What follows belongs to an exercise in optimizing a design on an open flow for small area; a production flow would make more cautious choices. Function was checked by simulation only, so behaviour that the tests miss may differ from the original. The series may have gaps, and a smaller design here may also do less where the tests do not look.

**Run 1: the metal 1 layer**

Bar = 100 µm.
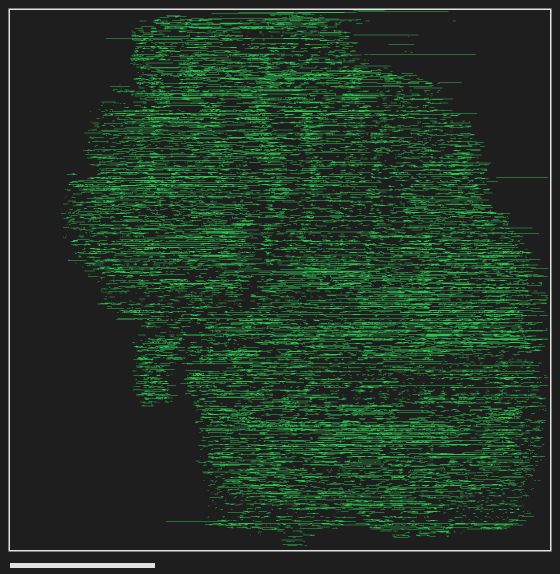
**Run 1: metal 2**

Cells faint in the background.
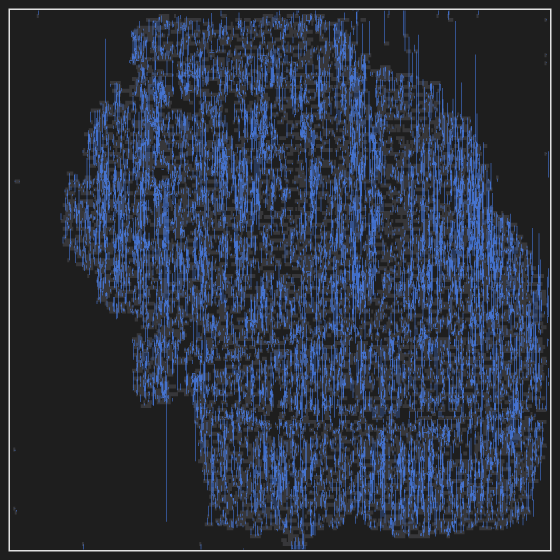
**Run 1: the metal 3 layer**

Cells faint in the background.
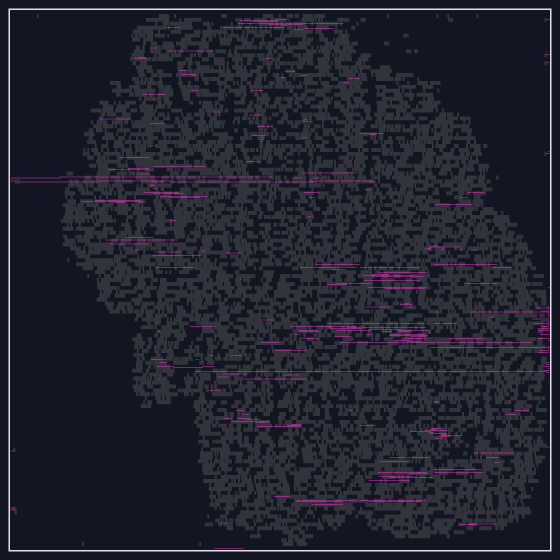
**Run 1: met4 routing**

Bar = 100 µm. Cells faint in the background.
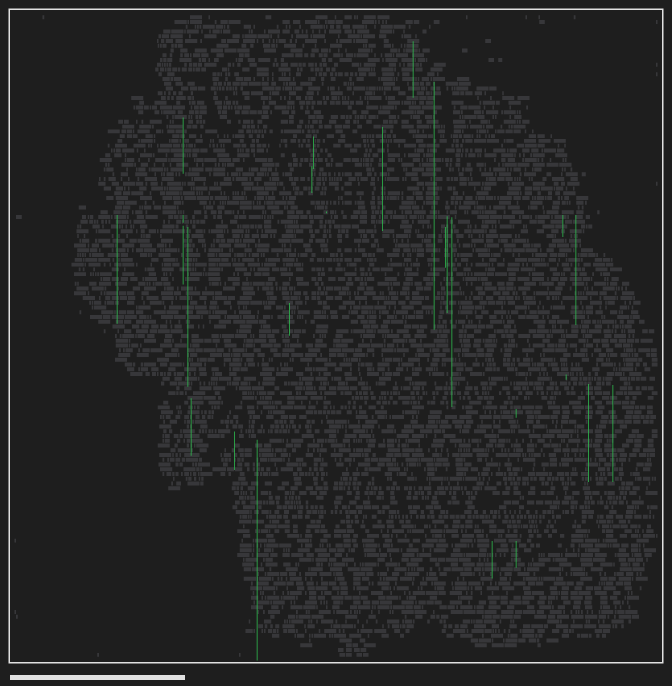
==> flow/design.v <==
module comparator_latch #
(
  parameter n_to_response_time = -1038,
  parameter p_to_response_time = -1020,
  parameter const_response_time = 1285,
  parameter n_to_tau = -1248,
  parameter p_to_tau = 1037,
  parameter const_tau = 1042,
  parameter n_to_response_time_lh = -1752,
  parameter p_to_response_time_lh = -1006,
  parameter const_response_time_lh = 1185,
  parameter n_to_tau_lh = 1131,
  parameter p_to_tau_lh = -1115,
  parameter const_tau_lh = 1529
)
(
  input clk,
  input reset,
  input sys_clk,
  input [15-1:0] n,
  input [15-1:0] p,
  output [35-1:0] out
);
  reg [17-1:0] state_cycle_counter;
  reg [1-1:0] prev_sys_clk;
  reg [35-1:0] o;
  wire [32-1:0] wait_time;
  wire [51-1:0] tau;
  wire [36-1:0] dvdt;
  wire [32-1:0] wait_time_lh;
  wire [59-1:0] tau_lh;
  wire [37-1:0] dodt;
  reg [32-1:0] fsm;
  localparam fsm_init = 0;
  wire [35-1:0] padr_0;
  wire [23-1:0] padr_bits_1;
  assign padr_bits_1 = 0;
  wire [29-1:0] truncR_2;
  wire [29-1:0] padl_3;
  wire [28-1:0] padl_bits_4;
  wire [1-1:0] toSInt_5;
  assign toSInt_5 = 0;
  wire [28-1:0] toSInt_imm_6;
  wire [27-1:0] const_7;
  assign const_7 = 27'd55364812;
  assign toSInt_imm_6 = { toSInt_5, const_7 };
  assign padl_bits_4 = toSInt_imm_6;
  assign padl_3 = { { 1{ padl_bits_4[27] } }, padl_bits_4 };
  assign truncR_2 = padl_3;
  wire [12-1:0] truncR_shift_8;
  assign truncR_shift_8 = truncR_2 >>> 17;
  wire [12-1:0] truncR_imm_9;
  assign truncR_imm_9 = (truncR_2[28])? truncR_shift_8[11:0] : truncR_2[28:17];
  assign padr_0 = { truncR_imm_9, padr_bits_1 };
  wire [32-1:0] padl_10;
  wire [18-1:0] padl_bits_11;
  wire [32-1:0] truncR_12;
  wire [32-1:0] padl_13;
  wire [17-1:0] padl_bits_14;
  wire [96-1:0] truncR_15;
  wire [163-1:0] truncval_16;
  wire [163-1:0] padl_17;
  wire [85-1:0] padl_bits_18;
  wire [85-1:0] padl_19;
  wire [52-1:0] padl_bits_20;
  wire [98-1:0] truncR_21;
  wire [107-1:0] truncval_22;
  wire [107-1:0] padl_23;
  wire [53-1:0] padl_bits_24;
  wire [53-1:0] padr_25;
  wire [38-1:0] padr_bits_26;
  assign padr_bits_26 = 0;
  assign padr_25 = { n, padr_bits_26 };
  assign padl_bits_24 = padr_25;
  assign padl_23 = { { 54{ padl_bits_24[52] } }, padl_bits_24 };
  wire [107-1:0] padl_27;
  wire [53-1:0] padl_bits_28;
  wire [53-1:0] padl_29;
  wire [50-1:0] padl_bits_30;
  wire [50-1:0] param_31;
  assign param_31 = n_to_response_time;
  assign padl_bits_30 = param_31;
  assign padl_29 = { { 3{ padl_bits_30[49] } }, padl_bits_30 };
  assign padl_bits_28 = padl_29;
  assign padl_27 = { { 54{ padl_bits_28[52] } }, padl_bits_28 };
  assign truncval_22 = padl_23 * padl_27;
  wire [98-1:0] truncval_imm_32;
  assign truncval_imm_32 = { truncval_22[106], truncval_22[96:0] };
  assign truncR_21 = truncval_imm_32;
  wire [52-1:0] truncR_shift_33;
  assign truncR_shift_33 = truncR_21 >>> 46;
  wire [52-1:0] truncR_imm_34;
  assign truncR_imm_34 = (truncR_21[97])? truncR_shift_33[51:0] : truncR_21[97:46];
  wire [52-1:0] padr_35;
  wire [2-1:0] padr_bits_36;
  assign padr_bits_36 = 0;
  wire [94-1:0] truncR_37;
  wire [103-1:0] truncval_38;
  wire [103-1:0] padl_39;
  wire [51-1:0] padl_bits_40;
  wire [51-1:0] padr_41;
  wire [36-1:0] padr_bits_42;
  assign padr_bits_42 = 0;
  assign padr_41 = { p, padr_bits_42 };
  assign padl_bits_40 = padr_41;
  assign padl_39 = { { 52{ padl_bits_40[50] } }, padl_bits_40 };
  wire [103-1:0] padl_43;
  wire [51-1:0] padl_bits_44;
  wire [51-1:0] padl_45;
  wire [48-1:0] padl_bits_46;
  wire [48-1:0] param_47;
  assign param_47 = p_to_response_time;
  assign padl_bits_46 = param_47;
  assign padl_45 = { { 3{ padl_bits_46[47] } }, padl_bits_46 };
  assign padl_bits_44 = padl_45;
  assign padl_43 = { { 52{ padl_bits_44[50] } }, padl_bits_44 };
  assign truncval_38 = padl_39 * padl_43;
  wire [94-1:0] truncval_imm_48;
  assign truncval_imm_48 = { truncval_38[102], truncval_38[92:0] };
  assign truncR_37 = truncval_imm_48;
  wire [50-1:0] truncR_shift_49;
  assign truncR_shift_49 = truncR_37 >>> 44;
  wire [50-1:0] truncR_imm_50;
  assign truncR_imm_50 = (truncR_37[93])? truncR_shift_49[49:0] : truncR_37[93:44];
  assign padr_35 = { truncR_imm_50, padr_bits_36 };
  wire [52-1:0] padr_51;
  wire [8-1:0] padr_bits_52;
  assign padr_bits_52 = 0;
  wire [44-1:0] padl_53;
  wire [43-1:0] padl_bits_54;
  wire [1-1:0] toSInt_55;
  assign toSInt_55 = 0;
  wire [43-1:0] toSInt_imm_56;
  wire [42-1:0] param_57;
  assign param_57 = const_response_time;
  assign toSInt_imm_56 = { toSInt_55, param_57 };
  assign padl_bits_54 = toSInt_imm_56;
  assign padl_53 = { { 1{ padl_bits_54[42] } }, padl_bits_54 };
  assign padr_51 = { padl_53, padr_bits_52 };
  assign padl_bits_20 = truncR_imm_34 + padr_35 + padr_51;
  assign padl_19 = { { 33{ padl_bits_20[51] } }, padl_bits_20 };
  assign padl_bits_18 = padl_19;
  assign padl_17 = { { 78{ padl_bits_18[84] } }, padl_bits_18 };
  wire [163-1:0] padl_58;
  wire [85-1:0] padl_bits_59;
  wire [85-1:0] padr_60;
  wire [50-1:0] padr_bits_61;
  assign padr_bits_61 = 0;
  wire [1-1:0] toSInt_62;
  assign toSInt_62 = 0;
  wire [35-1:0] toSInt_imm_63;
  wire [34-1:0] const_64;
  assign const_64 = 34'd78125000;
  assign toSInt_imm_63 = { toSInt_62, const_64 };
  assign padr_60 = { toSInt_imm_63, padr_bits_61 };
  assign padl_bits_59 = padr_60;
  assign padl_58 = { { 78{ padl_bits_59[84] } }, padl_bits_59 };
  assign truncval_16 = padl_17 * padl_58;
  assign truncR_15 = truncval_16[95:0];
  assign padl_bits_14 = truncR_15[95:79];
  wire [15-1:0] padl_bits_zero_65;
  assign padl_bits_zero_65 = 0;
  assign padl_13 = { padl_bits_zero_65, padl_bits_14 };
  assign truncR_12 = padl_13;
  assign padl_bits_11 = truncR_12[31:14];
  wire [14-1:0] padl_bits_zero_66;
  assign padl_bits_zero_66 = 0;
  assign padl_10 = { padl_bits_zero_66, padl_bits_11 };
  assign wait_time = padl_10;
  wire [35-1:0] padr_67;
  wire [23-1:0] padr_bits_68;
  assign padr_bits_68 = 0;
  wire [29-1:0] truncR_69;
  wire [29-1:0] padl_70;
  wire [28-1:0] padl_bits_71;
  wire [1-1:0] toSInt_72;
  assign toSInt_72 = 0;
  wire [28-1:0] toSInt_imm_73;
  wire [27-1:0] const_74;
  assign const_74 = 27'd55364812;
  assign toSInt_imm_73 = { toSInt_72, const_74 };
  assign padl_bits_71 = toSInt_imm_73;
  assign padl_70 = { { 1{ padl_bits_71[27] } }, padl_bits_71 };
  assign truncR_69 = padl_70;
  wire [12-1:0] truncR_shift_75;
  assign truncR_shift_75 = truncR_69 >>> 17;
  wire [12-1:0] truncR_imm_76;
  assign truncR_imm_76 = (truncR_69[28])? truncR_shift_75[11:0] : truncR_69[28:17];
  assign padr_67 = { truncR_imm_76, padr_bits_68 };
  wire [51-1:0] padr_77;
  wire [6-1:0] padr_bits_78;
  assign padr_bits_78 = 0;
  wire [46-1:0] truncval_79;
  wire [47-1:0] toUsInt_80;
  wire [47-1:0] padr_81;
  wire [1-1:0] padr_bits_82;
  assign padr_bits_82 = 0;
  wire [88-1:0] truncR_83;
  wire [97-1:0] truncval_84;
  wire [97-1:0] padl_85;
  wire [48-1:0] padl_bits_86;
  wire [48-1:0] padr_87;
  wire [33-1:0] padr_bits_88;
  assign padr_bits_88 = 0;
  assign padr_87 = { n, padr_bits_88 };
  assign padl_bits_86 = padr_87;
  assign padl_85 = { { 49{ padl_bits_86[47] } }, padl_bits_86 };
  wire [97-1:0] padl_89;
  wire [48-1:0] padl_bits_90;
  wire [48-1:0] padl_91;
  wire [45-1:0] padl_bits_92;
  wire [45-1:0] param_93;
  assign param_93 = n_to_tau;
  assign padl_bits_92 = param_93;
  assign padl_91 = { { 3{ padl_bits_92[44] } }, padl_bits_92 };
  assign padl_bits_90 = padl_91;
  assign padl_89 = { { 49{ padl_bits_90[47] } }, padl_bits_90 };
  assign truncval_84 = padl_85 * padl_89;
  wire [88-1:0] truncval_imm_94;
  assign truncval_imm_94 = { truncval_84[96], truncval_84[86:0] };
  assign truncR_83 = truncval_imm_94;
  wire [46-1:0] truncR_shift_95;
  assign truncR_shift_95 = truncR_83 >>> 42;
  wire [46-1:0] truncR_imm_96;
  assign truncR_imm_96 = (truncR_83[87])? truncR_shift_95[45:0] : truncR_83[87:42];
  assign padr_81 = { truncR_imm_96, padr_bits_82 };
  wire [88-1:0] truncR_97;
  wire [97-1:0] truncval_98;
  wire [97-1:0] padl_99;
  wire [48-1:0] padl_bits_100;
  wire [48-1:0] padr_101;
  wire [33-1:0] padr_bits_102;
  assign padr_bits_102 = 0;
  assign padr_101 = { p, padr_bits_102 };
  assign padl_bits_100 = padr_101;
  assign padl_99 = { { 49{ padl_bits_100[47] } }, padl_bits_100 };
  wire [97-1:0] padl_103;
  wire [48-1:0] padl_bits_104;
  wire [48-1:0] padl_105;
  wire [44-1:0] padl_bits_106;
  wire [1-1:0] toSInt_107;
  assign toSInt_107 = 0;
  wire [44-1:0] toSInt_imm_108;
  wire [43-1:0] param_109;
  assign param_109 = p_to_tau;
  assign toSInt_imm_108 = { toSInt_107, param_109 };
  assign padl_bits_106 = toSInt_imm_108;
  assign padl_105 = { { 4{ padl_bits_106[43] } }, padl_bits_106 };
  assign padl_bits_104 = padl_105;
  assign padl_103 = { { 49{ padl_bits_104[47] } }, padl_bits_104 };
  assign truncval_98 = padl_99 * padl_103;
  wire [88-1:0] truncval_imm_110;
  assign truncval_imm_110 = { truncval_98[96], truncval_98[86:0] };
  assign truncR_97 = truncval_imm_110;
  wire [47-1:0] truncR_shift_111;
  assign truncR_shift_111 = truncR_97 >>> 41;
  wire [47-1:0] truncR_imm_112;
  assign truncR_imm_112 = (truncR_97[87])? truncR_shift_111[46:0] : truncR_97[87:41];
  wire [47-1:0] padr_113;
  wire [4-1:0] padr_bits_114;
  assign padr_bits_114 = 0;
  wire [43-1:0] padl_115;
  wire [42-1:0] padl_bits_116;
  wire [1-1:0] toSInt_117;
  assign toSInt_117 = 0;
  wire [42-1:0] toSInt_imm_118;
  wire [41-1:0] param_119;
  assign param_119 = const_tau;
  assign toSInt_imm_118 = { toSInt_117, param_119 };
  assign padl_bits_116 = toSInt_imm_118;
  assign padl_115 = { { 1{ padl_bits_116[41] } }, padl_bits_116 };
  assign padr_113 = { padl_115, padr_bits_114 };
  assign toUsInt_80 = padr_81 + truncR_imm_112 + padr_113;
  assign truncval_79 = toUsInt_80[43:0];
  assign padr_77 = { truncval_79[44:0], padr_bits_78 };
  assign tau = padr_77;
  wire [36-1:0] padl_120;
  wire [13-1:0] padl_bits_121;
  wire [36-1:0] truncR_122;
  wire [60-1:0] truncR_123;
  wire [93-1:0] truncval_124;
  wire [93-1:0] padl_125;
  wire [46-1:0] padl_bits_126;
  wire [46-1:0] padl_127;
  wire [16-1:0] padl_bits_128;
  wire [16-1:0] neg_imm_129;
  wire [16-1:0] padr_130;
  wire [5-1:0] padr_bits_131;
  assign padr_bits_131 = 0;
  wire [12-1:0] truncval_132;
  wire [35-1:0] truncR_133;
  assign truncR_133 = o;
  wire [12-1:0] truncR_shift_134;
  assign truncR_shift_134 = truncR_133 >>> 23;
  wire [12-1:0] truncR_imm_135;
  assign truncR_imm_135 = (truncR_133[34])? truncR_shift_134[11:0] : truncR_133[34:23];
  assign truncval_132 = truncR_imm_135;
  wire [11-1:0] truncval_imm_136;
  assign truncval_imm_136 = { truncval_132[11], truncval_132[9:0] };
  assign padr_130 = { truncval_imm_136, padr_bits_131 };
  assign neg_imm_129 = -padr_130;
  assign padl_bits_128 = neg_imm_129;
  assign padl_127 = { { 30{ padl_bits_128[15] } }, padl_bits_128 };
  assign padl_bits_126 = padl_127;
  assign padl_125 = { { 47{ padl_bits_126[45] } }, padl_bits_126 };
  wire [93-1:0] padl_137;
  wire [46-1:0] padl_bits_138;
  wire [46-1:0] padr_139;
  wire [12-1:0] padr_bits_140;
  assign padr_bits_140 = 0;
  wire [1-1:0] toSInt_141;
  assign toSInt_141 = 0;
  wire [34-1:0] toSInt_imm_142;
  wire [51-1:0] truncval_143;
  assign truncval_143 = 52'd2251799813685248 / tau;
  assign toSInt_imm_142 = { toSInt_141, truncval_143[32:0] };
  assign padr_139 = { toSInt_imm_142, padr_bits_140 };
  assign padl_bits_138 = padr_139;
  assign padl_137 = { { 47{ padl_bits_138[45] } }, padl_bits_138 };
  assign truncval_124 = padl_125 * padl_137;
  wire [60-1:0] truncval_imm_144;
  assign truncval_imm_144 = { truncval_124[92], truncval_124[58:0] };
  assign truncR_123 = truncval_imm_144;
  wire [36-1:0] truncR_shift_145;
  assign truncR_shift_145 = truncR_123 >>> 24;
  wire [36-1:0] truncR_imm_146;
  assign truncR_imm_146 = (truncR_123[59])? truncR_shift_145[35:0] : truncR_123[59:24];
  assign truncR_122 = truncR_imm_146;
  wire [13-1:0] truncR_shift_147;
  assign truncR_shift_147 = truncR_122 >>> 23;
  wire [13-1:0] truncR_imm_148;
  assign truncR_imm_148 = (truncR_122[35])? truncR_shift_147[12:0] : truncR_122[35:23];
  assign padl_bits_121 = truncR_imm_148;
  assign padl_120 = { { 23{ padl_bits_121[12] } }, padl_bits_121 };
  assign dvdt = padl_120;
  wire [35-1:0] padr_149;
  wire [23-1:0] padr_bits_150;
  assign padr_bits_150 = 0;
  wire [19-1:0] truncR_151;
  wire [19-1:0] padl_152;
  wire [16-1:0] padl_bits_153;
  wire [31-1:0] truncR_154;
  wire [102-1:0] truncval_155;
  wire [102-1:0] padl_156;
  wire [62-1:0] padl_bits_157;
  wire [62-1:0] padl_158;
  wire [28-1:0] padl_bits_159;
  wire [28-1:0] const_160;
  assign const_160 = 28'd0;
  assign padl_bits_159 = const_160;
  assign padl_158 = { { 34{ padl_bits_159[27] } }, padl_bits_159 };
  assign padl_bits_157 = padl_158;
  assign padl_156 = { { 40{ padl_bits_157[61] } }, padl_bits_157 };
  wire [102-1:0] padl_161;
  wire [62-1:0] padl_bits_162;
  wire [62-1:0] padr_163;
  wire [26-1:0] padr_bits_164;
  assign padr_bits_164 = 0;
  assign padr_163 = { dvdt, padr_bits_164 };
  assign padl_bits_162 = padr_163;
  assign padl_161 = { { 40{ padl_bits_162[61] } }, padl_bits_162 };
  assign truncval_155 = 0;
  wire [31-1:0] truncval_imm_165;
  assign truncval_imm_165 = { truncval_155[101], truncval_155[29:0] };
  assign truncR_154 = truncval_imm_165;
  wire [16-1:0] truncR_shift_166;
  assign truncR_shift_166 = truncR_154 >>> 15;
  wire [16-1:0] truncR_imm_167;
  assign truncR_imm_167 = (truncR_154[30])? truncR_shift_166[15:0] : truncR_154[30:15];
  assign padl_bits_153 = truncR_imm_167;
  assign padl_152 = { { 3{ padl_bits_153[15] } }, padl_bits_153 };
  assign truncR_151 = padl_152;
  wire [12-1:0] truncR_shift_168;
  assign truncR_shift_168 = truncR_151 >>> 7;
  wire [12-1:0] truncR_imm_169;
  assign truncR_imm_169 = (truncR_151[18])? truncR_shift_168[11:0] : truncR_151[18:7];
  assign padr_149 = { truncR_imm_169, padr_bits_150 };
  wire [32-1:0] padl_170;
  wire [2-1:0] padl_bits_171;
  wire [13-1:0] truncR_172;
  wire [16-1:0] truncR_173;
  wire [93-1:0] truncR_174;
  wire [161-1:0] truncval_175;
  wire [161-1:0] padl_176;
  wire [84-1:0] padl_bits_177;
  wire [84-1:0] padl_178;
  wire [51-1:0] padl_bits_179;
  wire [98-1:0] truncR_180;
  wire [107-1:0] truncval_181;
  wire [107-1:0] padl_182;
  wire [53-1:0] padl_bits_183;
  wire [53-1:0] padr_184;
  wire [41-1:0] padr_bits_185;
  assign padr_bits_185 = 0;
  wire [15-1:0] truncR_186;
  assign truncR_186 = n;
  wire [12-1:0] truncR_shift_187;
  assign truncR_shift_187 = truncR_186 >>> 3;
  wire [12-1:0] truncR_imm_188;
  assign truncR_imm_188 = (truncR_186[14])? truncR_shift_187[11:0] : truncR_186[14:3];
  assign padr_184 = { truncR_imm_188, padr_bits_185 };
  assign padl_bits_183 = padr_184;
  assign padl_182 = { { 54{ padl_bits_183[52] } }, padl_bits_183 };
  wire [107-1:0] padl_189;
  wire [53-1:0] padl_bits_190;
  wire [53-1:0] padl_191;
  wire [50-1:0] padl_bits_192;
  wire [50-1:0] param_193;
  assign param_193 = n_to_response_time_lh;
  assign padl_bits_192 = param_193;
  assign padl_191 = { { 3{ padl_bits_192[49] } }, padl_bits_192 };
  assign padl_bits_190 = padl_191;
  assign padl_189 = { { 54{ padl_bits_190[52] } }, padl_bits_190 };
  assign truncval_181 = padl_182 * padl_189;
  wire [98-1:0] truncval_imm_194;
  assign truncval_imm_194 = { truncval_181[106], truncval_181[96:0] };
  assign truncR_180 = truncval_imm_194;
  wire [51-1:0] truncR_shift_195;
  assign truncR_shift_195 = truncR_180 >>> 47;
  wire [51-1:0] truncR_imm_196;
  assign truncR_imm_196 = (truncR_180[97])? truncR_shift_195[50:0] : truncR_180[97:47];
  wire [51-1:0] padr_197;
  wire [1-1:0] padr_bits_198;
  assign padr_bits_198 = 0;
  wire [94-1:0] truncR_199;
  wire [103-1:0] truncval_200;
  wire [103-1:0] padl_201;
  wire [51-1:0] padl_bits_202;
  wire [51-1:0] padr_203;
  wire [39-1:0] padr_bits_204;
  assign padr_bits_204 = 0;
  assign padr_203 = { p, padr_bits_204 };
  assign padl_bits_202 = padr_203;
  assign padl_201 = { { 52{ padl_bits_202[50] } }, padl_bits_202 };
  wire [103-1:0] padl_205;
  wire [51-1:0] padl_bits_206;
  wire [51-1:0] padl_207;
  wire [48-1:0] padl_bits_208;
  wire [48-1:0] param_209;
  assign param_209 = p_to_response_time_lh;
  assign padl_bits_208 = param_209;
  assign padl_207 = { { 3{ padl_bits_208[47] } }, padl_bits_208 };
  assign padl_bits_206 = padl_207;
  assign padl_205 = { { 52{ padl_bits_206[50] } }, padl_bits_206 };
  assign truncval_200 = padl_201 * padl_205;
  wire [94-1:0] truncval_imm_210;
  assign truncval_imm_210 = { truncval_200[102], truncval_200[92:0] };
  assign truncR_199 = truncval_imm_210;
  wire [50-1:0] truncR_shift_211;
  assign truncR_shift_211 = truncR_199 >>> 44;
  wire [50-1:0] truncR_imm_212;
  assign truncR_imm_212 = (truncR_199[93])? truncR_shift_211[49:0] : truncR_199[93:44];
  assign padr_197 = { truncR_imm_212, padr_bits_198 };
  wire [51-1:0] padr_213;
  wire [6-1:0] padr_bits_214;
  assign padr_bits_214 = 0;
  wire [45-1:0] padl_215;
  wire [44-1:0] padl_bits_216;
  wire [1-1:0] toSInt_217;
  assign toSInt_217 = 0;
  wire [44-1:0] toSInt_imm_218;
  wire [43-1:0] param_219;
  assign param_219 = const_response_time_lh;
  assign toSInt_imm_218 = { toSInt_217, param_219 };
  assign padl_bits_216 = toSInt_imm_218;
  assign padl_215 = { { 1{ padl_bits_216[43] } }, padl_bits_216 };
  assign padr_213 = { padl_215, padr_bits_214 };
  assign padl_bits_179 = truncR_imm_196 + padr_197 + padr_213;
  assign padl_178 = { { 33{ padl_bits_179[50] } }, padl_bits_179 };
  assign padl_bits_177 = padl_178;
  assign padl_176 = { { 77{ padl_bits_177[83] } }, padl_bits_177 };
  wire [161-1:0] padl_220;
  wire [84-1:0] padl_bits_221;
  wire [84-1:0] padr_222;
  wire [49-1:0] padr_bits_223;
  assign padr_bits_223 = 0;
  wire [1-1:0] toSInt_224;
  assign toSInt_224 = 0;
  wire [35-1:0] toSInt_imm_225;
  wire [34-1:0] const_226;
  assign const_226 = 34'd78125000;
  assign toSInt_imm_225 = { toSInt_224, const_226 };
  assign padr_222 = { toSInt_imm_225, padr_bits_223 };
  assign padl_bits_221 = padr_222;
  assign padl_220 = { { 77{ padl_bits_221[83] } }, padl_bits_221 };
  assign truncval_175 = padl_176 * padl_220;
  assign truncR_174 = truncval_175[92:0];
  assign truncR_173 = truncR_174[92:77];
  assign truncR_172 = truncR_173[15:3];
  assign padl_bits_171 = truncR_172[12:11];
  wire [30-1:0] padl_bits_zero_227;
  assign padl_bits_zero_227 = 0;
  assign padl_170 = { padl_bits_zero_227, padl_bits_171 };
  assign wait_time_lh = padl_170;
  wire [35-1:0] padr_228;
  wire [26-1:0] padr_bits_229;
  assign padr_bits_229 = 0;
  wire [31-1:0] truncR_230;
  wire [31-1:0] padl_231;
  wire [27-1:0] padl_bits_232;
  wire [1-1:0] toSInt_233;
  assign toSInt_233 = 0;
  wire [27-1:0] toSInt_imm_234;
  wire [26-1:0] const_235;
  assign const_235 = 26'd67108;
  assign toSInt_imm_234 = { toSInt_233, const_235 };
  assign padl_bits_232 = toSInt_imm_234;
  assign padl_231 = { { 4{ padl_bits_232[26] } }, padl_bits_232 };
  assign truncR_230 = padl_231;
  wire [9-1:0] truncR_shift_236;
  assign truncR_shift_236 = truncR_230 >>> 22;
  wire [9-1:0] truncR_imm_237;
  assign truncR_imm_237 = (truncR_230[30])? truncR_shift_236[8:0] : truncR_230[30:22];
  assign padr_228 = { truncR_imm_237, padr_bits_229 };
  wire [59-1:0] padr_238;
  wire [10-1:0] padr_bits_239;
  assign padr_bits_239 = 0;
  wire [50-1:0] truncval_240;
  wire [51-1:0] toUsInt_241;
  wire [51-1:0] padr_242;
  wire [3-1:0] padr_bits_243;
  assign padr_bits_243 = 0;
  wire [90-1:0] truncR_244;
  wire [99-1:0] truncval_245;
  wire [99-1:0] padl_246;
  wire [49-1:0] padl_bits_247;
  wire [49-1:0] padr_248;
  wire [37-1:0] padr_bits_249;
  assign padr_bits_249 = 0;
  wire [15-1:0] truncR_250;
  assign truncR_250 = n;
  wire [12-1:0] truncR_shift_251;
  assign truncR_shift_251 = truncR_250 >>> 3;
  wire [12-1:0] truncR_imm_252;
  assign truncR_imm_252 = (truncR_250[14])? truncR_shift_251[11:0] : truncR_250[14:3];
  assign padr_248 = { truncR_imm_252, padr_bits_249 };
  assign padl_bits_247 = padr_248;
  assign padl_246 = { { 50{ padl_bits_247[48] } }, padl_bits_247 };
  wire [99-1:0] padl_253;
  wire [49-1:0] padl_bits_254;
  wire [49-1:0] padl_255;
  wire [45-1:0] padl_bits_256;
  wire [1-1:0] toSInt_257;
  assign toSInt_257 = 0;
  wire [45-1:0] toSInt_imm_258;
  wire [44-1:0] param_259;
  assign param_259 = n_to_tau_lh;
  assign toSInt_imm_258 = { toSInt_257, param_259 };
  assign padl_bits_256 = toSInt_imm_258;
  assign padl_255 = { { 4{ padl_bits_256[44] } }, padl_bits_256 };
  assign padl_bits_254 = padl_255;
  assign padl_253 = { { 50{ padl_bits_254[48] } }, padl_bits_254 };
  assign truncval_245 = padl_246 * padl_253;
  wire [90-1:0] truncval_imm_260;
  assign truncval_imm_260 = { truncval_245[98], truncval_245[88:0] };
  assign truncR_244 = truncval_imm_260;
  wire [48-1:0] truncR_shift_261;
  assign truncR_shift_261 = truncR_244 >>> 42;
  wire [48-1:0] truncR_imm_262;
  assign truncR_imm_262 = (truncR_244[89])? truncR_shift_261[47:0] : truncR_244[89:42];
  assign padr_242 = { truncR_imm_262, padr_bits_243 };
  wire [96-1:0] truncR_263;
  wire [105-1:0] truncval_264;
  wire [105-1:0] padl_265;
  wire [52-1:0] padl_bits_266;
  wire [52-1:0] padr_267;
  wire [40-1:0] padr_bits_268;
  assign padr_bits_268 = 0;
  assign padr_267 = { p, padr_bits_268 };
  assign padl_bits_266 = padr_267;
  assign padl_265 = { { 53{ padl_bits_266[51] } }, padl_bits_266 };
  wire [105-1:0] padl_269;
  wire [52-1:0] padl_bits_270;
  wire [52-1:0] padl_271;
  wire [49-1:0] padl_bits_272;
  wire [49-1:0] param_273;
  assign param_273 = p_to_tau_lh;
  assign padl_bits_272 = param_273;
  assign padl_271 = { { 3{ padl_bits_272[48] } }, padl_bits_272 };
  assign padl_bits_270 = padl_271;
  assign padl_269 = { { 53{ padl_bits_270[51] } }, padl_bits_270 };
  assign truncval_264 = padl_265 * padl_269;
  wire [96-1:0] truncval_imm_274;
  assign truncval_imm_274 = { truncval_264[104], truncval_264[94:0] };
  assign truncR_263 = truncval_imm_274;
  wire [51-1:0] truncR_shift_275;
  assign truncR_shift_275 = truncR_263 >>> 45;
  wire [51-1:0] truncR_imm_276;
  assign truncR_imm_276 = (truncR_263[95])? truncR_shift_275[50:0] : truncR_263[95:45];
  wire [51-1:0] padr_277;
  wire [6-1:0] padr_bits_278;
  assign padr_bits_278 = 0;
  wire [45-1:0] padl_279;
  wire [44-1:0] padl_bits_280;
  wire [1-1:0] toSInt_281;
  assign toSInt_281 = 0;
  wire [44-1:0] toSInt_imm_282;
  wire [43-1:0] param_283;
  assign param_283 = const_tau_lh;
  assign toSInt_imm_282 = { toSInt_281, param_283 };
  assign padl_bits_280 = toSInt_imm_282;
  assign padl_279 = { { 1{ padl_bits_280[43] } }, padl_bits_280 };
  assign padr_277 = { padl_279, padr_bits_278 };
  assign toUsInt_241 = padr_242 + truncR_imm_276 + padr_277;
  assign truncval_240 = toUsInt_241[47:0];
  assign padr_238 = { truncval_240[48:0], padr_bits_239 };
  assign tau_lh = padr_238;
  wire [37-1:0] padl_284;
  wire [13-1:0] padl_bits_285;
  wire [37-1:0] truncR_286;
  wire [38-1:0] truncval_287;
  wire [98-1:0] truncR_288;
  wire [129-1:0] truncval_289;
  wire [129-1:0] padl_290;
  wire [64-1:0] padl_bits_291;
  wire [64-1:0] padl_292;
  wire [35-1:0] padl_bits_293;
  wire [35-1:0] padr_294;
  wire [6-1:0] padr_bits_295;
  assign padr_bits_295 = 0;
  wire [29-1:0] padl_296;
  wire [28-1:0] padl_bits_297;
  wire [1-1:0] toSInt_298;
  assign toSInt_298 = 0;
  wire [28-1:0] toSInt_imm_299;
  wire [27-1:0] const_300;
  assign const_300 = 27'd55364812;
  assign toSInt_imm_299 = { toSInt_298, const_300 };
  assign padl_bits_297 = toSInt_imm_299;
  assign padl_296 = { { 1{ padl_bits_297[27] } }, padl_bits_297 };
  assign padr_294 = { padl_296, padr_bits_295 };
  assign padl_bits_293 = padr_294 - o;
  assign padl_292 = { { 29{ padl_bits_293[34] } }, padl_bits_293 };
  assign padl_bits_291 = padl_292;
  assign padl_290 = { { 65{ padl_bits_291[63] } }, padl_bits_291 };
  wire [129-1:0] padl_301;
  wire [64-1:0] padl_bits_302;
  wire [64-1:0] padr_303;
  wire [30-1:0] padr_bits_304;
  assign padr_bits_304 = 0;
  wire [1-1:0] toSInt_305;
  assign toSInt_305 = 0;
  wire [34-1:0] toSInt_imm_306;
  wire [59-1:0] truncval_307;
  assign truncval_307 = 60'd576460752303423488 / tau_lh;
  assign toSInt_imm_306 = { toSInt_305, truncval_307[32:0] };
  assign padr_303 = { toSInt_imm_306, padr_bits_304 };
  assign padl_bits_302 = padr_303;
  assign padl_301 = { { 65{ padl_bits_302[63] } }, padl_bits_302 };
  assign truncval_289 = padl_290 * padl_301;
  wire [98-1:0] truncval_imm_308;
  assign truncval_imm_308 = { truncval_289[128], truncval_289[96:0] };
  assign truncR_288 = truncval_imm_308;
  wire [38-1:0] truncR_shift_309;
  assign truncR_shift_309 = truncR_288 >>> 60;
  wire [38-1:0] truncR_imm_310;
  assign truncR_imm_310 = (truncR_288[97])? truncR_shift_309[37:0] : truncR_288[97:60];
  assign truncval_287 = truncR_imm_310;
  wire [37-1:0] truncval_imm_311;
  assign truncval_imm_311 = { truncval_287[37], truncval_287[35:0] };
  assign truncR_286 = truncval_imm_311;
  wire [13-1:0] truncR_shift_312;
  assign truncR_shift_312 = truncR_286 >>> 24;
  wire [13-1:0] truncR_imm_313;
  assign truncR_imm_313 = (truncR_286[36])? truncR_shift_312[12:0] : truncR_286[36:24];
  assign padl_bits_285 = truncR_imm_313;
  assign padl_284 = { { 24{ padl_bits_285[12] } }, padl_bits_285 };
  assign dodt = padl_284;
  wire [35-1:0] padr_314;
  wire [17-1:0] padr_bits_315;
  assign padr_bits_315 = 0;
  wire [18-1:0] padl_316;
  wire [17-1:0] padl_bits_317;
  wire [32-1:0] truncR_318;
  wire [103-1:0] truncval_319;
  wire [103-1:0] padl_320;
  wire [63-1:0] padl_bits_321;
  wire [63-1:0] padl_322;
  wire [28-1:0] padl_bits_323;
  wire [28-1:0] const_324;
  assign const_324 = 28'd0;
  assign padl_bits_323 = const_324;
  assign padl_322 = { { 35{ padl_bits_323[27] } }, padl_bits_323 };
  assign padl_bits_321 = padl_322;
  assign padl_320 = { { 40{ padl_bits_321[62] } }, padl_bits_321 };
  wire [103-1:0] padl_325;
  wire [63-1:0] padl_bits_326;
  wire [63-1:0] padr_327;
  wire [26-1:0] padr_bits_328;
  assign padr_bits_328 = 0;
  assign padr_327 = { dodt, padr_bits_328 };
  assign padl_bits_326 = padr_327;
  assign padl_325 = { { 40{ padl_bits_326[62] } }, padl_bits_326 };
  assign truncval_319 = 0;
  wire [32-1:0] truncval_imm_329;
  assign truncval_imm_329 = { truncval_319[102], truncval_319[30:0] };
  assign truncR_318 = truncval_imm_329;
  wire [17-1:0] truncR_shift_330;
  assign truncR_shift_330 = truncR_318 >>> 15;
  wire [17-1:0] truncR_imm_331;
  assign truncR_imm_331 = (truncR_318[31])? truncR_shift_330[16:0] : truncR_318[31:15];
  assign padl_bits_317 = truncR_imm_331;
  assign padl_316 = { { 1{ padl_bits_317[16] } }, padl_bits_317 };
  assign padr_314 = { padl_316, padr_bits_315 };
  assign out = (fsm == 0)? o : o;
  always @(posedge clk) begin
    prev_sys_clk <= sys_clk;
  end
  localparam fsm_1 = 1;
  localparam fsm_2 = 2;
  localparam fsm_3 = 3;
  localparam fsm_4 = 4;
  always @(posedge clk) begin
    if(reset) begin
      fsm <= fsm_init;
      o <= 35'd3543348019;
      state_cycle_counter <= 0;
    end else begin
      case(fsm)
        fsm_init: begin
          if(reset) begin
            o <= 35'd3543348019;
          end else begin
            o <= padr_0;
          end
          if(~prev_sys_clk & sys_clk & ((n > p) & (n <= 15'd16384))) begin
            fsm <= fsm_1;
          end 
        end
        fsm_1: begin
          if(reset) begin
            o <= 35'd3543348019;
          end else begin
            o <= padr_67;
          end
          if(state_cycle_counter > wait_time) begin
            state_cycle_counter <= 0;
          end else begin
            state_cycle_counter <= state_cycle_counter + 1;
          end
          if(state_cycle_counter > wait_time) begin
            fsm <= fsm_2;
          end 
        end
        fsm_2: begin
          if(reset) begin
            o <= 35'd3543348019;
          end else begin
            o <= o + padr_149;
          end
          if(prev_sys_clk & ~sys_clk) begin
            fsm <= fsm_3;
          end 
        end
        fsm_3: begin
          if(reset) begin
            o <= 35'd3543348019;
          end else begin
            o <= padr_228;
          end
          if(state_cycle_counter > wait_time_lh) begin
            state_cycle_counter <= 0;
          end else begin
            state_cycle_counter <= state_cycle_counter + 1;
          end
          if(state_cycle_counter > wait_time_lh) begin
            fsm <= fsm_4;
          end 
        end
        fsm_4: begin
          if(reset) begin
            o <= 35'd3543348019;
          end else begin
            o <= o + padr_314;
          end
          if((o > 35'd3532610600) & (o <= 35'd17179869184)) begin
            fsm <= fsm_init;
          end 
        end
      endcase
    end
  end
endmodule
==> flow/run.sh <==
#!/bin/bash
# synth_recipe.tcl (not shown) runs the flow's synth.tcl, then flattens the netlist and writes it again
# the make line also repeats each setting of config.mk as NAME=value (left out here)
make -C /OpenROAD-flow-scripts/flow DESIGN_CONFIG=/design/flow/config.mk WORK_HOME=/design/flow/orfs CLKGATE_MAP_FILE= SYNTH_SCRIPT=/design/flow/synth_recipe.tcl finish
==> flow/config.mk <==
export PLATFORM = sky130hd
export DESIGN_NAME = comparator_latch
export DESIGN_NICKNAME = comparator_latch
export VERILOG_FILES = /design/flow/design.v
export SDC_FILE = /design/flow/constraint.sdc
export NUM_CORES = 4
export LEC_CHECK = 0
export CAP_MARGIN = 20
export CORE_MARGIN = 2
export CORE_UTILIZATION = 40
export SLEW_MARGIN = 20
==> flow/constraint.sdc <==
create_clock -name core_clock -period 26.0 [get_ports {clk}]
set_input_delay 5.2000 -clock core_clock [delete_from_list [all_inputs] [get_ports {clk}]]
set_output_delay 5.2000 -clock core_clock [all_outputs]
set_load 0.01 [all_outputs]
==> impl_metrics.json, run 1 <==
{
  "timing.hold.ws_ps": 473.4,
  "fmax_mhz": 40.48,
  "syn_avg_cell_area_um2": 9.356,
  "placedCellCount": 7697,
  "maxCapViolCount": 0,
  "synth_area_leaders": "fa_1 (36%), ha_1 (32%), inv_1 (13%)",
  "finalSetupViolCount": 0,
  "required_ps": 26190,
  "stdcell_area_um2": 57650,
  "final.setup.worst_slack_ps": 1296,
  "met2WireLength_mm": 53.70,
  "via_per_inst": 4.807,
  "reg2reg_from": "fsm[0]",
  "routed_wl_mm": 119.3,
  "cts_htree_levels": 1,
  "vias": 37020,
  "num_rows": 135,
  "wl_met1_mm": 60.31,
  "antenna_found_initial": 5,
  "grt_pass1_vias": 38680,
  "grt_max_degree": 32,
  "wl_met3_mm": 4.133,
  "ff2ff_setup_slack_ps": 23950,
  "wire_per_inst_um": 15.49,
  "initial_core_util_pct": 40.23,
  "cts_sinks": 23,
  "status": "no timing/DRC/antenna violations",
  "cts_buffer_depth": 2,
  "synth_ff_type": "dfxtp_1",
  "ctsResizeCount": 0,
  "core_area_um2": 135100,
  "yosysMostFrequentCell": "inv_1",
  "cpPeakStageDelay_ps": 660,
  "r2r_cells": 6,
  "synth-edff-count": 0,
  "place_area_um2": 57530,
  "netlist.top_cell.by_area": "fa_1",
  "min_path_cells": 2,
  "area_growth_pct": 6.047,
  "die_h_um": 372.6,
  "min_period_ps": 24700,
  "cp-start-kind": "input port",
  "hpwl_mm": 110.1,
  "grt-ovfl-total": 0,
  "worst_slew_pin_slew_ps": 1052,
  "endpoint_kind": "flop",
  "synth-seq-cells": 23,
  "slew_viol_final": 0,
  "r2r_end": "state_cycle_counter[6]",
  "die_w_um": 372.6,
  "fill_cells": 13280,
  "synthCells": 5810,
  "fin_util_pct": 42.66,
  "dpl_worst_slack_ps": 504.1,
  "io_buffers": 49,
  "top_layer_used": "met5",
  "clk_latency_ps": 260,
  "final_antenna_net_count": 0,
  "cp.arrival_ps": 24900,
  "firstDrtPassIters": 6,
  "grt_usage_pct": 17.87,
  "rsz0062_at_grt": "false",
  "ioPinCount": 68,
  "drc": 0,
  "fp.dieArea_um2": 138900,
  "maxSlewHeadroom_pct": 29.36,
  "seq_area_frac_synth_pct": 0.8470,
  "fin_crit_sh_pct": 95.02,
  "hold_viol_final": 0,
  "worstSetupStartpoint": "n[2]",
  "layoutNonFillerInstCount": 7702,
  "cp_max_fo": 9,
  "tns_ps": 0,
  "hold_path_class": "flop to flop"
}
About 'the metal 1 layer':
nets with wire on the layer: 7,984
wire length on this layer: 60.3 mm
longest straight run: 86.0 µm
share of all routed wire: 51%

About 'metal 2':
nets with wire on the layer: 6,846
longest straight run: 102 µm
wire length on this layer: 53.7 mm

About 'the metal 3 layer':
nets with wire on the layer: 219
wire length on this layer: 4,130 µm
longest straight run: 243 µm
share of all routed wire: 3.5%

About 'met4 routing':
main direction: vertical
wire length on this layer: 1,100 µm
share of all routed wire: 0.92%
longest straight run: 141 µm
nets with wire on the layer: 26

==> run 1: final cells by class <==
cell class / count / area, µm² / share of cell area [%]
Tap cell: 1781 / 2228 / 3.866
Sequential cell: 23 / 460.4 / 0.7987
Timing Repair Buffer: 142 / 1179 / 2.045
Antenna cell: 1 / 2.502 / 0.004341
Multi-Input combinational cell: 3851 / 46560 / 80.77
Inverter: 1900 / 7136 / 12.38
Clock buffer: 4 / 78.83 / 0.1367
==> run 1: layout by cell type (no fill, tap or decap), types with 11 or more instances in the layout <==
cell	instances
inv_1	1897
nand2b_1	36
nand4_1	39
o21bai_1	38
a31oi_1	25
and2_1	11
nor2b_1	37
xor2_1	84
a211oi_1	13
nor2_1	146
nand2_1	105
o21a_1	37
buf_4	93
or2_2	14
xnor2_1	196
ha_1	1373
a21oi_1	194
nor3_1	30
and3_1	15
nand3_1	44
conb_1	18
fa_1	979
o21ai_1	19
dfxtp_1	23
o21ai_0	93
nor4_1	13
clkdlybuf4s50_1	47
a21o_1	148
==> run 1: critical path: cells and delay by family <==
family                   cells  cell delay [ps]
AO/OA/AOI/OAI               16             3400
XOR/XNOR                     9             2150
adder cells (fa/ha/maj)     21            10100
buffers and inverters       13             2030
AND/OR/NAND/NOR             10             1950
==> run 1: how the worst max path moves through the flow <==
stage               slack (ps)                      end  cells after the start
finish                    1300                   fsm[1]                     69
global route                80                   fsm[1]                     80
CTS                        730   state_cycle_counter[6]                     71
detailed placement         500  state_cycle_counter[15]                     72
global placement           650  state_cycle_counter[14]                     72
floorplan                 2630                   fsm[0]                     69
==> run 1: state kept, by name (all words and copies together), names as in the netlist <==
signal               count
o                        2
fsm                      3
state_cycle_counter     17
prev_sys_clk             1
==> run 1: cells by family after synthesis <==
group / Yosys count / synth area share, %
flops: 23 / 0.8470
buf+inv: 1953 / 13.71
simple gates: 524 / 4.804
fa+ha+maj: 2353 / 67.69
mux: 2 / 0.03913
xor+xnor: 293 / 4.962
compound gates: 661 / 7.934
other cells: 1 / 0.006899
==> run 1: layer usage <==
layer | GRT usage (%) | up-vias
li1 | - | 18180
met1 | 27.48 | 18310
met2 | 28.54 | 464
met3 | 0.9677 | 55
met4 | 1.603 | 6
met5 | 0 | -
**Run 1: the clock tree on the layout**

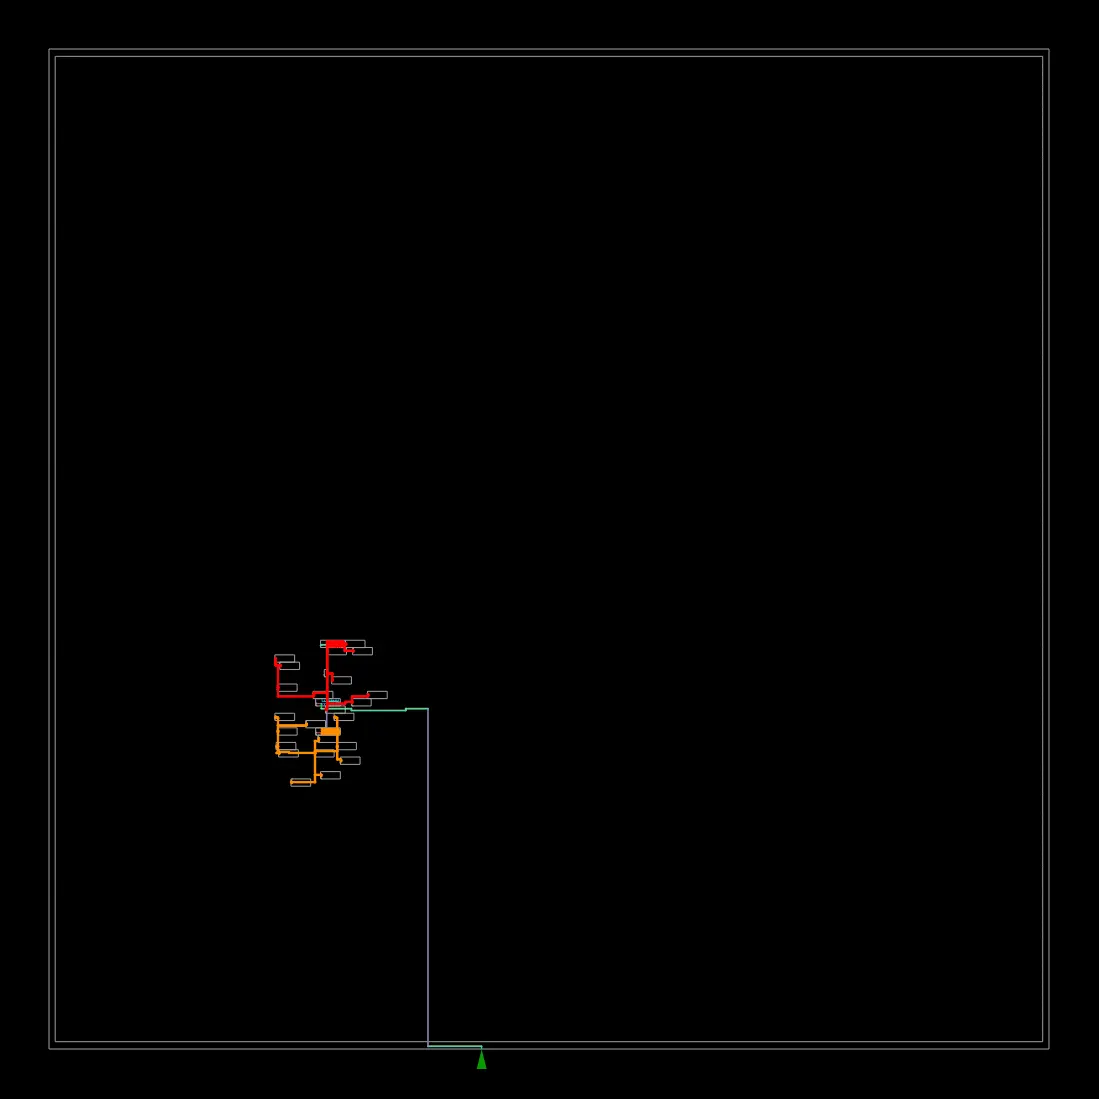

## Run 2: files that changed since run 1, shown whole
==> flow/design.v <==
module comparator_latch #
(
  parameter n_to_response_time = -1038,
  parameter p_to_response_time = -1020,
  parameter const_response_time = 1285,
  parameter n_to_tau = -1248,
  parameter p_to_tau = 1037,
  parameter const_tau = 1042,
  parameter n_to_response_time_lh = -1752,
  parameter p_to_response_time_lh = -1006,
  parameter const_response_time_lh = 1185,
  parameter n_to_tau_lh = 1131,
  parameter p_to_tau_lh = -1115,
  parameter const_tau_lh = 1529
)
(
  input clk,
  input reset,
  input sys_clk,
  input [15-1:0] n,
  input [15-1:0] p,
  output [35-1:0] out
);
  wire g0 = 8'd42 >> cnt;
  wire g1 = 8'd217 >> cnt;
  wire g2 = 8'd56 >> cnt;
  wire g3 = 8'd18 >> cnt;
  wire g4 = 8'd28 >> cnt;
  wire g5 = 8'd10 >> cnt;
  wire g6 = 8'd249 >> cnt;
  wire g7 = 8'd249 >> cnt;
  wire g8 = 8'd199 >> cnt;
  wire g9 = 8'd193 >> cnt;
  wire g10 = 8'd42 >> cnt;
  wire g11 = 8'd217 >> cnt;
  wire g12 = 8'd199 >> cnt;
  wire g13 = 8'd213 >> cnt;
  wire g14 = 8'd243 >> cnt;
  wire g15 = 8'd14 >> cnt;
  wire g16 = 8'd235 >> cnt;
  wire g17 = 8'd50 >> cnt;
  wire g18 = 8'd60 >> cnt;
  wire g19 = 8'd63 >> cnt;
  wire g20 = n[0] & ~n[3];
  wire g21 = (n[1] & ~n[4]) | (n[1] & g20) | (~n[4] & g20);
  wire g22 = (n[2] & ~n[5]) | (n[2] & g21) | (~n[5] & g21);
  wire g23 = (n[3] & ~n[6]) | (n[3] & g22) | (~n[6] & g22);
  wire g24 = (n[4] & ~n[7]) | (n[4] & g23) | (~n[7] & g23);
  wire g25 = n[5] ^ g0 ^ g24;
  wire g26 = (n[5] & g0) | (n[5] & g24) | (g0 & g24);
  wire g27 = ~n[8] & g25;
  wire g28 = n[0] ^ n[6] ^ g1;
  wire g29 = (n[0] & n[6]) | (n[0] & g1) | (n[6] & g1);
  wire g30 = g26 ^ g27 ^ g28;
  wire g31 = (g26 & g27) | (g26 & g28) | (g27 & g28);
  wire g32 = (~n[9] & ~p[6]) | (~n[9] & g30) | (~p[6] & g30);
  wire g33 = n[1] ^ n[7] ^ g2;
  wire g34 = (n[1] & n[7]) | (n[1] & g2) | (n[7] & g2);
  wire g35 = g29 ^ g31 ^ g32;
  wire g36 = (g29 & g31) | (g29 & g32) | (g31 & g32);
  wire g37 = ~g33;
  wire g38 = n[10] ^ p[7] ^ g37;
  wire g39 = (n[10] & p[7]) | (n[10] & g37) | (p[7] & g37);
  wire g40 = g35 & ~g38;
  wire g41 = n[11] ^ p[8] ^ g39;
  wire g42 = (n[11] & p[8]) | (n[11] & g39) | (p[8] & g39);
  wire g43 = n[2] ^ n[8] ^ p[0];
  wire g44 = (n[2] & n[8]) | (n[2] & p[0]) | (n[8] & p[0]);
  wire g45 = g3 ^ g34 ^ g36;
  wire g46 = (g3 & g34) | (g3 & g36) | (g34 & g36);
  wire g47 = g40 ^ g43 ^ g45;
  wire g48 = (g40 & g43) | (g40 & g45) | (g43 & g45);
  wire g49 = ~g41 & g47;
  wire g50 = n[12] ^ p[9] ^ g42;
  wire g51 = (n[12] & p[9]) | (n[12] & g42) | (p[9] & g42);
  wire g52 = n[3] ^ n[9] ^ p[1];
  wire g53 = (n[3] & n[9]) | (n[3] & p[1]) | (n[9] & p[1]);
  wire g54 = g4 ^ g44 ^ g46;
  wire g55 = (g4 & g44) | (g4 & g46) | (g44 & g46);
  wire g56 = g48 ^ g49 ^ g52;
  wire g57 = (g48 & g49) | (g48 & g52) | (g49 & g52);
  wire g58 = (~g50 & g54) | (~g50 & g56) | (g54 & g56);
  wire g59 = n[13] ^ p[10] ^ g51;
  wire g60 = (n[13] & p[10]) | (n[13] & g51) | (p[10] & g51);
  wire g61 = n[4] ^ n[10] ^ p[2];
  wire g62 = (n[4] & n[10]) | (n[4] & p[2]) | (n[10] & p[2]);
  wire g63 = g5 ^ g53 ^ g55;
  wire g64 = (g5 & g53) | (g5 & g55) | (g53 & g55);
  wire g65 = g57 ^ g58 ^ g61;
  wire g66 = (g57 & g58) | (g57 & g61) | (g58 & g61);
  wire g67 = (~g59 & g63) | (~g59 & g65) | (g63 & g65);
  wire g68 = n[5] ^ n[11] ^ n[14];
  wire g69 = (n[5] & n[11]) | (n[5] & n[14]) | (n[11] & n[14]);
  wire g70 = p[3] ^ g6 ^ g62;
  wire g71 = (p[3] & g6) | (p[3] & g62) | (g6 & g62);
  wire g72 = g64 ^ g66 ^ g67;
  wire g73 = (g64 & g66) | (g64 & g67) | (g66 & g67);
  wire g74 = g68 ^ g70 ^ g72;
  wire g75 = (g68 & g70) | (g68 & g72) | (g70 & g72);
  wire g76 = (~p[11] & ~g60) | (~p[11] & g74) | (~g60 & g74);
  wire g77 = n[6] ^ n[12] ^ p[4];
  wire g78 = (n[6] & n[12]) | (n[6] & p[4]) | (n[12] & p[4]);
  wire g79 = g7 ^ g69 ^ g71;
  wire g80 = (g7 & g69) | (g7 & g71) | (g69 & g71);
  wire g81 = g73 ^ g75 ^ g76;
  wire g82 = (g73 & g75) | (g73 & g76) | (g75 & g76);
  wire g83 = g77 ^ g79 ^ g81;
  wire g84 = (g77 & g79) | (g77 & g81) | (g79 & g81);
  wire g85 = ~p[12] & g83;
  wire g86 = n[7] ^ n[13] ^ p[5];
  wire g87 = (n[7] & n[13]) | (n[7] & p[5]) | (n[13] & p[5]);
  wire g88 = g8 ^ g78 ^ g80;
  wire g89 = (g8 & g78) | (g8 & g80) | (g78 & g80);
  wire g90 = g82 ^ g84 ^ g85;
  wire g91 = (g82 & g84) | (g82 & g85) | (g84 & g85);
  wire g92 = g86 ^ g88 ^ g90;
  wire g93 = (g86 & g88) | (g86 & g90) | (g88 & g90);
  wire g94 = ~p[13] & g92;
  wire g95 = n[8] ^ p[6] ^ p[14];
  wire g96 = (n[8] & p[6]) | (n[8] & p[14]) | (p[6] & p[14]);
  wire g97 = g9 ^ g87 ^ g89;
  wire g98 = (g9 & g87) | (g9 & g89) | (g87 & g89);
  wire g99 = g91 ^ g93 ^ g94;
  wire g100 = (g91 & g93) | (g91 & g94) | (g93 & g94);
  wire g101 = g95 ^ g97 ^ g99;
  wire g102 = (g95 & g97) | (g95 & g99) | (g97 & g99);
  wire g103 = ~n[14] & g101;
  wire g104 = n[9] ^ p[7] ^ g10;
  wire g105 = (n[9] & p[7]) | (n[9] & g10) | (p[7] & g10);
  wire g106 = g96 ^ g98 ^ g100;
  wire g107 = (g96 & g98) | (g96 & g100) | (g98 & g100);
  wire g108 = g102 ^ g103 ^ g104;
  wire g109 = (g102 & g103) | (g102 & g104) | (g103 & g104);
  wire g110 = g106 & g108;
  wire g111 = n[10] ^ p[8] ^ g11;
  wire g112 = (n[10] & p[8]) | (n[10] & g11) | (p[8] & g11);
  wire g113 = g105 ^ g107 ^ g109;
  wire g114 = (g105 & g107) | (g105 & g109) | (g107 & g109);
  wire g115 = (g110 & g111) | (g110 & g113) | (g111 & g113);
  wire g116 = n[11] ^ p[9] ^ g12;
  wire g117 = (n[11] & p[9]) | (n[11] & g12) | (p[9] & g12);
  wire g118 = g112 ^ g114 ^ g115;
  wire g119 = (g112 & g114) | (g112 & g115) | (g114 & g115);
  wire g120 = g116 & g118;
  wire g121 = n[12] ^ p[10] ^ g13;
  wire g122 = (n[12] & p[10]) | (n[12] & g13) | (p[10] & g13);
  wire g123 = g117 ^ g119 ^ g120;
  wire g124 = (g117 & g119) | (g117 & g120) | (g119 & g120);
  wire g125 = g121 & g123;
  wire g126 = n[13] ^ p[11] ^ g14;
  wire g127 = (n[13] & p[11]) | (n[13] & g14) | (p[11] & g14);
  wire g128 = g122 ^ g124 ^ g125;
  wire g129 = (g122 & g124) | (g122 & g125) | (g124 & g125);
  wire g130 = g126 & g128;
  wire g131 = p[12] ^ g15 ^ g127;
  wire g132 = (p[12] & g15) | (p[12] & g127) | (g15 & g127);
  wire g133 = g129 ^ g130 ^ g131;
  wire g134 = (g129 & g130) | (g129 & g131) | (g130 & g131);
  wire g135 = ~n[14] & g133;
  wire g136 = p[13] ^ g16 ^ g132;
  wire g137 = (p[13] & g16) | (p[13] & g132) | (g16 & g132);
  wire g138 = (g134 & g135) | (g134 & g136) | (g135 & g136);
  wire g139 = g17 ^ g137 ^ g138;
  wire g140 = (g17 & g137) | (g17 & g138) | (g137 & g138);
  wire g141 = ~p[14] & g139;
  wire g142 = (g18 & g140) | (g18 & g141) | (g140 & g141);
  wire g143 = g19 ^ g142;
  wire g144 = ~g143;
  wire g145 = p[3] ^ p[0];
  wire g146 = ~p[0];
  wire g147 = n[3] ^ p[0] ^ g146;
  wire g148 = (n[3] & p[0]) | (n[3] & g146) | (p[0] & g146);
  wire g149 = n[4] ^ p[1] ^ g148;
  wire g150 = (n[4] & p[1]) | (n[4] & g148) | (p[1] & g148);
  wire g151 = ~g149;
  wire g152 = p[1] ^ g151 ^ 1'b1;
  wire g153 = (p[1] & g151) | (p[1] & 1'b1) | (g151 & 1'b1);
  wire g154 = n[3] ^ n[5] ^ p[2];
  wire g155 = (n[3] & n[5]) | (n[3] & p[2]) | (n[5] & p[2]);
  wire g156 = ~g150;
  wire g157 = p[2] ^ g156 ^ g153;
  wire g158 = (p[2] & g156) | (p[2] & g153) | (g156 & g153);
  wire g159 = ~g154;
  wire g160 = g159 ^ g157 ^ 1'b1;
  wire g161 = (g159 & g157) | (g159 & 1'b1) | (g157 & 1'b1);
  wire g162 = n[4] ^ n[6] ^ p[0];
  wire g163 = (n[4] & n[6]) | (n[4] & p[0]) | (n[6] & p[0]);
  wire g164 = p[3] ^ g155 ^ g162;
  wire g165 = (p[3] & g155) | (p[3] & g162) | (g155 & g162);
  wire g166 = g145 ^ g158 ^ g161;
  wire g167 = (g145 & g158) | (g145 & g161) | (g158 & g161);
  wire g168 = ~g164;
  wire g169 = g168 ^ g166 ^ 1'b1;
  wire g170 = (g168 & g166) | (g168 & 1'b1) | (g166 & 1'b1);
  wire g171 = n[5] ^ n[7] ^ p[1];
  wire g172 = (n[5] & n[7]) | (n[5] & p[1]) | (n[7] & p[1]);
  wire g173 = p[4] ^ g163 ^ g165;
  wire g174 = (p[4] & g163) | (p[4] & g165) | (g163 & g165);
  wire g175 = ~g171;
  wire g176 = g167 ^ g170 ^ g175;
  wire g177 = (g167 & g170) | (g167 & g175) | (g170 & g175);
  wire g178 = ~g173 ^ g176;
  wire g179 = ~g173 & g176;
  wire g180 = n[3] ^ n[6] ^ n[8];
  wire g181 = (n[3] & n[6]) | (n[3] & n[8]) | (n[6] & n[8]);
  wire g182 = p[2] ^ p[5] ^ g172;
  wire g183 = (p[2] & p[5]) | (p[2] & g172) | (p[5] & g172);
  wire g184 = g174 ^ g180 ^ g182;
  wire g185 = (g174 & g180) | (g174 & g182) | (g180 & g182);
  wire g186 = ~g184;
  wire g187 = g177 ^ g179 ^ g186;
  wire g188 = (g177 & g179) | (g177 & g186) | (g179 & g186);
  wire g189 = g187 ^ 1'b1;
  wire g190 = g187 & 1'b1;
  wire g191 = n[4] ^ n[7] ^ n[9];
  wire g192 = (n[4] & n[7]) | (n[4] & n[9]) | (n[7] & n[9]);
  wire g193 = p[3] ^ p[6] ^ g181;
  wire g194 = (p[3] & p[6]) | (p[3] & g181) | (p[6] & g181);
  wire g195 = g183 ^ g185 ^ g191;
  wire g196 = (g183 & g185) | (g183 & g191) | (g185 & g191);
  wire g197 = ~g193;
  wire g198 = g188 ^ g190 ^ g197;
  wire g199 = (g188 & g190) | (g188 & g197) | (g190 & g197);
  wire g200 = ~g195 ^ g198;
  wire g201 = ~g195 & g198;
  wire g202 = n[5] ^ n[8] ^ n[10];
  wire g203 = (n[5] & n[8]) | (n[5] & n[10]) | (n[8] & n[10]);
  wire g204 = p[4] ^ p[7] ^ g192;
  wire g205 = (p[4] & p[7]) | (p[4] & g192) | (p[7] & g192);
  wire g206 = g194 ^ g196 ^ g202;
  wire g207 = (g194 & g196) | (g194 & g202) | (g196 & g202);
  wire g208 = ~g204;
  wire g209 = g199 ^ g201 ^ g208;
  wire g210 = (g199 & g201) | (g199 & g208) | (g201 & g208);
  wire g211 = ~g206 ^ g209;
  wire g212 = ~g206 & g209;
  wire g213 = n[6] ^ n[9] ^ n[11];
  wire g214 = (n[6] & n[9]) | (n[6] & n[11]) | (n[9] & n[11]);
  wire g215 = p[5] ^ p[8] ^ g203;
  wire g216 = (p[5] & p[8]) | (p[5] & g203) | (p[8] & g203);
  wire g217 = g205 ^ g207 ^ g213;
  wire g218 = (g205 & g207) | (g205 & g213) | (g207 & g213);
  wire g219 = n[3] ^ g210 ^ g212;
  wire g220 = (n[3] & g210) | (n[3] & g212) | (g210 & g212);
  wire g221 = ~g219;
  wire g222 = g215 ^ g217 ^ g221;
  wire g223 = (g215 & g217) | (g215 & g221) | (g217 & g221);
  wire g224 = n[7] ^ n[10] ^ n[12];
  wire g225 = (n[7] & n[10]) | (n[7] & n[12]) | (n[10] & n[12]);
  wire g226 = p[6] ^ p[9] ^ g214;
  wire g227 = (p[6] & p[9]) | (p[6] & g214) | (p[9] & g214);
  wire g228 = g216 ^ g218 ^ g223;
  wire g229 = (g216 & g218) | (g216 & g223) | (g218 & g223);
  wire g230 = g224 ^ g226 ^ g228;
  wire g231 = (g224 & g226) | (g224 & g228) | (g226 & g228);
  wire g232 = n[4] ^ p[0] ^ g220;
  wire g233 = (n[4] & p[0]) | (n[4] & g220) | (p[0] & g220);
  wire g234 = ~g230 ^ g232;
  wire g235 = ~g230 & g232;
  wire g236 = n[8] ^ n[11] ^ n[13];
  wire g237 = (n[8] & n[11]) | (n[8] & n[13]) | (n[11] & n[13]);
  wire g238 = p[7] ^ p[10] ^ g225;
  wire g239 = (p[7] & p[10]) | (p[7] & g225) | (p[10] & g225);
  wire g240 = g227 ^ g229 ^ g231;
  wire g241 = (g227 & g229) | (g227 & g231) | (g229 & g231);
  wire g242 = g236 ^ g238 ^ g240;
  wire g243 = (g236 & g238) | (g236 & g240) | (g238 & g240);
  wire g244 = n[5] ^ p[1] ^ g233;
  wire g245 = (n[5] & p[1]) | (n[5] & g233) | (p[1] & g233);
  wire g246 = ~g242;
  wire g247 = g235 ^ g246 ^ g244;
  wire g248 = (g235 & g246) | (g235 & g244) | (g246 & g244);
  wire g249 = n[9] ^ n[12] ^ p[8];
  wire g250 = (n[9] & n[12]) | (n[9] & p[8]) | (n[12] & p[8]);
  wire g251 = g237 ^ g239 ^ g241;
  wire g252 = (g237 & g239) | (g237 & g241) | (g239 & g241);
  wire g253 = g243 ^ g249 ^ g251;
  wire g254 = (g243 & g249) | (g243 & g251) | (g249 & g251);
  wire g255 = n[6] ^ n[14] ^ p[2];
  wire g256 = (n[6] & n[14]) | (n[6] & p[2]) | (n[14] & p[2]);
  wire g257 = p[11] ^ g245 ^ g248;
  wire g258 = (p[11] & g245) | (p[11] & g248) | (g245 & g248);
  wire g259 = ~g253;
  wire g260 = g259 ^ g255 ^ g257;
  wire g261 = (g259 & g255) | (g259 & g257) | (g255 & g257);
  wire g262 = n[10] ^ n[13] ^ p[9];
  wire g263 = (n[10] & n[13]) | (n[10] & p[9]) | (n[13] & p[9]);
  wire g264 = g250 ^ g252 ^ g254;
  wire g265 = (g250 & g252) | (g250 & g254) | (g252 & g254);
  wire g266 = n[7] ^ p[3] ^ g256;
  wire g267 = (n[7] & p[3]) | (n[7] & g256) | (p[3] & g256);
  wire g268 = g258 ^ g261 ^ g266;
  wire g269 = (g258 & g261) | (g258 & g266) | (g261 & g266);
  wire g270 = ~g268;
  wire g271 = g262 ^ g264 ^ g270;
  wire g272 = (g262 & g264) | (g262 & g270) | (g264 & g270);
  wire g273 = ~g271 ^ 1'b1;
  wire g274 = ~g271 & 1'b1;
  wire g275 = n[11] ^ p[10] ^ g263;
  wire g276 = (n[11] & p[10]) | (n[11] & g263) | (p[10] & g263);
  wire g277 = g265 ^ g272 ^ g275;
  wire g278 = (g265 & g272) | (g265 & g275) | (g272 & g275);
  wire g279 = n[8] ^ n[14] ^ p[4];
  wire g280 = (n[8] & n[14]) | (n[8] & p[4]) | (n[14] & p[4]);
  wire g281 = g267 ^ g269 ^ g274;
  wire g282 = (g267 & g269) | (g267 & g274) | (g269 & g274);
  wire g283 = ~g277;
  wire g284 = g283 ^ g279 ^ g281;
  wire g285 = (g283 & g279) | (g283 & g281) | (g279 & g281);
  wire g286 = n[12] ^ g276 ^ g278;
  wire g287 = (n[12] & g276) | (n[12] & g278) | (g276 & g278);
  wire g288 = n[9] ^ p[5] ^ p[11];
  wire g289 = (n[9] & p[5]) | (n[9] & p[11]) | (p[5] & p[11]);
  wire g290 = g280 ^ g282 ^ g285;
  wire g291 = (g280 & g282) | (g280 & g285) | (g282 & g285);
  wire g292 = ~g286;
  wire g293 = g292 ^ g288 ^ g290;
  wire g294 = (g292 & g288) | (g292 & g290) | (g288 & g290);
  wire g295 = n[10] ^ p[6] ^ g289;
  wire g296 = (n[10] & p[6]) | (n[10] & g289) | (p[6] & g289);
  wire g297 = g291 ^ g294 ^ g295;
  wire g298 = (g291 & g294) | (g291 & g295) | (g294 & g295);
  wire g299 = ~g297;
  wire g300 = n[13] ^ g287 ^ g299;
  wire g301 = (n[13] & g287) | (n[13] & g299) | (g287 & g299);
  wire g302 = ~g300 ^ 1'b1;
  wire g303 = ~g300 & 1'b1;
  wire g304 = n[11] ^ n[14] ^ p[7];
  wire g305 = (n[11] & n[14]) | (n[11] & p[7]) | (n[14] & p[7]);
  wire g306 = g296 ^ g298 ^ g303;
  wire g307 = (g296 & g298) | (g296 & g303) | (g298 & g303);
  wire g308 = ~g301;
  wire g309 = g308 ^ g304 ^ g306;
  wire g310 = (g308 & g304) | (g308 & g306) | (g304 & g306);
  wire g311 = n[12] ^ p[8] ^ g305;
  wire g312 = (n[12] & p[8]) | (n[12] & g305) | (p[8] & g305);
  wire g313 = g307 ^ g310 ^ g311;
  wire g314 = (g307 & g310) | (g307 & g311) | (g310 & g311);
  wire g315 = g313 ^ 1'b1;
  wire g316 = g313 & 1'b1;
  wire g317 = n[13] ^ p[9] ^ g312;
  wire g318 = (n[13] & p[9]) | (n[13] & g312) | (p[9] & g312);
  wire g319 = g314 ^ g316 ^ g317;
  wire g320 = (g314 & g316) | (g314 & g317) | (g316 & g317);
  wire g321 = g319 ^ 1'b1;
  wire g322 = g319 & 1'b1;
  wire g323 = p[10] ^ g318 ^ g320;
  wire g324 = (p[10] & g318) | (p[10] & g320) | (g318 & g320);
  wire g325 = ~n[14];
  wire g326 = g325 ^ g322 ^ g323;
  wire g327 = (g325 & g322) | (g325 & g323) | (g322 & g323);
  wire g328 = ~p[11];
  wire g329 = g328 ^ g324 ^ g327;
  wire g330 = (g328 & g324) | (g328 & g327) | (g324 & g327);
  wire g331 = g330 ^ 1'b1;
  wire g332 = ~~g147 & 1'b1;
  wire g333 = ~g152 & g332;
  wire g334 = ~g160 & g333;
  wire g335 = ~g169 & g334;
  wire g336 = ~g178 & g335;
  wire g337 = ~g189 & g336;
  wire g338 = ~g200 & g337;
  wire g339 = ~g211 & g338;
  wire g340 = ~~g222 & g339;
  wire g341 = ~g234 | g340;
  wire g342 = ~g247 & g341;
  wire g343 = ~g260 & g342;
  wire g344 = ~g273 & g343;
  wire g345 = ~g284 & g344;
  wire g346 = ~g293 | g345;
  wire g347 = ~g302 & g346;
  wire g348 = ~g309 | g347;
  wire g349 = ~g315 & g348;
  wire g350 = ~g321 & g349;
  wire g351 = ~g326 | g350;
  wire g352 = ~g329 & g351;
  wire g353 = ~~g331 | g352;
  wire g354 = ~~g147 & 1'b1;
  wire g355 = ~g152 & g354;
  wire g356 = ~g160 & g355;
  wire g357 = ~g169 | g356;
  wire g358 = ~g178 & g357;
  wire g359 = ~g189 & g358;
  wire g360 = ~g200 | g359;
  wire g361 = ~g211 | g360;
  wire g362 = ~~g222 & g361;
  wire g363 = ~g234 | g362;
  wire g364 = ~g247 & g363;
  wire g365 = ~g260 & g364;
  wire g366 = ~g273 & g365;
  wire g367 = ~g284 | g366;
  wire g368 = ~g293 | g367;
  wire g369 = ~g302 & g368;
  wire g370 = ~g309 & g369;
  wire g371 = ~g315 | g370;
  wire g372 = ~g321 & g371;
  wire g373 = ~g326 & g372;
  wire g374 = ~g329 & g373;
  wire g375 = ~~g331 | g374;
  wire g376 = ~~g147 & 1'b1;
  wire g377 = ~g152 & g376;
  wire g378 = ~g160 & g377;
  wire g379 = ~g169 & g378;
  wire g380 = ~g178 | g379;
  wire g381 = ~g189 & g380;
  wire g382 = ~g200 & g381;
  wire g383 = ~g211 | g382;
  wire g384 = ~~g222 | g383;
  wire g385 = ~g234 | g384;
  wire g386 = ~g247 & g385;
  wire g387 = ~g260 & g386;
  wire g388 = ~g273 & g387;
  wire g389 = ~g284 & g388;
  wire g390 = ~g293 & g389;
  wire g391 = ~g302 | g390;
  wire g392 = ~g309 | g391;
  wire g393 = ~g315 | g392;
  wire g394 = ~g321 & g393;
  wire g395 = ~g326 | g394;
  wire g396 = ~g329 | g395;
  wire g397 = ~~g331 & g396;
  wire g398 = ~~g147 & 1'b1;
  wire g399 = ~g152 & g398;
  wire g400 = ~g160 & g399;
  wire g401 = ~g169 | g400;
  wire g402 = ~g178 | g401;
  wire g403 = ~g189 & g402;
  wire g404 = ~g200 | g403;
  wire g405 = ~g211 & g404;
  wire g406 = ~~g222 & g405;
  wire g407 = ~g234 & g406;
  wire g408 = ~g247 | g407;
  wire g409 = ~g260 & g408;
  wire g410 = ~g273 & g409;
  wire g411 = ~g284 | g410;
  wire g412 = ~g293 & g411;
  wire g413 = ~g302 | g412;
  wire g414 = ~g309 & g413;
  wire g415 = ~g315 & g414;
  wire g416 = ~g321 | g415;
  wire g417 = ~g326 & g416;
  wire g418 = ~g329 | g417;
  wire g419 = ~~g331 & g418;
  wire g420 = ~~g147 & 1'b1;
  wire g421 = ~g152 & g420;
  wire g422 = ~g160 & g421;
  wire g423 = ~g169 & g422;
  wire g424 = ~g178 & g423;
  wire g425 = ~g189 | g424;
  wire g426 = ~g200 & g425;
  wire g427 = ~g211 & g426;
  wire g428 = ~~g222 | g427;
  wire g429 = ~g234 & g428;
  wire g430 = ~g247 | g429;
  wire g431 = ~g260 & g430;
  wire g432 = ~g273 & g431;
  wire g433 = ~g284 & g432;
  wire g434 = ~g293 | g433;
  wire g435 = ~g302 | g434;
  wire g436 = ~g309 | g435;
  wire g437 = ~g315 & g436;
  wire g438 = ~g321 | g437;
  wire g439 = ~g326 | g438;
  wire g440 = ~g329 & g439;
  wire g441 = ~~g331 & g440;
  wire g442 = ~~g147 & 1'b1;
  wire g443 = ~g152 & g442;
  wire g444 = ~g160 & g443;
  wire g445 = ~g169 & g444;
  wire g446 = ~g178 | g445;
  wire g447 = ~g189 | g446;
  wire g448 = ~g200 & g447;
  wire g449 = ~g211 & g448;
  wire g450 = ~~g222 | g449;
  wire g451 = ~g234 & g450;
  wire g452 = ~g247 & g451;
  wire g453 = ~g260 & g452;
  wire g454 = ~g273 & g453;
  wire g455 = ~g284 | g454;
  wire g456 = ~g293 & g455;
  wire g457 = ~g302 & g456;
  wire g458 = ~g309 & g457;
  wire g459 = ~g315 & g458;
  wire g460 = ~g321 & g459;
  wire g461 = ~g326 & g460;
  wire g462 = ~g329 | g461;
  wire g463 = ~~g331 | g462;
  wire g464 = (cnt == 3'd1) ? ((g353 & ~g375) | g441) : (cnt == 3'd2) ? ((g353 & ~g397) | g441) : (cnt == 3'd3) ? (~g463 | (g353 & ~g419) | g441) : (cnt != 3'd0);
  wire done1 = g144;
  wire done2 = g464;
  reg [2:0] fsm;
  reg [2:0] cnt;
  reg prev_sys_clk;
  reg is_r;
  wire start = ~prev_sys_clk & sys_clk & (n > p) & (n <= 15'd16384);
  always @(posedge clk) prev_sys_clk <= sys_clk;
  always @(posedge clk) begin
    if (reset) begin
      fsm <= 3'd0;
      cnt <= 3'd0;
      is_r <= 1'b1;
    end else begin
      is_r <= 1'b0;
      case (fsm)
        3'd0: if (start) fsm <= 3'd1;
        3'd1: begin
          cnt <= done1 ? 3'd0 : cnt + 3'd1;
          if (done1) fsm <= 3'd2;
        end
        3'd2: if (prev_sys_clk & ~sys_clk) fsm <= 3'd3;
        3'd3: begin
          cnt <= done2 ? 3'd0 : cnt + 3'd1;
          if (done2) fsm <= 3'd4;
        end
        default: ;
      endcase
    end
  end
  wire nz = ~((fsm == 3'd4) | ((fsm == 3'd3) & (cnt != 3'd0)));
  assign out = {1'b0, 1'b0, 1'b0, nz, nz, 1'b0, nz, 1'b0, 1'b0, nz, nz, 1'b0, 1'b0, is_r, is_r, 1'b0, 1'b0, is_r, is_r, 1'b0, 1'b0, is_r, is_r, 1'b0, 1'b0, is_r, is_r, 1'b0, 1'b0, is_r, is_r, 1'b0, 1'b0, is_r, is_r};
endmodule
**Run 2: the clock tree on the layout**

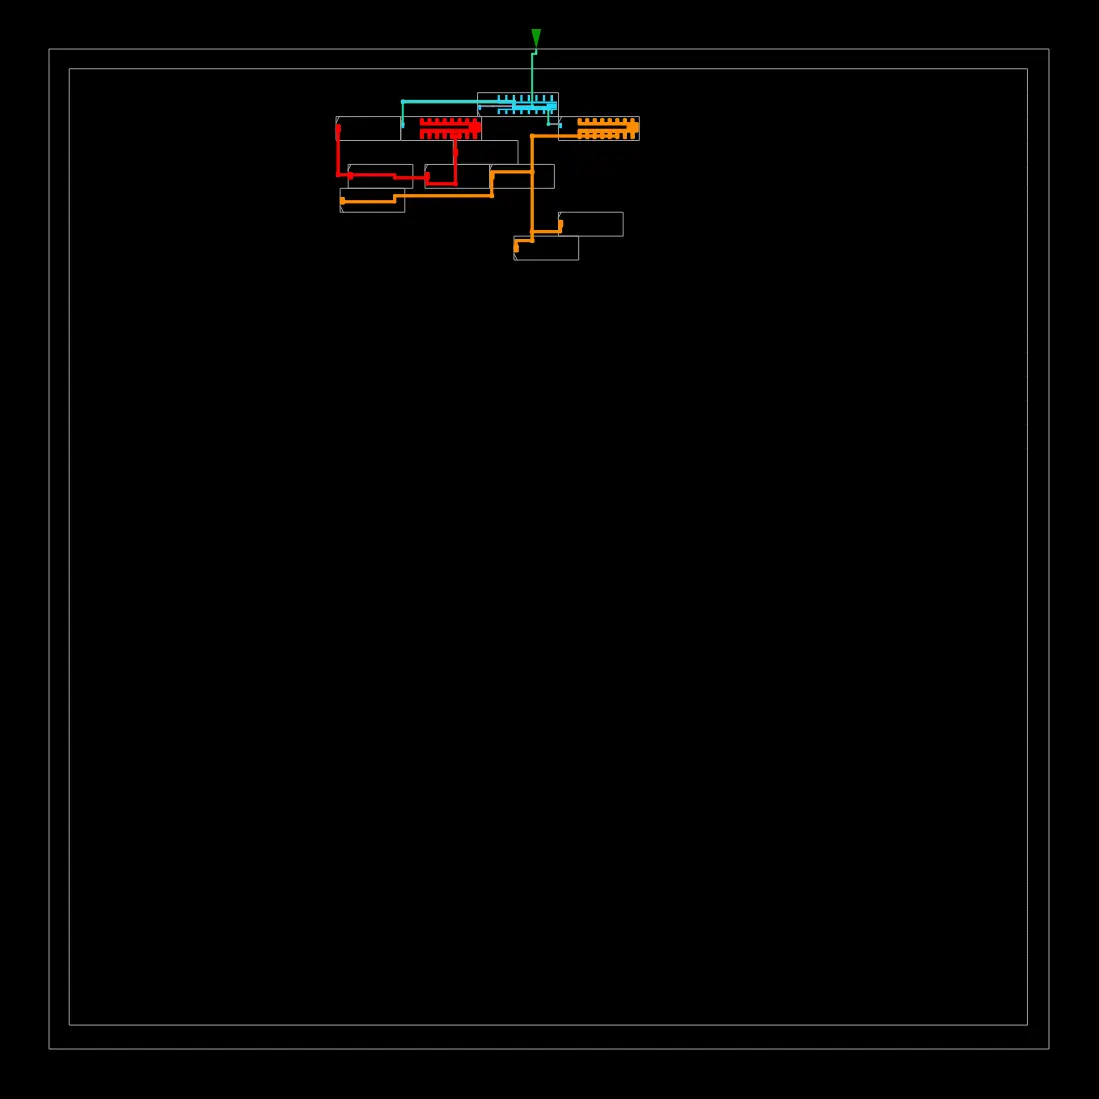
CTS buffer count: 3
flip-flop and latch count: 8

==> run 2 against run 1 <==
Net effect: sequential share of layout area increased by 2.2 points; cell area fell by 91%; hold slack better by 120 ps; flip-flop and latch count down 15; register-to-register slack lost 14000 ps; area after synthesis down 91%; via count down 91%; clock skew is 3.3 ps higher; critical path type unchanged; critical endpoint is now cnt[2].
==> impl_metrics.json, run 2 <==
{
  "ioPinCount": 68,
  "finalSetupViolCount": 0,
  "fmax_mhz": 42.22,
  "ff2ff_setup_slack_ps": 10120,
  "synth_ff_type": "dfxtp_1",
  "slew_viol_final": 0,
  "syn_avg_cell_area_um2": 9.358,
  "num_rows": 40,
  "fp.dieArea_um2": 12940,
  "placedCellCount": 689,
  "cpPeakStageDelay_ps": 710,
  "final_antenna_net_count": 0,
  "layoutNonFillerInstCount": 692,
  "min_period_ps": 23680,
  "seq_area_frac_synth_pct": 3.323,
  "n_antenna_cell": 0,
  "area_growth_pct": 11.11,
  "via_per_inst": 5.014,
  "cts_htree_levels": 1,
  "die_h_um": 113.8,
  "hold_path_class": "flop to flop",
  "hpwl_mm": 10.45,
  "r2r_end": "fsm[0]",
  "synth-seq-cells": 8,
  "final.setup.worst_slack_ps": 2317,
  "cp_max_fo": 10,
  "cts_buffer_depth": 2,
  "die_w_um": 113.8,
  "yosysMostFrequentCell": "inv_1",
  "grt_pass1_vias": 3802,
  "maxSlewHeadroom_pct": 51.52,
  "r2r_cells": 54,
  "firstDrtPassIters": 4,
  "initial_core_util_pct": 40.63,
  "netlist.top_cell.by_area": "fa_1",
  "cp-start-kind": "input port",
  "drc": 0,
  "status": "no timing/DRC/antenna violations",
  "place.gp.congestion": 0.8845,
  "routed_wl_mm": 11.79,
  "syn_area_um2": 4820,
  "cts_sinks": 8,
  "cp.arrival_ps": 23800,
  "reg.largest.list": "cnt: 3 flops, fsm: 3 flops",
  "core_area_um2": 11860,
  "timing.hold.ws_ps": 594.8,
  "grt_max_degree": 13,
  "reg2reg_from": "cnt[1]",
  "vias": 3470,
  "yosysTopAreaCellShare_pct": 49.43,
  "synthCells": 515,
  "ctsResizeCount": 0,
  "hold_viol_final": 0,
  "multi_input_area_um2": 3931,
  "drive_above_1_share_pct": 1.835,
  "layout_commonest_cell": "inv_1",
  "endpoint_kind": "flop",
  "seq_area_um2": 160.2,
  "grt_usage_pct": 19.43,
  "synth-edff-count": 0,
  "stdcell_area_um2": 5355,
  "final_cell_mix": "inv_1 (133), fa_1 (119), clkdlybuf4s50_1 (49), ha_1 (33)",
  "dpl_worst_slack_ps": 2109,
  "maxCapViolCount": 0,
  "clk_latency_ps": 230,
  "synth_cell_types": 51,
  "place_area_um2": 5280,
  "antenna_found_initial": 0,
  "rsz0062_at_grt": "false",
  "io_buffers": 49,
  "grt-ovfl-total": 0,
  "worst_slew_pin_slew_ps": 724.9,
  "min_path_cells": 1,
  "fill_cells": 1127,
  "synth_area_leaders": "fa_1 (49%), inv_1 (10%), ha_1 (8.6%)",
  "required_ps": 26120,
  "wire_per_inst_um": 17.04,
  "fin_crit_sh_pct": 91.09,
  "cpMostUsedCell": "fa_1"
}
**Run 2: the metal 3 layer**

Cells faint in the background.
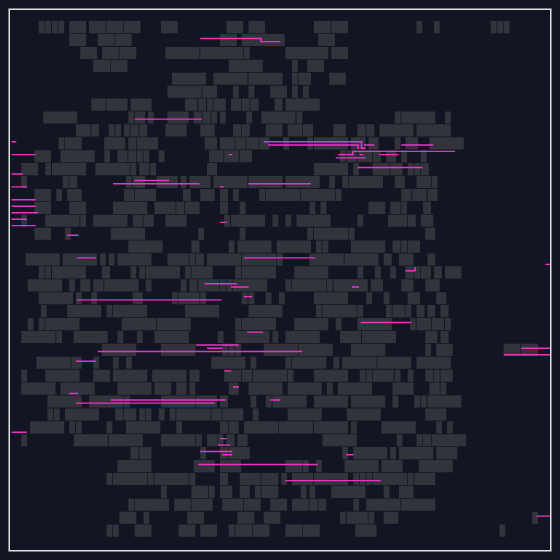
main direction: horizontal
longest straight run: 42.8 µm
nets with wire on the layer: 49
share of all routed wire: 4.1%
wire length on this layer: 477 µm

-- run 2: cell count changes after synthesis, moves of 34 or more --
cell and change:
inv_1 -1765, ha_1 -1340, fa_1 -861, xnor2_1 -196, a21oi_1 -175, a21o_1 -147, nor2_1 -125, nand2_1 -84
xor2_1 -84, o21ai_0 -83, o21bai_1 -37, nand3_1 -36, nand4_1 -34
-- run 2: metrics by stage --
stage,util [%]
global placement,44.51
finish,45.15
CTS,45.15
global route,45.15
floorplan,-
detailed placement,44.51
-- run 2: per-layer routing --
metal / vias up / track usage, % / wire (µm)
met5: - / 0 / 0
met4: 0 / 4.309 / 251
met3: 18 / 1.647 / 476
met2: 90 / 33.49 / 5819
met1: 1744 / 27.02 / 5241
li1: 1618 / - / -
-- run 2: worst max-delay path: cells and delay by family --
family / cells / cell delay (ps)
adder cells (fa/ha/maj): 38 / 14690
AND/OR/NAND/NOR: 3 / 950
AO/OA/AOI/OAI: 5 / 810
buffers and inverters: 23 / 2150
-- run 2: worst max-delay path by stage --
stage | slack (ps) | startpoint | endpoint
floorplan | 3840 | p[0] | cnt[0]
global placement | 2430 | n[3] | fsm[0]
detailed placement | 2110 | n[3] | cnt[2]
CTS | 2300 | n[3] | cnt[2]
global route | 1250 | n[3] | cnt[2]
finish | 2320 | n[3] | cnt[2]
-- run 2: cell type report --
type,instances,share of cell area [%]
repair buffers,49,9.159
clock buffers,3,1.402
inverters,137,9.603
well taps,147,3.435
multi-input cells,348,73.41
flip-flops and latches,8,2.991
-- run 2: logic make-up after synthesis --
kind of cell	share of synthesized area, %
flip-flops	3.323
adder cells (fa/ha/maj)	58.83
AND/OR/NAND/NOR	11.45
other	0.07781
XOR/XNOR	0.5453
AO/OA/AOI/OAI	9.346
buffers and inverters	16.43
**Run 2: metal 2**

Cells faint in the background.
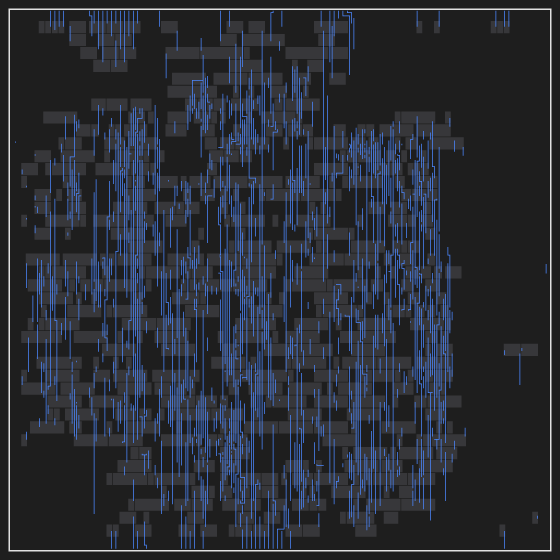

==> run 3: a larger rewrite; changed files in full <==
removed: flow/run.sh
==> flow/design.v <==
module comparator_latch #
(
  parameter n_to_response_time = -1038,
  parameter p_to_response_time = -1020,
  parameter const_response_time = 1285,
  parameter n_to_tau = -1248,
  parameter p_to_tau = 1037,
  parameter const_tau = 1042,
  parameter n_to_response_time_lh = -1752,
  parameter p_to_response_time_lh = -1006,
  parameter const_response_time_lh = 1185,
  parameter n_to_tau_lh = 1131,
  parameter p_to_tau_lh = -1115,
  parameter const_tau_lh = 1529
)
(
  input clk,
  input reset,
  input sys_clk,
  input [15-1:0] n,
  input [15-1:0] p,
  output [35-1:0] out
);
  wire g0 = 8'd42 >> cnt;
  wire g1 = 8'd217 >> cnt;
  wire g2 = 8'd56 >> cnt;
  wire g3 = 8'd18 >> cnt;
  wire g4 = 8'd28 >> cnt;
  wire g5 = 8'd10 >> cnt;
  wire g6 = 8'd249 >> cnt;
  wire g7 = 8'd249 >> cnt;
  wire g8 = 8'd199 >> cnt;
  wire g9 = 8'd193 >> cnt;
  wire g10 = 8'd42 >> cnt;
  wire g11 = 8'd217 >> cnt;
  wire g12 = 8'd199 >> cnt;
  wire g13 = 8'd213 >> cnt;
  wire g14 = 8'd243 >> cnt;
  wire g15 = 8'd14 >> cnt;
  wire g16 = 8'd235 >> cnt;
  wire g17 = 8'd50 >> cnt;
  wire g18 = 8'd60 >> cnt;
  wire g19 = 8'd63 >> cnt;
  wire g20 = n[0] & ~n[3];
  wire g21 = (n[1] & ~n[4]) | (n[1] & g20) | (~n[4] & g20);
  wire g22 = (n[2] & ~n[5]) | (n[2] & g21) | (~n[5] & g21);
  wire g23 = (n[3] & ~n[6]) | (n[3] & g22) | (~n[6] & g22);
  wire g24 = (n[4] & ~n[7]) | (n[4] & g23) | (~n[7] & g23);
  wire g25, g26;
  cl_fa u_g25 (.a(n[5]), .b(g0), .c(g24), .s(g25), .co(g26));
  wire g27 = ~n[8] & g25;
  wire g28, g29;
  cl_fa u_g28 (.a(n[0]), .b(n[6]), .c(g1), .s(g28), .co(g29));
  wire g30, g31;
  cl_fa u_g30 (.a(g26), .b(g27), .c(g28), .s(g30), .co(g31));
  wire g32 = (~n[9] & ~p[6]) | (~n[9] & g30) | (~p[6] & g30);
  wire g33, g34;
  cl_fa u_g33 (.a(n[1]), .b(n[7]), .c(g2), .s(g33), .co(g34));
  wire g35, g36;
  cl_fa u_g35 (.a(g29), .b(g31), .c(g32), .s(g35), .co(g36));
  wire g37 = ~g33;
  wire g38, g39;
  cl_fa u_g38 (.a(n[10]), .b(p[7]), .c(g37), .s(g38), .co(g39));
  wire g40 = g35 & ~g38;
  wire g41, g42;
  cl_fa u_g41 (.a(n[11]), .b(p[8]), .c(g39), .s(g41), .co(g42));
  wire g43, g44;
  cl_fa u_g43 (.a(n[2]), .b(n[8]), .c(p[0]), .s(g43), .co(g44));
  wire g45, g46;
  cl_fa u_g45 (.a(g3), .b(g34), .c(g36), .s(g45), .co(g46));
  wire g47, g48;
  cl_fa u_g47 (.a(g40), .b(g43), .c(g45), .s(g47), .co(g48));
  wire g49 = ~g41 & g47;
  wire g50, g51;
  cl_fa u_g50 (.a(n[12]), .b(p[9]), .c(g42), .s(g50), .co(g51));
  wire g52, g53;
  cl_fa u_g52 (.a(n[3]), .b(n[9]), .c(p[1]), .s(g52), .co(g53));
  wire g54, g55;
  cl_fa u_g54 (.a(g4), .b(g44), .c(g46), .s(g54), .co(g55));
  wire g56, g57;
  cl_fa u_g56 (.a(g48), .b(g49), .c(g52), .s(g56), .co(g57));
  wire g58 = (~g50 & g54) | (~g50 & g56) | (g54 & g56);
  wire g59, g60;
  cl_fa u_g59 (.a(n[13]), .b(p[10]), .c(g51), .s(g59), .co(g60));
  wire g61, g62;
  cl_fa u_g61 (.a(n[4]), .b(n[10]), .c(p[2]), .s(g61), .co(g62));
  wire g63, g64;
  cl_fa u_g63 (.a(g5), .b(g53), .c(g55), .s(g63), .co(g64));
  wire g65, g66;
  cl_fa u_g65 (.a(g57), .b(g58), .c(g61), .s(g65), .co(g66));
  wire g67 = (~g59 & g63) | (~g59 & g65) | (g63 & g65);
  wire g68, g69;
  cl_fa u_g68 (.a(n[5]), .b(n[11]), .c(n[14]), .s(g68), .co(g69));
  wire g70, g71;
  cl_fa u_g70 (.a(p[3]), .b(g6), .c(g62), .s(g70), .co(g71));
  wire g72, g73;
  cl_fa u_g72 (.a(g64), .b(g66), .c(g67), .s(g72), .co(g73));
  wire g74, g75;
  cl_fa u_g74 (.a(g68), .b(g70), .c(g72), .s(g74), .co(g75));
  wire g76 = (~p[11] & ~g60) | (~p[11] & g74) | (~g60 & g74);
  wire g77, g78;
  cl_fa u_g77 (.a(n[6]), .b(n[12]), .c(p[4]), .s(g77), .co(g78));
  wire g79, g80;
  cl_fa u_g79 (.a(g7), .b(g69), .c(g71), .s(g79), .co(g80));
  wire g81, g82;
  cl_fa u_g81 (.a(g73), .b(g75), .c(g76), .s(g81), .co(g82));
  wire g83, g84;
  cl_fa u_g83 (.a(g77), .b(g79), .c(g81), .s(g83), .co(g84));
  wire g85 = ~p[12] & g83;
  wire g86, g87;
  cl_fa u_g86 (.a(n[7]), .b(n[13]), .c(p[5]), .s(g86), .co(g87));
  wire g88, g89;
  cl_fa u_g88 (.a(g8), .b(g78), .c(g80), .s(g88), .co(g89));
  wire g90, g91;
  cl_fa u_g90 (.a(g82), .b(g84), .c(g85), .s(g90), .co(g91));
  wire g92, g93;
  cl_fa u_g92 (.a(g86), .b(g88), .c(g90), .s(g92), .co(g93));
  wire g94 = ~p[13] & g92;
  wire g95, g96;
  cl_fa u_g95 (.a(n[8]), .b(p[6]), .c(p[14]), .s(g95), .co(g96));
  wire g97, g98;
  cl_fa u_g97 (.a(g9), .b(g87), .c(g89), .s(g97), .co(g98));
  wire g99, g100;
  cl_fa u_g99 (.a(g91), .b(g93), .c(g94), .s(g99), .co(g100));
  wire g101, g102;
  cl_fa u_g101 (.a(g95), .b(g97), .c(g99), .s(g101), .co(g102));
  wire g103 = ~n[14] & g101;
  wire g104, g105;
  cl_fa u_g104 (.a(n[9]), .b(p[7]), .c(g10), .s(g104), .co(g105));
  wire g106, g107;
  cl_fa u_g106 (.a(g96), .b(g98), .c(g100), .s(g106), .co(g107));
  wire g108, g109;
  cl_fa u_g108 (.a(g102), .b(g103), .c(g104), .s(g108), .co(g109));
  wire g110 = g106 & g108;
  wire g111, g112;
  cl_fa u_g111 (.a(n[10]), .b(p[8]), .c(g11), .s(g111), .co(g112));
  wire g113, g114;
  cl_fa u_g113 (.a(g105), .b(g107), .c(g109), .s(g113), .co(g114));
  wire g115 = (g110 & g111) | (g110 & g113) | (g111 & g113);
  wire g116, g117;
  cl_fa u_g116 (.a(n[11]), .b(p[9]), .c(g12), .s(g116), .co(g117));
  wire g118, g119;
  cl_fa u_g118 (.a(g112), .b(g114), .c(g115), .s(g118), .co(g119));
  wire g120 = g116 & g118;
  wire g121, g122;
  cl_fa u_g121 (.a(n[12]), .b(p[10]), .c(g13), .s(g121), .co(g122));
  wire g123, g124;
  cl_fa u_g123 (.a(g117), .b(g119), .c(g120), .s(g123), .co(g124));
  wire g125 = g121 & g123;
  wire g126, g127;
  cl_fa u_g126 (.a(n[13]), .b(p[11]), .c(g14), .s(g126), .co(g127));
  wire g128, g129;
  cl_fa u_g128 (.a(g122), .b(g124), .c(g125), .s(g128), .co(g129));
  wire g130 = g126 & g128;
  wire g131, g132;
  cl_fa u_g131 (.a(p[12]), .b(g15), .c(g127), .s(g131), .co(g132));
  wire g133, g134;
  cl_fa u_g133 (.a(g129), .b(g130), .c(g131), .s(g133), .co(g134));
  wire g135 = ~n[14] & g133;
  wire g136, g137;
  cl_fa u_g136 (.a(p[13]), .b(g16), .c(g132), .s(g136), .co(g137));
  wire g138 = (g134 & g135) | (g134 & g136) | (g135 & g136);
  wire g139, g140;
  cl_fa u_g139 (.a(g17), .b(g137), .c(g138), .s(g139), .co(g140));
  wire g141 = ~p[14] & g139;
  wire g142 = (g18 & g140) | (g18 & g141) | (g140 & g141);
  wire g143 = g19 ^ g142;
  wire g144 = ~g143;
  wire g145 = n[3] & n[5];
  wire g146, g147;
  cl_fa u_g146 (.a(n[4]), .b(n[6]), .c(g145), .s(g146), .co(g147));
  wire g148, g149;
  cl_fa u_g148 (.a(n[5]), .b(n[7]), .c(g147), .s(g148), .co(g149));
  wire g150, g151;
  cl_fa u_g150 (.a(n[6]), .b(n[8]), .c(g149), .s(g150), .co(g151));
  wire g152, g153;
  cl_fa u_g152 (.a(n[7]), .b(n[9]), .c(g151), .s(g152), .co(g153));
  wire g154, g155;
  cl_fa u_g154 (.a(n[8]), .b(n[10]), .c(g153), .s(g154), .co(g155));
  wire g156, g157;
  cl_fa u_g156 (.a(n[9]), .b(n[11]), .c(g155), .s(g156), .co(g157));
  wire g158, g159;
  cl_fa u_g158 (.a(n[10]), .b(n[12]), .c(g157), .s(g158), .co(g159));
  wire g160, g161;
  cl_fa u_g160 (.a(n[11]), .b(n[13]), .c(g159), .s(g160), .co(g161));
  wire g162 = ~n[14];
  wire g163, g164;
  cl_fa u_g163 (.a(n[12]), .b(g162), .c(g161), .s(g163), .co(g164));
  wire g165 = g163 ^ 1'b1;
  wire g166 = g163 & 1'b1;
  wire g167, g168;
  cl_fa u_g167 (.a(n[13]), .b(g164), .c(g166), .s(g167), .co(g168));
  wire g169 = g167 ^ 1'b1;
  wire g170 = g167 & 1'b1;
  wire g171, g172;
  cl_fa u_g171 (.a(g162), .b(g168), .c(g170), .s(g171), .co(g172));
  wire g173 = g172 ^ 1'b1;
  wire g174 = p[0] & p[3];
  wire g175, g176;
  cl_fa u_g175 (.a(p[1]), .b(p[4]), .c(g174), .s(g175), .co(g176));
  wire g177, g178;
  cl_fa u_g177 (.a(p[2]), .b(p[5]), .c(g176), .s(g177), .co(g178));
  wire g179, g180;
  cl_fa u_g179 (.a(p[3]), .b(p[6]), .c(g178), .s(g179), .co(g180));
  wire g181, g182;
  cl_fa u_g181 (.a(p[4]), .b(p[7]), .c(g180), .s(g181), .co(g182));
  wire g183, g184;
  cl_fa u_g183 (.a(p[5]), .b(p[8]), .c(g182), .s(g183), .co(g184));
  wire g185, g186;
  cl_fa u_g185 (.a(p[6]), .b(p[9]), .c(g184), .s(g185), .co(g186));
  wire g187, g188;
  cl_fa u_g187 (.a(p[7]), .b(p[10]), .c(g186), .s(g187), .co(g188));
  wire g189 = ~p[11];
  wire g190, g191;
  cl_fa u_g190 (.a(p[8]), .b(g189), .c(g188), .s(g190), .co(g191));
  wire g192 = g190 ^ 1'b1;
  wire g193 = g190 & 1'b1;
  wire g194, g195;
  cl_fa u_g194 (.a(p[9]), .b(g191), .c(g193), .s(g194), .co(g195));
  wire g196 = g194 ^ 1'b1;
  wire g197 = g194 & 1'b1;
  wire g198, g199;
  cl_fa u_g198 (.a(p[10]), .b(g195), .c(g197), .s(g198), .co(g199));
  wire g200 = g198 ^ 1'b1;
  wire g201 = g198 & 1'b1;
  wire g202, g203;
  cl_fa u_g202 (.a(g189), .b(g199), .c(g201), .s(g202), .co(g203));
  wire g204 = g203 ^ 1'b1;
  wire g205 = g148 ^ g175;
  wire g206 = g148 & g175;
  wire g207, g208;
  cl_fa u_g207 (.a(n[3]), .b(g150), .c(g177), .s(g207), .co(g208));
  wire g209 = g206 ^ g207;
  wire g210 = g206 & g207;
  wire g211, g212;
  cl_fa u_g211 (.a(n[4]), .b(g152), .c(g179), .s(g211), .co(g212));
  wire g213, g214;
  cl_fa u_g213 (.a(g208), .b(g210), .c(g211), .s(g213), .co(g214));
  wire g215, g216;
  cl_fa u_g215 (.a(n[5]), .b(g154), .c(g181), .s(g215), .co(g216));
  wire g217, g218;
  cl_fa u_g217 (.a(g212), .b(g214), .c(g215), .s(g217), .co(g218));
  wire g219, g220;
  cl_fa u_g219 (.a(n[6]), .b(g156), .c(g183), .s(g219), .co(g220));
  wire g221, g222;
  cl_fa u_g221 (.a(g216), .b(g218), .c(g219), .s(g221), .co(g222));
  wire g223 = ~(~n[3] ^ g221);
  wire g224 = ~n[3] | g221;
  wire g225, g226;
  cl_fa u_g225 (.a(n[7]), .b(g158), .c(g185), .s(g225), .co(g226));
  wire g227, g228;
  cl_fa u_g227 (.a(g220), .b(g222), .c(g224), .s(g227), .co(g228));
  wire g229 = ~g225;
  wire g230, g231;
  cl_fa u_g230 (.a(n[4]), .b(p[0]), .c(g229), .s(g230), .co(g231));
  wire g232 = g227 ^ ~g230;
  wire g233 = g227 & ~g230;
  wire g234, g235;
  cl_fa u_g234 (.a(n[5]), .b(p[1]), .c(g231), .s(g234), .co(g235));
  wire g236, g237;
  cl_fa u_g236 (.a(n[8]), .b(g160), .c(g187), .s(g236), .co(g237));
  wire g238, g239;
  cl_fa u_g238 (.a(g226), .b(g228), .c(g233), .s(g238), .co(g239));
  wire g240 = ~g234;
  wire g241, g242;
  cl_fa u_g241 (.a(g240), .b(g236), .c(g238), .s(g241), .co(g242));
  wire g243 = g241 ^ 1'b1;
  wire g244 = g241 & 1'b1;
  wire g245, g246;
  cl_fa u_g245 (.a(n[6]), .b(p[2]), .c(g235), .s(g245), .co(g246));
  wire g247, g248;
  cl_fa u_g247 (.a(n[9]), .b(g165), .c(g192), .s(g247), .co(g248));
  wire g249, g250;
  cl_fa u_g249 (.a(g237), .b(g239), .c(g242), .s(g249), .co(g250));
  wire g251, g252;
  cl_fa u_g251 (.a(g244), .b(g247), .c(g249), .s(g251), .co(g252));
  wire g253 = ~g245 ^ g251;
  wire g254 = ~g245 & g251;
  wire g255, g256;
  cl_fa u_g255 (.a(n[7]), .b(p[3]), .c(g246), .s(g255), .co(g256));
  wire g257, g258;
  cl_fa u_g257 (.a(n[10]), .b(g169), .c(g196), .s(g257), .co(g258));
  wire g259, g260;
  cl_fa u_g259 (.a(g248), .b(g250), .c(g252), .s(g259), .co(g260));
  wire g261, g262;
  cl_fa u_g261 (.a(g254), .b(g257), .c(g259), .s(g261), .co(g262));
  wire g263 = ~g255 ^ g261;
  wire g264 = ~g255 & g261;
  wire g265, g266;
  cl_fa u_g265 (.a(n[8]), .b(p[4]), .c(g256), .s(g265), .co(g266));
  wire g267, g268;
  cl_fa u_g267 (.a(n[11]), .b(g171), .c(g200), .s(g267), .co(g268));
  wire g269, g270;
  cl_fa u_g269 (.a(g258), .b(g260), .c(g262), .s(g269), .co(g270));
  wire g271, g272;
  cl_fa u_g271 (.a(g264), .b(g267), .c(g269), .s(g271), .co(g272));
  wire g273 = ~g265 ^ g271;
  wire g274 = ~g265 & g271;
  wire g275, g276;
  cl_fa u_g275 (.a(n[9]), .b(g173), .c(p[5]), .s(g275), .co(g276));
  wire g277, g278;
  cl_fa u_g277 (.a(n[12]), .b(g202), .c(g268), .s(g277), .co(g278));
  wire g279, g280;
  cl_fa u_g279 (.a(g270), .b(g272), .c(g274), .s(g279), .co(g280));
  wire g281 = ~g277;
  wire g282, g283;
  cl_fa u_g282 (.a(g266), .b(g275), .c(g281), .s(g282), .co(g283));
  wire g284 = g279 ^ ~g282;
  wire g285 = g279 & ~g282;
  wire g286, g287;
  cl_fa u_g286 (.a(n[10]), .b(p[6]), .c(g204), .s(g286), .co(g287));
  wire g288, g289;
  cl_fa u_g288 (.a(g276), .b(g283), .c(g286), .s(g288), .co(g289));
  wire g290, g291;
  cl_fa u_g290 (.a(n[13]), .b(g278), .c(g280), .s(g290), .co(g291));
  wire g292 = ~g288;
  wire g293, g294;
  cl_fa u_g293 (.a(g285), .b(g292), .c(g290), .s(g293), .co(g294));
  wire g295 = g293 ^ 1'b1;
  wire g296 = g293 & 1'b1;
  wire g297, g298;
  cl_fa u_g297 (.a(n[11]), .b(n[14]), .c(p[7]), .s(g297), .co(g298));
  wire g299, g300;
  cl_fa u_g299 (.a(g287), .b(g289), .c(g297), .s(g299), .co(g300));
  wire g301, g302;
  cl_fa u_g301 (.a(g291), .b(g294), .c(g296), .s(g301), .co(g302));
  wire g303 = ~(~g299 ^ g301);
  wire g304 = ~g299 | g301;
  wire g305, g306;
  cl_fa u_g305 (.a(n[12]), .b(p[8]), .c(g298), .s(g305), .co(g306));
  wire g307 = ~g300;
  wire g308, g309;
  cl_fa u_g308 (.a(g307), .b(g302), .c(g304), .s(g308), .co(g309));
  wire g310 = ~(~g305 ^ g308);
  wire g311 = ~g305 | g308;
  wire g312, g313;
  cl_fa u_g312 (.a(n[13]), .b(p[9]), .c(g306), .s(g312), .co(g313));
  wire g314 = ~g312;
  wire g315, g316;
  cl_fa u_g315 (.a(g309), .b(g311), .c(g314), .s(g315), .co(g316));
  wire g317 = g315 ^ 1'b1;
  wire g318 = g315 & 1'b1;
  wire g319, g320;
  cl_fa u_g319 (.a(n[14]), .b(g316), .c(g318), .s(g319), .co(g320));
  wire g321 = ~g319;
  wire g322, g323;
  cl_fa u_g322 (.a(p[10]), .b(g313), .c(g321), .s(g322), .co(g323));
  wire g324 = ~g322 ^ 1'b1;
  wire g325 = ~g322 & 1'b1;
  wire g326, g327;
  cl_fa u_g326 (.a(p[11]), .b(g320), .c(g325), .s(g326), .co(g327));
  wire g328 = ~g323 ^ g326;
  wire g329 = ~g323 & g326;
  wire g330 = ~(g327 ^ g329);
  wire g331 = g327 | g329;
  wire g332 = g331 ^ 1'b1;
  wire g333 = ~g146 | 1'b1;
  wire g334 = ~g205 | g333;
  wire g335 = ~g209 | g334;
  wire g336 = ~g213 | g335;
  wire g337 = ~g217 | g336;
  wire g338 = ~g223 | g337;
  wire g339 = ~g232 | g338;
  wire g340 = ~g243 | g339;
  wire g341 = ~g253 | g340;
  wire g342 = ~g263 | g341;
  wire g343 = ~g273 | g342;
  wire g344 = ~g284 | g343;
  wire g345 = ~g295 | g344;
  wire g346 = ~g303 | g345;
  wire g347 = ~g310 | g346;
  wire g348 = ~g317 | g347;
  wire g349 = ~g324 | g348;
  wire g350 = ~g328 | g349;
  wire g351 = ~g330 | g350;
  wire g352 = ~~g332 & g351;
  wire g353 = ~g352;
  wire g354 = ~g146 & 1'b1;
  wire g355 = ~g205 | g354;
  wire g356 = ~g209 | g355;
  wire g357 = ~g213 & g356;
  wire g358 = ~g217 & g357;
  wire g359 = ~g223 | g358;
  wire g360 = ~g232 | g359;
  wire g361 = ~g243 | g360;
  wire g362 = ~g253 | g361;
  wire g363 = ~g263 | g362;
  wire g364 = ~g273 & g363;
  wire g365 = ~g284 | g364;
  wire g366 = ~g295 | g365;
  wire g367 = ~g303 & g366;
  wire g368 = ~g310 | g367;
  wire g369 = ~g317 | g368;
  wire g370 = ~g324 & g369;
  wire g371 = ~g328 & g370;
  wire g372 = ~g330 & g371;
  wire g373 = ~~g332 | g372;
  wire g374 = ~g373;
  wire g375 = ~g146 | 1'b1;
  wire g376 = ~g205 & g375;
  wire g377 = ~g209 | g376;
  wire g378 = ~g213 | g377;
  wire g379 = ~g217 & g378;
  wire g380 = ~g223 & g379;
  wire g381 = ~g232 | g380;
  wire g382 = ~g243 | g381;
  wire g383 = ~g253 | g382;
  wire g384 = ~g263 | g383;
  wire g385 = ~g273 | g384;
  wire g386 = ~g284 & g385;
  wire g387 = ~g295 | g386;
  wire g388 = ~g303 | g387;
  wire g389 = ~g310 & g388;
  wire g390 = ~g317 | g389;
  wire g391 = ~g324 | g390;
  wire g392 = ~g328 & g391;
  wire g393 = ~g330 & g392;
  wire g394 = ~~g332 | g393;
  wire g395 = ~g394;
  wire g396 = ~g146 & 1'b1;
  wire g397 = ~g205 & g396;
  wire g398 = ~g209 | g397;
  wire g399 = ~g213 & g398;
  wire g400 = ~g217 | g399;
  wire g401 = ~g223 | g400;
  wire g402 = ~g232 & g401;
  wire g403 = ~g243 | g402;
  wire g404 = ~g253 | g403;
  wire g405 = ~g263 | g404;
  wire g406 = ~g273 & g405;
  wire g407 = ~g284 & g406;
  wire g408 = ~g295 | g407;
  wire g409 = ~g303 & g408;
  wire g410 = ~g310 & g409;
  wire g411 = ~g317 | g410;
  wire g412 = ~g324 & g411;
  wire g413 = ~g328 | g412;
  wire g414 = ~g330 & g413;
  wire g415 = ~~g332 | g414;
  wire g416 = ~g415;
  wire g417 = ~g146 | 1'b1;
  wire g418 = ~g205 | g417;
  wire g419 = ~g209 & g418;
  wire g420 = ~g213 | g419;
  wire g421 = ~g217 | g420;
  wire g422 = ~g223 & g421;
  wire g423 = ~g232 & g422;
  wire g424 = ~g243 | g423;
  wire g425 = ~g253 | g424;
  wire g426 = ~g263 | g425;
  wire g427 = ~g273 | g426;
  wire g428 = ~g284 | g427;
  wire g429 = ~g295 & g428;
  wire g430 = ~g303 | g429;
  wire g431 = ~g310 | g430;
  wire g432 = ~g317 & g431;
  wire g433 = ~g324 | g432;
  wire g434 = ~g328 | g433;
  wire g435 = ~g330 & g434;
  wire g436 = ~~g332 | g435;
  wire g437 = ~g436;
  wire g438 = ~g146 | 1'b1;
  wire g439 = ~g205 & g438;
  wire g440 = ~g209 & g439;
  wire g441 = ~g213 | g440;
  wire g442 = ~g217 | g441;
  wire g443 = ~g223 & g442;
  wire g444 = ~g232 & g443;
  wire g445 = ~g243 & g444;
  wire g446 = ~g253 & g445;
  wire g447 = ~g263 & g446;
  wire g448 = ~g273 | g447;
  wire g449 = ~g284 & g448;
  wire g450 = ~g295 & g449;
  wire g451 = ~g303 | g450;
  wire g452 = ~g310 & g451;
  wire g453 = ~g317 & g452;
  wire g454 = ~g324 | g453;
  wire g455 = ~g328 | g454;
  wire g456 = ~g330 | g455;
  wire g457 = ~~g332 & g456;
  wire g458 = ~g457;
  wire g459 = (cnt == 3'd1) ? ((g353 & ~g374) | g437) : (cnt == 3'd2) ? ((g353 & ~g395) | g437) : (cnt == 3'd3) ? (~g458 | (g353 & ~g416) | g437) : (cnt != 3'd0);
  wire g460 = (n[0] & ~p[0]) | (~(n[0] ^ p[0]) & 1'b0);
  wire g461 = (n[1] & ~p[1]) | (~(n[1] ^ p[1]) & g460);
  wire g462 = (n[2] & ~p[2]) | (~(n[2] ^ p[2]) & g461);
  wire g463 = (n[3] & ~p[3]) | (~(n[3] ^ p[3]) & g462);
  wire g464 = (n[4] & ~p[4]) | (~(n[4] ^ p[4]) & g463);
  wire g465 = (n[5] & ~p[5]) | (~(n[5] ^ p[5]) & g464);
  wire g466 = (n[6] & ~p[6]) | (~(n[6] ^ p[6]) & g465);
  wire g467 = (n[7] & ~p[7]) | (~(n[7] ^ p[7]) & g466);
  wire g468 = (n[8] & ~p[8]) | (~(n[8] ^ p[8]) & g467);
  wire g469 = (n[9] & ~p[9]) | (~(n[9] ^ p[9]) & g468);
  wire g470 = (n[10] & ~p[10]) | (~(n[10] ^ p[10]) & g469);
  wire g471 = (n[11] & ~p[11]) | (~(n[11] ^ p[11]) & g470);
  wire g472 = (n[12] & ~p[12]) | (~(n[12] ^ p[12]) & g471);
  wire g473 = (n[13] & ~p[13]) | (~(n[13] ^ p[13]) & g472);
  wire g474 = (n[14] & ~p[14]) | (~(n[14] ^ p[14]) & g473);
  wire done1 = g144;
  wire done2 = g459;
  wire n_gt_p = g474;
  reg [2:0] fsm;
  reg [2:0] cnt;
  reg prev_sys_clk;
  reg is_r;
  wire start = ~prev_sys_clk & sys_clk & n_gt_p & (~n[14] | (n[13:0] == 14'd0));
  always @(posedge clk) prev_sys_clk <= sys_clk;
  always @(posedge clk) begin
    if (reset) begin
      fsm <= 3'd0;
      cnt <= 3'd0;
      is_r <= 1'b1;
    end else begin
      is_r <= 1'b0;
      case (fsm)
        3'd0: if (start) fsm <= 3'd1;
        3'd1: begin
          cnt <= done1 ? 3'd0 : cnt + 3'd1;
          if (done1) fsm <= 3'd2;
        end
        3'd2: if (prev_sys_clk & ~sys_clk) fsm <= 3'd3;
        3'd3: begin
          cnt <= done2 ? 3'd0 : cnt + 3'd1;
          if (done2) fsm <= 3'd4;
        end
        default: ;
      endcase
    end
  end
  wire nz = ~((fsm == 3'd4) | ((fsm == 3'd3) & (cnt != 3'd0)));
  assign out = {1'b0, 1'b0, 1'b0, nz, nz, 1'b0, nz, 1'b0, 1'b0, nz, nz, 1'b0, 1'b0, is_r, is_r, 1'b0, 1'b0, is_r, is_r, 1'b0, 1'b0, is_r, is_r, 1'b0, 1'b0, is_r, is_r, 1'b0, 1'b0, is_r, is_r, 1'b0, 1'b0, is_r, is_r};
endmodule
module cl_fa(input a, input b, input c, output s, output co);
  assign s = a ^ b ^ c;
  assign co = (a & b) | (a & c) | (b & c);
endmodule
==> flow/flow/run.sh <==
#!/bin/bash
set -euo pipefail
bash standard.sh "BUFFER_PORTS_ARGS=-buffer_cell sky130_fd_sc_hd__buf_1" finish > make_finish.log 2>&1
==> flow/standard.sh <==
#!/bin/bash
# synth_recipe.tcl (not shown) runs the flow's synth.tcl, then flattens the netlist and writes it again
# the make line also repeats each setting of config.mk as NAME=value (left out here)
make -C /OpenROAD-flow-scripts/flow DESIGN_CONFIG=/design/flow/config.mk WORK_HOME=/design/flow/orfs CLKGATE_MAP_FILE= SYNTH_SCRIPT=/design/flow/synth_recipe.tcl "${@:-finish}"
==> flow/config.mk <==
export PLATFORM = sky130hd
export DESIGN_NAME = comparator_latch
export DESIGN_NICKNAME = comparator_latch
export VERILOG_FILES = /design/flow/design.v
export SDC_FILE = /design/flow/constraint.sdc
export NUM_CORES = 4
export LEC_CHECK = 0
export CAP_MARGIN = 20
export CORE_MARGIN = 2
export CORE_UTILIZATION = 40
export CTS_BUF_LIST = sky130_fd_sc_hd__clkbuf_2
export SLEW_MARGIN = 20
export SYNTH_HIERARCHICAL = 1
export SYNTH_MINIMUM_KEEP_SIZE = 0
**Run 3: metal 2**

Cells faint in the background.
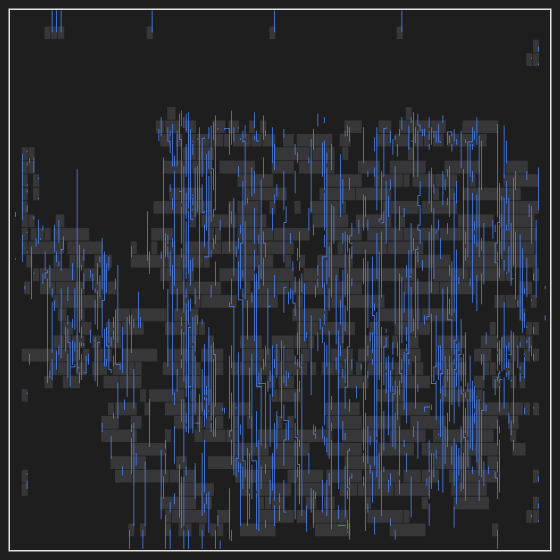
longest straight run: 41.1 µm
main direction: vertical
nets with wire on the layer: 549
wire length on this layer: 4,910 µm
share of all routed wire: 49%

==> run 3 against run 2 <==
Net effect: still clean on timing, DRC and antenna; flip-flop and latch count unchanged; non-clock buffer count up 4; critical path depth down 18; sequential share of layout area grew 0.47 points; utilization fell by 2.5 points; first-iteration DRC count fell by 37%; die area shrank 7.7%; worst setup slack better by 1800 ps; global-route usage fell by 0.67 points; critical endpoint unchanged; largest cell class unchanged; highest routed layer unchanged.
==> impl_metrics.json, run 3 <==
{
  "initial_core_util_pct": 40.93,
  "cts_buffers": 3,
  "cpMostUsedCell": "fa_1",
  "wire_per_inst_um": 16.70,
  "maxSlewHeadroom_pct": 43.71,
  "cpPeakStageDelay_ps": 510,
  "grtUsageMet3_pct": 1.186,
  "io_buffers": 49,
  "worst_clock_skew_ps": 13.08,
  "critPathSlowestCell": "fa_1",
  "hold_path_class": "flop to flop",
  "ioPinCount": 68,
  "area_growth_pct": 4.287,
  "required_ps": 26190,
  "cts_htree_levels": 1,
  "antenna_found_initial": 0,
  "via_per_inst": 5.240,
  "num_rows": 38,
  "fin_crit_sh_pct": 84.07,
  "worstSetupStartpoint": "n[4]",
  "yosysTopAreaCellShare_pct": 51.89,
  "synth-edff-count": 0,
  "cts_buffer_depth": 2,
  "synth-seq-cells": 8,
  "yosysMostFrequentCell": "fa_1",
  "cp_max_fo": 8,
  "ctsResizeCount": 0,
  "yosysWarnings": 7,
  "cp.arrival_ps": 22050,
  "reg.largest.list": "cnt: 3 flops, fsm: 3 flops",
  "synth_area_leaders": "fa_1 (52%), ha_1 (10%), buf_4 (5.9%)",
  "synth_cell_types": 51,
  "grt_pass1_wl_mm": 17.18,
  "seq_area_frac_synth_pct": 3.610,
  "grt_pass1_vias": 3324,
  "slew_viol_final": 0,
  "ys_async_sr_fraction_pct": 0,
  "drc": 0,
  "gr-max-usage-layer": "met2",
  "crit_family": "adder cells",
  "gr-usage-met1_pct": 27.28,
  "grt-ovfl-total": 0,
  "nets": 641,
  "firstDrtPassIters": 4,
  "rsz0062_at_grt": "false",
  "layoutNonFillerInstCount": 595,
  "status": "no timing/DRC/antenna violations",
  "maxCapViolCount": 0,
  "min_period_ps": 21860,
  "final.setup.worst_slack_ps": 4142,
  "synthCells": 421,
  "placedCellCount": 592,
  "grt_max_degree": 16,
  "cts_sinks": 8,
  "cts_root_buf": "clkbuf_2",
  "synth_common_cells": "fa_1 (115), inv_1 (69), ha_1 (36), buf_4 (35), nand2_1 (17)",
  "endpoint_kind": "flop",
  "fmax_mhz": 45.75,
  "fp.dieArea_um2": 11950,
  "hpwl_mm": 8.533,
  "worst_slew_pin_slew_ps": 844.3,
  "n_antenna_cell": 0,
  "crit_type": "input port to flop",
  "reg2reg_from": "cnt[0]",
  "syn_avg_cell_area_um2": 10.54,
  "stdcell_area_um2": 4627,
  "final_cell_mix": "fa_1 (115), inv_1 (69), buf_1 (49), ha_1 (36), conb_1 (18)",
  "final_antenna_net_count": 0,
  "core_area_um2": 10840,
  "tns_ps": 0,
  "drtIter0Drc": 110,
  "crit_buf_inv": 2,
  "vias": 3118,
  "hold_viol_final": 0,
  "cp-start-kind": "input port",
  "min_from": "fsm[0]",
  "drive_above_1_share_pct": 2.418,
  "cts_hold_buf": 0,
  "layout_commonest_cell": "fa_1",
  "clkTransAtPathRegs_ps": 80,
  "place.gp.congestion": 0.8540,
  "syn_area_um2": 4437,
  "routed_wl_mm": 9.936,
  "cts_setup_buffers": 0,
  "finalSetupViolCount": 0,
  "dpl_worst_slack_ps": 3788,
  "die_h_um": 109.3,
  "die_w_um": 109.3,
  "clk_latency_ps": 250,
  "cts_tree": "built",
  "netlist.top_cell.by_area": "fa_1",
  "place_area_um2": 4612,
  "synth_ff_type": "dfxtp_1"
}
**Run 3: track usage over the die**

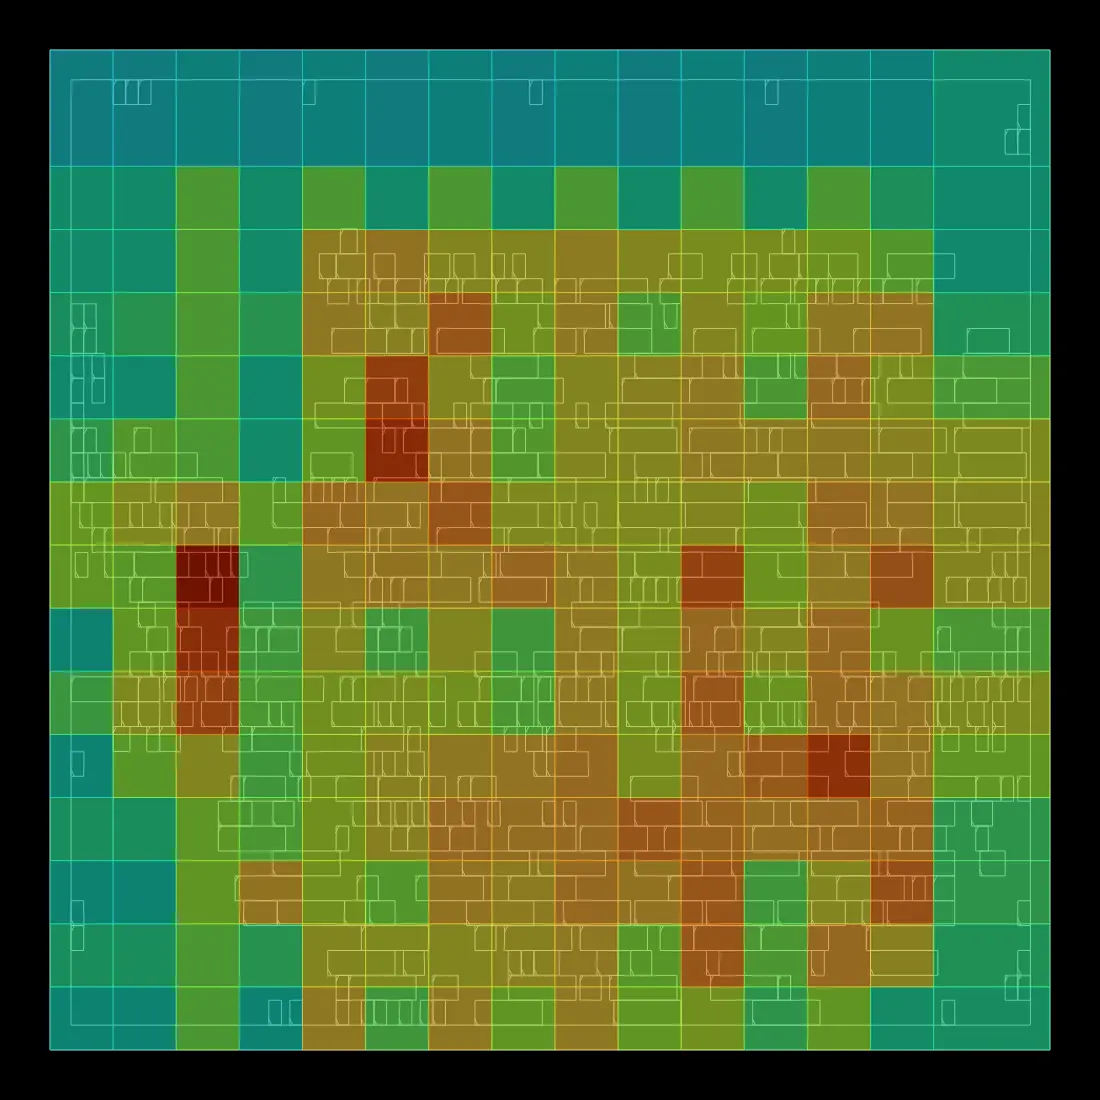
total global routing track utilization: 18.76%
final core occ: 42.68%
grt met2 use: 32.10%

[run 3: changes by cell type in the layout (fill, tap and decap cells not counted), sizes merged, moves of 5 or more]
cell           before  now
a21oi              20    8
buf                 0   53
clkdlybuf4s50      49    0
inv               137   70
maj3                4    9
nand2b             10    5
nor2               21   15
[run 3: Yosys stat by module (local to each module, per instance)]
module | copies in the design | flops+latches
comparator_latch | 1 | 8
cl_fa | 115 | 0
[run 3: path summary, 6_finish.rpt]
path / cells after the start / endpoint / slack (ps)
max: 51 / cnt[2] / 4140
min: 2 / fsm[0] / 660
max reg2reg: 47 / cnt[2] / 9260
min reg2reg: 2 / fsm[0] / 660
[run 3: area by class of cell]
type / instances / area [µm²]
Tap cell: 140 / 175.2
Sequential cell: 8 / 160.2
Clock buffer: 3 / 15.01
Inverter: 70 / 262.8
Multi-Input combinational cell: 321 / 3800
Timing Repair Buffer: 53 / 214.0
Fill cell: 1069 / 6213
[run 3: layer usage]
layer  wire length (µm)  share of wire, %  vias up
li1                   -                 -     1400
met1               4511                45     1622
met2               4905                49       92
met3                469               4.7        4
met4                 50              0.50        0
met5                  0                 0        -
[run 3: kinds of logic after synthesis]
group	count (synthesis)	synth area share, %
compound gates	59	9.645
fa+ha+maj	160	64.07
buf+inv	109	12.18
flops	8	3.610
other cells	1	0.08452
xor+xnor	1	0.1974
simple gates	83	10.21
[run 3: per-stage QoR]
step	hold slack [ps]	util [%]
after floorplan	596.3	-
after detailed placement	632.1	42.54
after global placement	614.9	42.54
final	655.0	42.68
after CTS	644.6	42.68
after global routing	693.4	42.68
[run 3: worst min-delay path, delay by kind of cell (launching register included)]
family,cells,cell delay (ps)
flip-flops,1,400
AND/OR/NAND/NOR,1,110
AO/OA/AOI/OAI,1,90
**Run 3: the clock tree on the layout**

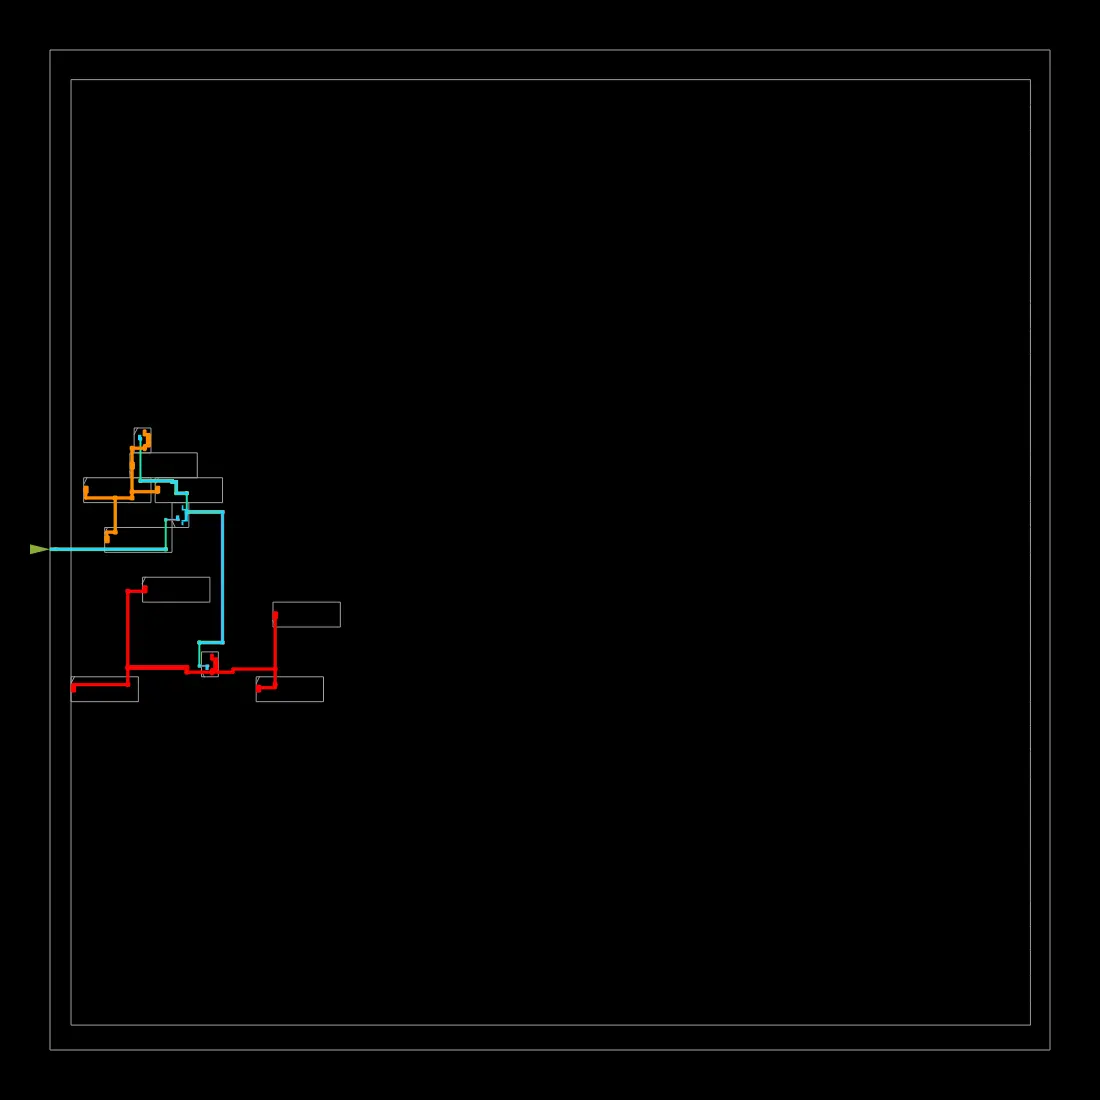

==> run 3 -> run 4 <==
==> flow/run.sh (new file) <==
#!/bin/bash
# synth_recipe.tcl (not shown) runs the flow's synth.tcl, then flattens the netlist and writes it again
# the make line also repeats each setting of config.mk as NAME=value (left out here)
make -C /OpenROAD-flow-scripts/flow DESIGN_CONFIG=/design/flow/config.mk WORK_HOME=/design/flow/orfs CLKGATE_MAP_FILE= SYNTH_SCRIPT=/design/flow/synth_recipe.tcl finish
removed: flow/flow/run.sh
removed: flow/standard.sh
**Run 4: the clock tree on the layout**

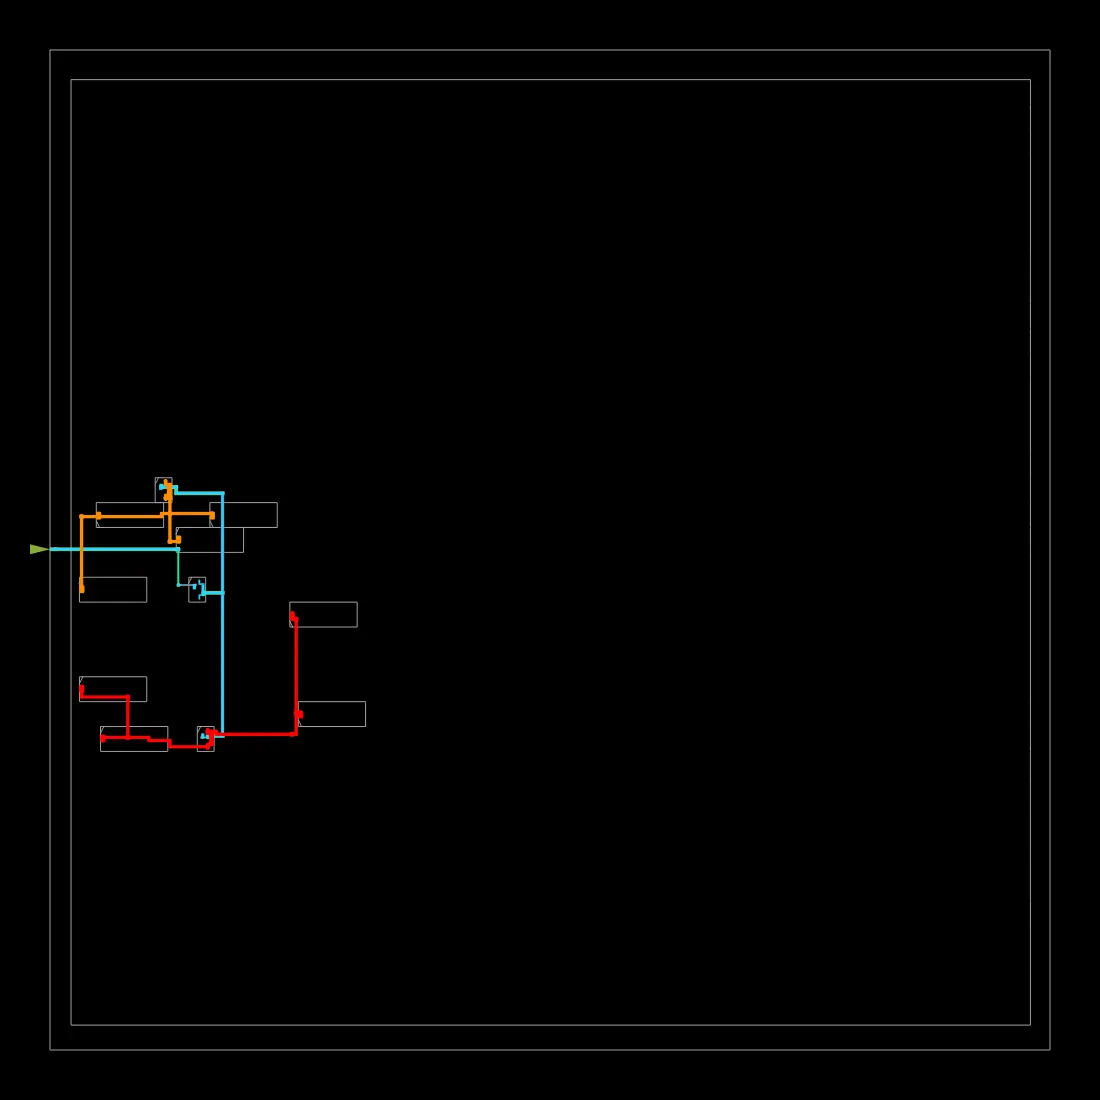
Root Driver: clkbuf_2
TritonCTS Sinks: 8

**Run 4: track usage over the die**

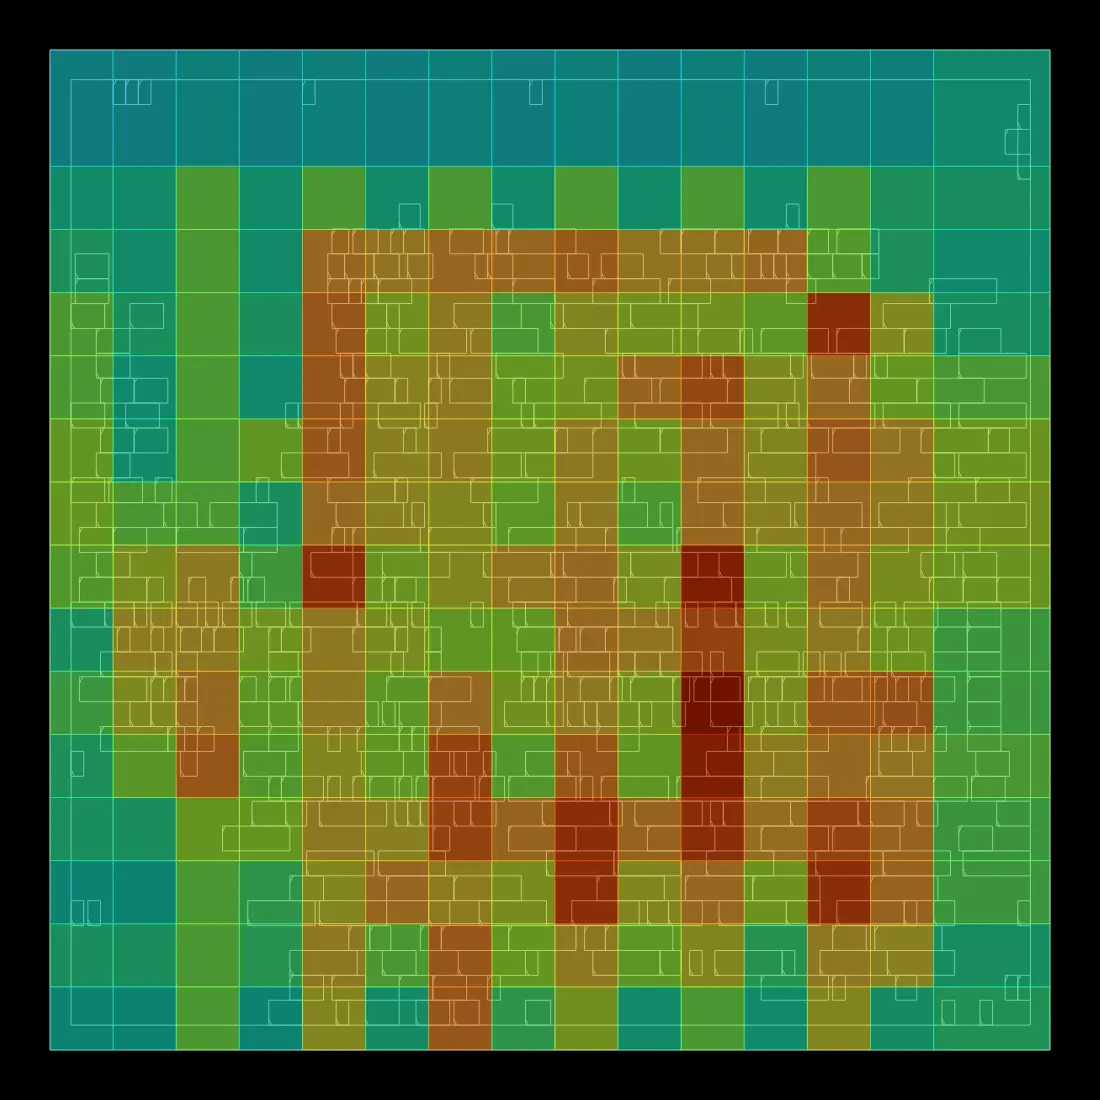
global routing usage on met1: 26.69%
grt met2 use: 32.50%
Routed WL per cell: 16.91 µm
met3 Use GR: 1.541%
GR peak layer: met2

==> run 4 against run 3 <==
Net effect: final cell count fell by 0.50%; clock skew barely moved; flip-flop and latch count did not move; non-clock buffer count fell by 3; fmax fell by 1.7%; critical path type unchanged.
==> impl_metrics.json, run 4 <==
{
  "drtIter0Drc": 143,
  "io_buffers": 49,
  "min_from": "fsm[0]",
  "die_h_um": 109.3,
  "reg2reg_from": "cnt[0]",
  "ff2ff_setup_slack_ps": 9250,
  "cpMostUsedCell": "fa_1",
  "synth_common_cells": "fa_1 (115), inv_1 (69), ha_1 (36), buf_4 (35), nand2_1 (17)",
  "cts_htree_levels": 1,
  "cp.arrival_ps": 22420,
  "synth_area_leaders": "fa_1 (52%), ha_1 (10%), buf_4 (5.9%)",
  "fp.dieArea_um2": 11950,
  "placedCellCount": 589,
  "clkTransAtPathRegs_ps": 90,
  "min_path_cells": 2,
  "num_rows": 38,
  "status": "no timing/DRC/antenna violations",
  "final_cell_mix": "fa_1 (115), inv_1 (69), clkdlybuf4s50_1 (49), ha_1 (36), conb_1 (18)",
  "required_ps": 26200,
  "place.gp.congestion": 0.8583,
  "cp-start-kind": "input port",
  "synth-seq-cells": 8,
  "cts_setup_buffers": 0,
  "tns_ps": 0,
  "critPathSlowestCell": "clkdlybuf4s50_1",
  "final.setup.worst_slack_ps": 3774,
  "hold_viol_final": 0,
  "endpoint_kind": "flop",
  "fin_util_pct": 45.30,
  "cpPeakStageDelay_ps": 760,
  "cts_buffer_depth": 2,
  "area_growth_pct": 10.69,
  "syn_avg_cell_area_um2": 10.54,
  "r2r_cells": 47,
  "fmax_mhz": 44.99,
  "syn_area_um2": 4437,
  "cts_tree": "built",
  "synthCells": 421,
  "drc": 0,
  "ctsResizeCount": 0,
  "maxSlewHeadroom_pct": 49.42,
  "reg.largest.list": "cnt: 3 flops, fsm: 3 flops",
  "crit_family": "adder cells",
  "yosysMostFrequentCell": "fa_1",
  "hpwl_mm": 8.633,
  "layout_commonest_cell": "fa_1",
  "synth_cell_types": 51
}
==> run 4: how the worst max path moves through the flow <==
stage | start | endpoint | slack, ps | depth (start not counted)
floorplan | n[0] | cnt[2] | 5020 | 50
detailed placement | n[4] | cnt[1] | 3430 | 51
global route | n[4] | cnt[2] | 2990 | 51
global placement | n[4] | cnt[2] | 3690 | 51
CTS | n[4] | cnt[1] | 3630 | 51
finish | n[4] | cnt[2] | 3770 | 51
==> run 4: area by class of cell <==
class | instances | area [µm²] | share of cell area, %
Clock buffer | 3 | 15.01 | 0.3057
Inverter | 70 | 262.8 | 5.350
Multi-Input combinational cell | 321 | 3800 | 77.38
Sequential cell | 8 | 160.2 | 3.261
Tap cell | 140 | 175.2 | 3.567
Timing Repair Buffer | 50 | 498.0 | 10.14
==> run 4: logic make-up after synthesis <==
family,after synthesis,share of synthesized area (%)
buf+inv,109,12.18
xor+xnor,1,0.1974
compound gates,59,9.645
fa+ha+maj,160,64.07
other cells,1,0.08452
flops,8,3.610
simple gates,83,10.21
==> run 4: metrics by stage <==
step | area, µm²
after floorplan | 4501
after global placement | 4896
after detailed placement | 4896
after CTS | 4911
after global routing | 4911
final | 4911
==> run 4: worst register-to-register path: cells and delay by family (launching register included) <==
family,cells,cell delay (ps)
DFF,1,510
buffers and inverters,1,160
AOI/OAI and AO/OA,4,1050
adders and majority gates,29,12630
and+or+nand+nor,12,2040
xor gates and xnor gates,1,310
==> run 4: per-layer routing <==
metal / part of all wire, % / global-route usage [%]
met3: 8.0 / 1.541
met5: 0 / 0
met1: 42 / 26.69
met4: 0.42 / 1.627
met2: 49 / 32.50
==> run 4: per-module statistics from Yosys (local to each module, per instance) <==
module	times used	flops+latches	cell area [µm²]
comparator_latch	1	8	2135
cl_fa	115	0	20.02
**Run 4: the metal 3 layer**

Cells faint in the background.
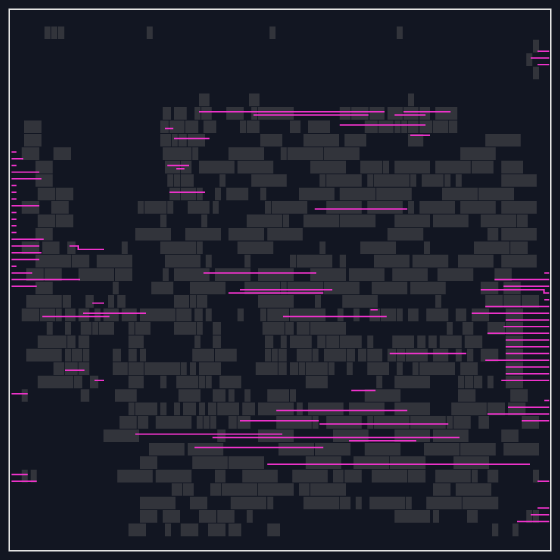

--- run 5 (changed files replaced; the others as in run 4) ---
removed: flow/run.sh
==> flow/design.v <==
module comparator_latch #
(
  parameter n_to_response_time = -1038,
  parameter p_to_response_time = -1020,
  parameter const_response_time = 1285,
  parameter n_to_tau = -1248,
  parameter p_to_tau = 1037,
  parameter const_tau = 1042,
  parameter n_to_response_time_lh = -1752,
  parameter p_to_response_time_lh = -1006,
  parameter const_response_time_lh = 1185,
  parameter n_to_tau_lh = 1131,
  parameter p_to_tau_lh = -1115,
  parameter const_tau_lh = 1529
)
(
  input clk,
  input reset,
  input sys_clk,
  input [15-1:0] n,
  input [15-1:0] p,
  output [35-1:0] out
);
  wire p3x = p[3] ^ p[0];
  wire g0 = n[0] | st[3];
  wire g1 = n[1] | st[3];
  wire g2 = n[2] | st[3];
  wire g3 = n[0] & ~st[3];
  wire g4 = n[3] | st[3];
  wire g5 = st[3] ? n[3] : n[1];
  wire g6 = st[3] ? p[0] : ~n[4];
  wire g7 = p[0] | ~st[3];
  wire g8 = st[3] ? n[4] : n[2];
  wire g9 = st[3] ? p[1] : ~n[5];
  wire g10 = p[1] | ~st[3];
  wire g11 = st[3] ? n[5] : ~n[6];
  wire g12 = p[2] & st[3];
  wire g13 = p[2] | ~st[3];
  wire g14 = st[3] ? n[6] : ~n[7];
  wire g15 = p[0] & st[3];
  wire g16 = p[3] & st[3];
  wire g17 = p3x | ~st[3];
  wire g18 = st[3] ? n[7] : ~n[8];
  wire g19 = p[1] & st[3];
  wire g20 = p[4] & st[3];
  wire g21 = st[3] ? n[3] : n[0];
  wire g22 = st[3] ? n[8] : ~n[9];
  wire g23 = st[3] ? p[2] : ~p[6];
  wire g24 = p[5] & st[3];
  wire g25 = st[3] ? n[4] : n[1];
  wire g26 = st[3] ? n[9] : ~n[10];
  wire g27 = st[3] ? p[3] : ~p[7];
  wire g28 = p[6] & st[3];
  wire g29 = st[3] ? n[5] : n[2];
  wire g30 = st[3] ? n[10] : p[0];
  wire g31 = st[3] ? p[4] : ~n[11];
  wire g32 = st[3] ? p[7] : ~p[8];
  wire g33 = n[3] ^ st[3];
  wire g34 = st[3] ? n[6] : p[1];
  wire g35 = st[3] ? n[11] : ~n[12];
  wire g36 = st[3] ? p[5] : ~p[9];
  wire g37 = p[8] & st[3];
  wire g38 = n[4] ^ st[3];
  wire g39 = st[3] ? n[7] : p[2];
  wire g40 = st[3] ? n[12] : ~n[13];
  wire g41 = st[3] ? p[6] : ~p[10];
  wire g42 = p[9] & st[3];
  wire g43 = p[0] | ~st[3];
  wire g44 = n[5] ^ st[3];
  wire g45 = st[3] ? n[8] : n[14];
  wire g46 = st[3] ? n[13] : p[3];
  wire g47 = st[3] ? p[7] : ~p[11];
  wire g48 = p[10] & st[3];
  wire g49 = p[1] | ~st[3];
  wire g50 = n[6] ^ st[3];
  wire g51 = st[3] ? n[9] : p[4];
  wire g52 = st[3] ? p[8] : ~p[12];
  wire g53 = n[14] | ~st[3];
  wire g54 = p[2] | ~st[3];
  wire g55 = p[11] | ~st[3];
  wire g56 = n[7] ^ st[3];
  wire g57 = st[3] ? n[10] : p[5];
  wire g58 = st[3] ? p[9] : ~p[13];
  wire g59 = p[3] | ~st[3];
  wire g60 = n[8] ^ st[3];
  wire g61 = st[3] ? n[11] : p[6];
  wire g62 = st[3] ? p[10] : p[14];
  wire g63 = p[4] | ~st[3];
  wire g64 = n[9] ^ st[3];
  wire g65 = st[3] ? n[12] : p[7];
  wire g66 = p[5] | ~st[3];
  wire g67 = p[11] | ~st[3];
  wire g68 = n[10] ^ st[3];
  wire g69 = st[3] ? n[13] : p[8];
  wire g70 = p[6] | ~st[3];
  wire g71 = n[11] ^ st[3];
  wire g72 = st[3] ? ~n[14] : p[9];
  wire g73 = p[7] | ~st[3];
  wire g74 = n[12] ^ st[3];
  wire g75 = st[3] ? ~p[8] : p[10];
  wire g76 = n[13] ^ st[3];
  wire g77 = st[3] ? ~p[9] : p[11];
  wire g78 = n[14] ^ st[3];
  wire g79 = st[3] ? ~p[10] : p[12];
  wire g80 = st[3] ? p[11] : p[13];
  wire g81 = p[14] | st[3];
  wire g82 = 16'd65280 >> {st[3], st[2:0]};
  wire g83 = 16'd65322 >> {st[3], st[2:0]};
  wire g84 = 16'd65497 >> {st[3], st[2:0]};
  wire g85 = 16'd65336 >> {st[3], st[2:0]};
  wire g86 = 16'd65298 >> {st[3], st[2:0]};
  wire g87 = 16'd28 >> {st[3], st[2:0]};
  wire g88 = 16'd65290 >> {st[3], st[2:0]};
  wire g89 = 16'd249 >> {st[3], st[2:0]};
  wire g90 = 16'd249 >> {st[3], st[2:0]};
  wire g91 = 16'd65479 >> {st[3], st[2:0]};
  wire g92 = 16'd193 >> {st[3], st[2:0]};
  wire g93 = 16'd42 >> {st[3], st[2:0]};
  wire g94 = 16'd65497 >> {st[3], st[2:0]};
  wire g95 = 16'd199 >> {st[3], st[2:0]};
  wire g96 = 16'd65493 >> {st[3], st[2:0]};
  wire g97 = 16'd65523 >> {st[3], st[2:0]};
  wire g98 = 16'd14 >> {st[3], st[2:0]};
  wire g99 = 16'd235 >> {st[3], st[2:0]};
  wire g100 = 16'd65330 >> {st[3], st[2:0]};
  wire g101 = 16'd65340 >> {st[3], st[2:0]};
  wire g102 = 16'd65343 >> {st[3], st[2:0]};
  wire g103 = g3 ^ ~g4;
  wire g104 = g3 & ~g4;
  wire g105, g106;
  cl_fa u_g105 (.a(g5), .b(g6), .c(g82), .s(g105), .co(g106));
  wire g107 = ~g7;
  wire g108, g109;
  cl_fa u_g108 (.a(g107), .b(g104), .c(g105), .s(g108), .co(g109));
  wire g110, g111;
  cl_fa u_g110 (.a(g8), .b(g9), .c(g106), .s(g110), .co(g111));
  wire g112 = ~g10;
  wire g113, g114;
  cl_fa u_g113 (.a(g112), .b(g109), .c(g110), .s(g113), .co(g114));
  wire g115, g116;
  cl_fa u_g115 (.a(n[3]), .b(g11), .c(g12), .s(g115), .co(g116));
  wire g117, g118;
  cl_fa u_g117 (.a(g111), .b(g114), .c(g115), .s(g117), .co(g118));
  wire g119 = ~g13 ^ g117;
  wire g120 = ~g13 & g117;
  wire g121, g122;
  cl_fa u_g121 (.a(n[4]), .b(g14), .c(g15), .s(g121), .co(g122));
  wire g123, g124;
  cl_fa u_g123 (.a(g16), .b(g116), .c(g118), .s(g123), .co(g124));
  wire g125, g126;
  cl_fa u_g125 (.a(g120), .b(g121), .c(g123), .s(g125), .co(g126));
  wire g127 = ~g17 ^ g125;
  wire g128 = ~g17 & g125;
  wire g129, g130;
  cl_fa u_g129 (.a(n[5]), .b(g18), .c(g19), .s(g129), .co(g130));
  wire g131, g132;
  cl_fa u_g131 (.a(g20), .b(g83), .c(g122), .s(g131), .co(g132));
  wire g133, g134;
  cl_fa u_g133 (.a(g124), .b(g126), .c(g128), .s(g133), .co(g134));
  wire g135, g136;
  cl_fa u_g135 (.a(g129), .b(g131), .c(g133), .s(g135), .co(g136));
  wire g137, g138;
  cl_fa u_g137 (.a(n[6]), .b(g21), .c(g22), .s(g137), .co(g138));
  wire g139, g140;
  cl_fa u_g139 (.a(g23), .b(g24), .c(g84), .s(g139), .co(g140));
  wire g141, g142;
  cl_fa u_g141 (.a(g130), .b(g132), .c(g134), .s(g141), .co(g142));
  wire g143, g144;
  cl_fa u_g143 (.a(g136), .b(g137), .c(g139), .s(g143), .co(g144));
  wire g145 = g141 ^ g143;
  wire g146 = g141 & g143;
  wire g147, g148;
  cl_fa u_g147 (.a(n[7]), .b(g25), .c(g26), .s(g147), .co(g148));
  wire g149, g150;
  cl_fa u_g149 (.a(g27), .b(g28), .c(g85), .s(g149), .co(g150));
  wire g151, g152;
  cl_fa u_g151 (.a(g138), .b(g140), .c(g142), .s(g151), .co(g152));
  wire g153, g154;
  cl_fa u_g153 (.a(g144), .b(g146), .c(g147), .s(g153), .co(g154));
  wire g155, g156;
  cl_fa u_g155 (.a(g149), .b(g151), .c(g153), .s(g155), .co(g156));
  wire g157, g158;
  cl_fa u_g157 (.a(n[8]), .b(g29), .c(g30), .s(g157), .co(g158));
  wire g159, g160;
  cl_fa u_g159 (.a(g31), .b(g32), .c(g86), .s(g159), .co(g160));
  wire g161, g162;
  cl_fa u_g161 (.a(g148), .b(g150), .c(g152), .s(g161), .co(g162));
  wire g163, g164;
  cl_fa u_g163 (.a(g154), .b(g156), .c(g157), .s(g163), .co(g164));
  wire g165, g166;
  cl_fa u_g165 (.a(g159), .b(g161), .c(g163), .s(g165), .co(g166));
  wire g167, g168;
  cl_fa u_g167 (.a(n[9]), .b(g33), .c(g34), .s(g167), .co(g168));
  wire g169, g170;
  cl_fa u_g169 (.a(g35), .b(g36), .c(g37), .s(g169), .co(g170));
  wire g171, g172;
  cl_fa u_g171 (.a(g87), .b(g158), .c(g160), .s(g171), .co(g172));
  wire g173, g174;
  cl_fa u_g173 (.a(g162), .b(g164), .c(g166), .s(g173), .co(g174));
  wire g175, g176;
  cl_fa u_g175 (.a(g167), .b(g169), .c(g171), .s(g175), .co(g176));
  wire g177 = g173 ^ g175;
  wire g178 = g173 & g175;
  wire g179, g180;
  cl_fa u_g179 (.a(n[10]), .b(g38), .c(g39), .s(g179), .co(g180));
  wire g181, g182;
  cl_fa u_g181 (.a(g40), .b(g41), .c(g42), .s(g181), .co(g182));
  wire g183, g184;
  cl_fa u_g183 (.a(g88), .b(g168), .c(g170), .s(g183), .co(g184));
  wire g185, g186;
  cl_fa u_g185 (.a(g172), .b(g174), .c(g176), .s(g185), .co(g186));
  wire g187, g188;
  cl_fa u_g187 (.a(g178), .b(g179), .c(g181), .s(g187), .co(g188));
  wire g189, g190;
  cl_fa u_g189 (.a(g183), .b(g185), .c(g187), .s(g189), .co(g190));
  wire g191 = ~g43 ^ g189;
  wire g192 = ~g43 & g189;
  wire g193, g194;
  cl_fa u_g193 (.a(n[11]), .b(g44), .c(g45), .s(g193), .co(g194));
  wire g195, g196;
  cl_fa u_g195 (.a(g46), .b(g47), .c(g48), .s(g195), .co(g196));
  wire g197, g198;
  cl_fa u_g197 (.a(g89), .b(g180), .c(g182), .s(g197), .co(g198));
  wire g199, g200;
  cl_fa u_g199 (.a(g184), .b(g186), .c(g188), .s(g199), .co(g200));
  wire g201, g202;
  cl_fa u_g201 (.a(g190), .b(g192), .c(g193), .s(g201), .co(g202));
  wire g203, g204;
  cl_fa u_g203 (.a(g195), .b(g197), .c(g199), .s(g203), .co(g204));
  wire g205 = ~g49;
  wire g206, g207;
  cl_fa u_g206 (.a(g205), .b(g201), .c(g203), .s(g206), .co(g207));
  wire g208, g209;
  cl_fa u_g208 (.a(g53), .b(g54), .c(g55), .s(g208), .co(g209));
  wire g210, g211;
  cl_fa u_g210 (.a(n[12]), .b(g50), .c(g51), .s(g210), .co(g211));
  wire g212, g213;
  cl_fa u_g212 (.a(g52), .b(g90), .c(g194), .s(g212), .co(g213));
  wire g214, g215;
  cl_fa u_g214 (.a(g196), .b(g198), .c(g200), .s(g214), .co(g215));
  wire g216, g217;
  cl_fa u_g216 (.a(g202), .b(g204), .c(g207), .s(g216), .co(g217));
  wire g218, g219;
  cl_fa u_g218 (.a(g210), .b(g212), .c(g214), .s(g218), .co(g219));
  wire g220 = ~g208;
  wire g221, g222;
  cl_fa u_g221 (.a(g220), .b(g216), .c(g218), .s(g221), .co(g222));
  wire g223, g224;
  cl_fa u_g223 (.a(n[13]), .b(g56), .c(g57), .s(g223), .co(g224));
  wire g225, g226;
  cl_fa u_g225 (.a(g58), .b(g91), .c(g211), .s(g225), .co(g226));
  wire g227, g228;
  cl_fa u_g227 (.a(g213), .b(g215), .c(g217), .s(g227), .co(g228));
  wire g229, g230;
  cl_fa u_g229 (.a(g219), .b(g222), .c(g223), .s(g229), .co(g230));
  wire g231, g232;
  cl_fa u_g231 (.a(g225), .b(g227), .c(g229), .s(g231), .co(g232));
  wire g233 = ~g231;
  wire g234, g235;
  cl_fa u_g234 (.a(g59), .b(g209), .c(g233), .s(g234), .co(g235));
  wire g236, g237;
  cl_fa u_g236 (.a(n[14]), .b(g63), .c(g235), .s(g236), .co(g237));
  wire g238, g239;
  cl_fa u_g238 (.a(g60), .b(g61), .c(g62), .s(g238), .co(g239));
  wire g240, g241;
  cl_fa u_g240 (.a(g92), .b(g224), .c(g226), .s(g240), .co(g241));
  wire g242, g243;
  cl_fa u_g242 (.a(g228), .b(g230), .c(g232), .s(g242), .co(g243));
  wire g244, g245;
  cl_fa u_g244 (.a(g238), .b(g240), .c(g242), .s(g244), .co(g245));
  wire g246 = ~g236 ^ g244;
  wire g247 = ~g236 & g244;
  wire g248, g249;
  cl_fa u_g248 (.a(g66), .b(g67), .c(g237), .s(g248), .co(g249));
  wire g250, g251;
  cl_fa u_g250 (.a(g64), .b(g65), .c(g93), .s(g250), .co(g251));
  wire g252, g253;
  cl_fa u_g252 (.a(g239), .b(g241), .c(g243), .s(g252), .co(g253));
  wire g254, g255;
  cl_fa u_g254 (.a(g245), .b(g247), .c(g250), .s(g254), .co(g255));
  wire g256 = ~g248;
  wire g257, g258;
  cl_fa u_g257 (.a(g256), .b(g252), .c(g254), .s(g257), .co(g258));
  wire g259, g260;
  cl_fa u_g259 (.a(g68), .b(g69), .c(g94), .s(g259), .co(g260));
  wire g261, g262;
  cl_fa u_g261 (.a(g251), .b(g253), .c(g255), .s(g261), .co(g262));
  wire g263, g264;
  cl_fa u_g263 (.a(g258), .b(g259), .c(g261), .s(g263), .co(g264));
  wire g265 = ~g263;
  wire g266, g267;
  cl_fa u_g266 (.a(g70), .b(g249), .c(g265), .s(g266), .co(g267));
  wire g268, g269;
  cl_fa u_g268 (.a(g71), .b(g72), .c(g95), .s(g268), .co(g269));
  wire g270, g271;
  cl_fa u_g270 (.a(g260), .b(g262), .c(g264), .s(g270), .co(g271));
  wire g272 = ~g268;
  wire g273, g274;
  cl_fa u_g273 (.a(g73), .b(g267), .c(g272), .s(g273), .co(g274));
  wire g275 = g270 ^ ~g273;
  wire g276 = g270 & ~g273;
  wire g277, g278;
  cl_fa u_g277 (.a(g74), .b(g75), .c(g96), .s(g277), .co(g278));
  wire g279, g280;
  cl_fa u_g279 (.a(g269), .b(g271), .c(g276), .s(g279), .co(g280));
  wire g281 = ~g274;
  wire g282, g283;
  cl_fa u_g282 (.a(g281), .b(g277), .c(g279), .s(g282), .co(g283));
  wire g284, g285;
  cl_fa u_g284 (.a(g76), .b(g77), .c(g97), .s(g284), .co(g285));
  wire g286, g287;
  cl_fa u_g286 (.a(g278), .b(g280), .c(g283), .s(g286), .co(g287));
  wire g288 = g284 ^ g286;
  wire g289 = g284 & g286;
  wire g290, g291;
  cl_fa u_g290 (.a(g79), .b(g98), .c(g285), .s(g290), .co(g291));
  wire g292, g293;
  cl_fa u_g292 (.a(g287), .b(g289), .c(g290), .s(g292), .co(g293));
  wire g294 = ~g78 ^ g292;
  wire g295 = ~g78 & g292;
  wire g296, g297;
  cl_fa u_g296 (.a(g80), .b(g99), .c(g291), .s(g296), .co(g297));
  wire g298, g299;
  cl_fa u_g298 (.a(g293), .b(g295), .c(g296), .s(g298), .co(g299));
  wire g300, g301;
  cl_fa u_g300 (.a(g100), .b(g297), .c(g299), .s(g300), .co(g301));
  wire g302 = ~g81 ^ g300;
  wire g303 = ~g81 & g300;
  wire g304, g305;
  cl_fa u_g304 (.a(g101), .b(g301), .c(g303), .s(g304), .co(g305));
  wire g306 = g102 ^ g305;
  wire g307 = ~g306;
  wire g308 = ~g108 | 1'b1;
  wire g309 = ~g113 | g308;
  wire g310 = ~g119 | g309;
  wire g311 = ~g127 | g310;
  wire g312 = ~g135 | g311;
  wire g313 = ~g145 | g312;
  wire g314 = ~g155 | g313;
  wire g315 = ~g165 | g314;
  wire g316 = ~g177 | g315;
  wire g317 = ~g191 & g316;
  wire g318 = ~g206 | g317;
  wire g319 = ~g221 | g318;
  wire g320 = ~~g234 | g319;
  wire g321 = ~g246 | g320;
  wire g322 = ~g257 & g321;
  wire g323 = ~~g266 | g322;
  wire g324 = ~g275 & g323;
  wire g325 = ~g282 | g324;
  wire g326 = ~g288 | g325;
  wire g327 = ~g294 & g326;
  wire g328 = ~g298 | g327;
  wire g329 = ~g302 | g328;
  wire g330 = ~g304 | g329;
  wire g331 = ~~g306 & g330;
  wire g332 = ~g331;
  wire g333 = ~g108 | 1'b1;
  wire g334 = ~g113 | g333;
  wire g335 = ~g119 | g334;
  wire g336 = ~g127 & g335;
  wire g337 = ~g135 | g336;
  wire g338 = ~g145 | g337;
  wire g339 = ~g155 & g338;
  wire g340 = ~g165 & g339;
  wire g341 = ~g177 | g340;
  wire g342 = ~g191 & g341;
  wire g343 = ~g206 | g342;
  wire g344 = ~g221 | g343;
  wire g345 = ~~g234 | g344;
  wire g346 = ~g246 & g345;
  wire g347 = ~g257 & g346;
  wire g348 = ~~g266 | g347;
  wire g349 = ~g275 | g348;
  wire g350 = ~g282 & g349;
  wire g351 = ~g288 | g350;
  wire g352 = ~g294 | g351;
  wire g353 = ~g298 | g352;
  wire g354 = ~g302 | g353;
  wire g355 = ~g304 | g354;
  wire g356 = ~~g306 & g355;
  wire g357 = ~g356;
  wire g358 = ~g108 | 1'b1;
  wire g359 = ~g113 | g358;
  wire g360 = ~g119 | g359;
  wire g361 = ~g127 | g360;
  wire g362 = ~g135 & g361;
  wire g363 = ~g145 | g362;
  wire g364 = ~g155 | g363;
  wire g365 = ~g165 & g364;
  wire g366 = ~g177 & g365;
  wire g367 = ~g191 & g366;
  wire g368 = ~g206 | g367;
  wire g369 = ~g221 | g368;
  wire g370 = ~~g234 | g369;
  wire g371 = ~g246 | g370;
  wire g372 = ~g257 | g371;
  wire g373 = ~~g266 & g372;
  wire g374 = ~g275 & g373;
  wire g375 = ~g282 & g374;
  wire g376 = ~g288 | g375;
  wire g377 = ~g294 & g376;
  wire g378 = ~g298 & g377;
  wire g379 = ~g302 & g378;
  wire g380 = ~g304 & g379;
  wire g381 = ~~g306 | g380;
  wire g382 = ~g381;
  wire g383 = ~g108 | 1'b1;
  wire g384 = ~g113 | g383;
  wire g385 = ~g119 | g384;
  wire g386 = ~g127 & g385;
  wire g387 = ~g135 & g386;
  wire g388 = ~g145 | g387;
  wire g389 = ~g155 & g388;
  wire g390 = ~g165 | g389;
  wire g391 = ~g177 | g390;
  wire g392 = ~g191 | g391;
  wire g393 = ~g206 & g392;
  wire g394 = ~g221 | g393;
  wire g395 = ~~g234 | g394;
  wire g396 = ~g246 & g395;
  wire g397 = ~g257 | g396;
  wire g398 = ~~g266 & g397;
  wire g399 = ~g275 | g398;
  wire g400 = ~g282 | g399;
  wire g401 = ~g288 & g400;
  wire g402 = ~g294 | g401;
  wire g403 = ~g298 & g402;
  wire g404 = ~g302 & g403;
  wire g405 = ~g304 & g404;
  wire g406 = ~~g306 | g405;
  wire g407 = ~g406;
  wire g408 = ~g108 | 1'b1;
  wire g409 = ~g113 | g408;
  wire g410 = ~g119 | g409;
  wire g411 = ~g127 | g410;
  wire g412 = ~g135 | g411;
  wire g413 = ~g145 & g412;
  wire g414 = ~g155 | g413;
  wire g415 = ~g165 | g414;
  wire g416 = ~g177 & g415;
  wire g417 = ~g191 | g416;
  wire g418 = ~g206 & g417;
  wire g419 = ~g221 | g418;
  wire g420 = ~~g234 | g419;
  wire g421 = ~g246 | g420;
  wire g422 = ~g257 & g421;
  wire g423 = ~~g266 & g422;
  wire g424 = ~g275 & g423;
  wire g425 = ~g282 | g424;
  wire g426 = ~g288 & g425;
  wire g427 = ~g294 & g426;
  wire g428 = ~g298 | g427;
  wire g429 = ~g302 & g428;
  wire g430 = ~g304 & g429;
  wire g431 = ~~g306 | g430;
  wire g432 = ~g431;
  wire g433 = ~g108 | 1'b1;
  wire g434 = ~g113 | g433;
  wire g435 = ~g119 | g434;
  wire g436 = ~g127 | g435;
  wire g437 = ~g135 & g436;
  wire g438 = ~g145 & g437;
  wire g439 = ~g155 | g438;
  wire g440 = ~g165 | g439;
  wire g441 = ~g177 & g440;
  wire g442 = ~g191 | g441;
  wire g443 = ~g206 | g442;
  wire g444 = ~g221 | g443;
  wire g445 = ~~g234 | g444;
  wire g446 = ~g246 & g445;
  wire g447 = ~g257 | g446;
  wire g448 = ~~g266 | g447;
  wire g449 = ~g275 | g448;
  wire g450 = ~g282 | g449;
  wire g451 = ~g288 | g450;
  wire g452 = ~g294 | g451;
  wire g453 = ~g298 & g452;
  wire g454 = ~g302 | g453;
  wire g455 = ~g304 | g454;
  wire g456 = ~~g306 & g455;
  wire g457 = ~g456;
  wire g458 = (st[2:0] == 3'd1) ? ((g332 & ~g357) | g432) : (st[2:0] == 3'd2) ? ((g332 & ~g382) | g432) : (st[2:0] == 3'd3) ? (~g457 | (g332 & ~g407) | g432) : (st[2:0] != 3'd0);
  wire g459 = (n[0] & ~p[0]) | (~(n[0] ^ p[0]) & 1'b0);
  wire g460 = (n[1] & ~p[1]) | (~(n[1] ^ p[1]) & g459);
  wire g461 = (n[2] & ~p[2]) | (~(n[2] ^ p[2]) & g460);
  wire g462 = (n[3] & ~p[3]) | (~(n[3] ^ p[3]) & g461);
  wire g463 = (n[4] & ~p[4]) | (~(n[4] ^ p[4]) & g462);
  wire g464 = (n[5] & ~p[5]) | (~(n[5] ^ p[5]) & g463);
  wire g465 = (n[6] & ~p[6]) | (~(n[6] ^ p[6]) & g464);
  wire g466 = (n[7] & ~p[7]) | (~(n[7] ^ p[7]) & g465);
  wire g467 = (n[8] & ~p[8]) | (~(n[8] ^ p[8]) & g466);
  wire g468 = (n[9] & ~p[9]) | (~(n[9] ^ p[9]) & g467);
  wire g469 = (n[10] & ~p[10]) | (~(n[10] ^ p[10]) & g468);
  wire g470 = (n[11] & ~p[11]) | (~(n[11] ^ p[11]) & g469);
  wire g471 = (n[12] & ~p[12]) | (~(n[12] ^ p[12]) & g470);
  wire g472 = (n[13] & ~p[13]) | (~(n[13] ^ p[13]) & g471);
  wire g473 = (n[14] & ~p[14]) | (~(n[14] ^ p[14]) & g472);
  wire done1 = g307;
  wire done2 = g458;
  wire n_gt_p = g473;
  reg [3:0] st;
  reg prev_sys_clk;
  wire [2:0] cnt = st[2:0];
  wire start = ~prev_sys_clk & sys_clk & n_gt_p & (~n[14] | (n[13:0] == 14'd0));
  always @(posedge clk) prev_sys_clk <= sys_clk;
  always @(posedge clk) begin
    if (reset) st <= 4'd7;
    else if (st == 4'd7 || st == 4'd13) st <= start ? 4'd0 : 4'd13;
    else if (st == 4'd14) st <= (prev_sys_clk & ~sys_clk) ? 4'd8 : 4'd14;
    else if (st == 4'd15) st <= 4'd15;
    else if (~st[3]) st <= done1 ? 4'd14 : st + 4'd1;
    else st <= done2 ? 4'd15 : st + 4'd1;
  end
  wire is_r = (st == 4'd7);
  wire nz = ~((st == 4'd15) | (st[3] & (st[2:0] != 3'd0) & (st[2:0] < 3'd5)));
  assign out = {1'b0, 1'b0, 1'b0, nz, nz, 1'b0, nz, 1'b0, 1'b0, nz, nz, 1'b0, 1'b0, is_r, is_r, 1'b0, 1'b0, is_r, is_r, 1'b0, 1'b0, is_r, is_r, 1'b0, 1'b0, is_r, is_r, 1'b0, 1'b0, is_r, is_r, 1'b0, 1'b0, is_r, is_r};
endmodule
module cl_fa(input a, input b, input c, output s, output co);
  assign s = a ^ b ^ c;
  assign co = (a & b) | (a & c) | (b & c);
endmodule
==> flow/flow/run.sh <==
#!/bin/bash
set -euo pipefail
bash standard.sh "BUFFER_PORTS_ARGS=-buffer_cell sky130_fd_sc_hd__buf_1" finish > make_finish.log 2>&1
==> flow/standard.sh <==
#!/bin/bash
# synth_recipe.tcl (not shown) runs the flow's synth.tcl, then flattens the netlist and writes it again
# the make line also repeats each setting of config.mk as NAME=value (left out here)
make -C /OpenROAD-flow-scripts/flow DESIGN_CONFIG=/design/flow/config.mk WORK_HOME=/design/flow/orfs CLKGATE_MAP_FILE= SYNTH_SCRIPT=/design/flow/synth_recipe.tcl "${@:-finish}"
==> flow/config.mk <==
export PLATFORM = sky130hd
export DESIGN_NAME = comparator_latch
export DESIGN_NICKNAME = comparator_latch
export VERILOG_FILES = /design/flow/design.v
export SDC_FILE = /design/flow/constraint.sdc
export NUM_CORES = 4
export LEC_CHECK = 0
export ABC_AREA = 1
export CAP_MARGIN = 20
export CORE_MARGIN = 2
export CORE_UTILIZATION = 40
export CTS_BUF_LIST = sky130_fd_sc_hd__clkbuf_2
export SLEW_MARGIN = 20
export SYNTH_HIERARCHICAL = 1
export SYNTH_MINIMUM_KEEP_SIZE = 0
**Run 5: the metal 3 layer**

Cells faint in the background.
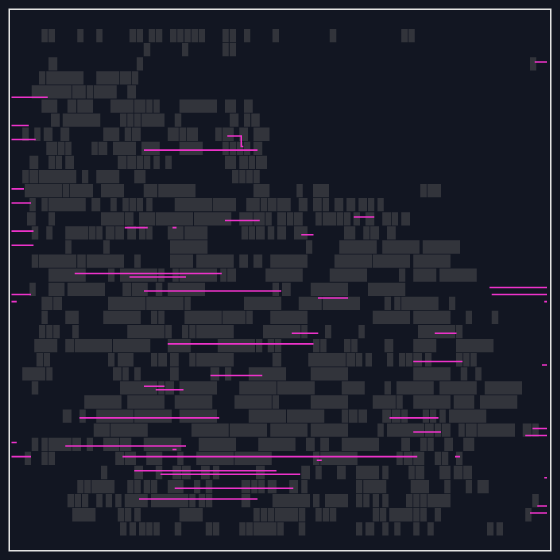
WL final: 10.29 mm
vias: 3,174
met3 Use GR: 1.629%

**Run 5: the clock tree on the layout**

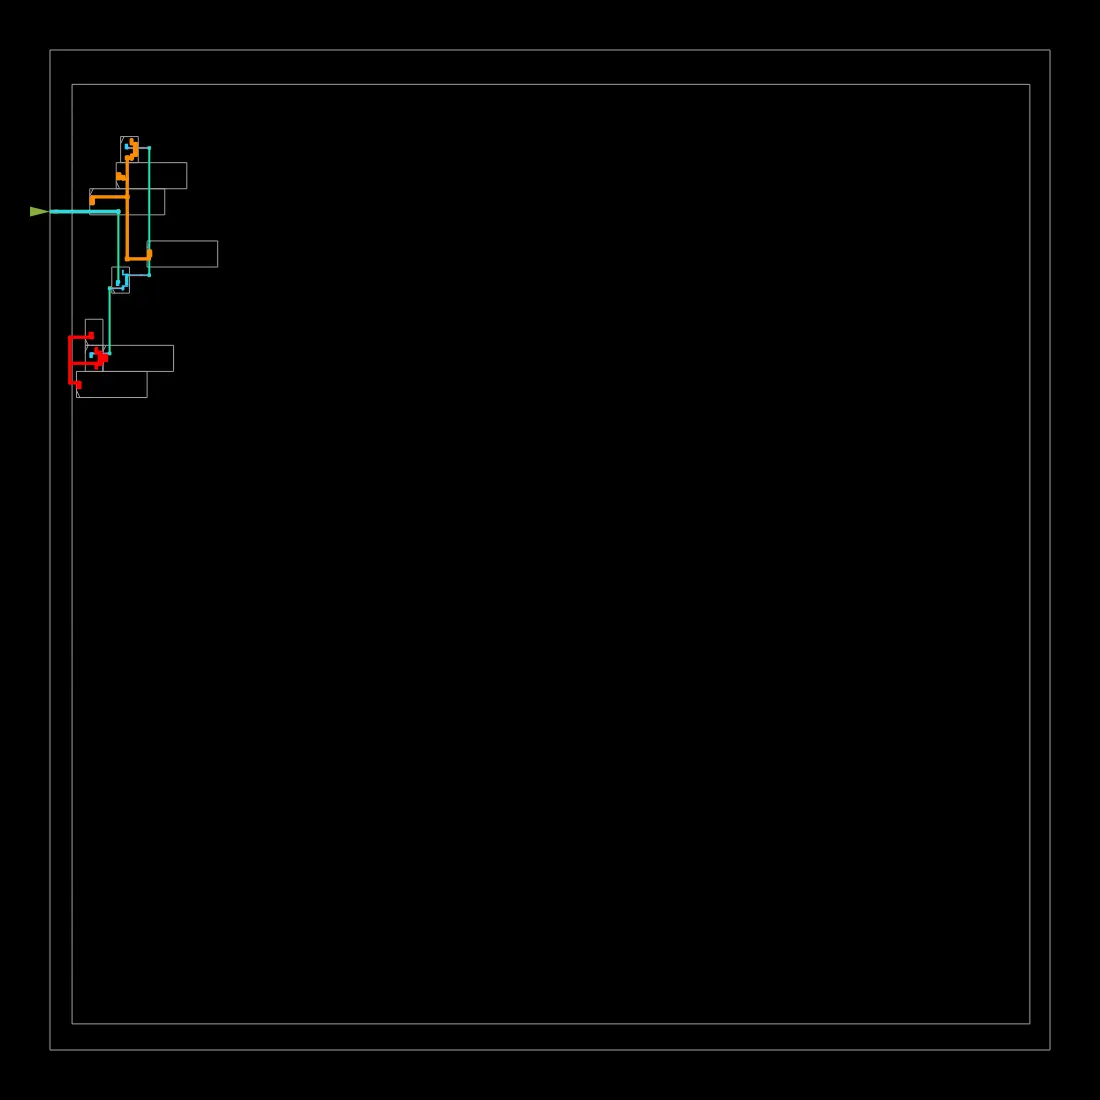
TritonCTS Sinks: 5
flip-flop and latch count: 5
H-tree depth: 1

==> run 5 against run 4 <==
Net effect: still clean; first-iteration DRC count fell by 8.4%; clock skew fell by 9.2 ps; hold slack improved by 72 ps; critical path depth rose by 14; area after synthesis fell by 9.4%; synthesized cell count rose by 17%; sequential share of layout area fell by 0.84 points; critical endpoint is now st[3]; largest cell class unchanged; highest routed layer unchanged.
==> impl_metrics.json, run 5 <==
{
  "status": "no timing/DRC/antenna violations",
  "gr-usage-met1_pct": 27.96,
  "largest_register": "st",
  "endpoint_kind": "flop",
  "gr-max-usage-layer": "met2",
  "place.gp.congestion": 0.8585,
  "die_h_um": 104.2,
  "cpMostUsedCell": "fa_1",
  "area_growth_pct": 4.142,
  "ff2ff_setup_slack_ps": 4750,
  "cts_setup_buffers": 0,
  "reg2reg_from": "st[3]",
  "synthCells": 492,
  "final_cell_mix": "fa_1 (86), nand2_1 (84), inv_1 (78), buf_1 (46), a21oi_1 (38)",
  "fmax_mhz": 39.82,
  "num_rows": 36,
  "clkTransAtPathRegs_ps": 50,
  "required_ps": 26100,
  "cpPeakStageDelay_ps": 550,
  "use_met2_pct": 34.54,
  "yosysMostFrequentCell": "fa_1",
  "min_from": "prev_sys_clk",
  "hpwl_mm": 9.032,
  "layout_commonest_cell": "fa_1",
  "synth-seq-cells": 5,
  "fin_util_pct": 42.81,
  "syn_area_um2": 4018,
  "r2r_cells": 67,
  "hold_viol_final": 0,
  "synth_cell_types": 32,
  "wire_per_inst_um": 15.82,
  "min_path_cells": 6,
  "syn_avg_cell_area_um2": 8.166,
  "drtIter0Drc": 131,
  "final.setup.worst_slack_ps": 889.5,
  "cts_root_buf": "clkbuf_2",
  "critPathSlowestCell": "fa_1",
  "drive_above_1_share_pct": 4.449,
  "drc": 0,
  "io_buffers": 49,
  "placedCellCount": 646,
  "maxSlewHeadroom_pct": 55.27,
  "synth_area_leaders": "fa_1 (43%), ha_1 (11%), nand2_1 (7.9%)",
  "cts_tree": "built",
  "ctsResizeCount": 0,
  "cp.arrival_ps": 25210,
  "cts_buffer_depth": 2,
  "cp-start-kind": "input port",
  "fp.dieArea_um2": 10860,
  "crit_family": "adder cells",
  "reg.largest.list": "st: 4 flops, prev_sys_clk: 1 flops"
}
## run 5: layout make-up
| class | instances | area [µm²] |
|---|---|---|
| clock buffer | 4 | 20.02 |
| fill | 1029 | 5590 |
| inverter | 80 | 300.3 |
| multi-input combinational | 377 | 3393 |
| sequential | 5 | 101.3 |
| tap | 133 | 166.4 |
| timing repair buffer | 51 | 202.7 |
## run 5: worst max path at each step
stage	startpoint	end	slack [ps]	cells after the start
6_report	n[3]	st[3]	890	65
5_1_grt	n[3]	st[3]	20	65
4_1_cts	p[0]	st[3]	570	63
3_5_place_dp	p[0]	st[3]	360	63
3_3_place_gp	p[0]	st[3]	530	63
2_1_floorplan	p[0]	st[3]	1400	62
## run 5: Yosys stat by module, one instance, submodules excluded
module / times used / cell area [µm²]
comparator_latch: 1 / 2296
cl_fa: 86 / 20.02
## run 5: tightest hold or removal path: stages, from the launching register on
cell     delay, ps
dfxtp_1        300
inv_1           50
nand2_1         70
a21oi_1         50
nand2_2         70
nand2_2         60
nand3_1         60
## run 5: cells by family after synthesis
family	after synthesis	synth area share [%]
xor+xnor	9	1.962
flops	5	2.492
simple gates	153	16.04
compound gates	76	10.53
other cells	1	0.09334
fa+ha+maj	121	53.75
buf+inv	127	15.14
## run 5: layer usage
metal	share of wire, %	up-vias	routed length [µm]
met5	0	-	0
met4	1.1	0	112
met3	4.6	8	469
met2	49	79	5028
met1	45	1534	4675
li1	-	1553	-
## run 5: metrics by stage
stage	instance area, µm²
floorplan	4081
global placement	4140
detailed placement	4140
CTS	4160
global route	4184
finish	4184
**Run 5: track usage over the die**

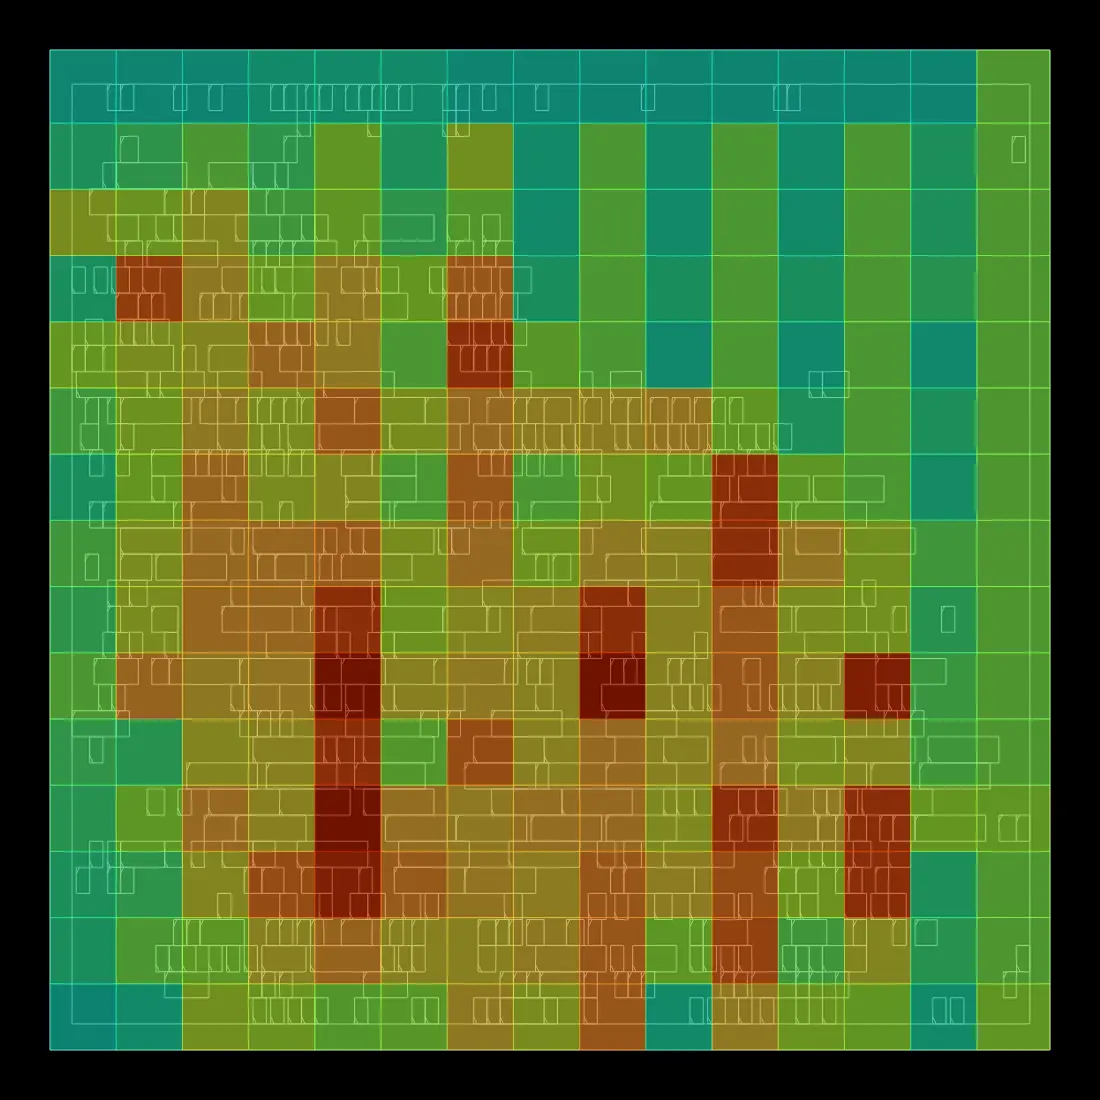

--- run 6 (changed files replaced; the others as in run 5) ---
==> flow/design.v <==
module comparator_latch #
(
  parameter n_to_response_time = -1038,
  parameter p_to_response_time = -1020,
  parameter const_response_time = 1285,
  parameter n_to_tau = -1248,
  parameter p_to_tau = 1037,
  parameter const_tau = 1042,
  parameter n_to_response_time_lh = -1752,
  parameter p_to_response_time_lh = -1006,
  parameter const_response_time_lh = 1185,
  parameter n_to_tau_lh = 1131,
  parameter p_to_tau_lh = -1115,
  parameter const_tau_lh = 1529
)
(
  input clk,
  input reset,
  input sys_clk,
  input [15-1:0] n,
  input [15-1:0] p,
  output [35-1:0] out
);
  wire g0 = p[0] & p[3];
  wire g1, g2;
  cl_fa u_g1 (.a(p[1]), .b(p[4]), .c(g0), .s(g1), .co(g2));
  wire g3, g4;
  cl_fa u_g3 (.a(p[2]), .b(p[5]), .c(g2), .s(g3), .co(g4));
  wire g5, g6;
  cl_fa u_g5 (.a(p[3]), .b(p[6]), .c(g4), .s(g5), .co(g6));
  wire g7, g8;
  cl_fa u_g7 (.a(p[4]), .b(p[7]), .c(g6), .s(g7), .co(g8));
  wire g9, g10;
  cl_fa u_g9 (.a(p[5]), .b(p[8]), .c(g8), .s(g9), .co(g10));
  wire g11, g12;
  cl_fa u_g11 (.a(p[6]), .b(p[9]), .c(g10), .s(g11), .co(g12));
  wire g13, g14;
  cl_fa u_g13 (.a(p[7]), .b(p[10]), .c(g12), .s(g13), .co(g14));
  wire g15 = ~p[11];
  wire g16, g17;
  cl_fa u_g16 (.a(p[8]), .b(g15), .c(g14), .s(g16), .co(g17));
  wire g18 = g16 ^ 1'b1;
  wire g19 = g16 & 1'b1;
  wire g20, g21;
  cl_fa u_g20 (.a(p[9]), .b(g17), .c(g19), .s(g20), .co(g21));
  wire g22 = g20 ^ 1'b1;
  wire g23 = g20 & 1'b1;
  wire g24, g25;
  cl_fa u_g24 (.a(p[10]), .b(g21), .c(g23), .s(g24), .co(g25));
  wire g26 = g24 ^ 1'b1;
  wire g27 = g24 & 1'b1;
  wire g28, g29;
  cl_fa u_g28 (.a(g15), .b(g25), .c(g27), .s(g28), .co(g29));
  wire g30 = g29 ^ 1'b1;
  wire g31 = n[0] | st[3];
  wire g32 = n[1] | st[3];
  wire g33 = n[2] | st[3];
  wire g34 = n[0] & ~st[3];
  wire g35 = n[3] | st[3];
  wire g36 = st[3] ? n[3] : n[1];
  wire g37 = n[4] | st[3];
  wire g38 = st[3] ? n[4] : n[2];
  wire g39 = n[5] | st[3];
  wire g40 = st[3] ? n[5] : ~n[6];
  wire g41 = st[3] ? n[6] : ~n[7];
  wire g42 = st[3] ? n[7] : ~n[8];
  wire g43 = g1 & st[3];
  wire g44 = st[3] ? n[3] : n[0];
  wire g45 = st[3] ? n[8] : ~n[9];
  wire g46 = st[3] ? g3 : ~p[6];
  wire g47 = st[3] ? n[4] : n[1];
  wire g48 = st[3] ? n[9] : ~n[10];
  wire g49 = st[3] ? g5 : ~p[7];
  wire g50 = st[3] ? n[5] : n[2];
  wire g51 = st[3] ? n[10] : p[0];
  wire g52 = st[3] ? g7 : ~n[11];
  wire g53 = p[8] | st[3];
  wire g54 = n[3] ^ st[3];
  wire g55 = st[3] ? n[6] : p[1];
  wire g56 = st[3] ? n[11] : ~n[12];
  wire g57 = st[3] ? g9 : ~p[9];
  wire g58 = n[4] ^ st[3];
  wire g59 = st[3] ? n[7] : p[2];
  wire g60 = st[3] ? n[12] : ~n[13];
  wire g61 = st[3] ? g11 : ~p[10];
  wire g62 = p[0] | ~st[3];
  wire g63 = n[5] ^ st[3];
  wire g64 = st[3] ? n[8] : n[14];
  wire g65 = st[3] ? n[13] : p[3];
  wire g66 = st[3] ? g13 : ~p[11];
  wire g67 = p[1] | ~st[3];
  wire g68 = n[6] ^ st[3];
  wire g69 = st[3] ? n[9] : p[4];
  wire g70 = st[3] ? g18 : ~p[12];
  wire g71 = n[14] | ~st[3];
  wire g72 = p[2] | ~st[3];
  wire g73 = n[7] ^ st[3];
  wire g74 = st[3] ? n[10] : p[5];
  wire g75 = st[3] ? g22 : ~p[13];
  wire g76 = p[3] | ~st[3];
  wire g77 = n[8] ^ st[3];
  wire g78 = st[3] ? n[11] : p[6];
  wire g79 = st[3] ? g26 : p[14];
  wire g80 = p[4] | ~st[3];
  wire g81 = n[9] ^ st[3];
  wire g82 = st[3] ? n[12] : p[7];
  wire g83 = g28 & st[3];
  wire g84 = p[5] | ~st[3];
  wire g85 = n[10] ^ st[3];
  wire g86 = st[3] ? n[13] : p[8];
  wire g87 = p[6] | ~st[3];
  wire g88 = g30 | ~st[3];
  wire g89 = n[11] ^ st[3];
  wire g90 = st[3] ? ~n[14] : p[9];
  wire g91 = p[7] | ~st[3];
  wire g92 = n[12] ^ st[3];
  wire g93 = st[3] ? ~p[8] : p[10];
  wire g94 = n[13] ^ st[3];
  wire g95 = st[3] ? ~p[9] : p[11];
  wire g96 = n[14] ^ st[3];
  wire g97 = st[3] ? ~p[10] : p[12];
  wire g98 = st[3] ? p[11] : p[13];
  wire g99 = p[14] | st[3];
  wire g100 = g34 ^ ~g35;
  wire g101 = g34 & ~g35;
  wire g102 = ~g37;
  wire g103, g104;
  cl_fa u_g103 (.a(g36), .b(g102), .c(g101), .s(g103), .co(g104));
  wire g105 = ~g39;
  wire g106, g107;
  cl_fa u_g106 (.a(g38), .b(g105), .c(g104), .s(g106), .co(g107));
  wire g108, g109;
  cl_fa u_g108 (.a(n[3]), .b(g40), .c(g107), .s(g108), .co(g109));
  wire g110, g111;
  cl_fa u_g110 (.a(n[4]), .b(g41), .c(g109), .s(g110), .co(g111));
  wire g112, g113;
  cl_fa u_g112 (.a(n[5]), .b(g42), .c(g43), .s(g112), .co(g113));
  wire g114 = g111 ^ g112;
  wire g115 = g111 & g112;
  wire g116, g117;
  cl_fa u_g116 (.a(n[6]), .b(g44), .c(g45), .s(g116), .co(g117));
  wire g118, g119;
  cl_fa u_g118 (.a(g46), .b(g113), .c(g115), .s(g118), .co(g119));
  wire g120 = ~(g116 ^ g118);
  wire g121 = g116 | g118;
  wire g122, g123;
  cl_fa u_g122 (.a(n[7]), .b(g47), .c(g48), .s(g122), .co(g123));
  wire g124, g125;
  cl_fa u_g124 (.a(g49), .b(g117), .c(g119), .s(g124), .co(g125));
  wire g126, g127;
  cl_fa u_g126 (.a(g121), .b(g122), .c(g124), .s(g126), .co(g127));
  wire g128, g129;
  cl_fa u_g128 (.a(n[8]), .b(g50), .c(g51), .s(g128), .co(g129));
  wire g130, g131;
  cl_fa u_g130 (.a(g52), .b(g123), .c(g125), .s(g130), .co(g131));
  wire g132, g133;
  cl_fa u_g132 (.a(g127), .b(g128), .c(g130), .s(g132), .co(g133));
  wire g134 = ~g53 ^ g132;
  wire g135 = ~g53 & g132;
  wire g136, g137;
  cl_fa u_g136 (.a(n[9]), .b(g54), .c(g55), .s(g136), .co(g137));
  wire g138, g139;
  cl_fa u_g138 (.a(g56), .b(g57), .c(g129), .s(g138), .co(g139));
  wire g140, g141;
  cl_fa u_g140 (.a(g131), .b(g133), .c(g135), .s(g140), .co(g141));
  wire g142, g143;
  cl_fa u_g142 (.a(g136), .b(g138), .c(g140), .s(g142), .co(g143));
  wire g144, g145;
  cl_fa u_g144 (.a(n[10]), .b(g58), .c(g59), .s(g144), .co(g145));
  wire g146, g147;
  cl_fa u_g146 (.a(g60), .b(g61), .c(g137), .s(g146), .co(g147));
  wire g148, g149;
  cl_fa u_g148 (.a(g139), .b(g141), .c(g143), .s(g148), .co(g149));
  wire g150, g151;
  cl_fa u_g150 (.a(g144), .b(g146), .c(g148), .s(g150), .co(g151));
  wire g152 = ~g62 ^ g150;
  wire g153 = ~g62 & g150;
  wire g154, g155;
  cl_fa u_g154 (.a(n[11]), .b(g63), .c(g64), .s(g154), .co(g155));
  wire g156, g157;
  cl_fa u_g156 (.a(g65), .b(g66), .c(g145), .s(g156), .co(g157));
  wire g158, g159;
  cl_fa u_g158 (.a(g147), .b(g149), .c(g151), .s(g158), .co(g159));
  wire g160, g161;
  cl_fa u_g160 (.a(g153), .b(g154), .c(g156), .s(g160), .co(g161));
  wire g162 = ~g67;
  wire g163, g164;
  cl_fa u_g163 (.a(g162), .b(g158), .c(g160), .s(g163), .co(g164));
  wire g165 = g163 ^ 1'b1;
  wire g166 = g163 & 1'b1;
  wire g167, g168;
  cl_fa u_g167 (.a(n[12]), .b(g68), .c(g69), .s(g167), .co(g168));
  wire g169, g170;
  cl_fa u_g169 (.a(g70), .b(g155), .c(g157), .s(g169), .co(g170));
  wire g171, g172;
  cl_fa u_g171 (.a(g159), .b(g161), .c(g164), .s(g171), .co(g172));
  wire g173, g174;
  cl_fa u_g173 (.a(g166), .b(g167), .c(g169), .s(g173), .co(g174));
  wire g175 = ~g171;
  wire g176, g177;
  cl_fa u_g176 (.a(g71), .b(g72), .c(g175), .s(g176), .co(g177));
  wire g178 = ~(g173 ^ ~g176);
  wire g179 = g173 | ~g176;
  wire g180, g181;
  cl_fa u_g180 (.a(n[13]), .b(g73), .c(g74), .s(g180), .co(g181));
  wire g182, g183;
  cl_fa u_g182 (.a(g75), .b(g168), .c(g170), .s(g182), .co(g183));
  wire g184, g185;
  cl_fa u_g184 (.a(g172), .b(g174), .c(g179), .s(g184), .co(g185));
  wire g186, g187;
  cl_fa u_g186 (.a(g180), .b(g182), .c(g184), .s(g186), .co(g187));
  wire g188 = ~g186;
  wire g189, g190;
  cl_fa u_g189 (.a(g76), .b(g177), .c(g188), .s(g189), .co(g190));
  wire g191 = ~g189 ^ 1'b1;
  wire g192 = ~g189 & 1'b1;
  wire g193, g194;
  cl_fa u_g193 (.a(n[14]), .b(g80), .c(g190), .s(g193), .co(g194));
  wire g195, g196;
  cl_fa u_g195 (.a(g77), .b(g78), .c(g79), .s(g195), .co(g196));
  wire g197, g198;
  cl_fa u_g197 (.a(g181), .b(g183), .c(g185), .s(g197), .co(g198));
  wire g199, g200;
  cl_fa u_g199 (.a(g187), .b(g192), .c(g195), .s(g199), .co(g200));
  wire g201 = ~g193;
  wire g202, g203;
  cl_fa u_g202 (.a(g201), .b(g197), .c(g199), .s(g202), .co(g203));
  wire g204 = g202 ^ 1'b1;
  wire g205 = g202 & 1'b1;
  wire g206, g207;
  cl_fa u_g206 (.a(g81), .b(g82), .c(g83), .s(g206), .co(g207));
  wire g208, g209;
  cl_fa u_g208 (.a(g196), .b(g198), .c(g200), .s(g208), .co(g209));
  wire g210, g211;
  cl_fa u_g210 (.a(g203), .b(g205), .c(g206), .s(g210), .co(g211));
  wire g212 = ~g208;
  wire g213, g214;
  cl_fa u_g213 (.a(g84), .b(g194), .c(g212), .s(g213), .co(g214));
  wire g215 = g210 ^ ~g213;
  wire g216 = g210 & ~g213;
  wire g217, g218;
  cl_fa u_g217 (.a(g87), .b(g88), .c(g214), .s(g217), .co(g218));
  wire g219, g220;
  cl_fa u_g219 (.a(g85), .b(g86), .c(g207), .s(g219), .co(g220));
  wire g221, g222;
  cl_fa u_g221 (.a(g209), .b(g211), .c(g216), .s(g221), .co(g222));
  wire g223 = ~g217;
  wire g224, g225;
  cl_fa u_g224 (.a(g223), .b(g219), .c(g221), .s(g224), .co(g225));
  wire g226 = g224 ^ 1'b1;
  wire g227 = g224 & 1'b1;
  wire g228, g229;
  cl_fa u_g228 (.a(g89), .b(g90), .c(g220), .s(g228), .co(g229));
  wire g230, g231;
  cl_fa u_g230 (.a(g222), .b(g225), .c(g227), .s(g230), .co(g231));
  wire g232 = ~g228;
  wire g233, g234;
  cl_fa u_g233 (.a(g91), .b(g218), .c(g232), .s(g233), .co(g234));
  wire g235 = ~(g230 ^ ~g233);
  wire g236 = g230 | ~g233;
  wire g237, g238;
  cl_fa u_g237 (.a(g92), .b(g93), .c(g229), .s(g237), .co(g238));
  wire g239, g240;
  cl_fa u_g239 (.a(g231), .b(g236), .c(g237), .s(g239), .co(g240));
  wire g241 = ~(~g234 ^ g239);
  wire g242 = ~g234 | g239;
  wire g243, g244;
  cl_fa u_g243 (.a(g94), .b(g95), .c(g238), .s(g243), .co(g244));
  wire g245, g246;
  cl_fa u_g245 (.a(g240), .b(g242), .c(g243), .s(g245), .co(g246));
  wire g247 = g245 ^ 1'b1;
  wire g248 = g245 & 1'b1;
  wire g249, g250;
  cl_fa u_g249 (.a(g97), .b(g244), .c(g246), .s(g249), .co(g250));
  wire g251 = ~g96;
  wire g252, g253;
  cl_fa u_g252 (.a(g251), .b(g248), .c(g249), .s(g252), .co(g253));
  wire g254, g255;
  cl_fa u_g254 (.a(g98), .b(g250), .c(g253), .s(g254), .co(g255));
  wire g256 = g254 ^ 1'b1;
  wire g257 = g254 & 1'b1;
  wire g258 = ~g99;
  wire g259, g260;
  cl_fa u_g259 (.a(g258), .b(g255), .c(g257), .s(g259), .co(g260));
  wire g261 = g260 ^ 1'b1;
  wire g262 = g260 & 1'b1;
  wire g263 = g262 ^ 1'b1;
  wire g264 = 8'd63 >> st[2:0];
  wire g265 = (~g31 & ~g264) | ((~g31 | ~g264) & 1'b0);
  wire g266 = 8'd63 >> st[2:0];
  wire g267 = (~g32 & ~g266) | ((~g32 | ~g266) & g265);
  wire g268 = 8'd63 >> st[2:0];
  wire g269 = (~g33 & ~g268) | ((~g33 | ~g268) & g267);
  wire g270 = 8'd63 >> st[2:0];
  wire g271 = (g100 & ~g270) | ((g100 | ~g270) & g269);
  wire g272 = 8'd63 >> st[2:0];
  wire g273 = (g103 & ~g272) | ((g103 | ~g272) & g271);
  wire g274 = 8'd63 >> st[2:0];
  wire g275 = (g106 & ~g274) | ((g106 | ~g274) & g273);
  wire g276 = 8'd63 >> st[2:0];
  wire g277 = (g108 & ~g276) | ((g108 | ~g276) & g275);
  wire g278 = 8'd63 >> st[2:0];
  wire g279 = (g110 & ~g278) | ((g110 | ~g278) & g277);
  wire g280 = 8'd21 >> st[2:0];
  wire g281 = (g114 & ~g280) | ((g114 | ~g280) & g279);
  wire g282 = 8'd25 >> st[2:0];
  wire g283 = (g120 & ~g282) | ((g120 | ~g282) & g281);
  wire g284 = 8'd33 >> st[2:0];
  wire g285 = (g126 & ~g284) | ((g126 | ~g284) & g283);
  wire g286 = 8'd43 >> st[2:0];
  wire g287 = (g134 & ~g286) | ((g134 | ~g286) & g285);
  wire g288 = 8'd39 >> st[2:0];
  wire g289 = (g142 & ~g288) | ((g142 | ~g288) & g287);
  wire g290 = 8'd53 >> st[2:0];
  wire g291 = (g152 & ~g290) | ((g152 | ~g290) & g289);
  wire g292 = 8'd57 >> st[2:0];
  wire g293 = (g165 & ~g292) | ((g165 | ~g292) & g291);
  wire g294 = 8'd63 >> st[2:0];
  wire g295 = (g178 & ~g294) | ((g178 | ~g294) & g293);
  wire g296 = 8'd1 >> st[2:0];
  wire g297 = (g191 & ~g296) | ((g191 | ~g296) & g295);
  wire g298 = 8'd63 >> st[2:0];
  wire g299 = (g204 & ~g298) | ((g204 | ~g298) & g297);
  wire g300 = 8'd43 >> st[2:0];
  wire g301 = (g215 & ~g300) | ((g215 | ~g300) & g299);
  wire g302 = 8'd13 >> st[2:0];
  wire g303 = (g226 & ~g302) | ((g226 | ~g302) & g301);
  wire g304 = 8'd49 >> st[2:0];
  wire g305 = (g235 & ~g304) | ((g235 | ~g304) & g303);
  wire g306 = 8'd43 >> st[2:0];
  wire g307 = (g241 & ~g306) | ((g241 | ~g306) & g305);
  wire g308 = 8'd13 >> st[2:0];
  wire g309 = (g247 & ~g308) | ((g247 | ~g308) & g307);
  wire g310 = 8'd15 >> st[2:0];
  wire g311 = (g252 & ~g310) | ((g252 | ~g310) & g309);
  wire g312 = 8'd27 >> st[2:0];
  wire g313 = (g256 & ~g312) | ((g256 | ~g312) & g311);
  wire g314 = 8'd57 >> st[2:0];
  wire g315 = (g259 & ~g314) | ((g259 | ~g314) & g313);
  wire g316 = 8'd57 >> st[2:0];
  wire g317 = (g261 & ~g316) | ((g261 | ~g316) & g315);
  wire g318 = 8'd7 >> st[2:0];
  wire g319 = (~g263 & ~g318) | ((~g263 | ~g318) & g317);
  wire g320 = ~~g31 | 1'b1;
  wire g321 = ~~g32 | g320;
  wire g322 = ~~g33 | g321;
  wire g323 = ~g100 | g322;
  wire g324 = ~g103 | g323;
  wire g325 = ~g106 | g324;
  wire g326 = ~g108 | g325;
  wire g327 = ~g110 | g326;
  wire g328 = ~g114 | g327;
  wire g329 = ~g120 & g328;
  wire g330 = ~g126 & g329;
  wire g331 = ~g134 & g330;
  wire g332 = ~g142 | g331;
  wire g333 = ~g152 | g332;
  wire g334 = ~g165 | g333;
  wire g335 = ~g178 | g334;
  wire g336 = ~g191 | g335;
  wire g337 = ~g204 & g336;
  wire g338 = ~g215 & g337;
  wire g339 = ~g226 & g338;
  wire g340 = ~g235 & g339;
  wire g341 = ~g241 & g340;
  wire g342 = ~g247 & g341;
  wire g343 = ~g252 | g342;
  wire g344 = ~g256 & g343;
  wire g345 = ~g259 | g344;
  wire g346 = ~g261 | g345;
  wire g347 = ~~g263 & g346;
  wire g348 = ~g347;
  wire g349 = ~~g31 | 1'b1;
  wire g350 = ~~g32 | g349;
  wire g351 = ~~g33 | g350;
  wire g352 = ~g100 | g351;
  wire g353 = ~g103 | g352;
  wire g354 = ~g106 | g353;
  wire g355 = ~g108 | g354;
  wire g356 = ~g110 & g355;
  wire g357 = ~g114 | g356;
  wire g358 = ~g120 & g357;
  wire g359 = ~g126 | g358;
  wire g360 = ~g134 & g359;
  wire g361 = ~g142 & g360;
  wire g362 = ~g152 | g361;
  wire g363 = ~g165 | g362;
  wire g364 = ~g178 | g363;
  wire g365 = ~g191 | g364;
  wire g366 = ~g204 | g365;
  wire g367 = ~g215 | g366;
  wire g368 = ~g226 | g367;
  wire g369 = ~g235 & g368;
  wire g370 = ~g241 | g369;
  wire g371 = ~g247 | g370;
  wire g372 = ~g252 | g371;
  wire g373 = ~g256 & g372;
  wire g374 = ~g259 | g373;
  wire g375 = ~g261 | g374;
  wire g376 = ~~g263 & g375;
  wire g377 = ~g376;
  wire g378 = ~~g31 | 1'b1;
  wire g379 = ~~g32 | g378;
  wire g380 = ~~g33 | g379;
  wire g381 = ~g100 | g380;
  wire g382 = ~g103 | g381;
  wire g383 = ~g106 | g382;
  wire g384 = ~g108 | g383;
  wire g385 = ~g110 | g384;
  wire g386 = ~g114 & g385;
  wire g387 = ~g120 & g386;
  wire g388 = ~g126 & g387;
  wire g389 = ~g134 | g388;
  wire g390 = ~g142 | g389;
  wire g391 = ~g152 & g390;
  wire g392 = ~g165 | g391;
  wire g393 = ~g178 | g392;
  wire g394 = ~g191 | g393;
  wire g395 = ~g204 & g394;
  wire g396 = ~g215 | g395;
  wire g397 = ~g226 | g396;
  wire g398 = ~g235 | g397;
  wire g399 = ~g241 & g398;
  wire g400 = ~g247 | g399;
  wire g401 = ~g252 & g400;
  wire g402 = ~g256 | g401;
  wire g403 = ~g259 | g402;
  wire g404 = ~g261 | g403;
  wire g405 = ~~g263 & g404;
  wire g406 = ~g405;
  wire g407 = ~~g31 | 1'b1;
  wire g408 = ~~g32 | g407;
  wire g409 = ~~g33 | g408;
  wire g410 = ~g100 | g409;
  wire g411 = ~g103 | g410;
  wire g412 = ~g106 | g411;
  wire g413 = ~g108 | g412;
  wire g414 = ~g110 & g413;
  wire g415 = ~g114 & g414;
  wire g416 = ~g120 & g415;
  wire g417 = ~g126 | g416;
  wire g418 = ~g134 | g417;
  wire g419 = ~g142 & g418;
  wire g420 = ~g152 & g419;
  wire g421 = ~g165 | g420;
  wire g422 = ~g178 | g421;
  wire g423 = ~g191 | g422;
  wire g424 = ~g204 | g423;
  wire g425 = ~g215 & g424;
  wire g426 = ~g226 | g425;
  wire g427 = ~g235 & g426;
  wire g428 = ~g241 & g427;
  wire g429 = ~g247 | g428;
  wire g430 = ~g252 | g429;
  wire g431 = ~g256 | g430;
  wire g432 = ~g259 | g431;
  wire g433 = ~g261 | g432;
  wire g434 = ~~g263 & g433;
  wire g435 = ~g434;
  wire g436 = ~~g31 | 1'b1;
  wire g437 = ~~g32 | g436;
  wire g438 = ~~g33 | g437;
  wire g439 = ~g100 | g438;
  wire g440 = ~g103 | g439;
  wire g441 = ~g106 | g440;
  wire g442 = ~g108 | g441;
  wire g443 = ~g110 | g442;
  wire g444 = ~g114 | g443;
  wire g445 = ~g120 | g444;
  wire g446 = ~g126 | g445;
  wire g447 = ~g134 | g446;
  wire g448 = ~g142 | g447;
  wire g449 = ~g152 | g448;
  wire g450 = ~g165 & g449;
  wire g451 = ~g178 | g450;
  wire g452 = ~g191 | g451;
  wire g453 = ~g204 & g452;
  wire g454 = ~g215 & g453;
  wire g455 = ~g226 | g454;
  wire g456 = ~g235 | g455;
  wire g457 = ~g241 | g456;
  wire g458 = ~g247 & g457;
  wire g459 = ~g252 & g458;
  wire g460 = ~g256 & g459;
  wire g461 = ~g259 & g460;
  wire g462 = ~g261 & g461;
  wire g463 = ~~g263 | g462;
  wire g464 = ~g463;
  wire g465 = ~~g31 | 1'b1;
  wire g466 = ~~g32 | g465;
  wire g467 = ~~g33 | g466;
  wire g468 = ~g100 | g467;
  wire g469 = ~g103 | g468;
  wire g470 = ~g106 | g469;
  wire g471 = ~g108 | g470;
  wire g472 = ~g110 | g471;
  wire g473 = ~g114 & g472;
  wire g474 = ~g120 | g473;
  wire g475 = ~g126 | g474;
  wire g476 = ~g134 | g475;
  wire g477 = ~g142 | g476;
  wire g478 = ~g152 | g477;
  wire g479 = ~g165 | g478;
  wire g480 = ~g178 | g479;
  wire g481 = ~g191 | g480;
  wire g482 = ~g204 | g481;
  wire g483 = ~g215 & g482;
  wire g484 = ~g226 & g483;
  wire g485 = ~g235 | g484;
  wire g486 = ~g241 & g485;
  wire g487 = ~g247 & g486;
  wire g488 = ~g252 & g487;
  wire g489 = ~g256 & g488;
  wire g490 = ~g259 | g489;
  wire g491 = ~g261 | g490;
  wire g492 = ~~g263 & g491;
  wire g493 = ~g492;
  wire g494 = (st[2:0] == 3'd1) ? ((g348 & ~g377) | g464) : (st[2:0] == 3'd2) ? ((g348 & ~g406) | g464) : (st[2:0] == 3'd3) ? (~g493 | (g348 & ~g435) | g464) : (st[2:0] != 3'd0);
  wire g495 = (n[0] & ~p[0]) | ((n[0] | ~p[0]) & 1'b0);
  wire g496 = (n[1] & ~p[1]) | ((n[1] | ~p[1]) & g495);
  wire g497 = (n[2] & ~p[2]) | ((n[2] | ~p[2]) & g496);
  wire g498 = (n[3] & ~p[3]) | ((n[3] | ~p[3]) & g497);
  wire g499 = (n[4] & ~p[4]) | ((n[4] | ~p[4]) & g498);
  wire g500 = (n[5] & ~p[5]) | ((n[5] | ~p[5]) & g499);
  wire g501 = (n[6] & ~p[6]) | ((n[6] | ~p[6]) & g500);
  wire g502 = (n[7] & ~p[7]) | ((n[7] | ~p[7]) & g501);
  wire g503 = (n[8] & ~p[8]) | ((n[8] | ~p[8]) & g502);
  wire g504 = (n[9] & ~p[9]) | ((n[9] | ~p[9]) & g503);
  wire g505 = (n[10] & ~p[10]) | ((n[10] | ~p[10]) & g504);
  wire g506 = (n[11] & ~p[11]) | ((n[11] | ~p[11]) & g505);
  wire g507 = (n[12] & ~p[12]) | ((n[12] | ~p[12]) & g506);
  wire g508 = (n[13] & ~p[13]) | ((n[13] | ~p[13]) & g507);
  wire g509 = (n[14] & ~p[14]) | ((n[14] | ~p[14]) & g508);
  wire done1 = g319;
  wire done2 = g494;
  wire n_gt_p = g509;
  reg [3:0] st;
  reg prev_sys_clk;
  wire [2:0] cnt = st[2:0];
  wire start = ~prev_sys_clk & sys_clk & n_gt_p & (~n[14] | (n[13:0] == 14'd0));
  always @(posedge clk) prev_sys_clk <= sys_clk;
  always @(posedge clk) begin
    if (reset) st <= 4'd7;
    else if (st == 4'd7 || st == 4'd13) st <= start ? 4'd0 : 4'd13;
    else if (st == 4'd14) st <= (prev_sys_clk & ~sys_clk) ? 4'd8 : 4'd14;
    else if (st == 4'd15) st <= 4'd15;
    else if (~st[3]) st <= done1 ? 4'd14 : st + 4'd1;
    else st <= done2 ? 4'd15 : st + 4'd1;
  end
  wire is_r = (st == 4'd7);
  wire nz = ~((st == 4'd15) | (st[3] & (st[2:0] != 3'd0) & (st[2:0] < 3'd5)));
  assign out = {1'b0, 1'b0, 1'b0, nz, nz, 1'b0, nz, 1'b0, 1'b0, nz, nz, 1'b0, 1'b0, is_r, is_r, 1'b0, 1'b0, is_r, is_r, 1'b0, 1'b0, is_r, is_r, 1'b0, 1'b0, is_r, is_r, 1'b0, 1'b0, is_r, is_r, 1'b0, 1'b0, is_r, is_r};
endmodule
module cl_fa(input a, input b, input c, output s, output co);
  assign s = a ^ b ^ c;
  assign co = (a & b) | (a & c) | (b & c);
endmodule
**Run 6: track usage over the die**

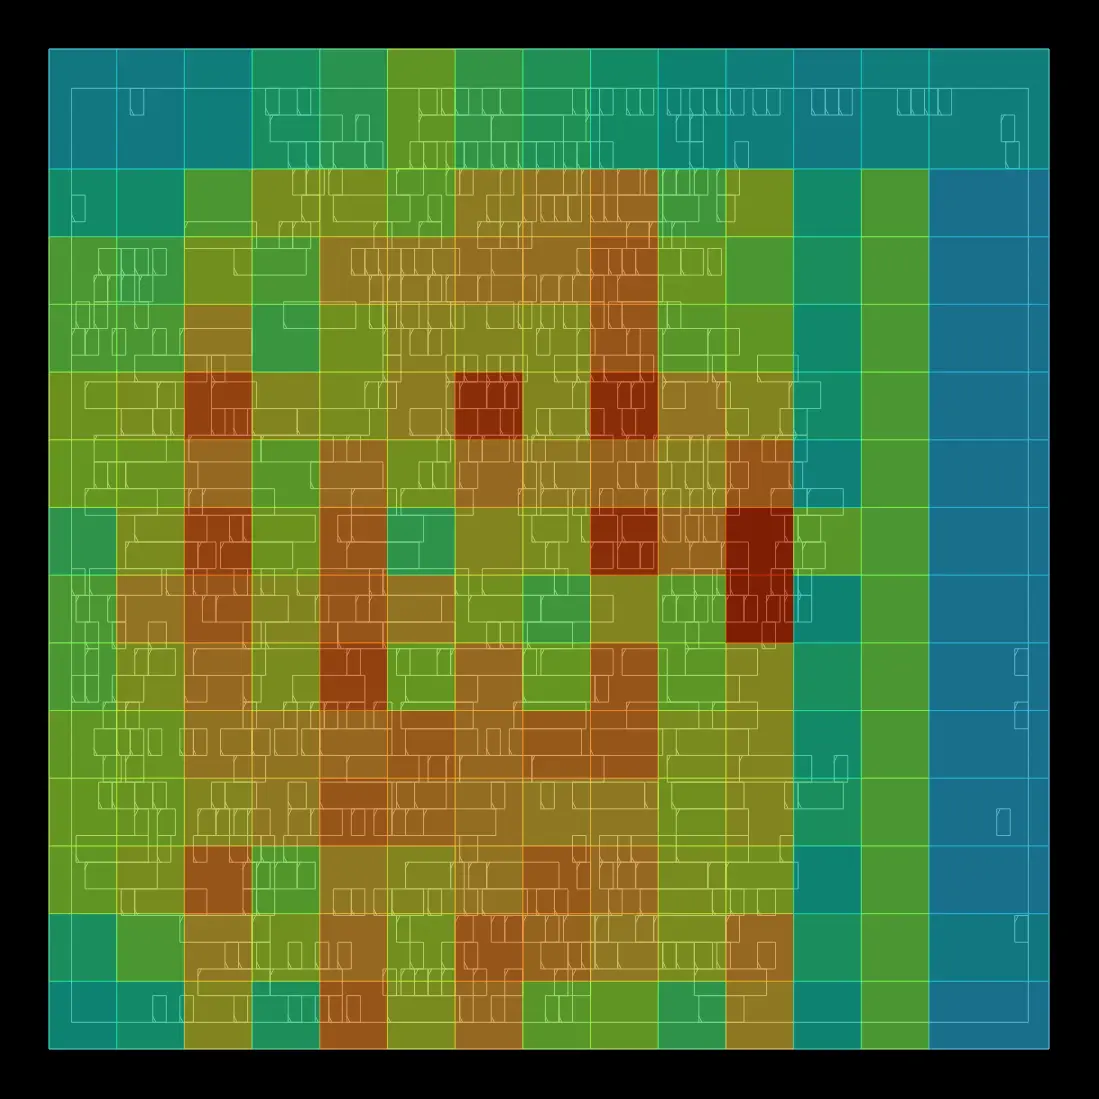
final core occ: 42.56%
global routing usage on met1: 29.40%
grt met2 use: 33.60%

==> run 6 against run 5 <==
Net effect: wire length decreased by 6.5%; synthesized cell count increased by 3.5%; clock skew decreased by 2.0 ps; highest routed layer unchanged; critical path depth decreased by 6; first-iteration DRC count increased by 56%; flip-flop and latch count unchanged; clock-buffer cell count unchanged; critical endpoint is now st[0]; utilization decreased by 0.25 points; register-to-register slack improved by 2200 ps.
==> impl_metrics.json, run 6 <==
{
  "status": "no timing/DRC/antenna violations",
  "ioPinCount": 68,
  "endpoint_kind": "flop",
  "synth_cell_types": 43,
  "clkTransAtPathRegs_ps": 50,
  "hpwl_mm": 8.366,
  "ff2ff_setup_slack_ps": 6930,
  "cts_tree": "built",
  "synth-seq-cells": 5,
  "cp-start-kind": "input port",
  "cts_sinks": 5,
  "yosysWarnings": 7,
  "cp_max_fo": 6,
  "largest_register": "st",
  "grt_pass1_vias": 3278,
  "crit_type": "input port to flop",
  "min_period_ps": 23040,
  "place.gp.congestion": 0.8844,
  "synth_ff_type": "dfxtp_1",
  "hold_viol_final": 0,
  "initial_core_util_pct": 41.32,
  "via_per_inst": 5.094,
  "cp.arrival_ps": 23150,
  "required_ps": 26100,
  "cts_buffers": 3,
  "layout_commonest_cell": "nand2_1",
  "maxSlewHeadroom_pct": 59.44,
  "placedCellCount": 657,
  "clk_latency_ps": 210,
  "firstDrtPassIters": 5,
  "multi_input_area_um2": 3161,
  "critPathSlowestCell": "fa_1",
  "hold_path_class": "flop to flop",
  "seq_area_frac_synth_pct": 2.609,
  "ys_async_sr_fraction_pct": 0,
  "cts_htree_levels": 1,
  "cts_root_buf": "clkbuf_2",
  "num_rows": 35,
  "grt-ovfl-total": 0,
  "synthCells": 509,
  "cpMostUsedCell": "fa_1",
  "drtIter0Drc": 205,
  "core_area_um2": 9284,
  "cts_hold_buf": 0,
  "cpPeakStageDelay_ps": 640,
  "drc": 0,
  "seq_area_um2": 101.3,
  "layoutNonFillerInstCount": 661,
  "maxCapViolCount": 0,
  "yosysMostFrequentCell": "nand2_1",
  "ctsResizeCount": 0,
  "die_h_um": 101.9,
  "yosysTopAreaCellShare_pct": 37.05,
  "fmax_mhz": 43.40,
  "final_cell_mix": "nand2_1 (97), inv_1 (80), fa_1 (71), buf_1 (49), nor2_1 (36)",
  "fill_cells": 999,
  "tns_ps": 0,
  "fin_crit_sh_pct": 88.63,
  "drive_above_1_share_pct": 6.579,
  "cts_setup_buffers": 0,
  "reg.largest.list": "st: 4 flops, prev_sys_clk: 1 flops",
  "largest_reg_flops": 4,
  "syn_avg_cell_area_um2": 7.537,
  "rsz0062_at_grt": "false",
  "final_antenna_net_count": 0,
  "antenna_found_initial": 0,
  "area_growth_pct": 3.001,
  "grt_max_degree": 54,
  "fp.dieArea_um2": 10390,
  "syn_area_um2": 3836,
  "synth_area_leaders": "fa_1 (37%), nand2_1 (9.5%), inv_1 (7.8%)",
  "cts_buffer_depth": 2,
  "wire_per_inst_um": 14.55,
  "io_buffers": 49,
  "synth-edff-count": 0
}
**Run 6: metal 2**

Cells faint in the background.
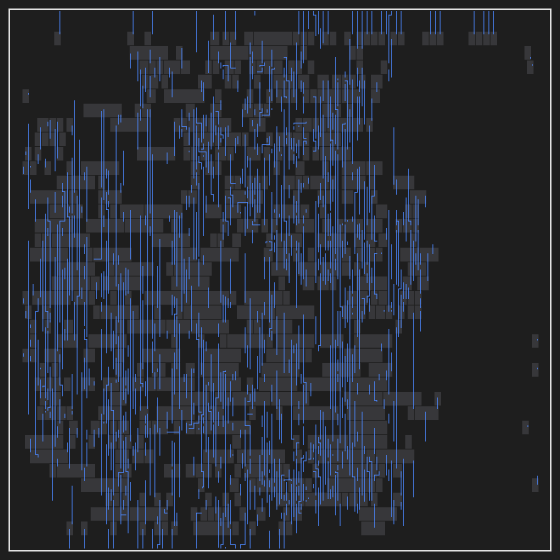
vias: 3,367
WL final: 9.620 mm

[run 6: cell count changes in the layout (fill, tap and decap cells not counted), moves of 6 or more]
cell	delta
ha_1	-16
fa_1	-15
nand2_1	+13
a21oi_1	-12
o21ai_0	+10
nand3_2	+8
nor2_1	+8
o22ai_1	+6
[run 6: cells by family after synthesis]
group                      after synthesis  share of synthesized area [%]
and+or+nand+nor                        188                          22.31
adders and majority gates               90                          43.25
xor gates and xnor gates                 7                          1.598
other                                    1                        0.09775
buffers and inverters                  131                          16.80
AOI/OAI and AO/OA                       87                          13.34
DFF                                      5                          2.609
[run 6: per-stage QoR]
step | area, µm² | worst slack (ps) | hold slack [ps]
after floorplan | 3900 | 3809 | 599.1
after global placement | 3926 | 2984 | 680.7
after detailed placement | 3926 | 2682 | 692.7
after CTS | 3946 | 2885 | 703.1
after global routing | 3951 | 2074 | 792.8
final | 3951 | 2957 | 693.1
[run 6: area by class of cell]
cell class                      instances  area share [%]
Multi-Input combinational cell        390           79.99
Inverter                               83           8.011
Timing Repair Buffer                   50           4.845
Tap cell                              129           4.085
Sequential cell                         5           2.565
Clock buffer                            4          0.5066
[run 6: worst paths after layout]
check,startpoint,to,cells after the start
worst min-delay path,prev_sys_clk,st[2],6
worst min register to register,prev_sys_clk,st[2],6
worst max-delay path,n[3],st[0],59
worst max register to register,st[3],st[0],59
[run 6: Yosys stat by module, one instance, submodules excluded]
module,cell area [µm²],flops+latches,cells,copies in the design
comparator_latch,2415,5,438,1
cl_fa,20.02,0,1,71
[run 6: layer usage]
layer / track usage (%) / share of wire [%] / vias to the layer above
li1: - / - / 1622
met1: 29.40 / 46 / 1634
met2: 33.60 / 49 / 107
met3: 0.9576 / 4.7 / 4
met4: 0.9231 / 0.33 / 0
met5: 0 / 0 / -
[run 6: critical path: cells and delay by family]
family | cells | cell delay, ps
adder cells (fa/ha/maj) | 40 | 15990
buffers and inverters | 10 | 760
AND/OR/NAND/NOR | 7 | 900
AO/OA/AOI/OAI | 2 | 290
**Run 6: the clock tree on the layout**

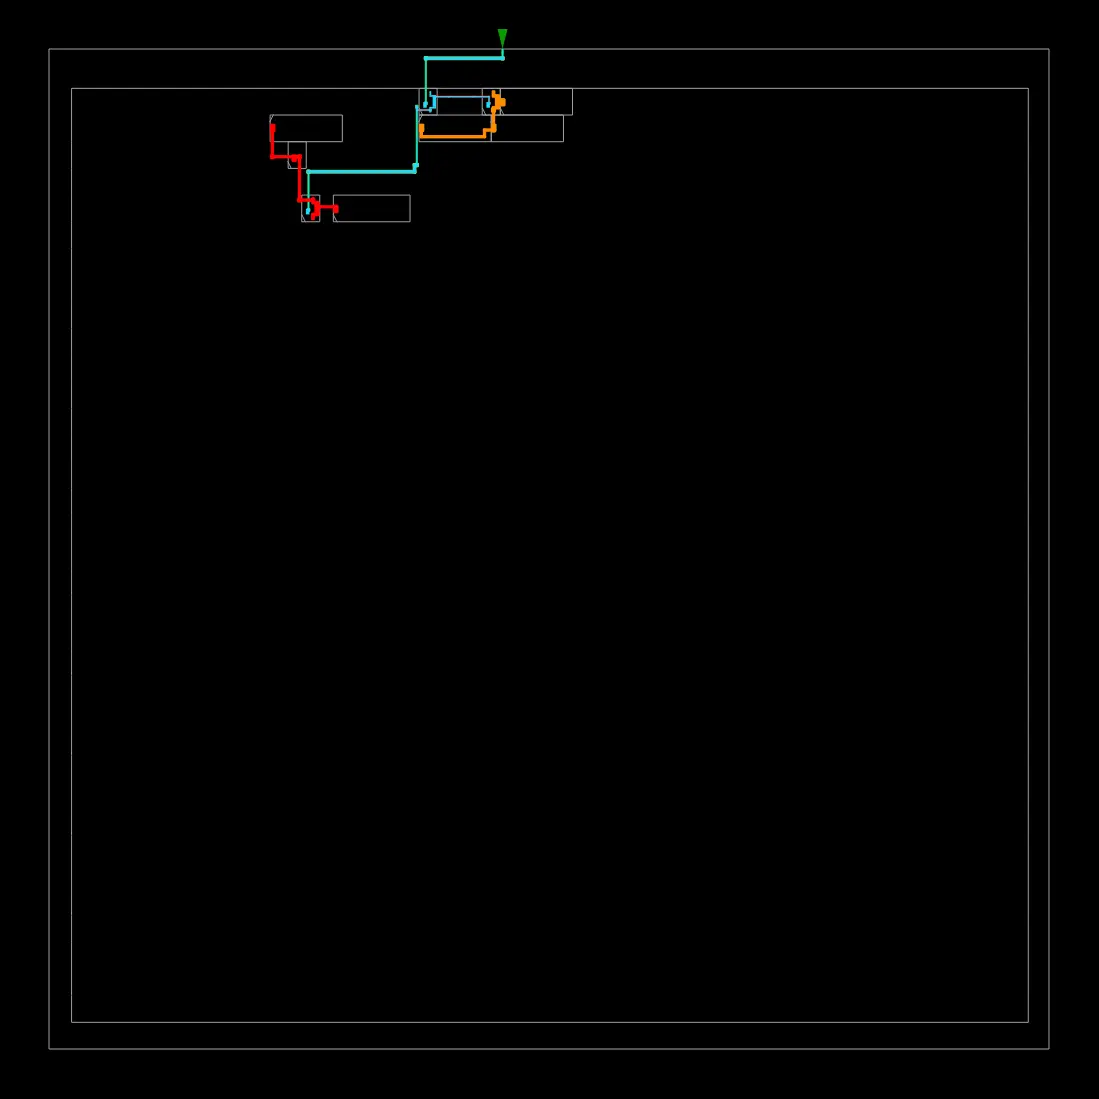

==> run 6 -> run 7 <==
==> flow/flow/run.sh (replaced) <==
#!/bin/bash
# The standard layout, with two changes:
#  - ABC maps the logic for area only (map -a, no buffering or upsizing), from a copy of
#    ORFS's scripts whose abc_area.script is replaced (ABC_AREA is 1 in config.mk);
#  - the port buffers are made from the smallest buffer cell.
set -euo pipefail
rm -rf scripts_area
cp -r "$FLOW_HOME/scripts" scripts_area
printf 'strash\ndch\nmap -a\ntopo\nstime -c\ndnsize -c\n' > scripts_area/abc_area.script
bash standard.sh "SCRIPTS_DIR=$PWD/scripts_area" \
  "BUFFER_PORTS_ARGS=-buffer_cell sky130_fd_sc_hd__buf_1" finish > make_finish.log 2>&1
**Run 7: the clock tree on the layout**

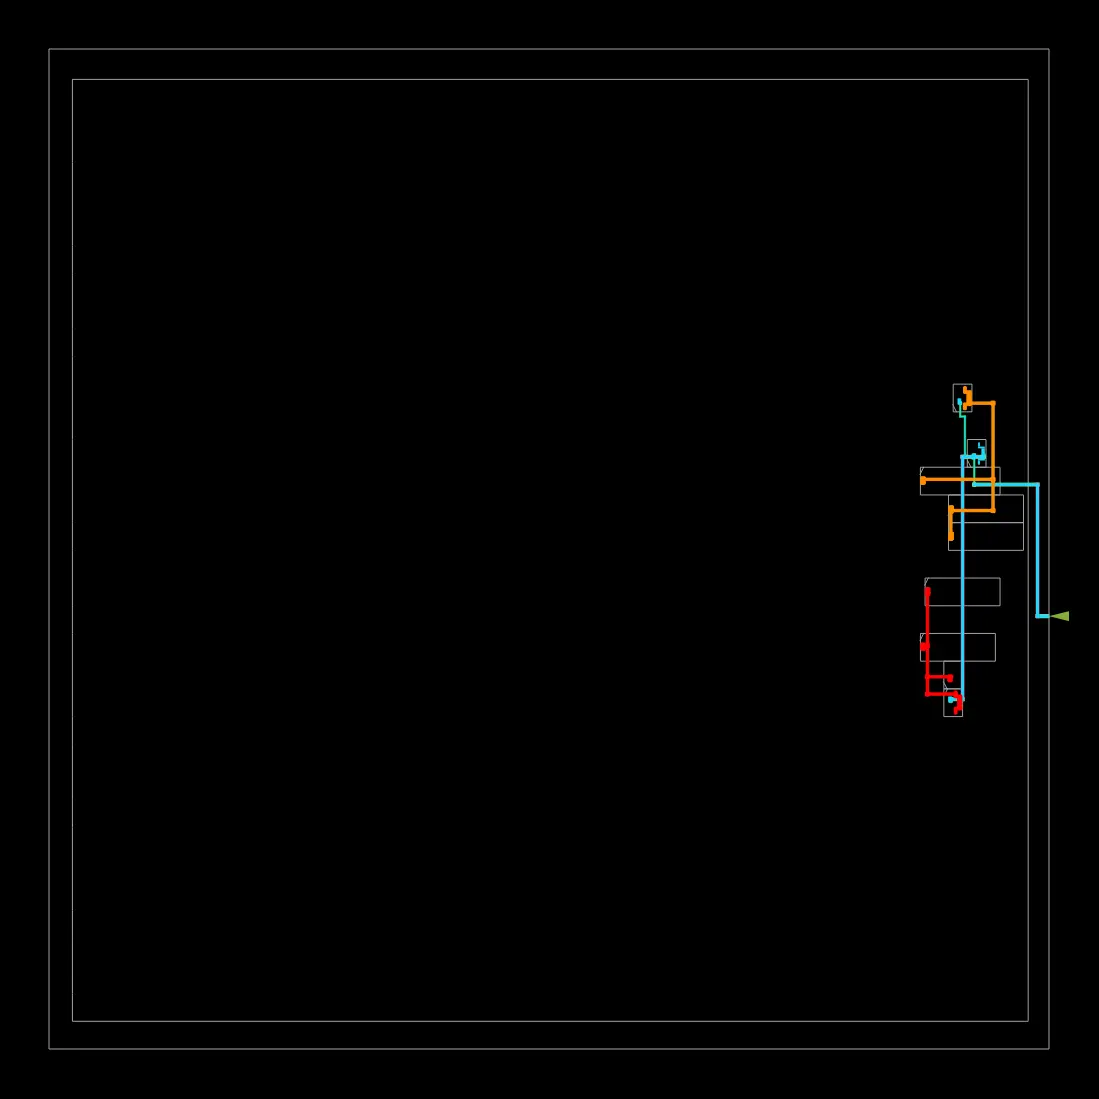

**Run 7: the metal 3 layer**

Cells faint in the background.
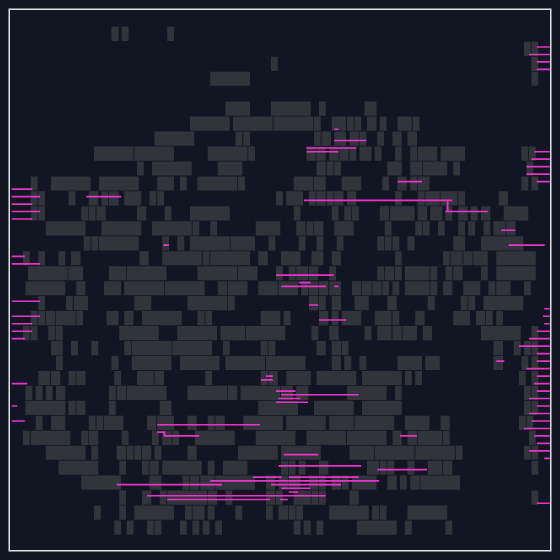
wire length on this layer: 458 µm
main direction: horizontal
share of all routed wire: 5.0%
nets with wire on the layer: 74
longest straight run: 32.2 µm

==> run 7 against run 6 <==
Net effect: still clean on timing, DRC and antenna; hold slack got worse by 95 ps; worst setup slack lost 660 ps; clock skew grew 3.2 ps; final cell count is 11% lower; critical path type unchanged; critical endpoint unchanged.
==> impl_metrics.json, run 7 <==
{
  "tns_ps": 0,
  "die_h_um": 98.19,
  "drive_above_1_share_pct": 1.677,
  "status": "no timing/DRC/antenna violations",
  "hpwl_mm": 8.019,
  "synthCells": 440,
  "layout_commonest_cell": "clkinv_1",
  "final_antenna_net_count": 0,
  "io_buffers": 49,
  "synth_common_cells": "clkinv_1 (72), fa_1 (71), nor2_1 (51), nand2_1 (36), buf_4 (35)",
  "cts_buffer_depth": 2,
  "core_area_um2": 8678,
  "worst_clock_skew_ps": 5.157,
  "cts_sinks": 5,
  "syn_area_um2": 3548,
  "finalSetupViolCount": 0,
  "routed_wl_mm": 9.189,
  "drtIter0Drc": 166,
  "synth_ff_type": "dfxtp_1",
  "yosysMostFrequentCell": "clkinv_1",
  "grt_max_degree": 54,
  "critPathSlowestCell": "fa_1",
  "wire_per_inst_um": 15.71,
  "netlist.top_cell.by_area": "fa_1",
  "cp_max_fo": 5,
  "initial_core_util_pct": 40.89,
  "grt_pass1_wl_mm": 15.77,
  "largest_register": "st",
  "endpoint_kind": "flop",
  "firstDrtPassIters": 4,
  "ys_async_sr_fraction_pct": 0,
  "cts_buffers": 3,
  "rsz0062_at_grt": "false",
  "largest_reg_flops": 4,
  "antenna_found_initial": 0,
  "clkTransAtPathRegs_ps": 60,
  "cpPeakStageDelay_ps": 610,
  "cp-start-kind": "input port",
  "grt-ovfl-total": 0,
  "vias": 3116,
  "min_period_ps": 23700,
  "required_ps": 26110,
  "crit_buf_inv": 11,
  "num_rows": 34,
  "nets": 601,
  "maxCapViolCount": 0,
  "worst_slew_pin_slew_ps": 621.4,
  "ioPinCount": 68,
  "ctsResizeCount": 0,
  "via_per_inst": 5.326,
  "cts_htree_levels": 1,
  "clk_latency_ps": 220,
  "grt_pass1_vias": 3141,
  "cts_root_buf": "clkbuf_2",
  "cts_tree": "built",
  "synth_cell_types": 33,
  "maxSlewHeadroom_pct": 58.42,
  "synth_area_leaders": "fa_1 (40%), clkinv_1 (7.6%), buf_4 (7.4%)",
  "cts_hold_buf": 0,
  "seq_area_frac_synth_pct": 2.821,
  "slew_viol_final": 0,
  "final_cell_mix": "clkinv_1 (72), fa_1 (71), nor2_1 (51), buf_1 (49), nand2_1 (36)",
  "fp.dieArea_um2": 9640,
  "cpMostUsedCell": "fa_1",
  "placedCellCount": 581,
  "syn_avg_cell_area_um2": 8.065,
  "n_antenna_cell": 0,
  "hold_viol_final": 0,
  "yosysWarnings": 7,
  "fmax_mhz": 42.19,
  "area_growth_pct": 4.408,
  "layoutNonFillerInstCount": 585,
  "drc": 0,
  "grt_usage_pct": 20.17,
  "synth-edff-count": 0,
  "ff2ff_setup_slack_ps": 6880,
  "hold_path_class": "flop to flop",
  "synth-seq-cells": 5,
  "reg.largest.list": "st: 4 flops, prev_sys_clk: 1 flops",
  "place.gp.congestion": 0.9593,
  "crit_family": "adder cells",
  "fin_crit_sh_pct": 91.16,
  "cts_setup_buffers": 0,
  "crit_type": "input port to flop",
  "die_w_um": 98.19,
  "yosysTopAreaCellShare_pct": 40.06,
  "cp.arrival_ps": 23810
}
-- run 7: worst min-delay path, cell delays in order, from the launching register on --
cell and delay [ps]:
dfxtp_1 330, o41ai_1 130, o211ai_1 100
-- run 7: cell type report --
cell class,instances,area [µm²]
clock buffer,4,20.02
multi-input combinational,345,2979
sequential,5,101.3
timing repair buffer,51,198.9
inverter,72,270.3
fill,955,4974
tap,108,135.1
-- run 7: path summary, 6_finish.rpt --
path,startpoint,end,cells after the start
min,prev_sys_clk,st[2],2
min reg2reg,prev_sys_clk,st[2],2
max,n[3],st[0],60
max reg2reg,st[3],st[0],60
-- run 7: stage by stage --
step	hold WS [ps]	util (%)	worst slack (ps)	instance area (µm²)
after floorplan	505.3	-	3344	3612
after global placement	571.2	42.46	2416	3685
after detailed placement	569.6	42.46	2038	3685
after CTS	594.9	42.69	2286	3705
after global routing	631.2	42.69	1379	3705
final	597.8	42.69	2298	3705
-- run 7: cell families after synthesis --
logic type	count (synthesis)	share of synthesized area, %
and+or+nand+nor	123	14.74
DFF	5	2.821
AOI/OAI and AO/OA	95	15.44
other	1	0.1057
buffers and inverters	107	15.02
xor gates and xnor gates	7	1.728
adders and majority gates	102	50.14
-- run 7: per-layer routing --
| metal | part of all wire (%) | global-route usage [%] | vias to the layer above |
|---|---|---|---|
| li1 | - | - | 1496 |
| met1 | 47 | 29.30 | 1489 |
| met2 | 47 | 34.25 | 120 |
| met3 | 5.0 | 0.7874 | 11 |
| met4 | 1.3 | 3.583 | 0 |
| met5 | 0 | 0 | - |
-- run 7: modules after synthesis, one instance, submodules excluded --
module,cell area [µm²],cells,flops+latches,copies in the design
comparator_latch,2127,369,5,1
cl_fa,20.02,1,0,71
**Run 7: track usage over the die**

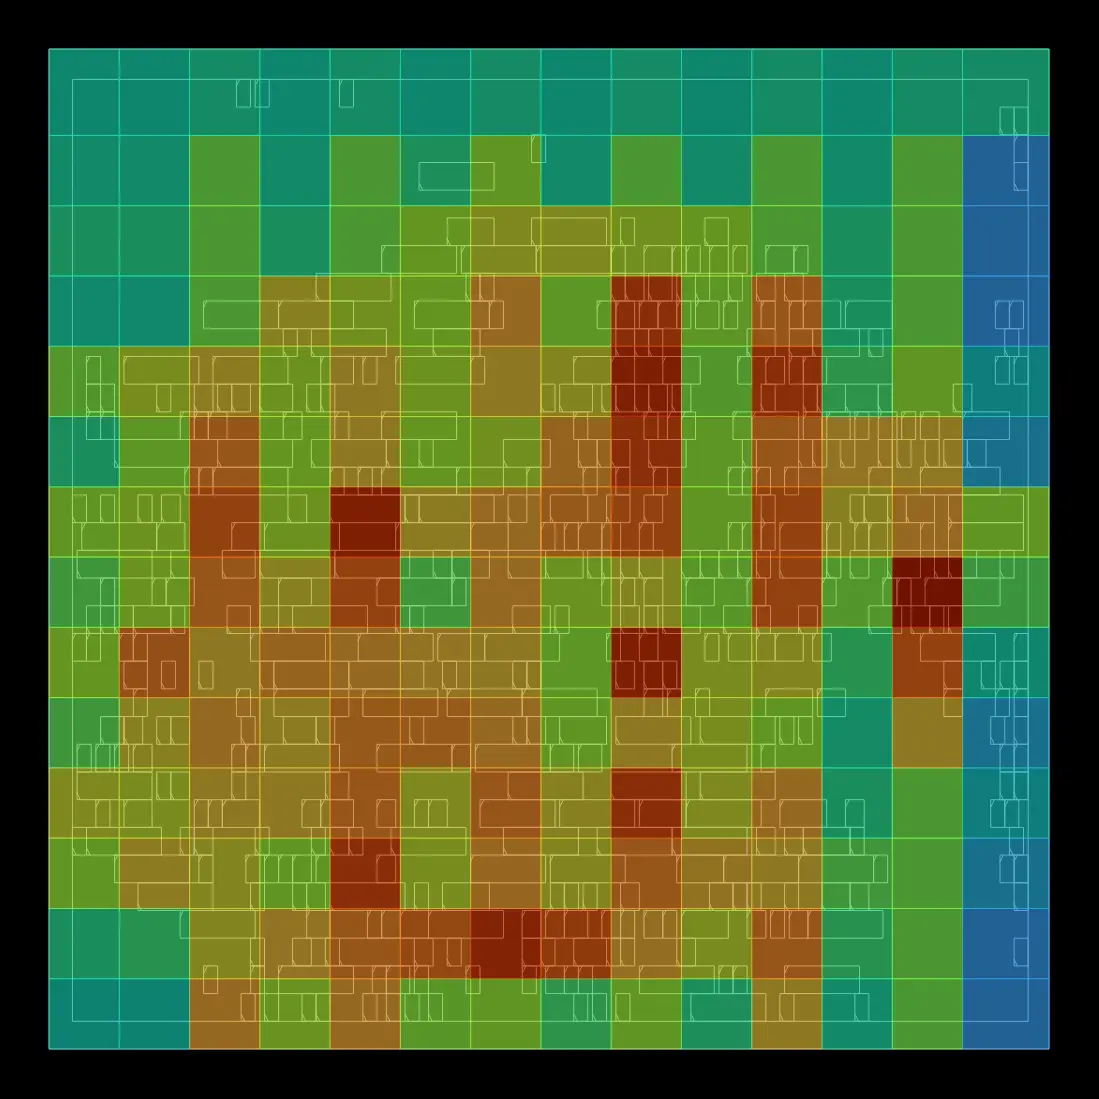

--- run 8 (changed files replaced; the others as in run 7) ---
==> flow/design.v <==
module comparator_latch #
(
  parameter n_to_response_time = -1038,
  parameter p_to_response_time = -1020,
  parameter const_response_time = 1285,
  parameter n_to_tau = -1248,
  parameter p_to_tau = 1037,
  parameter const_tau = 1042,
  parameter n_to_response_time_lh = -1752,
  parameter p_to_response_time_lh = -1006,
  parameter const_response_time_lh = 1185,
  parameter n_to_tau_lh = 1131,
  parameter p_to_tau_lh = -1115,
  parameter const_tau_lh = 1529
)
(
  input clk,
  input reset,
  input sys_clk,
  input [15-1:0] n,
  input [15-1:0] p,
  output [35-1:0] out
);
  wire g0 = p[0] & p[3];
  wire g1, g2;
  cl_fa u_g1 (.a(p[1]), .b(p[4]), .c(g0), .s(g1), .co(g2));
  wire g3, g4;
  cl_fa u_g3 (.a(p[2]), .b(p[5]), .c(g2), .s(g3), .co(g4));
  wire g5, g6;
  cl_fa u_g5 (.a(p[3]), .b(p[6]), .c(g4), .s(g5), .co(g6));
  wire g7, g8;
  cl_fa u_g7 (.a(p[4]), .b(p[7]), .c(g6), .s(g7), .co(g8));
  wire g9, g10;
  cl_fa u_g9 (.a(p[5]), .b(p[8]), .c(g8), .s(g9), .co(g10));
  wire g11, g12;
  cl_fa u_g11 (.a(p[6]), .b(p[9]), .c(g10), .s(g11), .co(g12));
  wire g13, g14;
  cl_fa u_g13 (.a(p[7]), .b(p[10]), .c(g12), .s(g13), .co(g14));
  wire g15 = ~p[11];
  wire g16, g17;
  cl_fa u_g16 (.a(p[8]), .b(g15), .c(g14), .s(g16), .co(g17));
  wire g18 = g16 ^ 1'b1;
  wire g19 = g16 & 1'b1;
  wire g20, g21;
  cl_fa u_g20 (.a(p[9]), .b(g17), .c(g19), .s(g20), .co(g21));
  wire g22 = g20 ^ 1'b1;
  wire g23 = g20 & 1'b1;
  wire g24, g25;
  cl_fa u_g24 (.a(p[10]), .b(g21), .c(g23), .s(g24), .co(g25));
  wire g26 = g24 ^ 1'b1;
  wire g27 = g24 & 1'b1;
  wire g28, g29;
  cl_fa u_g28 (.a(g15), .b(g25), .c(g27), .s(g28), .co(g29));
  wire g30 = g29 ^ 1'b1;
  wire g31 = n[0] | st[3];
  wire g32 = n[1] | st[3];
  wire g33 = n[2] | st[3];
  wire g34 = n[0] & ~st[3];
  wire g35 = n[3] | st[3];
  wire g36 = st[3] ? n[3] : n[1];
  wire g37 = n[4] | st[3];
  wire g38 = st[3] ? n[4] : n[2];
  wire g39 = n[5] | st[3];
  wire g40 = st[3] ? n[5] : ~n[6];
  wire g41 = st[3] ? n[6] : ~n[7];
  wire g42 = st[3] ? n[7] : ~n[8];
  wire g43 = g1 & st[3];
  wire g44 = st[3] ? n[3] : n[0];
  wire g45 = st[3] ? n[8] : ~n[9];
  wire g46 = st[3] ? g3 : ~p[6];
  wire g47 = st[3] ? n[4] : n[1];
  wire g48 = st[3] ? n[9] : ~n[10];
  wire g49 = st[3] ? g5 : ~p[7];
  wire g50 = st[3] ? n[5] : n[2];
  wire g51 = st[3] ? n[10] : p[0];
  wire g52 = st[3] ? g7 : ~n[11];
  wire g53 = p[8] | st[3];
  wire g54 = n[3] ^ st[3];
  wire g55 = st[3] ? n[6] : p[1];
  wire g56 = st[3] ? n[11] : ~n[12];
  wire g57 = st[3] ? g9 : ~p[9];
  wire g58 = n[4] ^ st[3];
  wire g59 = st[3] ? n[7] : p[2];
  wire g60 = st[3] ? n[12] : ~n[13];
  wire g61 = st[3] ? g11 : ~p[10];
  wire g62 = p[0] | ~st[3];
  wire g63 = n[5] ^ st[3];
  wire g64 = st[3] ? n[8] : n[14];
  wire g65 = st[3] ? n[13] : p[3];
  wire g66 = st[3] ? g13 : ~p[11];
  wire g67 = p[1] | ~st[3];
  wire g68 = n[6] ^ st[3];
  wire g69 = st[3] ? n[9] : p[4];
  wire g70 = st[3] ? g18 : ~p[12];
  wire g71 = n[14] | ~st[3];
  wire g72 = p[2] | ~st[3];
  wire g73 = n[7] ^ st[3];
  wire g74 = st[3] ? n[10] : p[5];
  wire g75 = st[3] ? g22 : ~p[13];
  wire g76 = p[3] | ~st[3];
  wire g77 = n[8] ^ st[3];
  wire g78 = st[3] ? n[11] : p[6];
  wire g79 = st[3] ? g26 : p[14];
  wire g80 = p[4] | ~st[3];
  wire g81 = n[9] ^ st[3];
  wire g82 = st[3] ? n[12] : p[7];
  wire g83 = g28 & st[3];
  wire g84 = p[5] | ~st[3];
  wire g85 = n[10] ^ st[3];
  wire g86 = st[3] ? n[13] : p[8];
  wire g87 = p[6] | ~st[3];
  wire g88 = g30 | ~st[3];
  wire g89 = n[11] ^ st[3];
  wire g90 = st[3] ? ~n[14] : p[9];
  wire g91 = p[7] | ~st[3];
  wire g92 = n[12] ^ st[3];
  wire g93 = st[3] ? ~p[8] : p[10];
  wire g94 = n[13] ^ st[3];
  wire g95 = st[3] ? ~p[9] : p[11];
  wire g96 = n[14] ^ st[3];
  wire g97 = st[3] ? ~p[10] : p[12];
  wire g98 = st[3] ? p[11] : p[13];
  wire g99 = p[14] | st[3];
  wire g100 = g34 & ~g35;
  wire g101 = (g36 & ~g37) | (g36 & g100) | (~g37 & g100);
  wire g102 = (g38 & ~g39) | (g38 & g101) | (~g39 & g101);
  wire g103 = (n[3] & g40) | (n[3] & g102) | (g40 & g102);
  wire g104, g105;
  cl_fa u_g104 (.a(n[4]), .b(g41), .c(g103), .s(g104), .co(g105));
  wire g106, g107;
  cl_fa u_g106 (.a(n[5]), .b(g42), .c(g43), .s(g106), .co(g107));
  wire g108 = g105 ^ g106;
  wire g109 = g105 & g106;
  wire g110, g111;
  cl_fa u_g110 (.a(n[6]), .b(g44), .c(g45), .s(g110), .co(g111));
  wire g112, g113;
  cl_fa u_g112 (.a(g46), .b(g107), .c(g109), .s(g112), .co(g113));
  wire g114 = ~(g110 ^ g112);
  wire g115 = g110 | g112;
  wire g116, g117;
  cl_fa u_g116 (.a(n[7]), .b(g47), .c(g48), .s(g116), .co(g117));
  wire g118, g119;
  cl_fa u_g118 (.a(g49), .b(g111), .c(g113), .s(g118), .co(g119));
  wire g120, g121;
  cl_fa u_g120 (.a(g115), .b(g116), .c(g118), .s(g120), .co(g121));
  wire g122, g123;
  cl_fa u_g122 (.a(n[8]), .b(g50), .c(g51), .s(g122), .co(g123));
  wire g124, g125;
  cl_fa u_g124 (.a(g52), .b(g117), .c(g119), .s(g124), .co(g125));
  wire g126, g127;
  cl_fa u_g126 (.a(g121), .b(g122), .c(g124), .s(g126), .co(g127));
  wire g128 = g53 ^ g126;
  wire g129 = ~g53 & g126;
  wire g130, g131;
  cl_fa u_g130 (.a(n[9]), .b(g54), .c(g55), .s(g130), .co(g131));
  wire g132, g133;
  cl_fa u_g132 (.a(g56), .b(g57), .c(g123), .s(g132), .co(g133));
  wire g134, g135;
  cl_fa u_g134 (.a(g125), .b(g127), .c(g129), .s(g134), .co(g135));
  wire g136, g137;
  cl_fa u_g136 (.a(g130), .b(g132), .c(g134), .s(g136), .co(g137));
  wire g138, g139;
  cl_fa u_g138 (.a(n[10]), .b(g58), .c(g59), .s(g138), .co(g139));
  wire g140, g141;
  cl_fa u_g140 (.a(g60), .b(g61), .c(g131), .s(g140), .co(g141));
  wire g142, g143;
  cl_fa u_g142 (.a(g133), .b(g135), .c(g137), .s(g142), .co(g143));
  wire g144, g145;
  cl_fa u_g144 (.a(g138), .b(g140), .c(g142), .s(g144), .co(g145));
  wire g146 = g62 ^ g144;
  wire g147 = ~g62 & g144;
  wire g148, g149;
  cl_fa u_g148 (.a(n[11]), .b(g63), .c(g64), .s(g148), .co(g149));
  wire g150, g151;
  cl_fa u_g150 (.a(g65), .b(g66), .c(g139), .s(g150), .co(g151));
  wire g152, g153;
  cl_fa u_g152 (.a(g141), .b(g143), .c(g145), .s(g152), .co(g153));
  wire g154, g155;
  cl_fa u_g154 (.a(g147), .b(g148), .c(g150), .s(g154), .co(g155));
  wire g156 = ~g67;
  wire g157, g158;
  cl_fa u_g157 (.a(g156), .b(g152), .c(g154), .s(g157), .co(g158));
  wire g159, g160;
  cl_fa u_g159 (.a(n[12]), .b(g68), .c(g69), .s(g159), .co(g160));
  wire g161, g162;
  cl_fa u_g161 (.a(g70), .b(g149), .c(g151), .s(g161), .co(g162));
  wire g163, g164;
  cl_fa u_g163 (.a(g153), .b(g155), .c(g158), .s(g163), .co(g164));
  wire g165, g166;
  cl_fa u_g165 (.a(g159), .b(g161), .c(g163), .s(g165), .co(g166));
  wire g167 = ~g165;
  wire g168, g169;
  cl_fa u_g168 (.a(g71), .b(g72), .c(g167), .s(g168), .co(g169));
  wire g170, g171;
  cl_fa u_g170 (.a(n[13]), .b(g73), .c(g74), .s(g170), .co(g171));
  wire g172, g173;
  cl_fa u_g172 (.a(g75), .b(g160), .c(g162), .s(g172), .co(g173));
  wire g174, g175;
  cl_fa u_g174 (.a(g164), .b(g166), .c(g170), .s(g174), .co(g175));
  wire g176 = ~g172;
  wire g177, g178;
  cl_fa u_g177 (.a(g76), .b(g169), .c(g176), .s(g177), .co(g178));
  wire g179 = g174 ^ g177;
  wire g180 = g174 & ~g177;
  wire g181, g182;
  cl_fa u_g181 (.a(n[14]), .b(g80), .c(g178), .s(g181), .co(g182));
  wire g183, g184;
  cl_fa u_g183 (.a(g77), .b(g78), .c(g79), .s(g183), .co(g184));
  wire g185, g186;
  cl_fa u_g185 (.a(g171), .b(g173), .c(g175), .s(g185), .co(g186));
  wire g187, g188;
  cl_fa u_g187 (.a(g180), .b(g183), .c(g185), .s(g187), .co(g188));
  wire g189 = ~(~g181 ^ g187);
  wire g190 = ~g181 | g187;
  wire g191, g192;
  cl_fa u_g191 (.a(g81), .b(g82), .c(g83), .s(g191), .co(g192));
  wire g193, g194;
  cl_fa u_g193 (.a(g184), .b(g186), .c(g188), .s(g193), .co(g194));
  wire g195, g196;
  cl_fa u_g195 (.a(g190), .b(g191), .c(g193), .s(g195), .co(g196));
  wire g197 = ~g195;
  wire g198, g199;
  cl_fa u_g198 (.a(g84), .b(g182), .c(g197), .s(g198), .co(g199));
  wire g200, g201;
  cl_fa u_g200 (.a(g87), .b(g88), .c(g199), .s(g200), .co(g201));
  wire g202, g203;
  cl_fa u_g202 (.a(g85), .b(g86), .c(g192), .s(g202), .co(g203));
  wire g204, g205;
  cl_fa u_g204 (.a(g194), .b(g196), .c(g202), .s(g204), .co(g205));
  wire g206 = g200 ^ g204;
  wire g207 = ~g200 & g204;
  wire g208, g209;
  cl_fa u_g208 (.a(g89), .b(g90), .c(g203), .s(g208), .co(g209));
  wire g210, g211;
  cl_fa u_g210 (.a(g205), .b(g207), .c(g208), .s(g210), .co(g211));
  wire g212 = ~g210;
  wire g213, g214;
  cl_fa u_g213 (.a(g91), .b(g201), .c(g212), .s(g213), .co(g214));
  wire g215, g216;
  cl_fa u_g215 (.a(g92), .b(g93), .c(g209), .s(g215), .co(g216));
  wire g217 = ~g214;
  wire g218, g219;
  cl_fa u_g218 (.a(g211), .b(g217), .c(g215), .s(g218), .co(g219));
  wire g220, g221;
  cl_fa u_g220 (.a(g94), .b(g95), .c(g216), .s(g220), .co(g221));
  wire g222 = ~(g219 ^ g220);
  wire g223 = g219 | g220;
  wire g224, g225;
  cl_fa u_g224 (.a(g97), .b(g221), .c(g223), .s(g224), .co(g225));
  wire g226 = g96 ^ g224;
  wire g227 = ~g96 & g224;
  wire g228, g229;
  cl_fa u_g228 (.a(g98), .b(g225), .c(g227), .s(g228), .co(g229));
  wire g230 = g228 ^ 1'b1;
  wire g231 = g228 & 1'b1;
  wire g232 = ~g99;
  wire g233, g234;
  cl_fa u_g233 (.a(g232), .b(g229), .c(g231), .s(g233), .co(g234));
  wire g235 = g234 ^ 1'b1;
  wire g236 = g234 & 1'b1;
  wire g237 = g236 ^ 1'b1;
  wire g238 = 16'd1279 >> {st[3], st[2:0]};
  wire g239 = (g104 & ~g238) | ((g104 | ~g238) & 1'b0);
  wire g240 = 16'd62228 >> {st[3], st[2:0]};
  wire g241 = (g108 & ~g240) | ((g108 | ~g240) & g239);
  wire g242 = 16'd24 >> {st[3], st[2:0]};
  wire g243 = (g114 & ~g242) | ((g114 | ~g242) & g241);
  wire g244 = 16'd64288 >> {st[3], st[2:0]};
  wire g245 = (g120 & ~g244) | ((g120 | ~g244) & g243);
  wire g246 = 16'd3307 >> {st[3], st[2:0]};
  wire g247 = (~g128 & ~g246) | ((~g128 | ~g246) & g245);
  wire g248 = 16'd1255 >> {st[3], st[2:0]};
  wire g249 = (g136 & ~g248) | ((g136 | ~g248) & g247);
  wire g250 = 16'd62260 >> {st[3], st[2:0]};
  wire g251 = (~g146 & ~g250) | ((~g146 | ~g250) & g249);
  wire g252 = 16'd199 >> {st[3], st[2:0]};
  wire g253 = (g157 & ~g252) | ((g157 | ~g252) & g251);
  wire g254 = 16'd199 >> {st[3], st[2:0]};
  wire g255 = (~g168 & ~g254) | ((~g168 | ~g254) & g253);
  wire g256 = 16'd56 >> {st[3], st[2:0]};
  wire g257 = (~g179 & ~g256) | ((~g179 | ~g256) & g255);
  wire g258 = 16'd64256 >> {st[3], st[2:0]};
  wire g259 = (g189 & ~g258) | ((g189 | ~g258) & g257);
  wire g260 = 16'd63467 >> {st[3], st[2:0]};
  wire g261 = (~g198 & ~g260) | ((~g198 | ~g260) & g259);
  wire g262 = 16'd243 >> {st[3], st[2:0]};
  wire g263 = (~g206 & ~g262) | ((~g206 | ~g262) & g261);
  wire g264 = 16'd64316 >> {st[3], st[2:0]};
  wire g265 = (~g213 & ~g264) | ((~g213 | ~g264) & g263);
  wire g266 = 16'd63467 >> {st[3], st[2:0]};
  wire g267 = (g218 & ~g266) | ((g218 | ~g266) & g265);
  wire g268 = 16'd243 >> {st[3], st[2:0]};
  wire g269 = (g222 & ~g268) | ((g222 | ~g268) & g267);
  wire g270 = 16'd64316 >> {st[3], st[2:0]};
  wire g271 = (~g226 & ~g270) | ((~g226 | ~g270) & g269);
  wire g272 = 16'd3307 >> {st[3], st[2:0]};
  wire g273 = (g230 & ~g272) | ((g230 | ~g272) & g271);
  wire g274 = 16'd65304 >> {st[3], st[2:0]};
  wire g275 = (g233 & ~g274) | ((g233 | ~g274) & g273);
  wire g276 = 16'd65336 >> {st[3], st[2:0]};
  wire g277 = (g235 & ~g276) | ((g235 | ~g276) & g275);
  wire g278 = 16'd199 >> {st[3], st[2:0]};
  wire g279 = (~g237 & ~g278) | ((~g237 | ~g278) & g277);
  wire g280 = ((st[2:0] == 3'd0) | (st[2:0] >= 3'd6)) ? (st[2:0] >= 3'd6) : g279;
  wire g281 = ~g104 | 1'b1;
  wire g282 = ~g108 | g281;
  wire g283 = ~g114 & g282;
  wire g284 = ~g120 & g283;
  wire g285 = ~~g128 & g284;
  wire g286 = ~g136 | g285;
  wire g287 = ~~g146 | g286;
  wire g288 = ~g157 & g287;
  wire g289 = ~~g168 & g288;
  wire g290 = ~~g179 & g289;
  wire g291 = ~g189 & g290;
  wire g292 = ~~g198 & g291;
  wire g293 = ~~g206 | g292;
  wire g294 = ~~g213 & g293;
  wire g295 = ~g218 & g294;
  wire g296 = ~g222 | g295;
  wire g297 = ~~g226 & g296;
  wire g298 = ~g230 & g297;
  wire g299 = ~g233 | g298;
  wire g300 = ~g235 | g299;
  wire g301 = ~~g237 & g300;
  wire g302 = ~g301;
  wire g303 = ~g237;
  wire g304 = ~g104 | 1'b1;
  wire g305 = ~g108 & g304;
  wire g306 = ~g114 | g305;
  wire g307 = ~g120 | g306;
  wire g308 = ~~g128 | g307;
  wire g309 = ~g136 | g308;
  wire g310 = ~~g146 | g309;
  wire g311 = ~g157 & g310;
  wire g312 = ~~g168 & g311;
  wire g313 = ~~g179 & g312;
  wire g314 = ~g189 | g313;
  wire g315 = ~~g198 & g314;
  wire g316 = ~~g206 | g315;
  wire g317 = ~~g213 | g316;
  wire g318 = ~g218 & g317;
  wire g319 = ~g222 | g318;
  wire g320 = ~~g226 | g319;
  wire g321 = ~g230 | g320;
  wire g322 = ~g233 & g321;
  wire g323 = ~g235 | g322;
  wire g324 = ~~g237 & g323;
  wire g325 = ~g324;
  wire g326 = (st[2:0] == 3'd1 || st[2:0] == 3'd2) ? ((g302 & ~g279) | g303) : (st[2:0] == 3'd3) ? (~g325 | (g302 & ~g279) | g303) : (st[2:0] != 3'd0);
  wire g327 = (n[0] & ~p[0]) | ((n[0] | ~p[0]) & 1'b0);
  wire g328 = (n[1] & ~p[1]) | ((n[1] | ~p[1]) & g327);
  wire g329 = (n[2] & ~p[2]) | ((n[2] | ~p[2]) & g328);
  wire g330 = (n[3] & ~p[3]) | ((n[3] | ~p[3]) & g329);
  wire g331 = (n[4] & ~p[4]) | ((n[4] | ~p[4]) & g330);
  wire g332 = (n[5] & ~p[5]) | ((n[5] | ~p[5]) & g331);
  wire g333 = (n[6] & ~p[6]) | ((n[6] | ~p[6]) & g332);
  wire g334 = (n[7] & ~p[7]) | ((n[7] | ~p[7]) & g333);
  wire g335 = (n[8] & ~p[8]) | ((n[8] | ~p[8]) & g334);
  wire g336 = (n[9] & ~p[9]) | ((n[9] | ~p[9]) & g335);
  wire g337 = (n[10] & ~p[10]) | ((n[10] | ~p[10]) & g336);
  wire g338 = (n[11] & ~p[11]) | ((n[11] | ~p[11]) & g337);
  wire g339 = (n[12] & ~p[12]) | ((n[12] | ~p[12]) & g338);
  wire g340 = (n[13] & ~p[13]) | ((n[13] | ~p[13]) & g339);
  wire g341 = (n[14] & ~p[14]) | ((n[14] | ~p[14]) & g340);
  wire done1 = g280;
  wire done2 = g326;
  wire n_gt_p = g341;
  reg [3:0] st;
  reg prev_sys_clk;
  wire [2:0] cnt = st[2:0];
  wire start = ~prev_sys_clk & sys_clk & n_gt_p & (~n[14] | (n[13:0] == 14'd0));
  always @(posedge clk) prev_sys_clk <= sys_clk;
  always @(posedge clk) begin
    if (reset) st <= 4'd7;
    else if (st == 4'd7 || st == 4'd13) st <= start ? 4'd0 : 4'd13;
    else if (st == 4'd14) st <= (prev_sys_clk & ~sys_clk) ? 4'd8 : 4'd14;
    else if (st == 4'd15) st <= 4'd15;
    else if (~st[3]) st <= done1 ? 4'd14 : st + 4'd1;
    else st <= done2 ? 4'd15 : st + 4'd1;
  end
  wire is_r = (st == 4'd7);
  wire nz = ~((st == 4'd15) | (st[3] & (st[2:0] != 3'd0) & (st[2:0] < 3'd5)));
  assign out = {1'b0, 1'b0, 1'b0, nz, nz, 1'b0, nz, 1'b0, 1'b0, nz, nz, 1'b0, 1'b0, is_r, is_r, 1'b0, 1'b0, is_r, is_r, 1'b0, 1'b0, is_r, is_r, 1'b0, 1'b0, is_r, is_r, 1'b0, 1'b0, is_r, is_r, 1'b0, 1'b0, is_r, is_r};
endmodule
module cl_fa(input a, input b, input c, output s, output co);
  assign s = a ^ b ^ c;
  assign co = (a & b) | (a & c) | (b & c);
endmodule
**Run 8: track usage over the die**

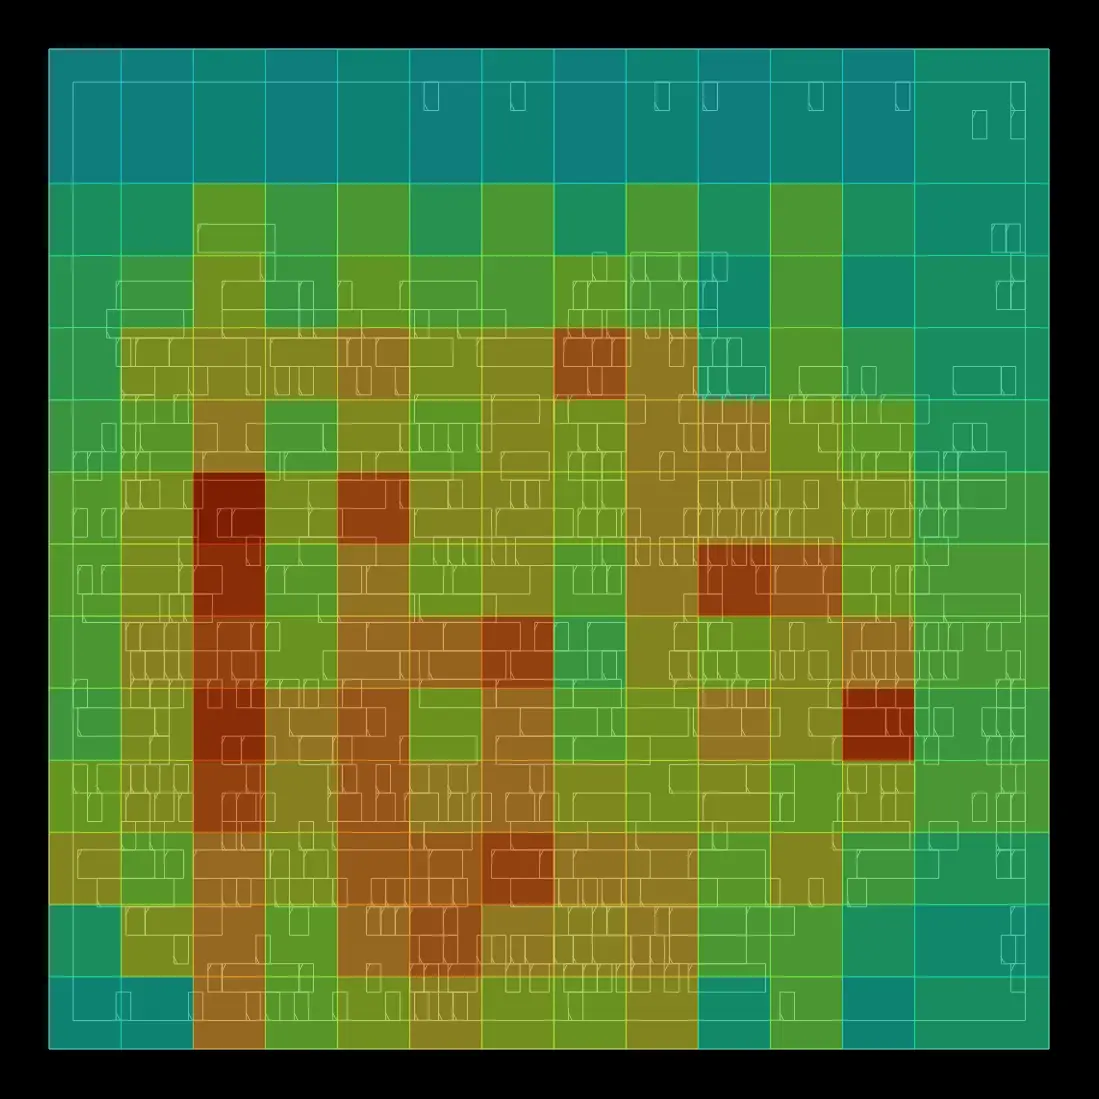
global routing usage on met1: 27.14%
total global routing track utilization: 19.45%
final core occ: 42.96%
met3 Use GR: 1.186%

**Run 8: metal 2**

Cells faint in the background.
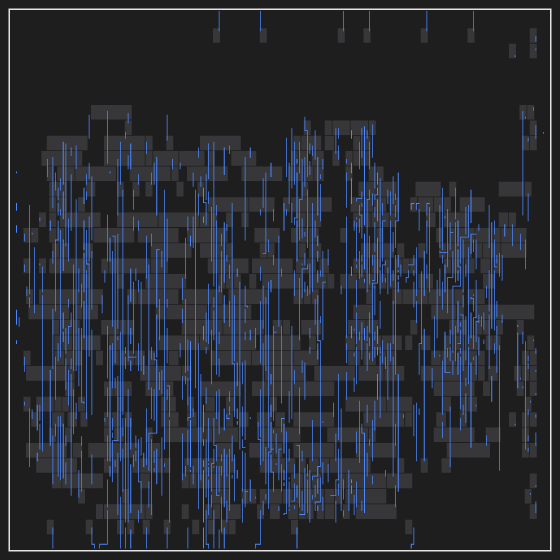
main direction: vertical
share of all routed wire: 49%
longest straight run: 45.9 µm

==> run 8 against run 7 <==
Net effect: clock-buffer cell count is the same; area after synthesis down 5.3%; wire length shrank 11%; cell area is 5.2% lower; flip-flop and latch count unchanged; clock skew increased by 4.7 ps; first-iteration DRC count shrank 14%; global-route usage is 0.72 points lower; critical path type unchanged.
==> impl_metrics.json, run 8 <==
{
  "n_antenna_cell": 0,
  "cts_hold_buf": 0,
  "die_w_um": 95.65,
  "required_ps": 26070,
  "largest_register": "st",
  "synth_cell_types": 31,
  "ioPinCount": 68,
  "use_met2_pct": 34.44,
  "status": "no timing/DRC/antenna violations",
  "hold_viol_final": 0,
  "layoutNonFillerInstCount": 567,
  "largest_reg_flops": 4,
  "nets": 582,
  "io_buffers": 49,
  "rsz0062_at_grt": "false",
  "fin_crit_sh_pct": 83.13,
  "via_per_inst": 5.265,
  "drc": 0,
  "grt_max_degree": 62,
  "synth_common_cells": "clkinv_1 (74), fa_1 (63), nor2_1 (50), a21oi_1 (41), nand2_1 (38)",
  "yosysMostFrequentCell": "clkinv_1",
  "grt_pass1_wl_mm": 13.87,
  "stdcell_area_um2": 3512,
  "worstSetupStartpoint": "n[3]",
  "final_cell_mix": "clkinv_1 (74), fa_1 (63), nor2_1 (50), buf_1 (49), a21oi_1 (41)",
  "synthCells": 425,
  "critPathSlowestCell": "fa_1",
  "syn_avg_cell_area_um2": 7.905,
  "placedCellCount": 563,
  "core_area_um2": 8175,
  "grt_pass1_vias": 2970,
  "antenna_found_initial": 0,
  "cts_setup_buffers": 0,
  "reg2reg_from": "st[3]",
  "cpMostUsedCell": "fa_1",
  "cts_buffers": 3,
  "grt-ovfl-total": 0,
  "cp.arrival_ps": 21680,
  "firstDrtPassIters": 5,
  "area_growth_pct": 4.544,
  "yosysWarnings": 7,
  "routed_wl_mm": 8.157,
  "cts_buffer_depth": 2,
  "crit_type": "input port to flop",
  "cpPeakStageDelay_ps": 590,
  "clkTransAtPathRegs_ps": 60
}
[run 8: metal layers]
metal  vias up  wire, µm
met2       118      3958
met5         -         0
met3         6       452
met1      1426      3684
li1       1435         -
met4         0        61
[run 8: tightest hold or removal path: stages, from the launching register on]
cell and delay, ps:
dfxtp_1 310, clkinv_1 70, nor2_1 100, a21oi_1 90
nand2_1 60, nand2_1 40
[run 8: stage by stage]
step / hold slack, ps
after global placement: 699.3
after global routing: 761.9
after CTS: 703.5
final: 706.5
after detailed placement: 690.5
after floorplan: 638.9
[run 8: layout make-up]
type / instances / area, µm² / area share, %
clock buffers: 4 / 20.02 / 0.5700
inverters: 74 / 277.8 / 7.909
well taps: 105 / 131.4 / 3.741
multi-input cells: 328 / 2783 / 79.23
flip-flops and latches: 5 / 101.3 / 2.886
repair buffers: 51 / 198.9 / 5.664
[run 8: logic make-up (layout without fill, tap and decap cells)]
family	count (synthesis)	in the layout	share of synthesized area, %
AO/OA/AOI/OAI	106	106	18.32
XOR/XNOR	7	7	1.825
adder cells (fa/ha/maj)	93	93	48.19
buffers and inverters	109	129	16.09
flip-flops	5	5	2.980
other	1	18	0.1116
AND/OR/NAND/NOR	104	104	12.48
[run 8: worst paths after layout]
check                             end  slack (ps)  cells after the start
worst max-delay path            st[3]        4390                     57
worst min-delay path            st[1]         710                      5
worst max register to register  st[3]        7870                     58
worst min register to register  st[1]         710                      5
[run 8: Yosys stat by module, one instance, submodules excluded]
module	cells inside	times used	area [µm²]
cl_fa	1	63	20.02
comparator_latch	362	1	2098

afterwards: timing with drivers on the ports:
No port has a modelled driver above. Below, the same layouts with a new extraction and two added sets of constraints. Step 1, drivers: a clkbuf_16 drives clk and a buf_2 each remaining input, both assumed. Step 2 moves the port delays by t, midway between the first and last clock arrival at a register: inputs arrive t later, outputs are due t later. That takes back most of the time a late clock gives input paths. Three values: no drivers, after step 1, after step 2; two values: the first two.
| run | shift t [ns] | slack for setup (ns) | clock arrival spread, ns |
|---|---|---|---|
| run 1 | 0.307 | 1.296 / 1.260 / 0.953 | 0.001 / 0.002 |
| run 2 | 0.249 | 2.317 / 2.317 / 2.067 | 0.005 / 0.005 |
| run 3 | 0.258 | 4.142 / 4.132 / 3.874 | 0.013 / 0.013 |
| run 4 | 0.262 | 3.774 / 3.762 / 3.501 | 0.013 / 0.013 |
| run 5 | 0.224 | 0.890 / 0.884 / 0.660 | 0.004 / 0.004 |
| run 6 | 0.228 | 2.957 / 2.951 / 2.723 | 0.002 / 0.002 |
| run 7 | 0.236 | 2.298 / 2.291 / 2.055 | 0.005 / 0.005 |
| run 8 | 0.224 | 4.386 / 4.383 / 4.159 | 0.009 / 0.010 |
After both steps setup and hold are still met in every run listed. For run 1, which loses most, drivers alone change the setup slack by -0.036 ns; drivers and shift together by -0.343 ns.
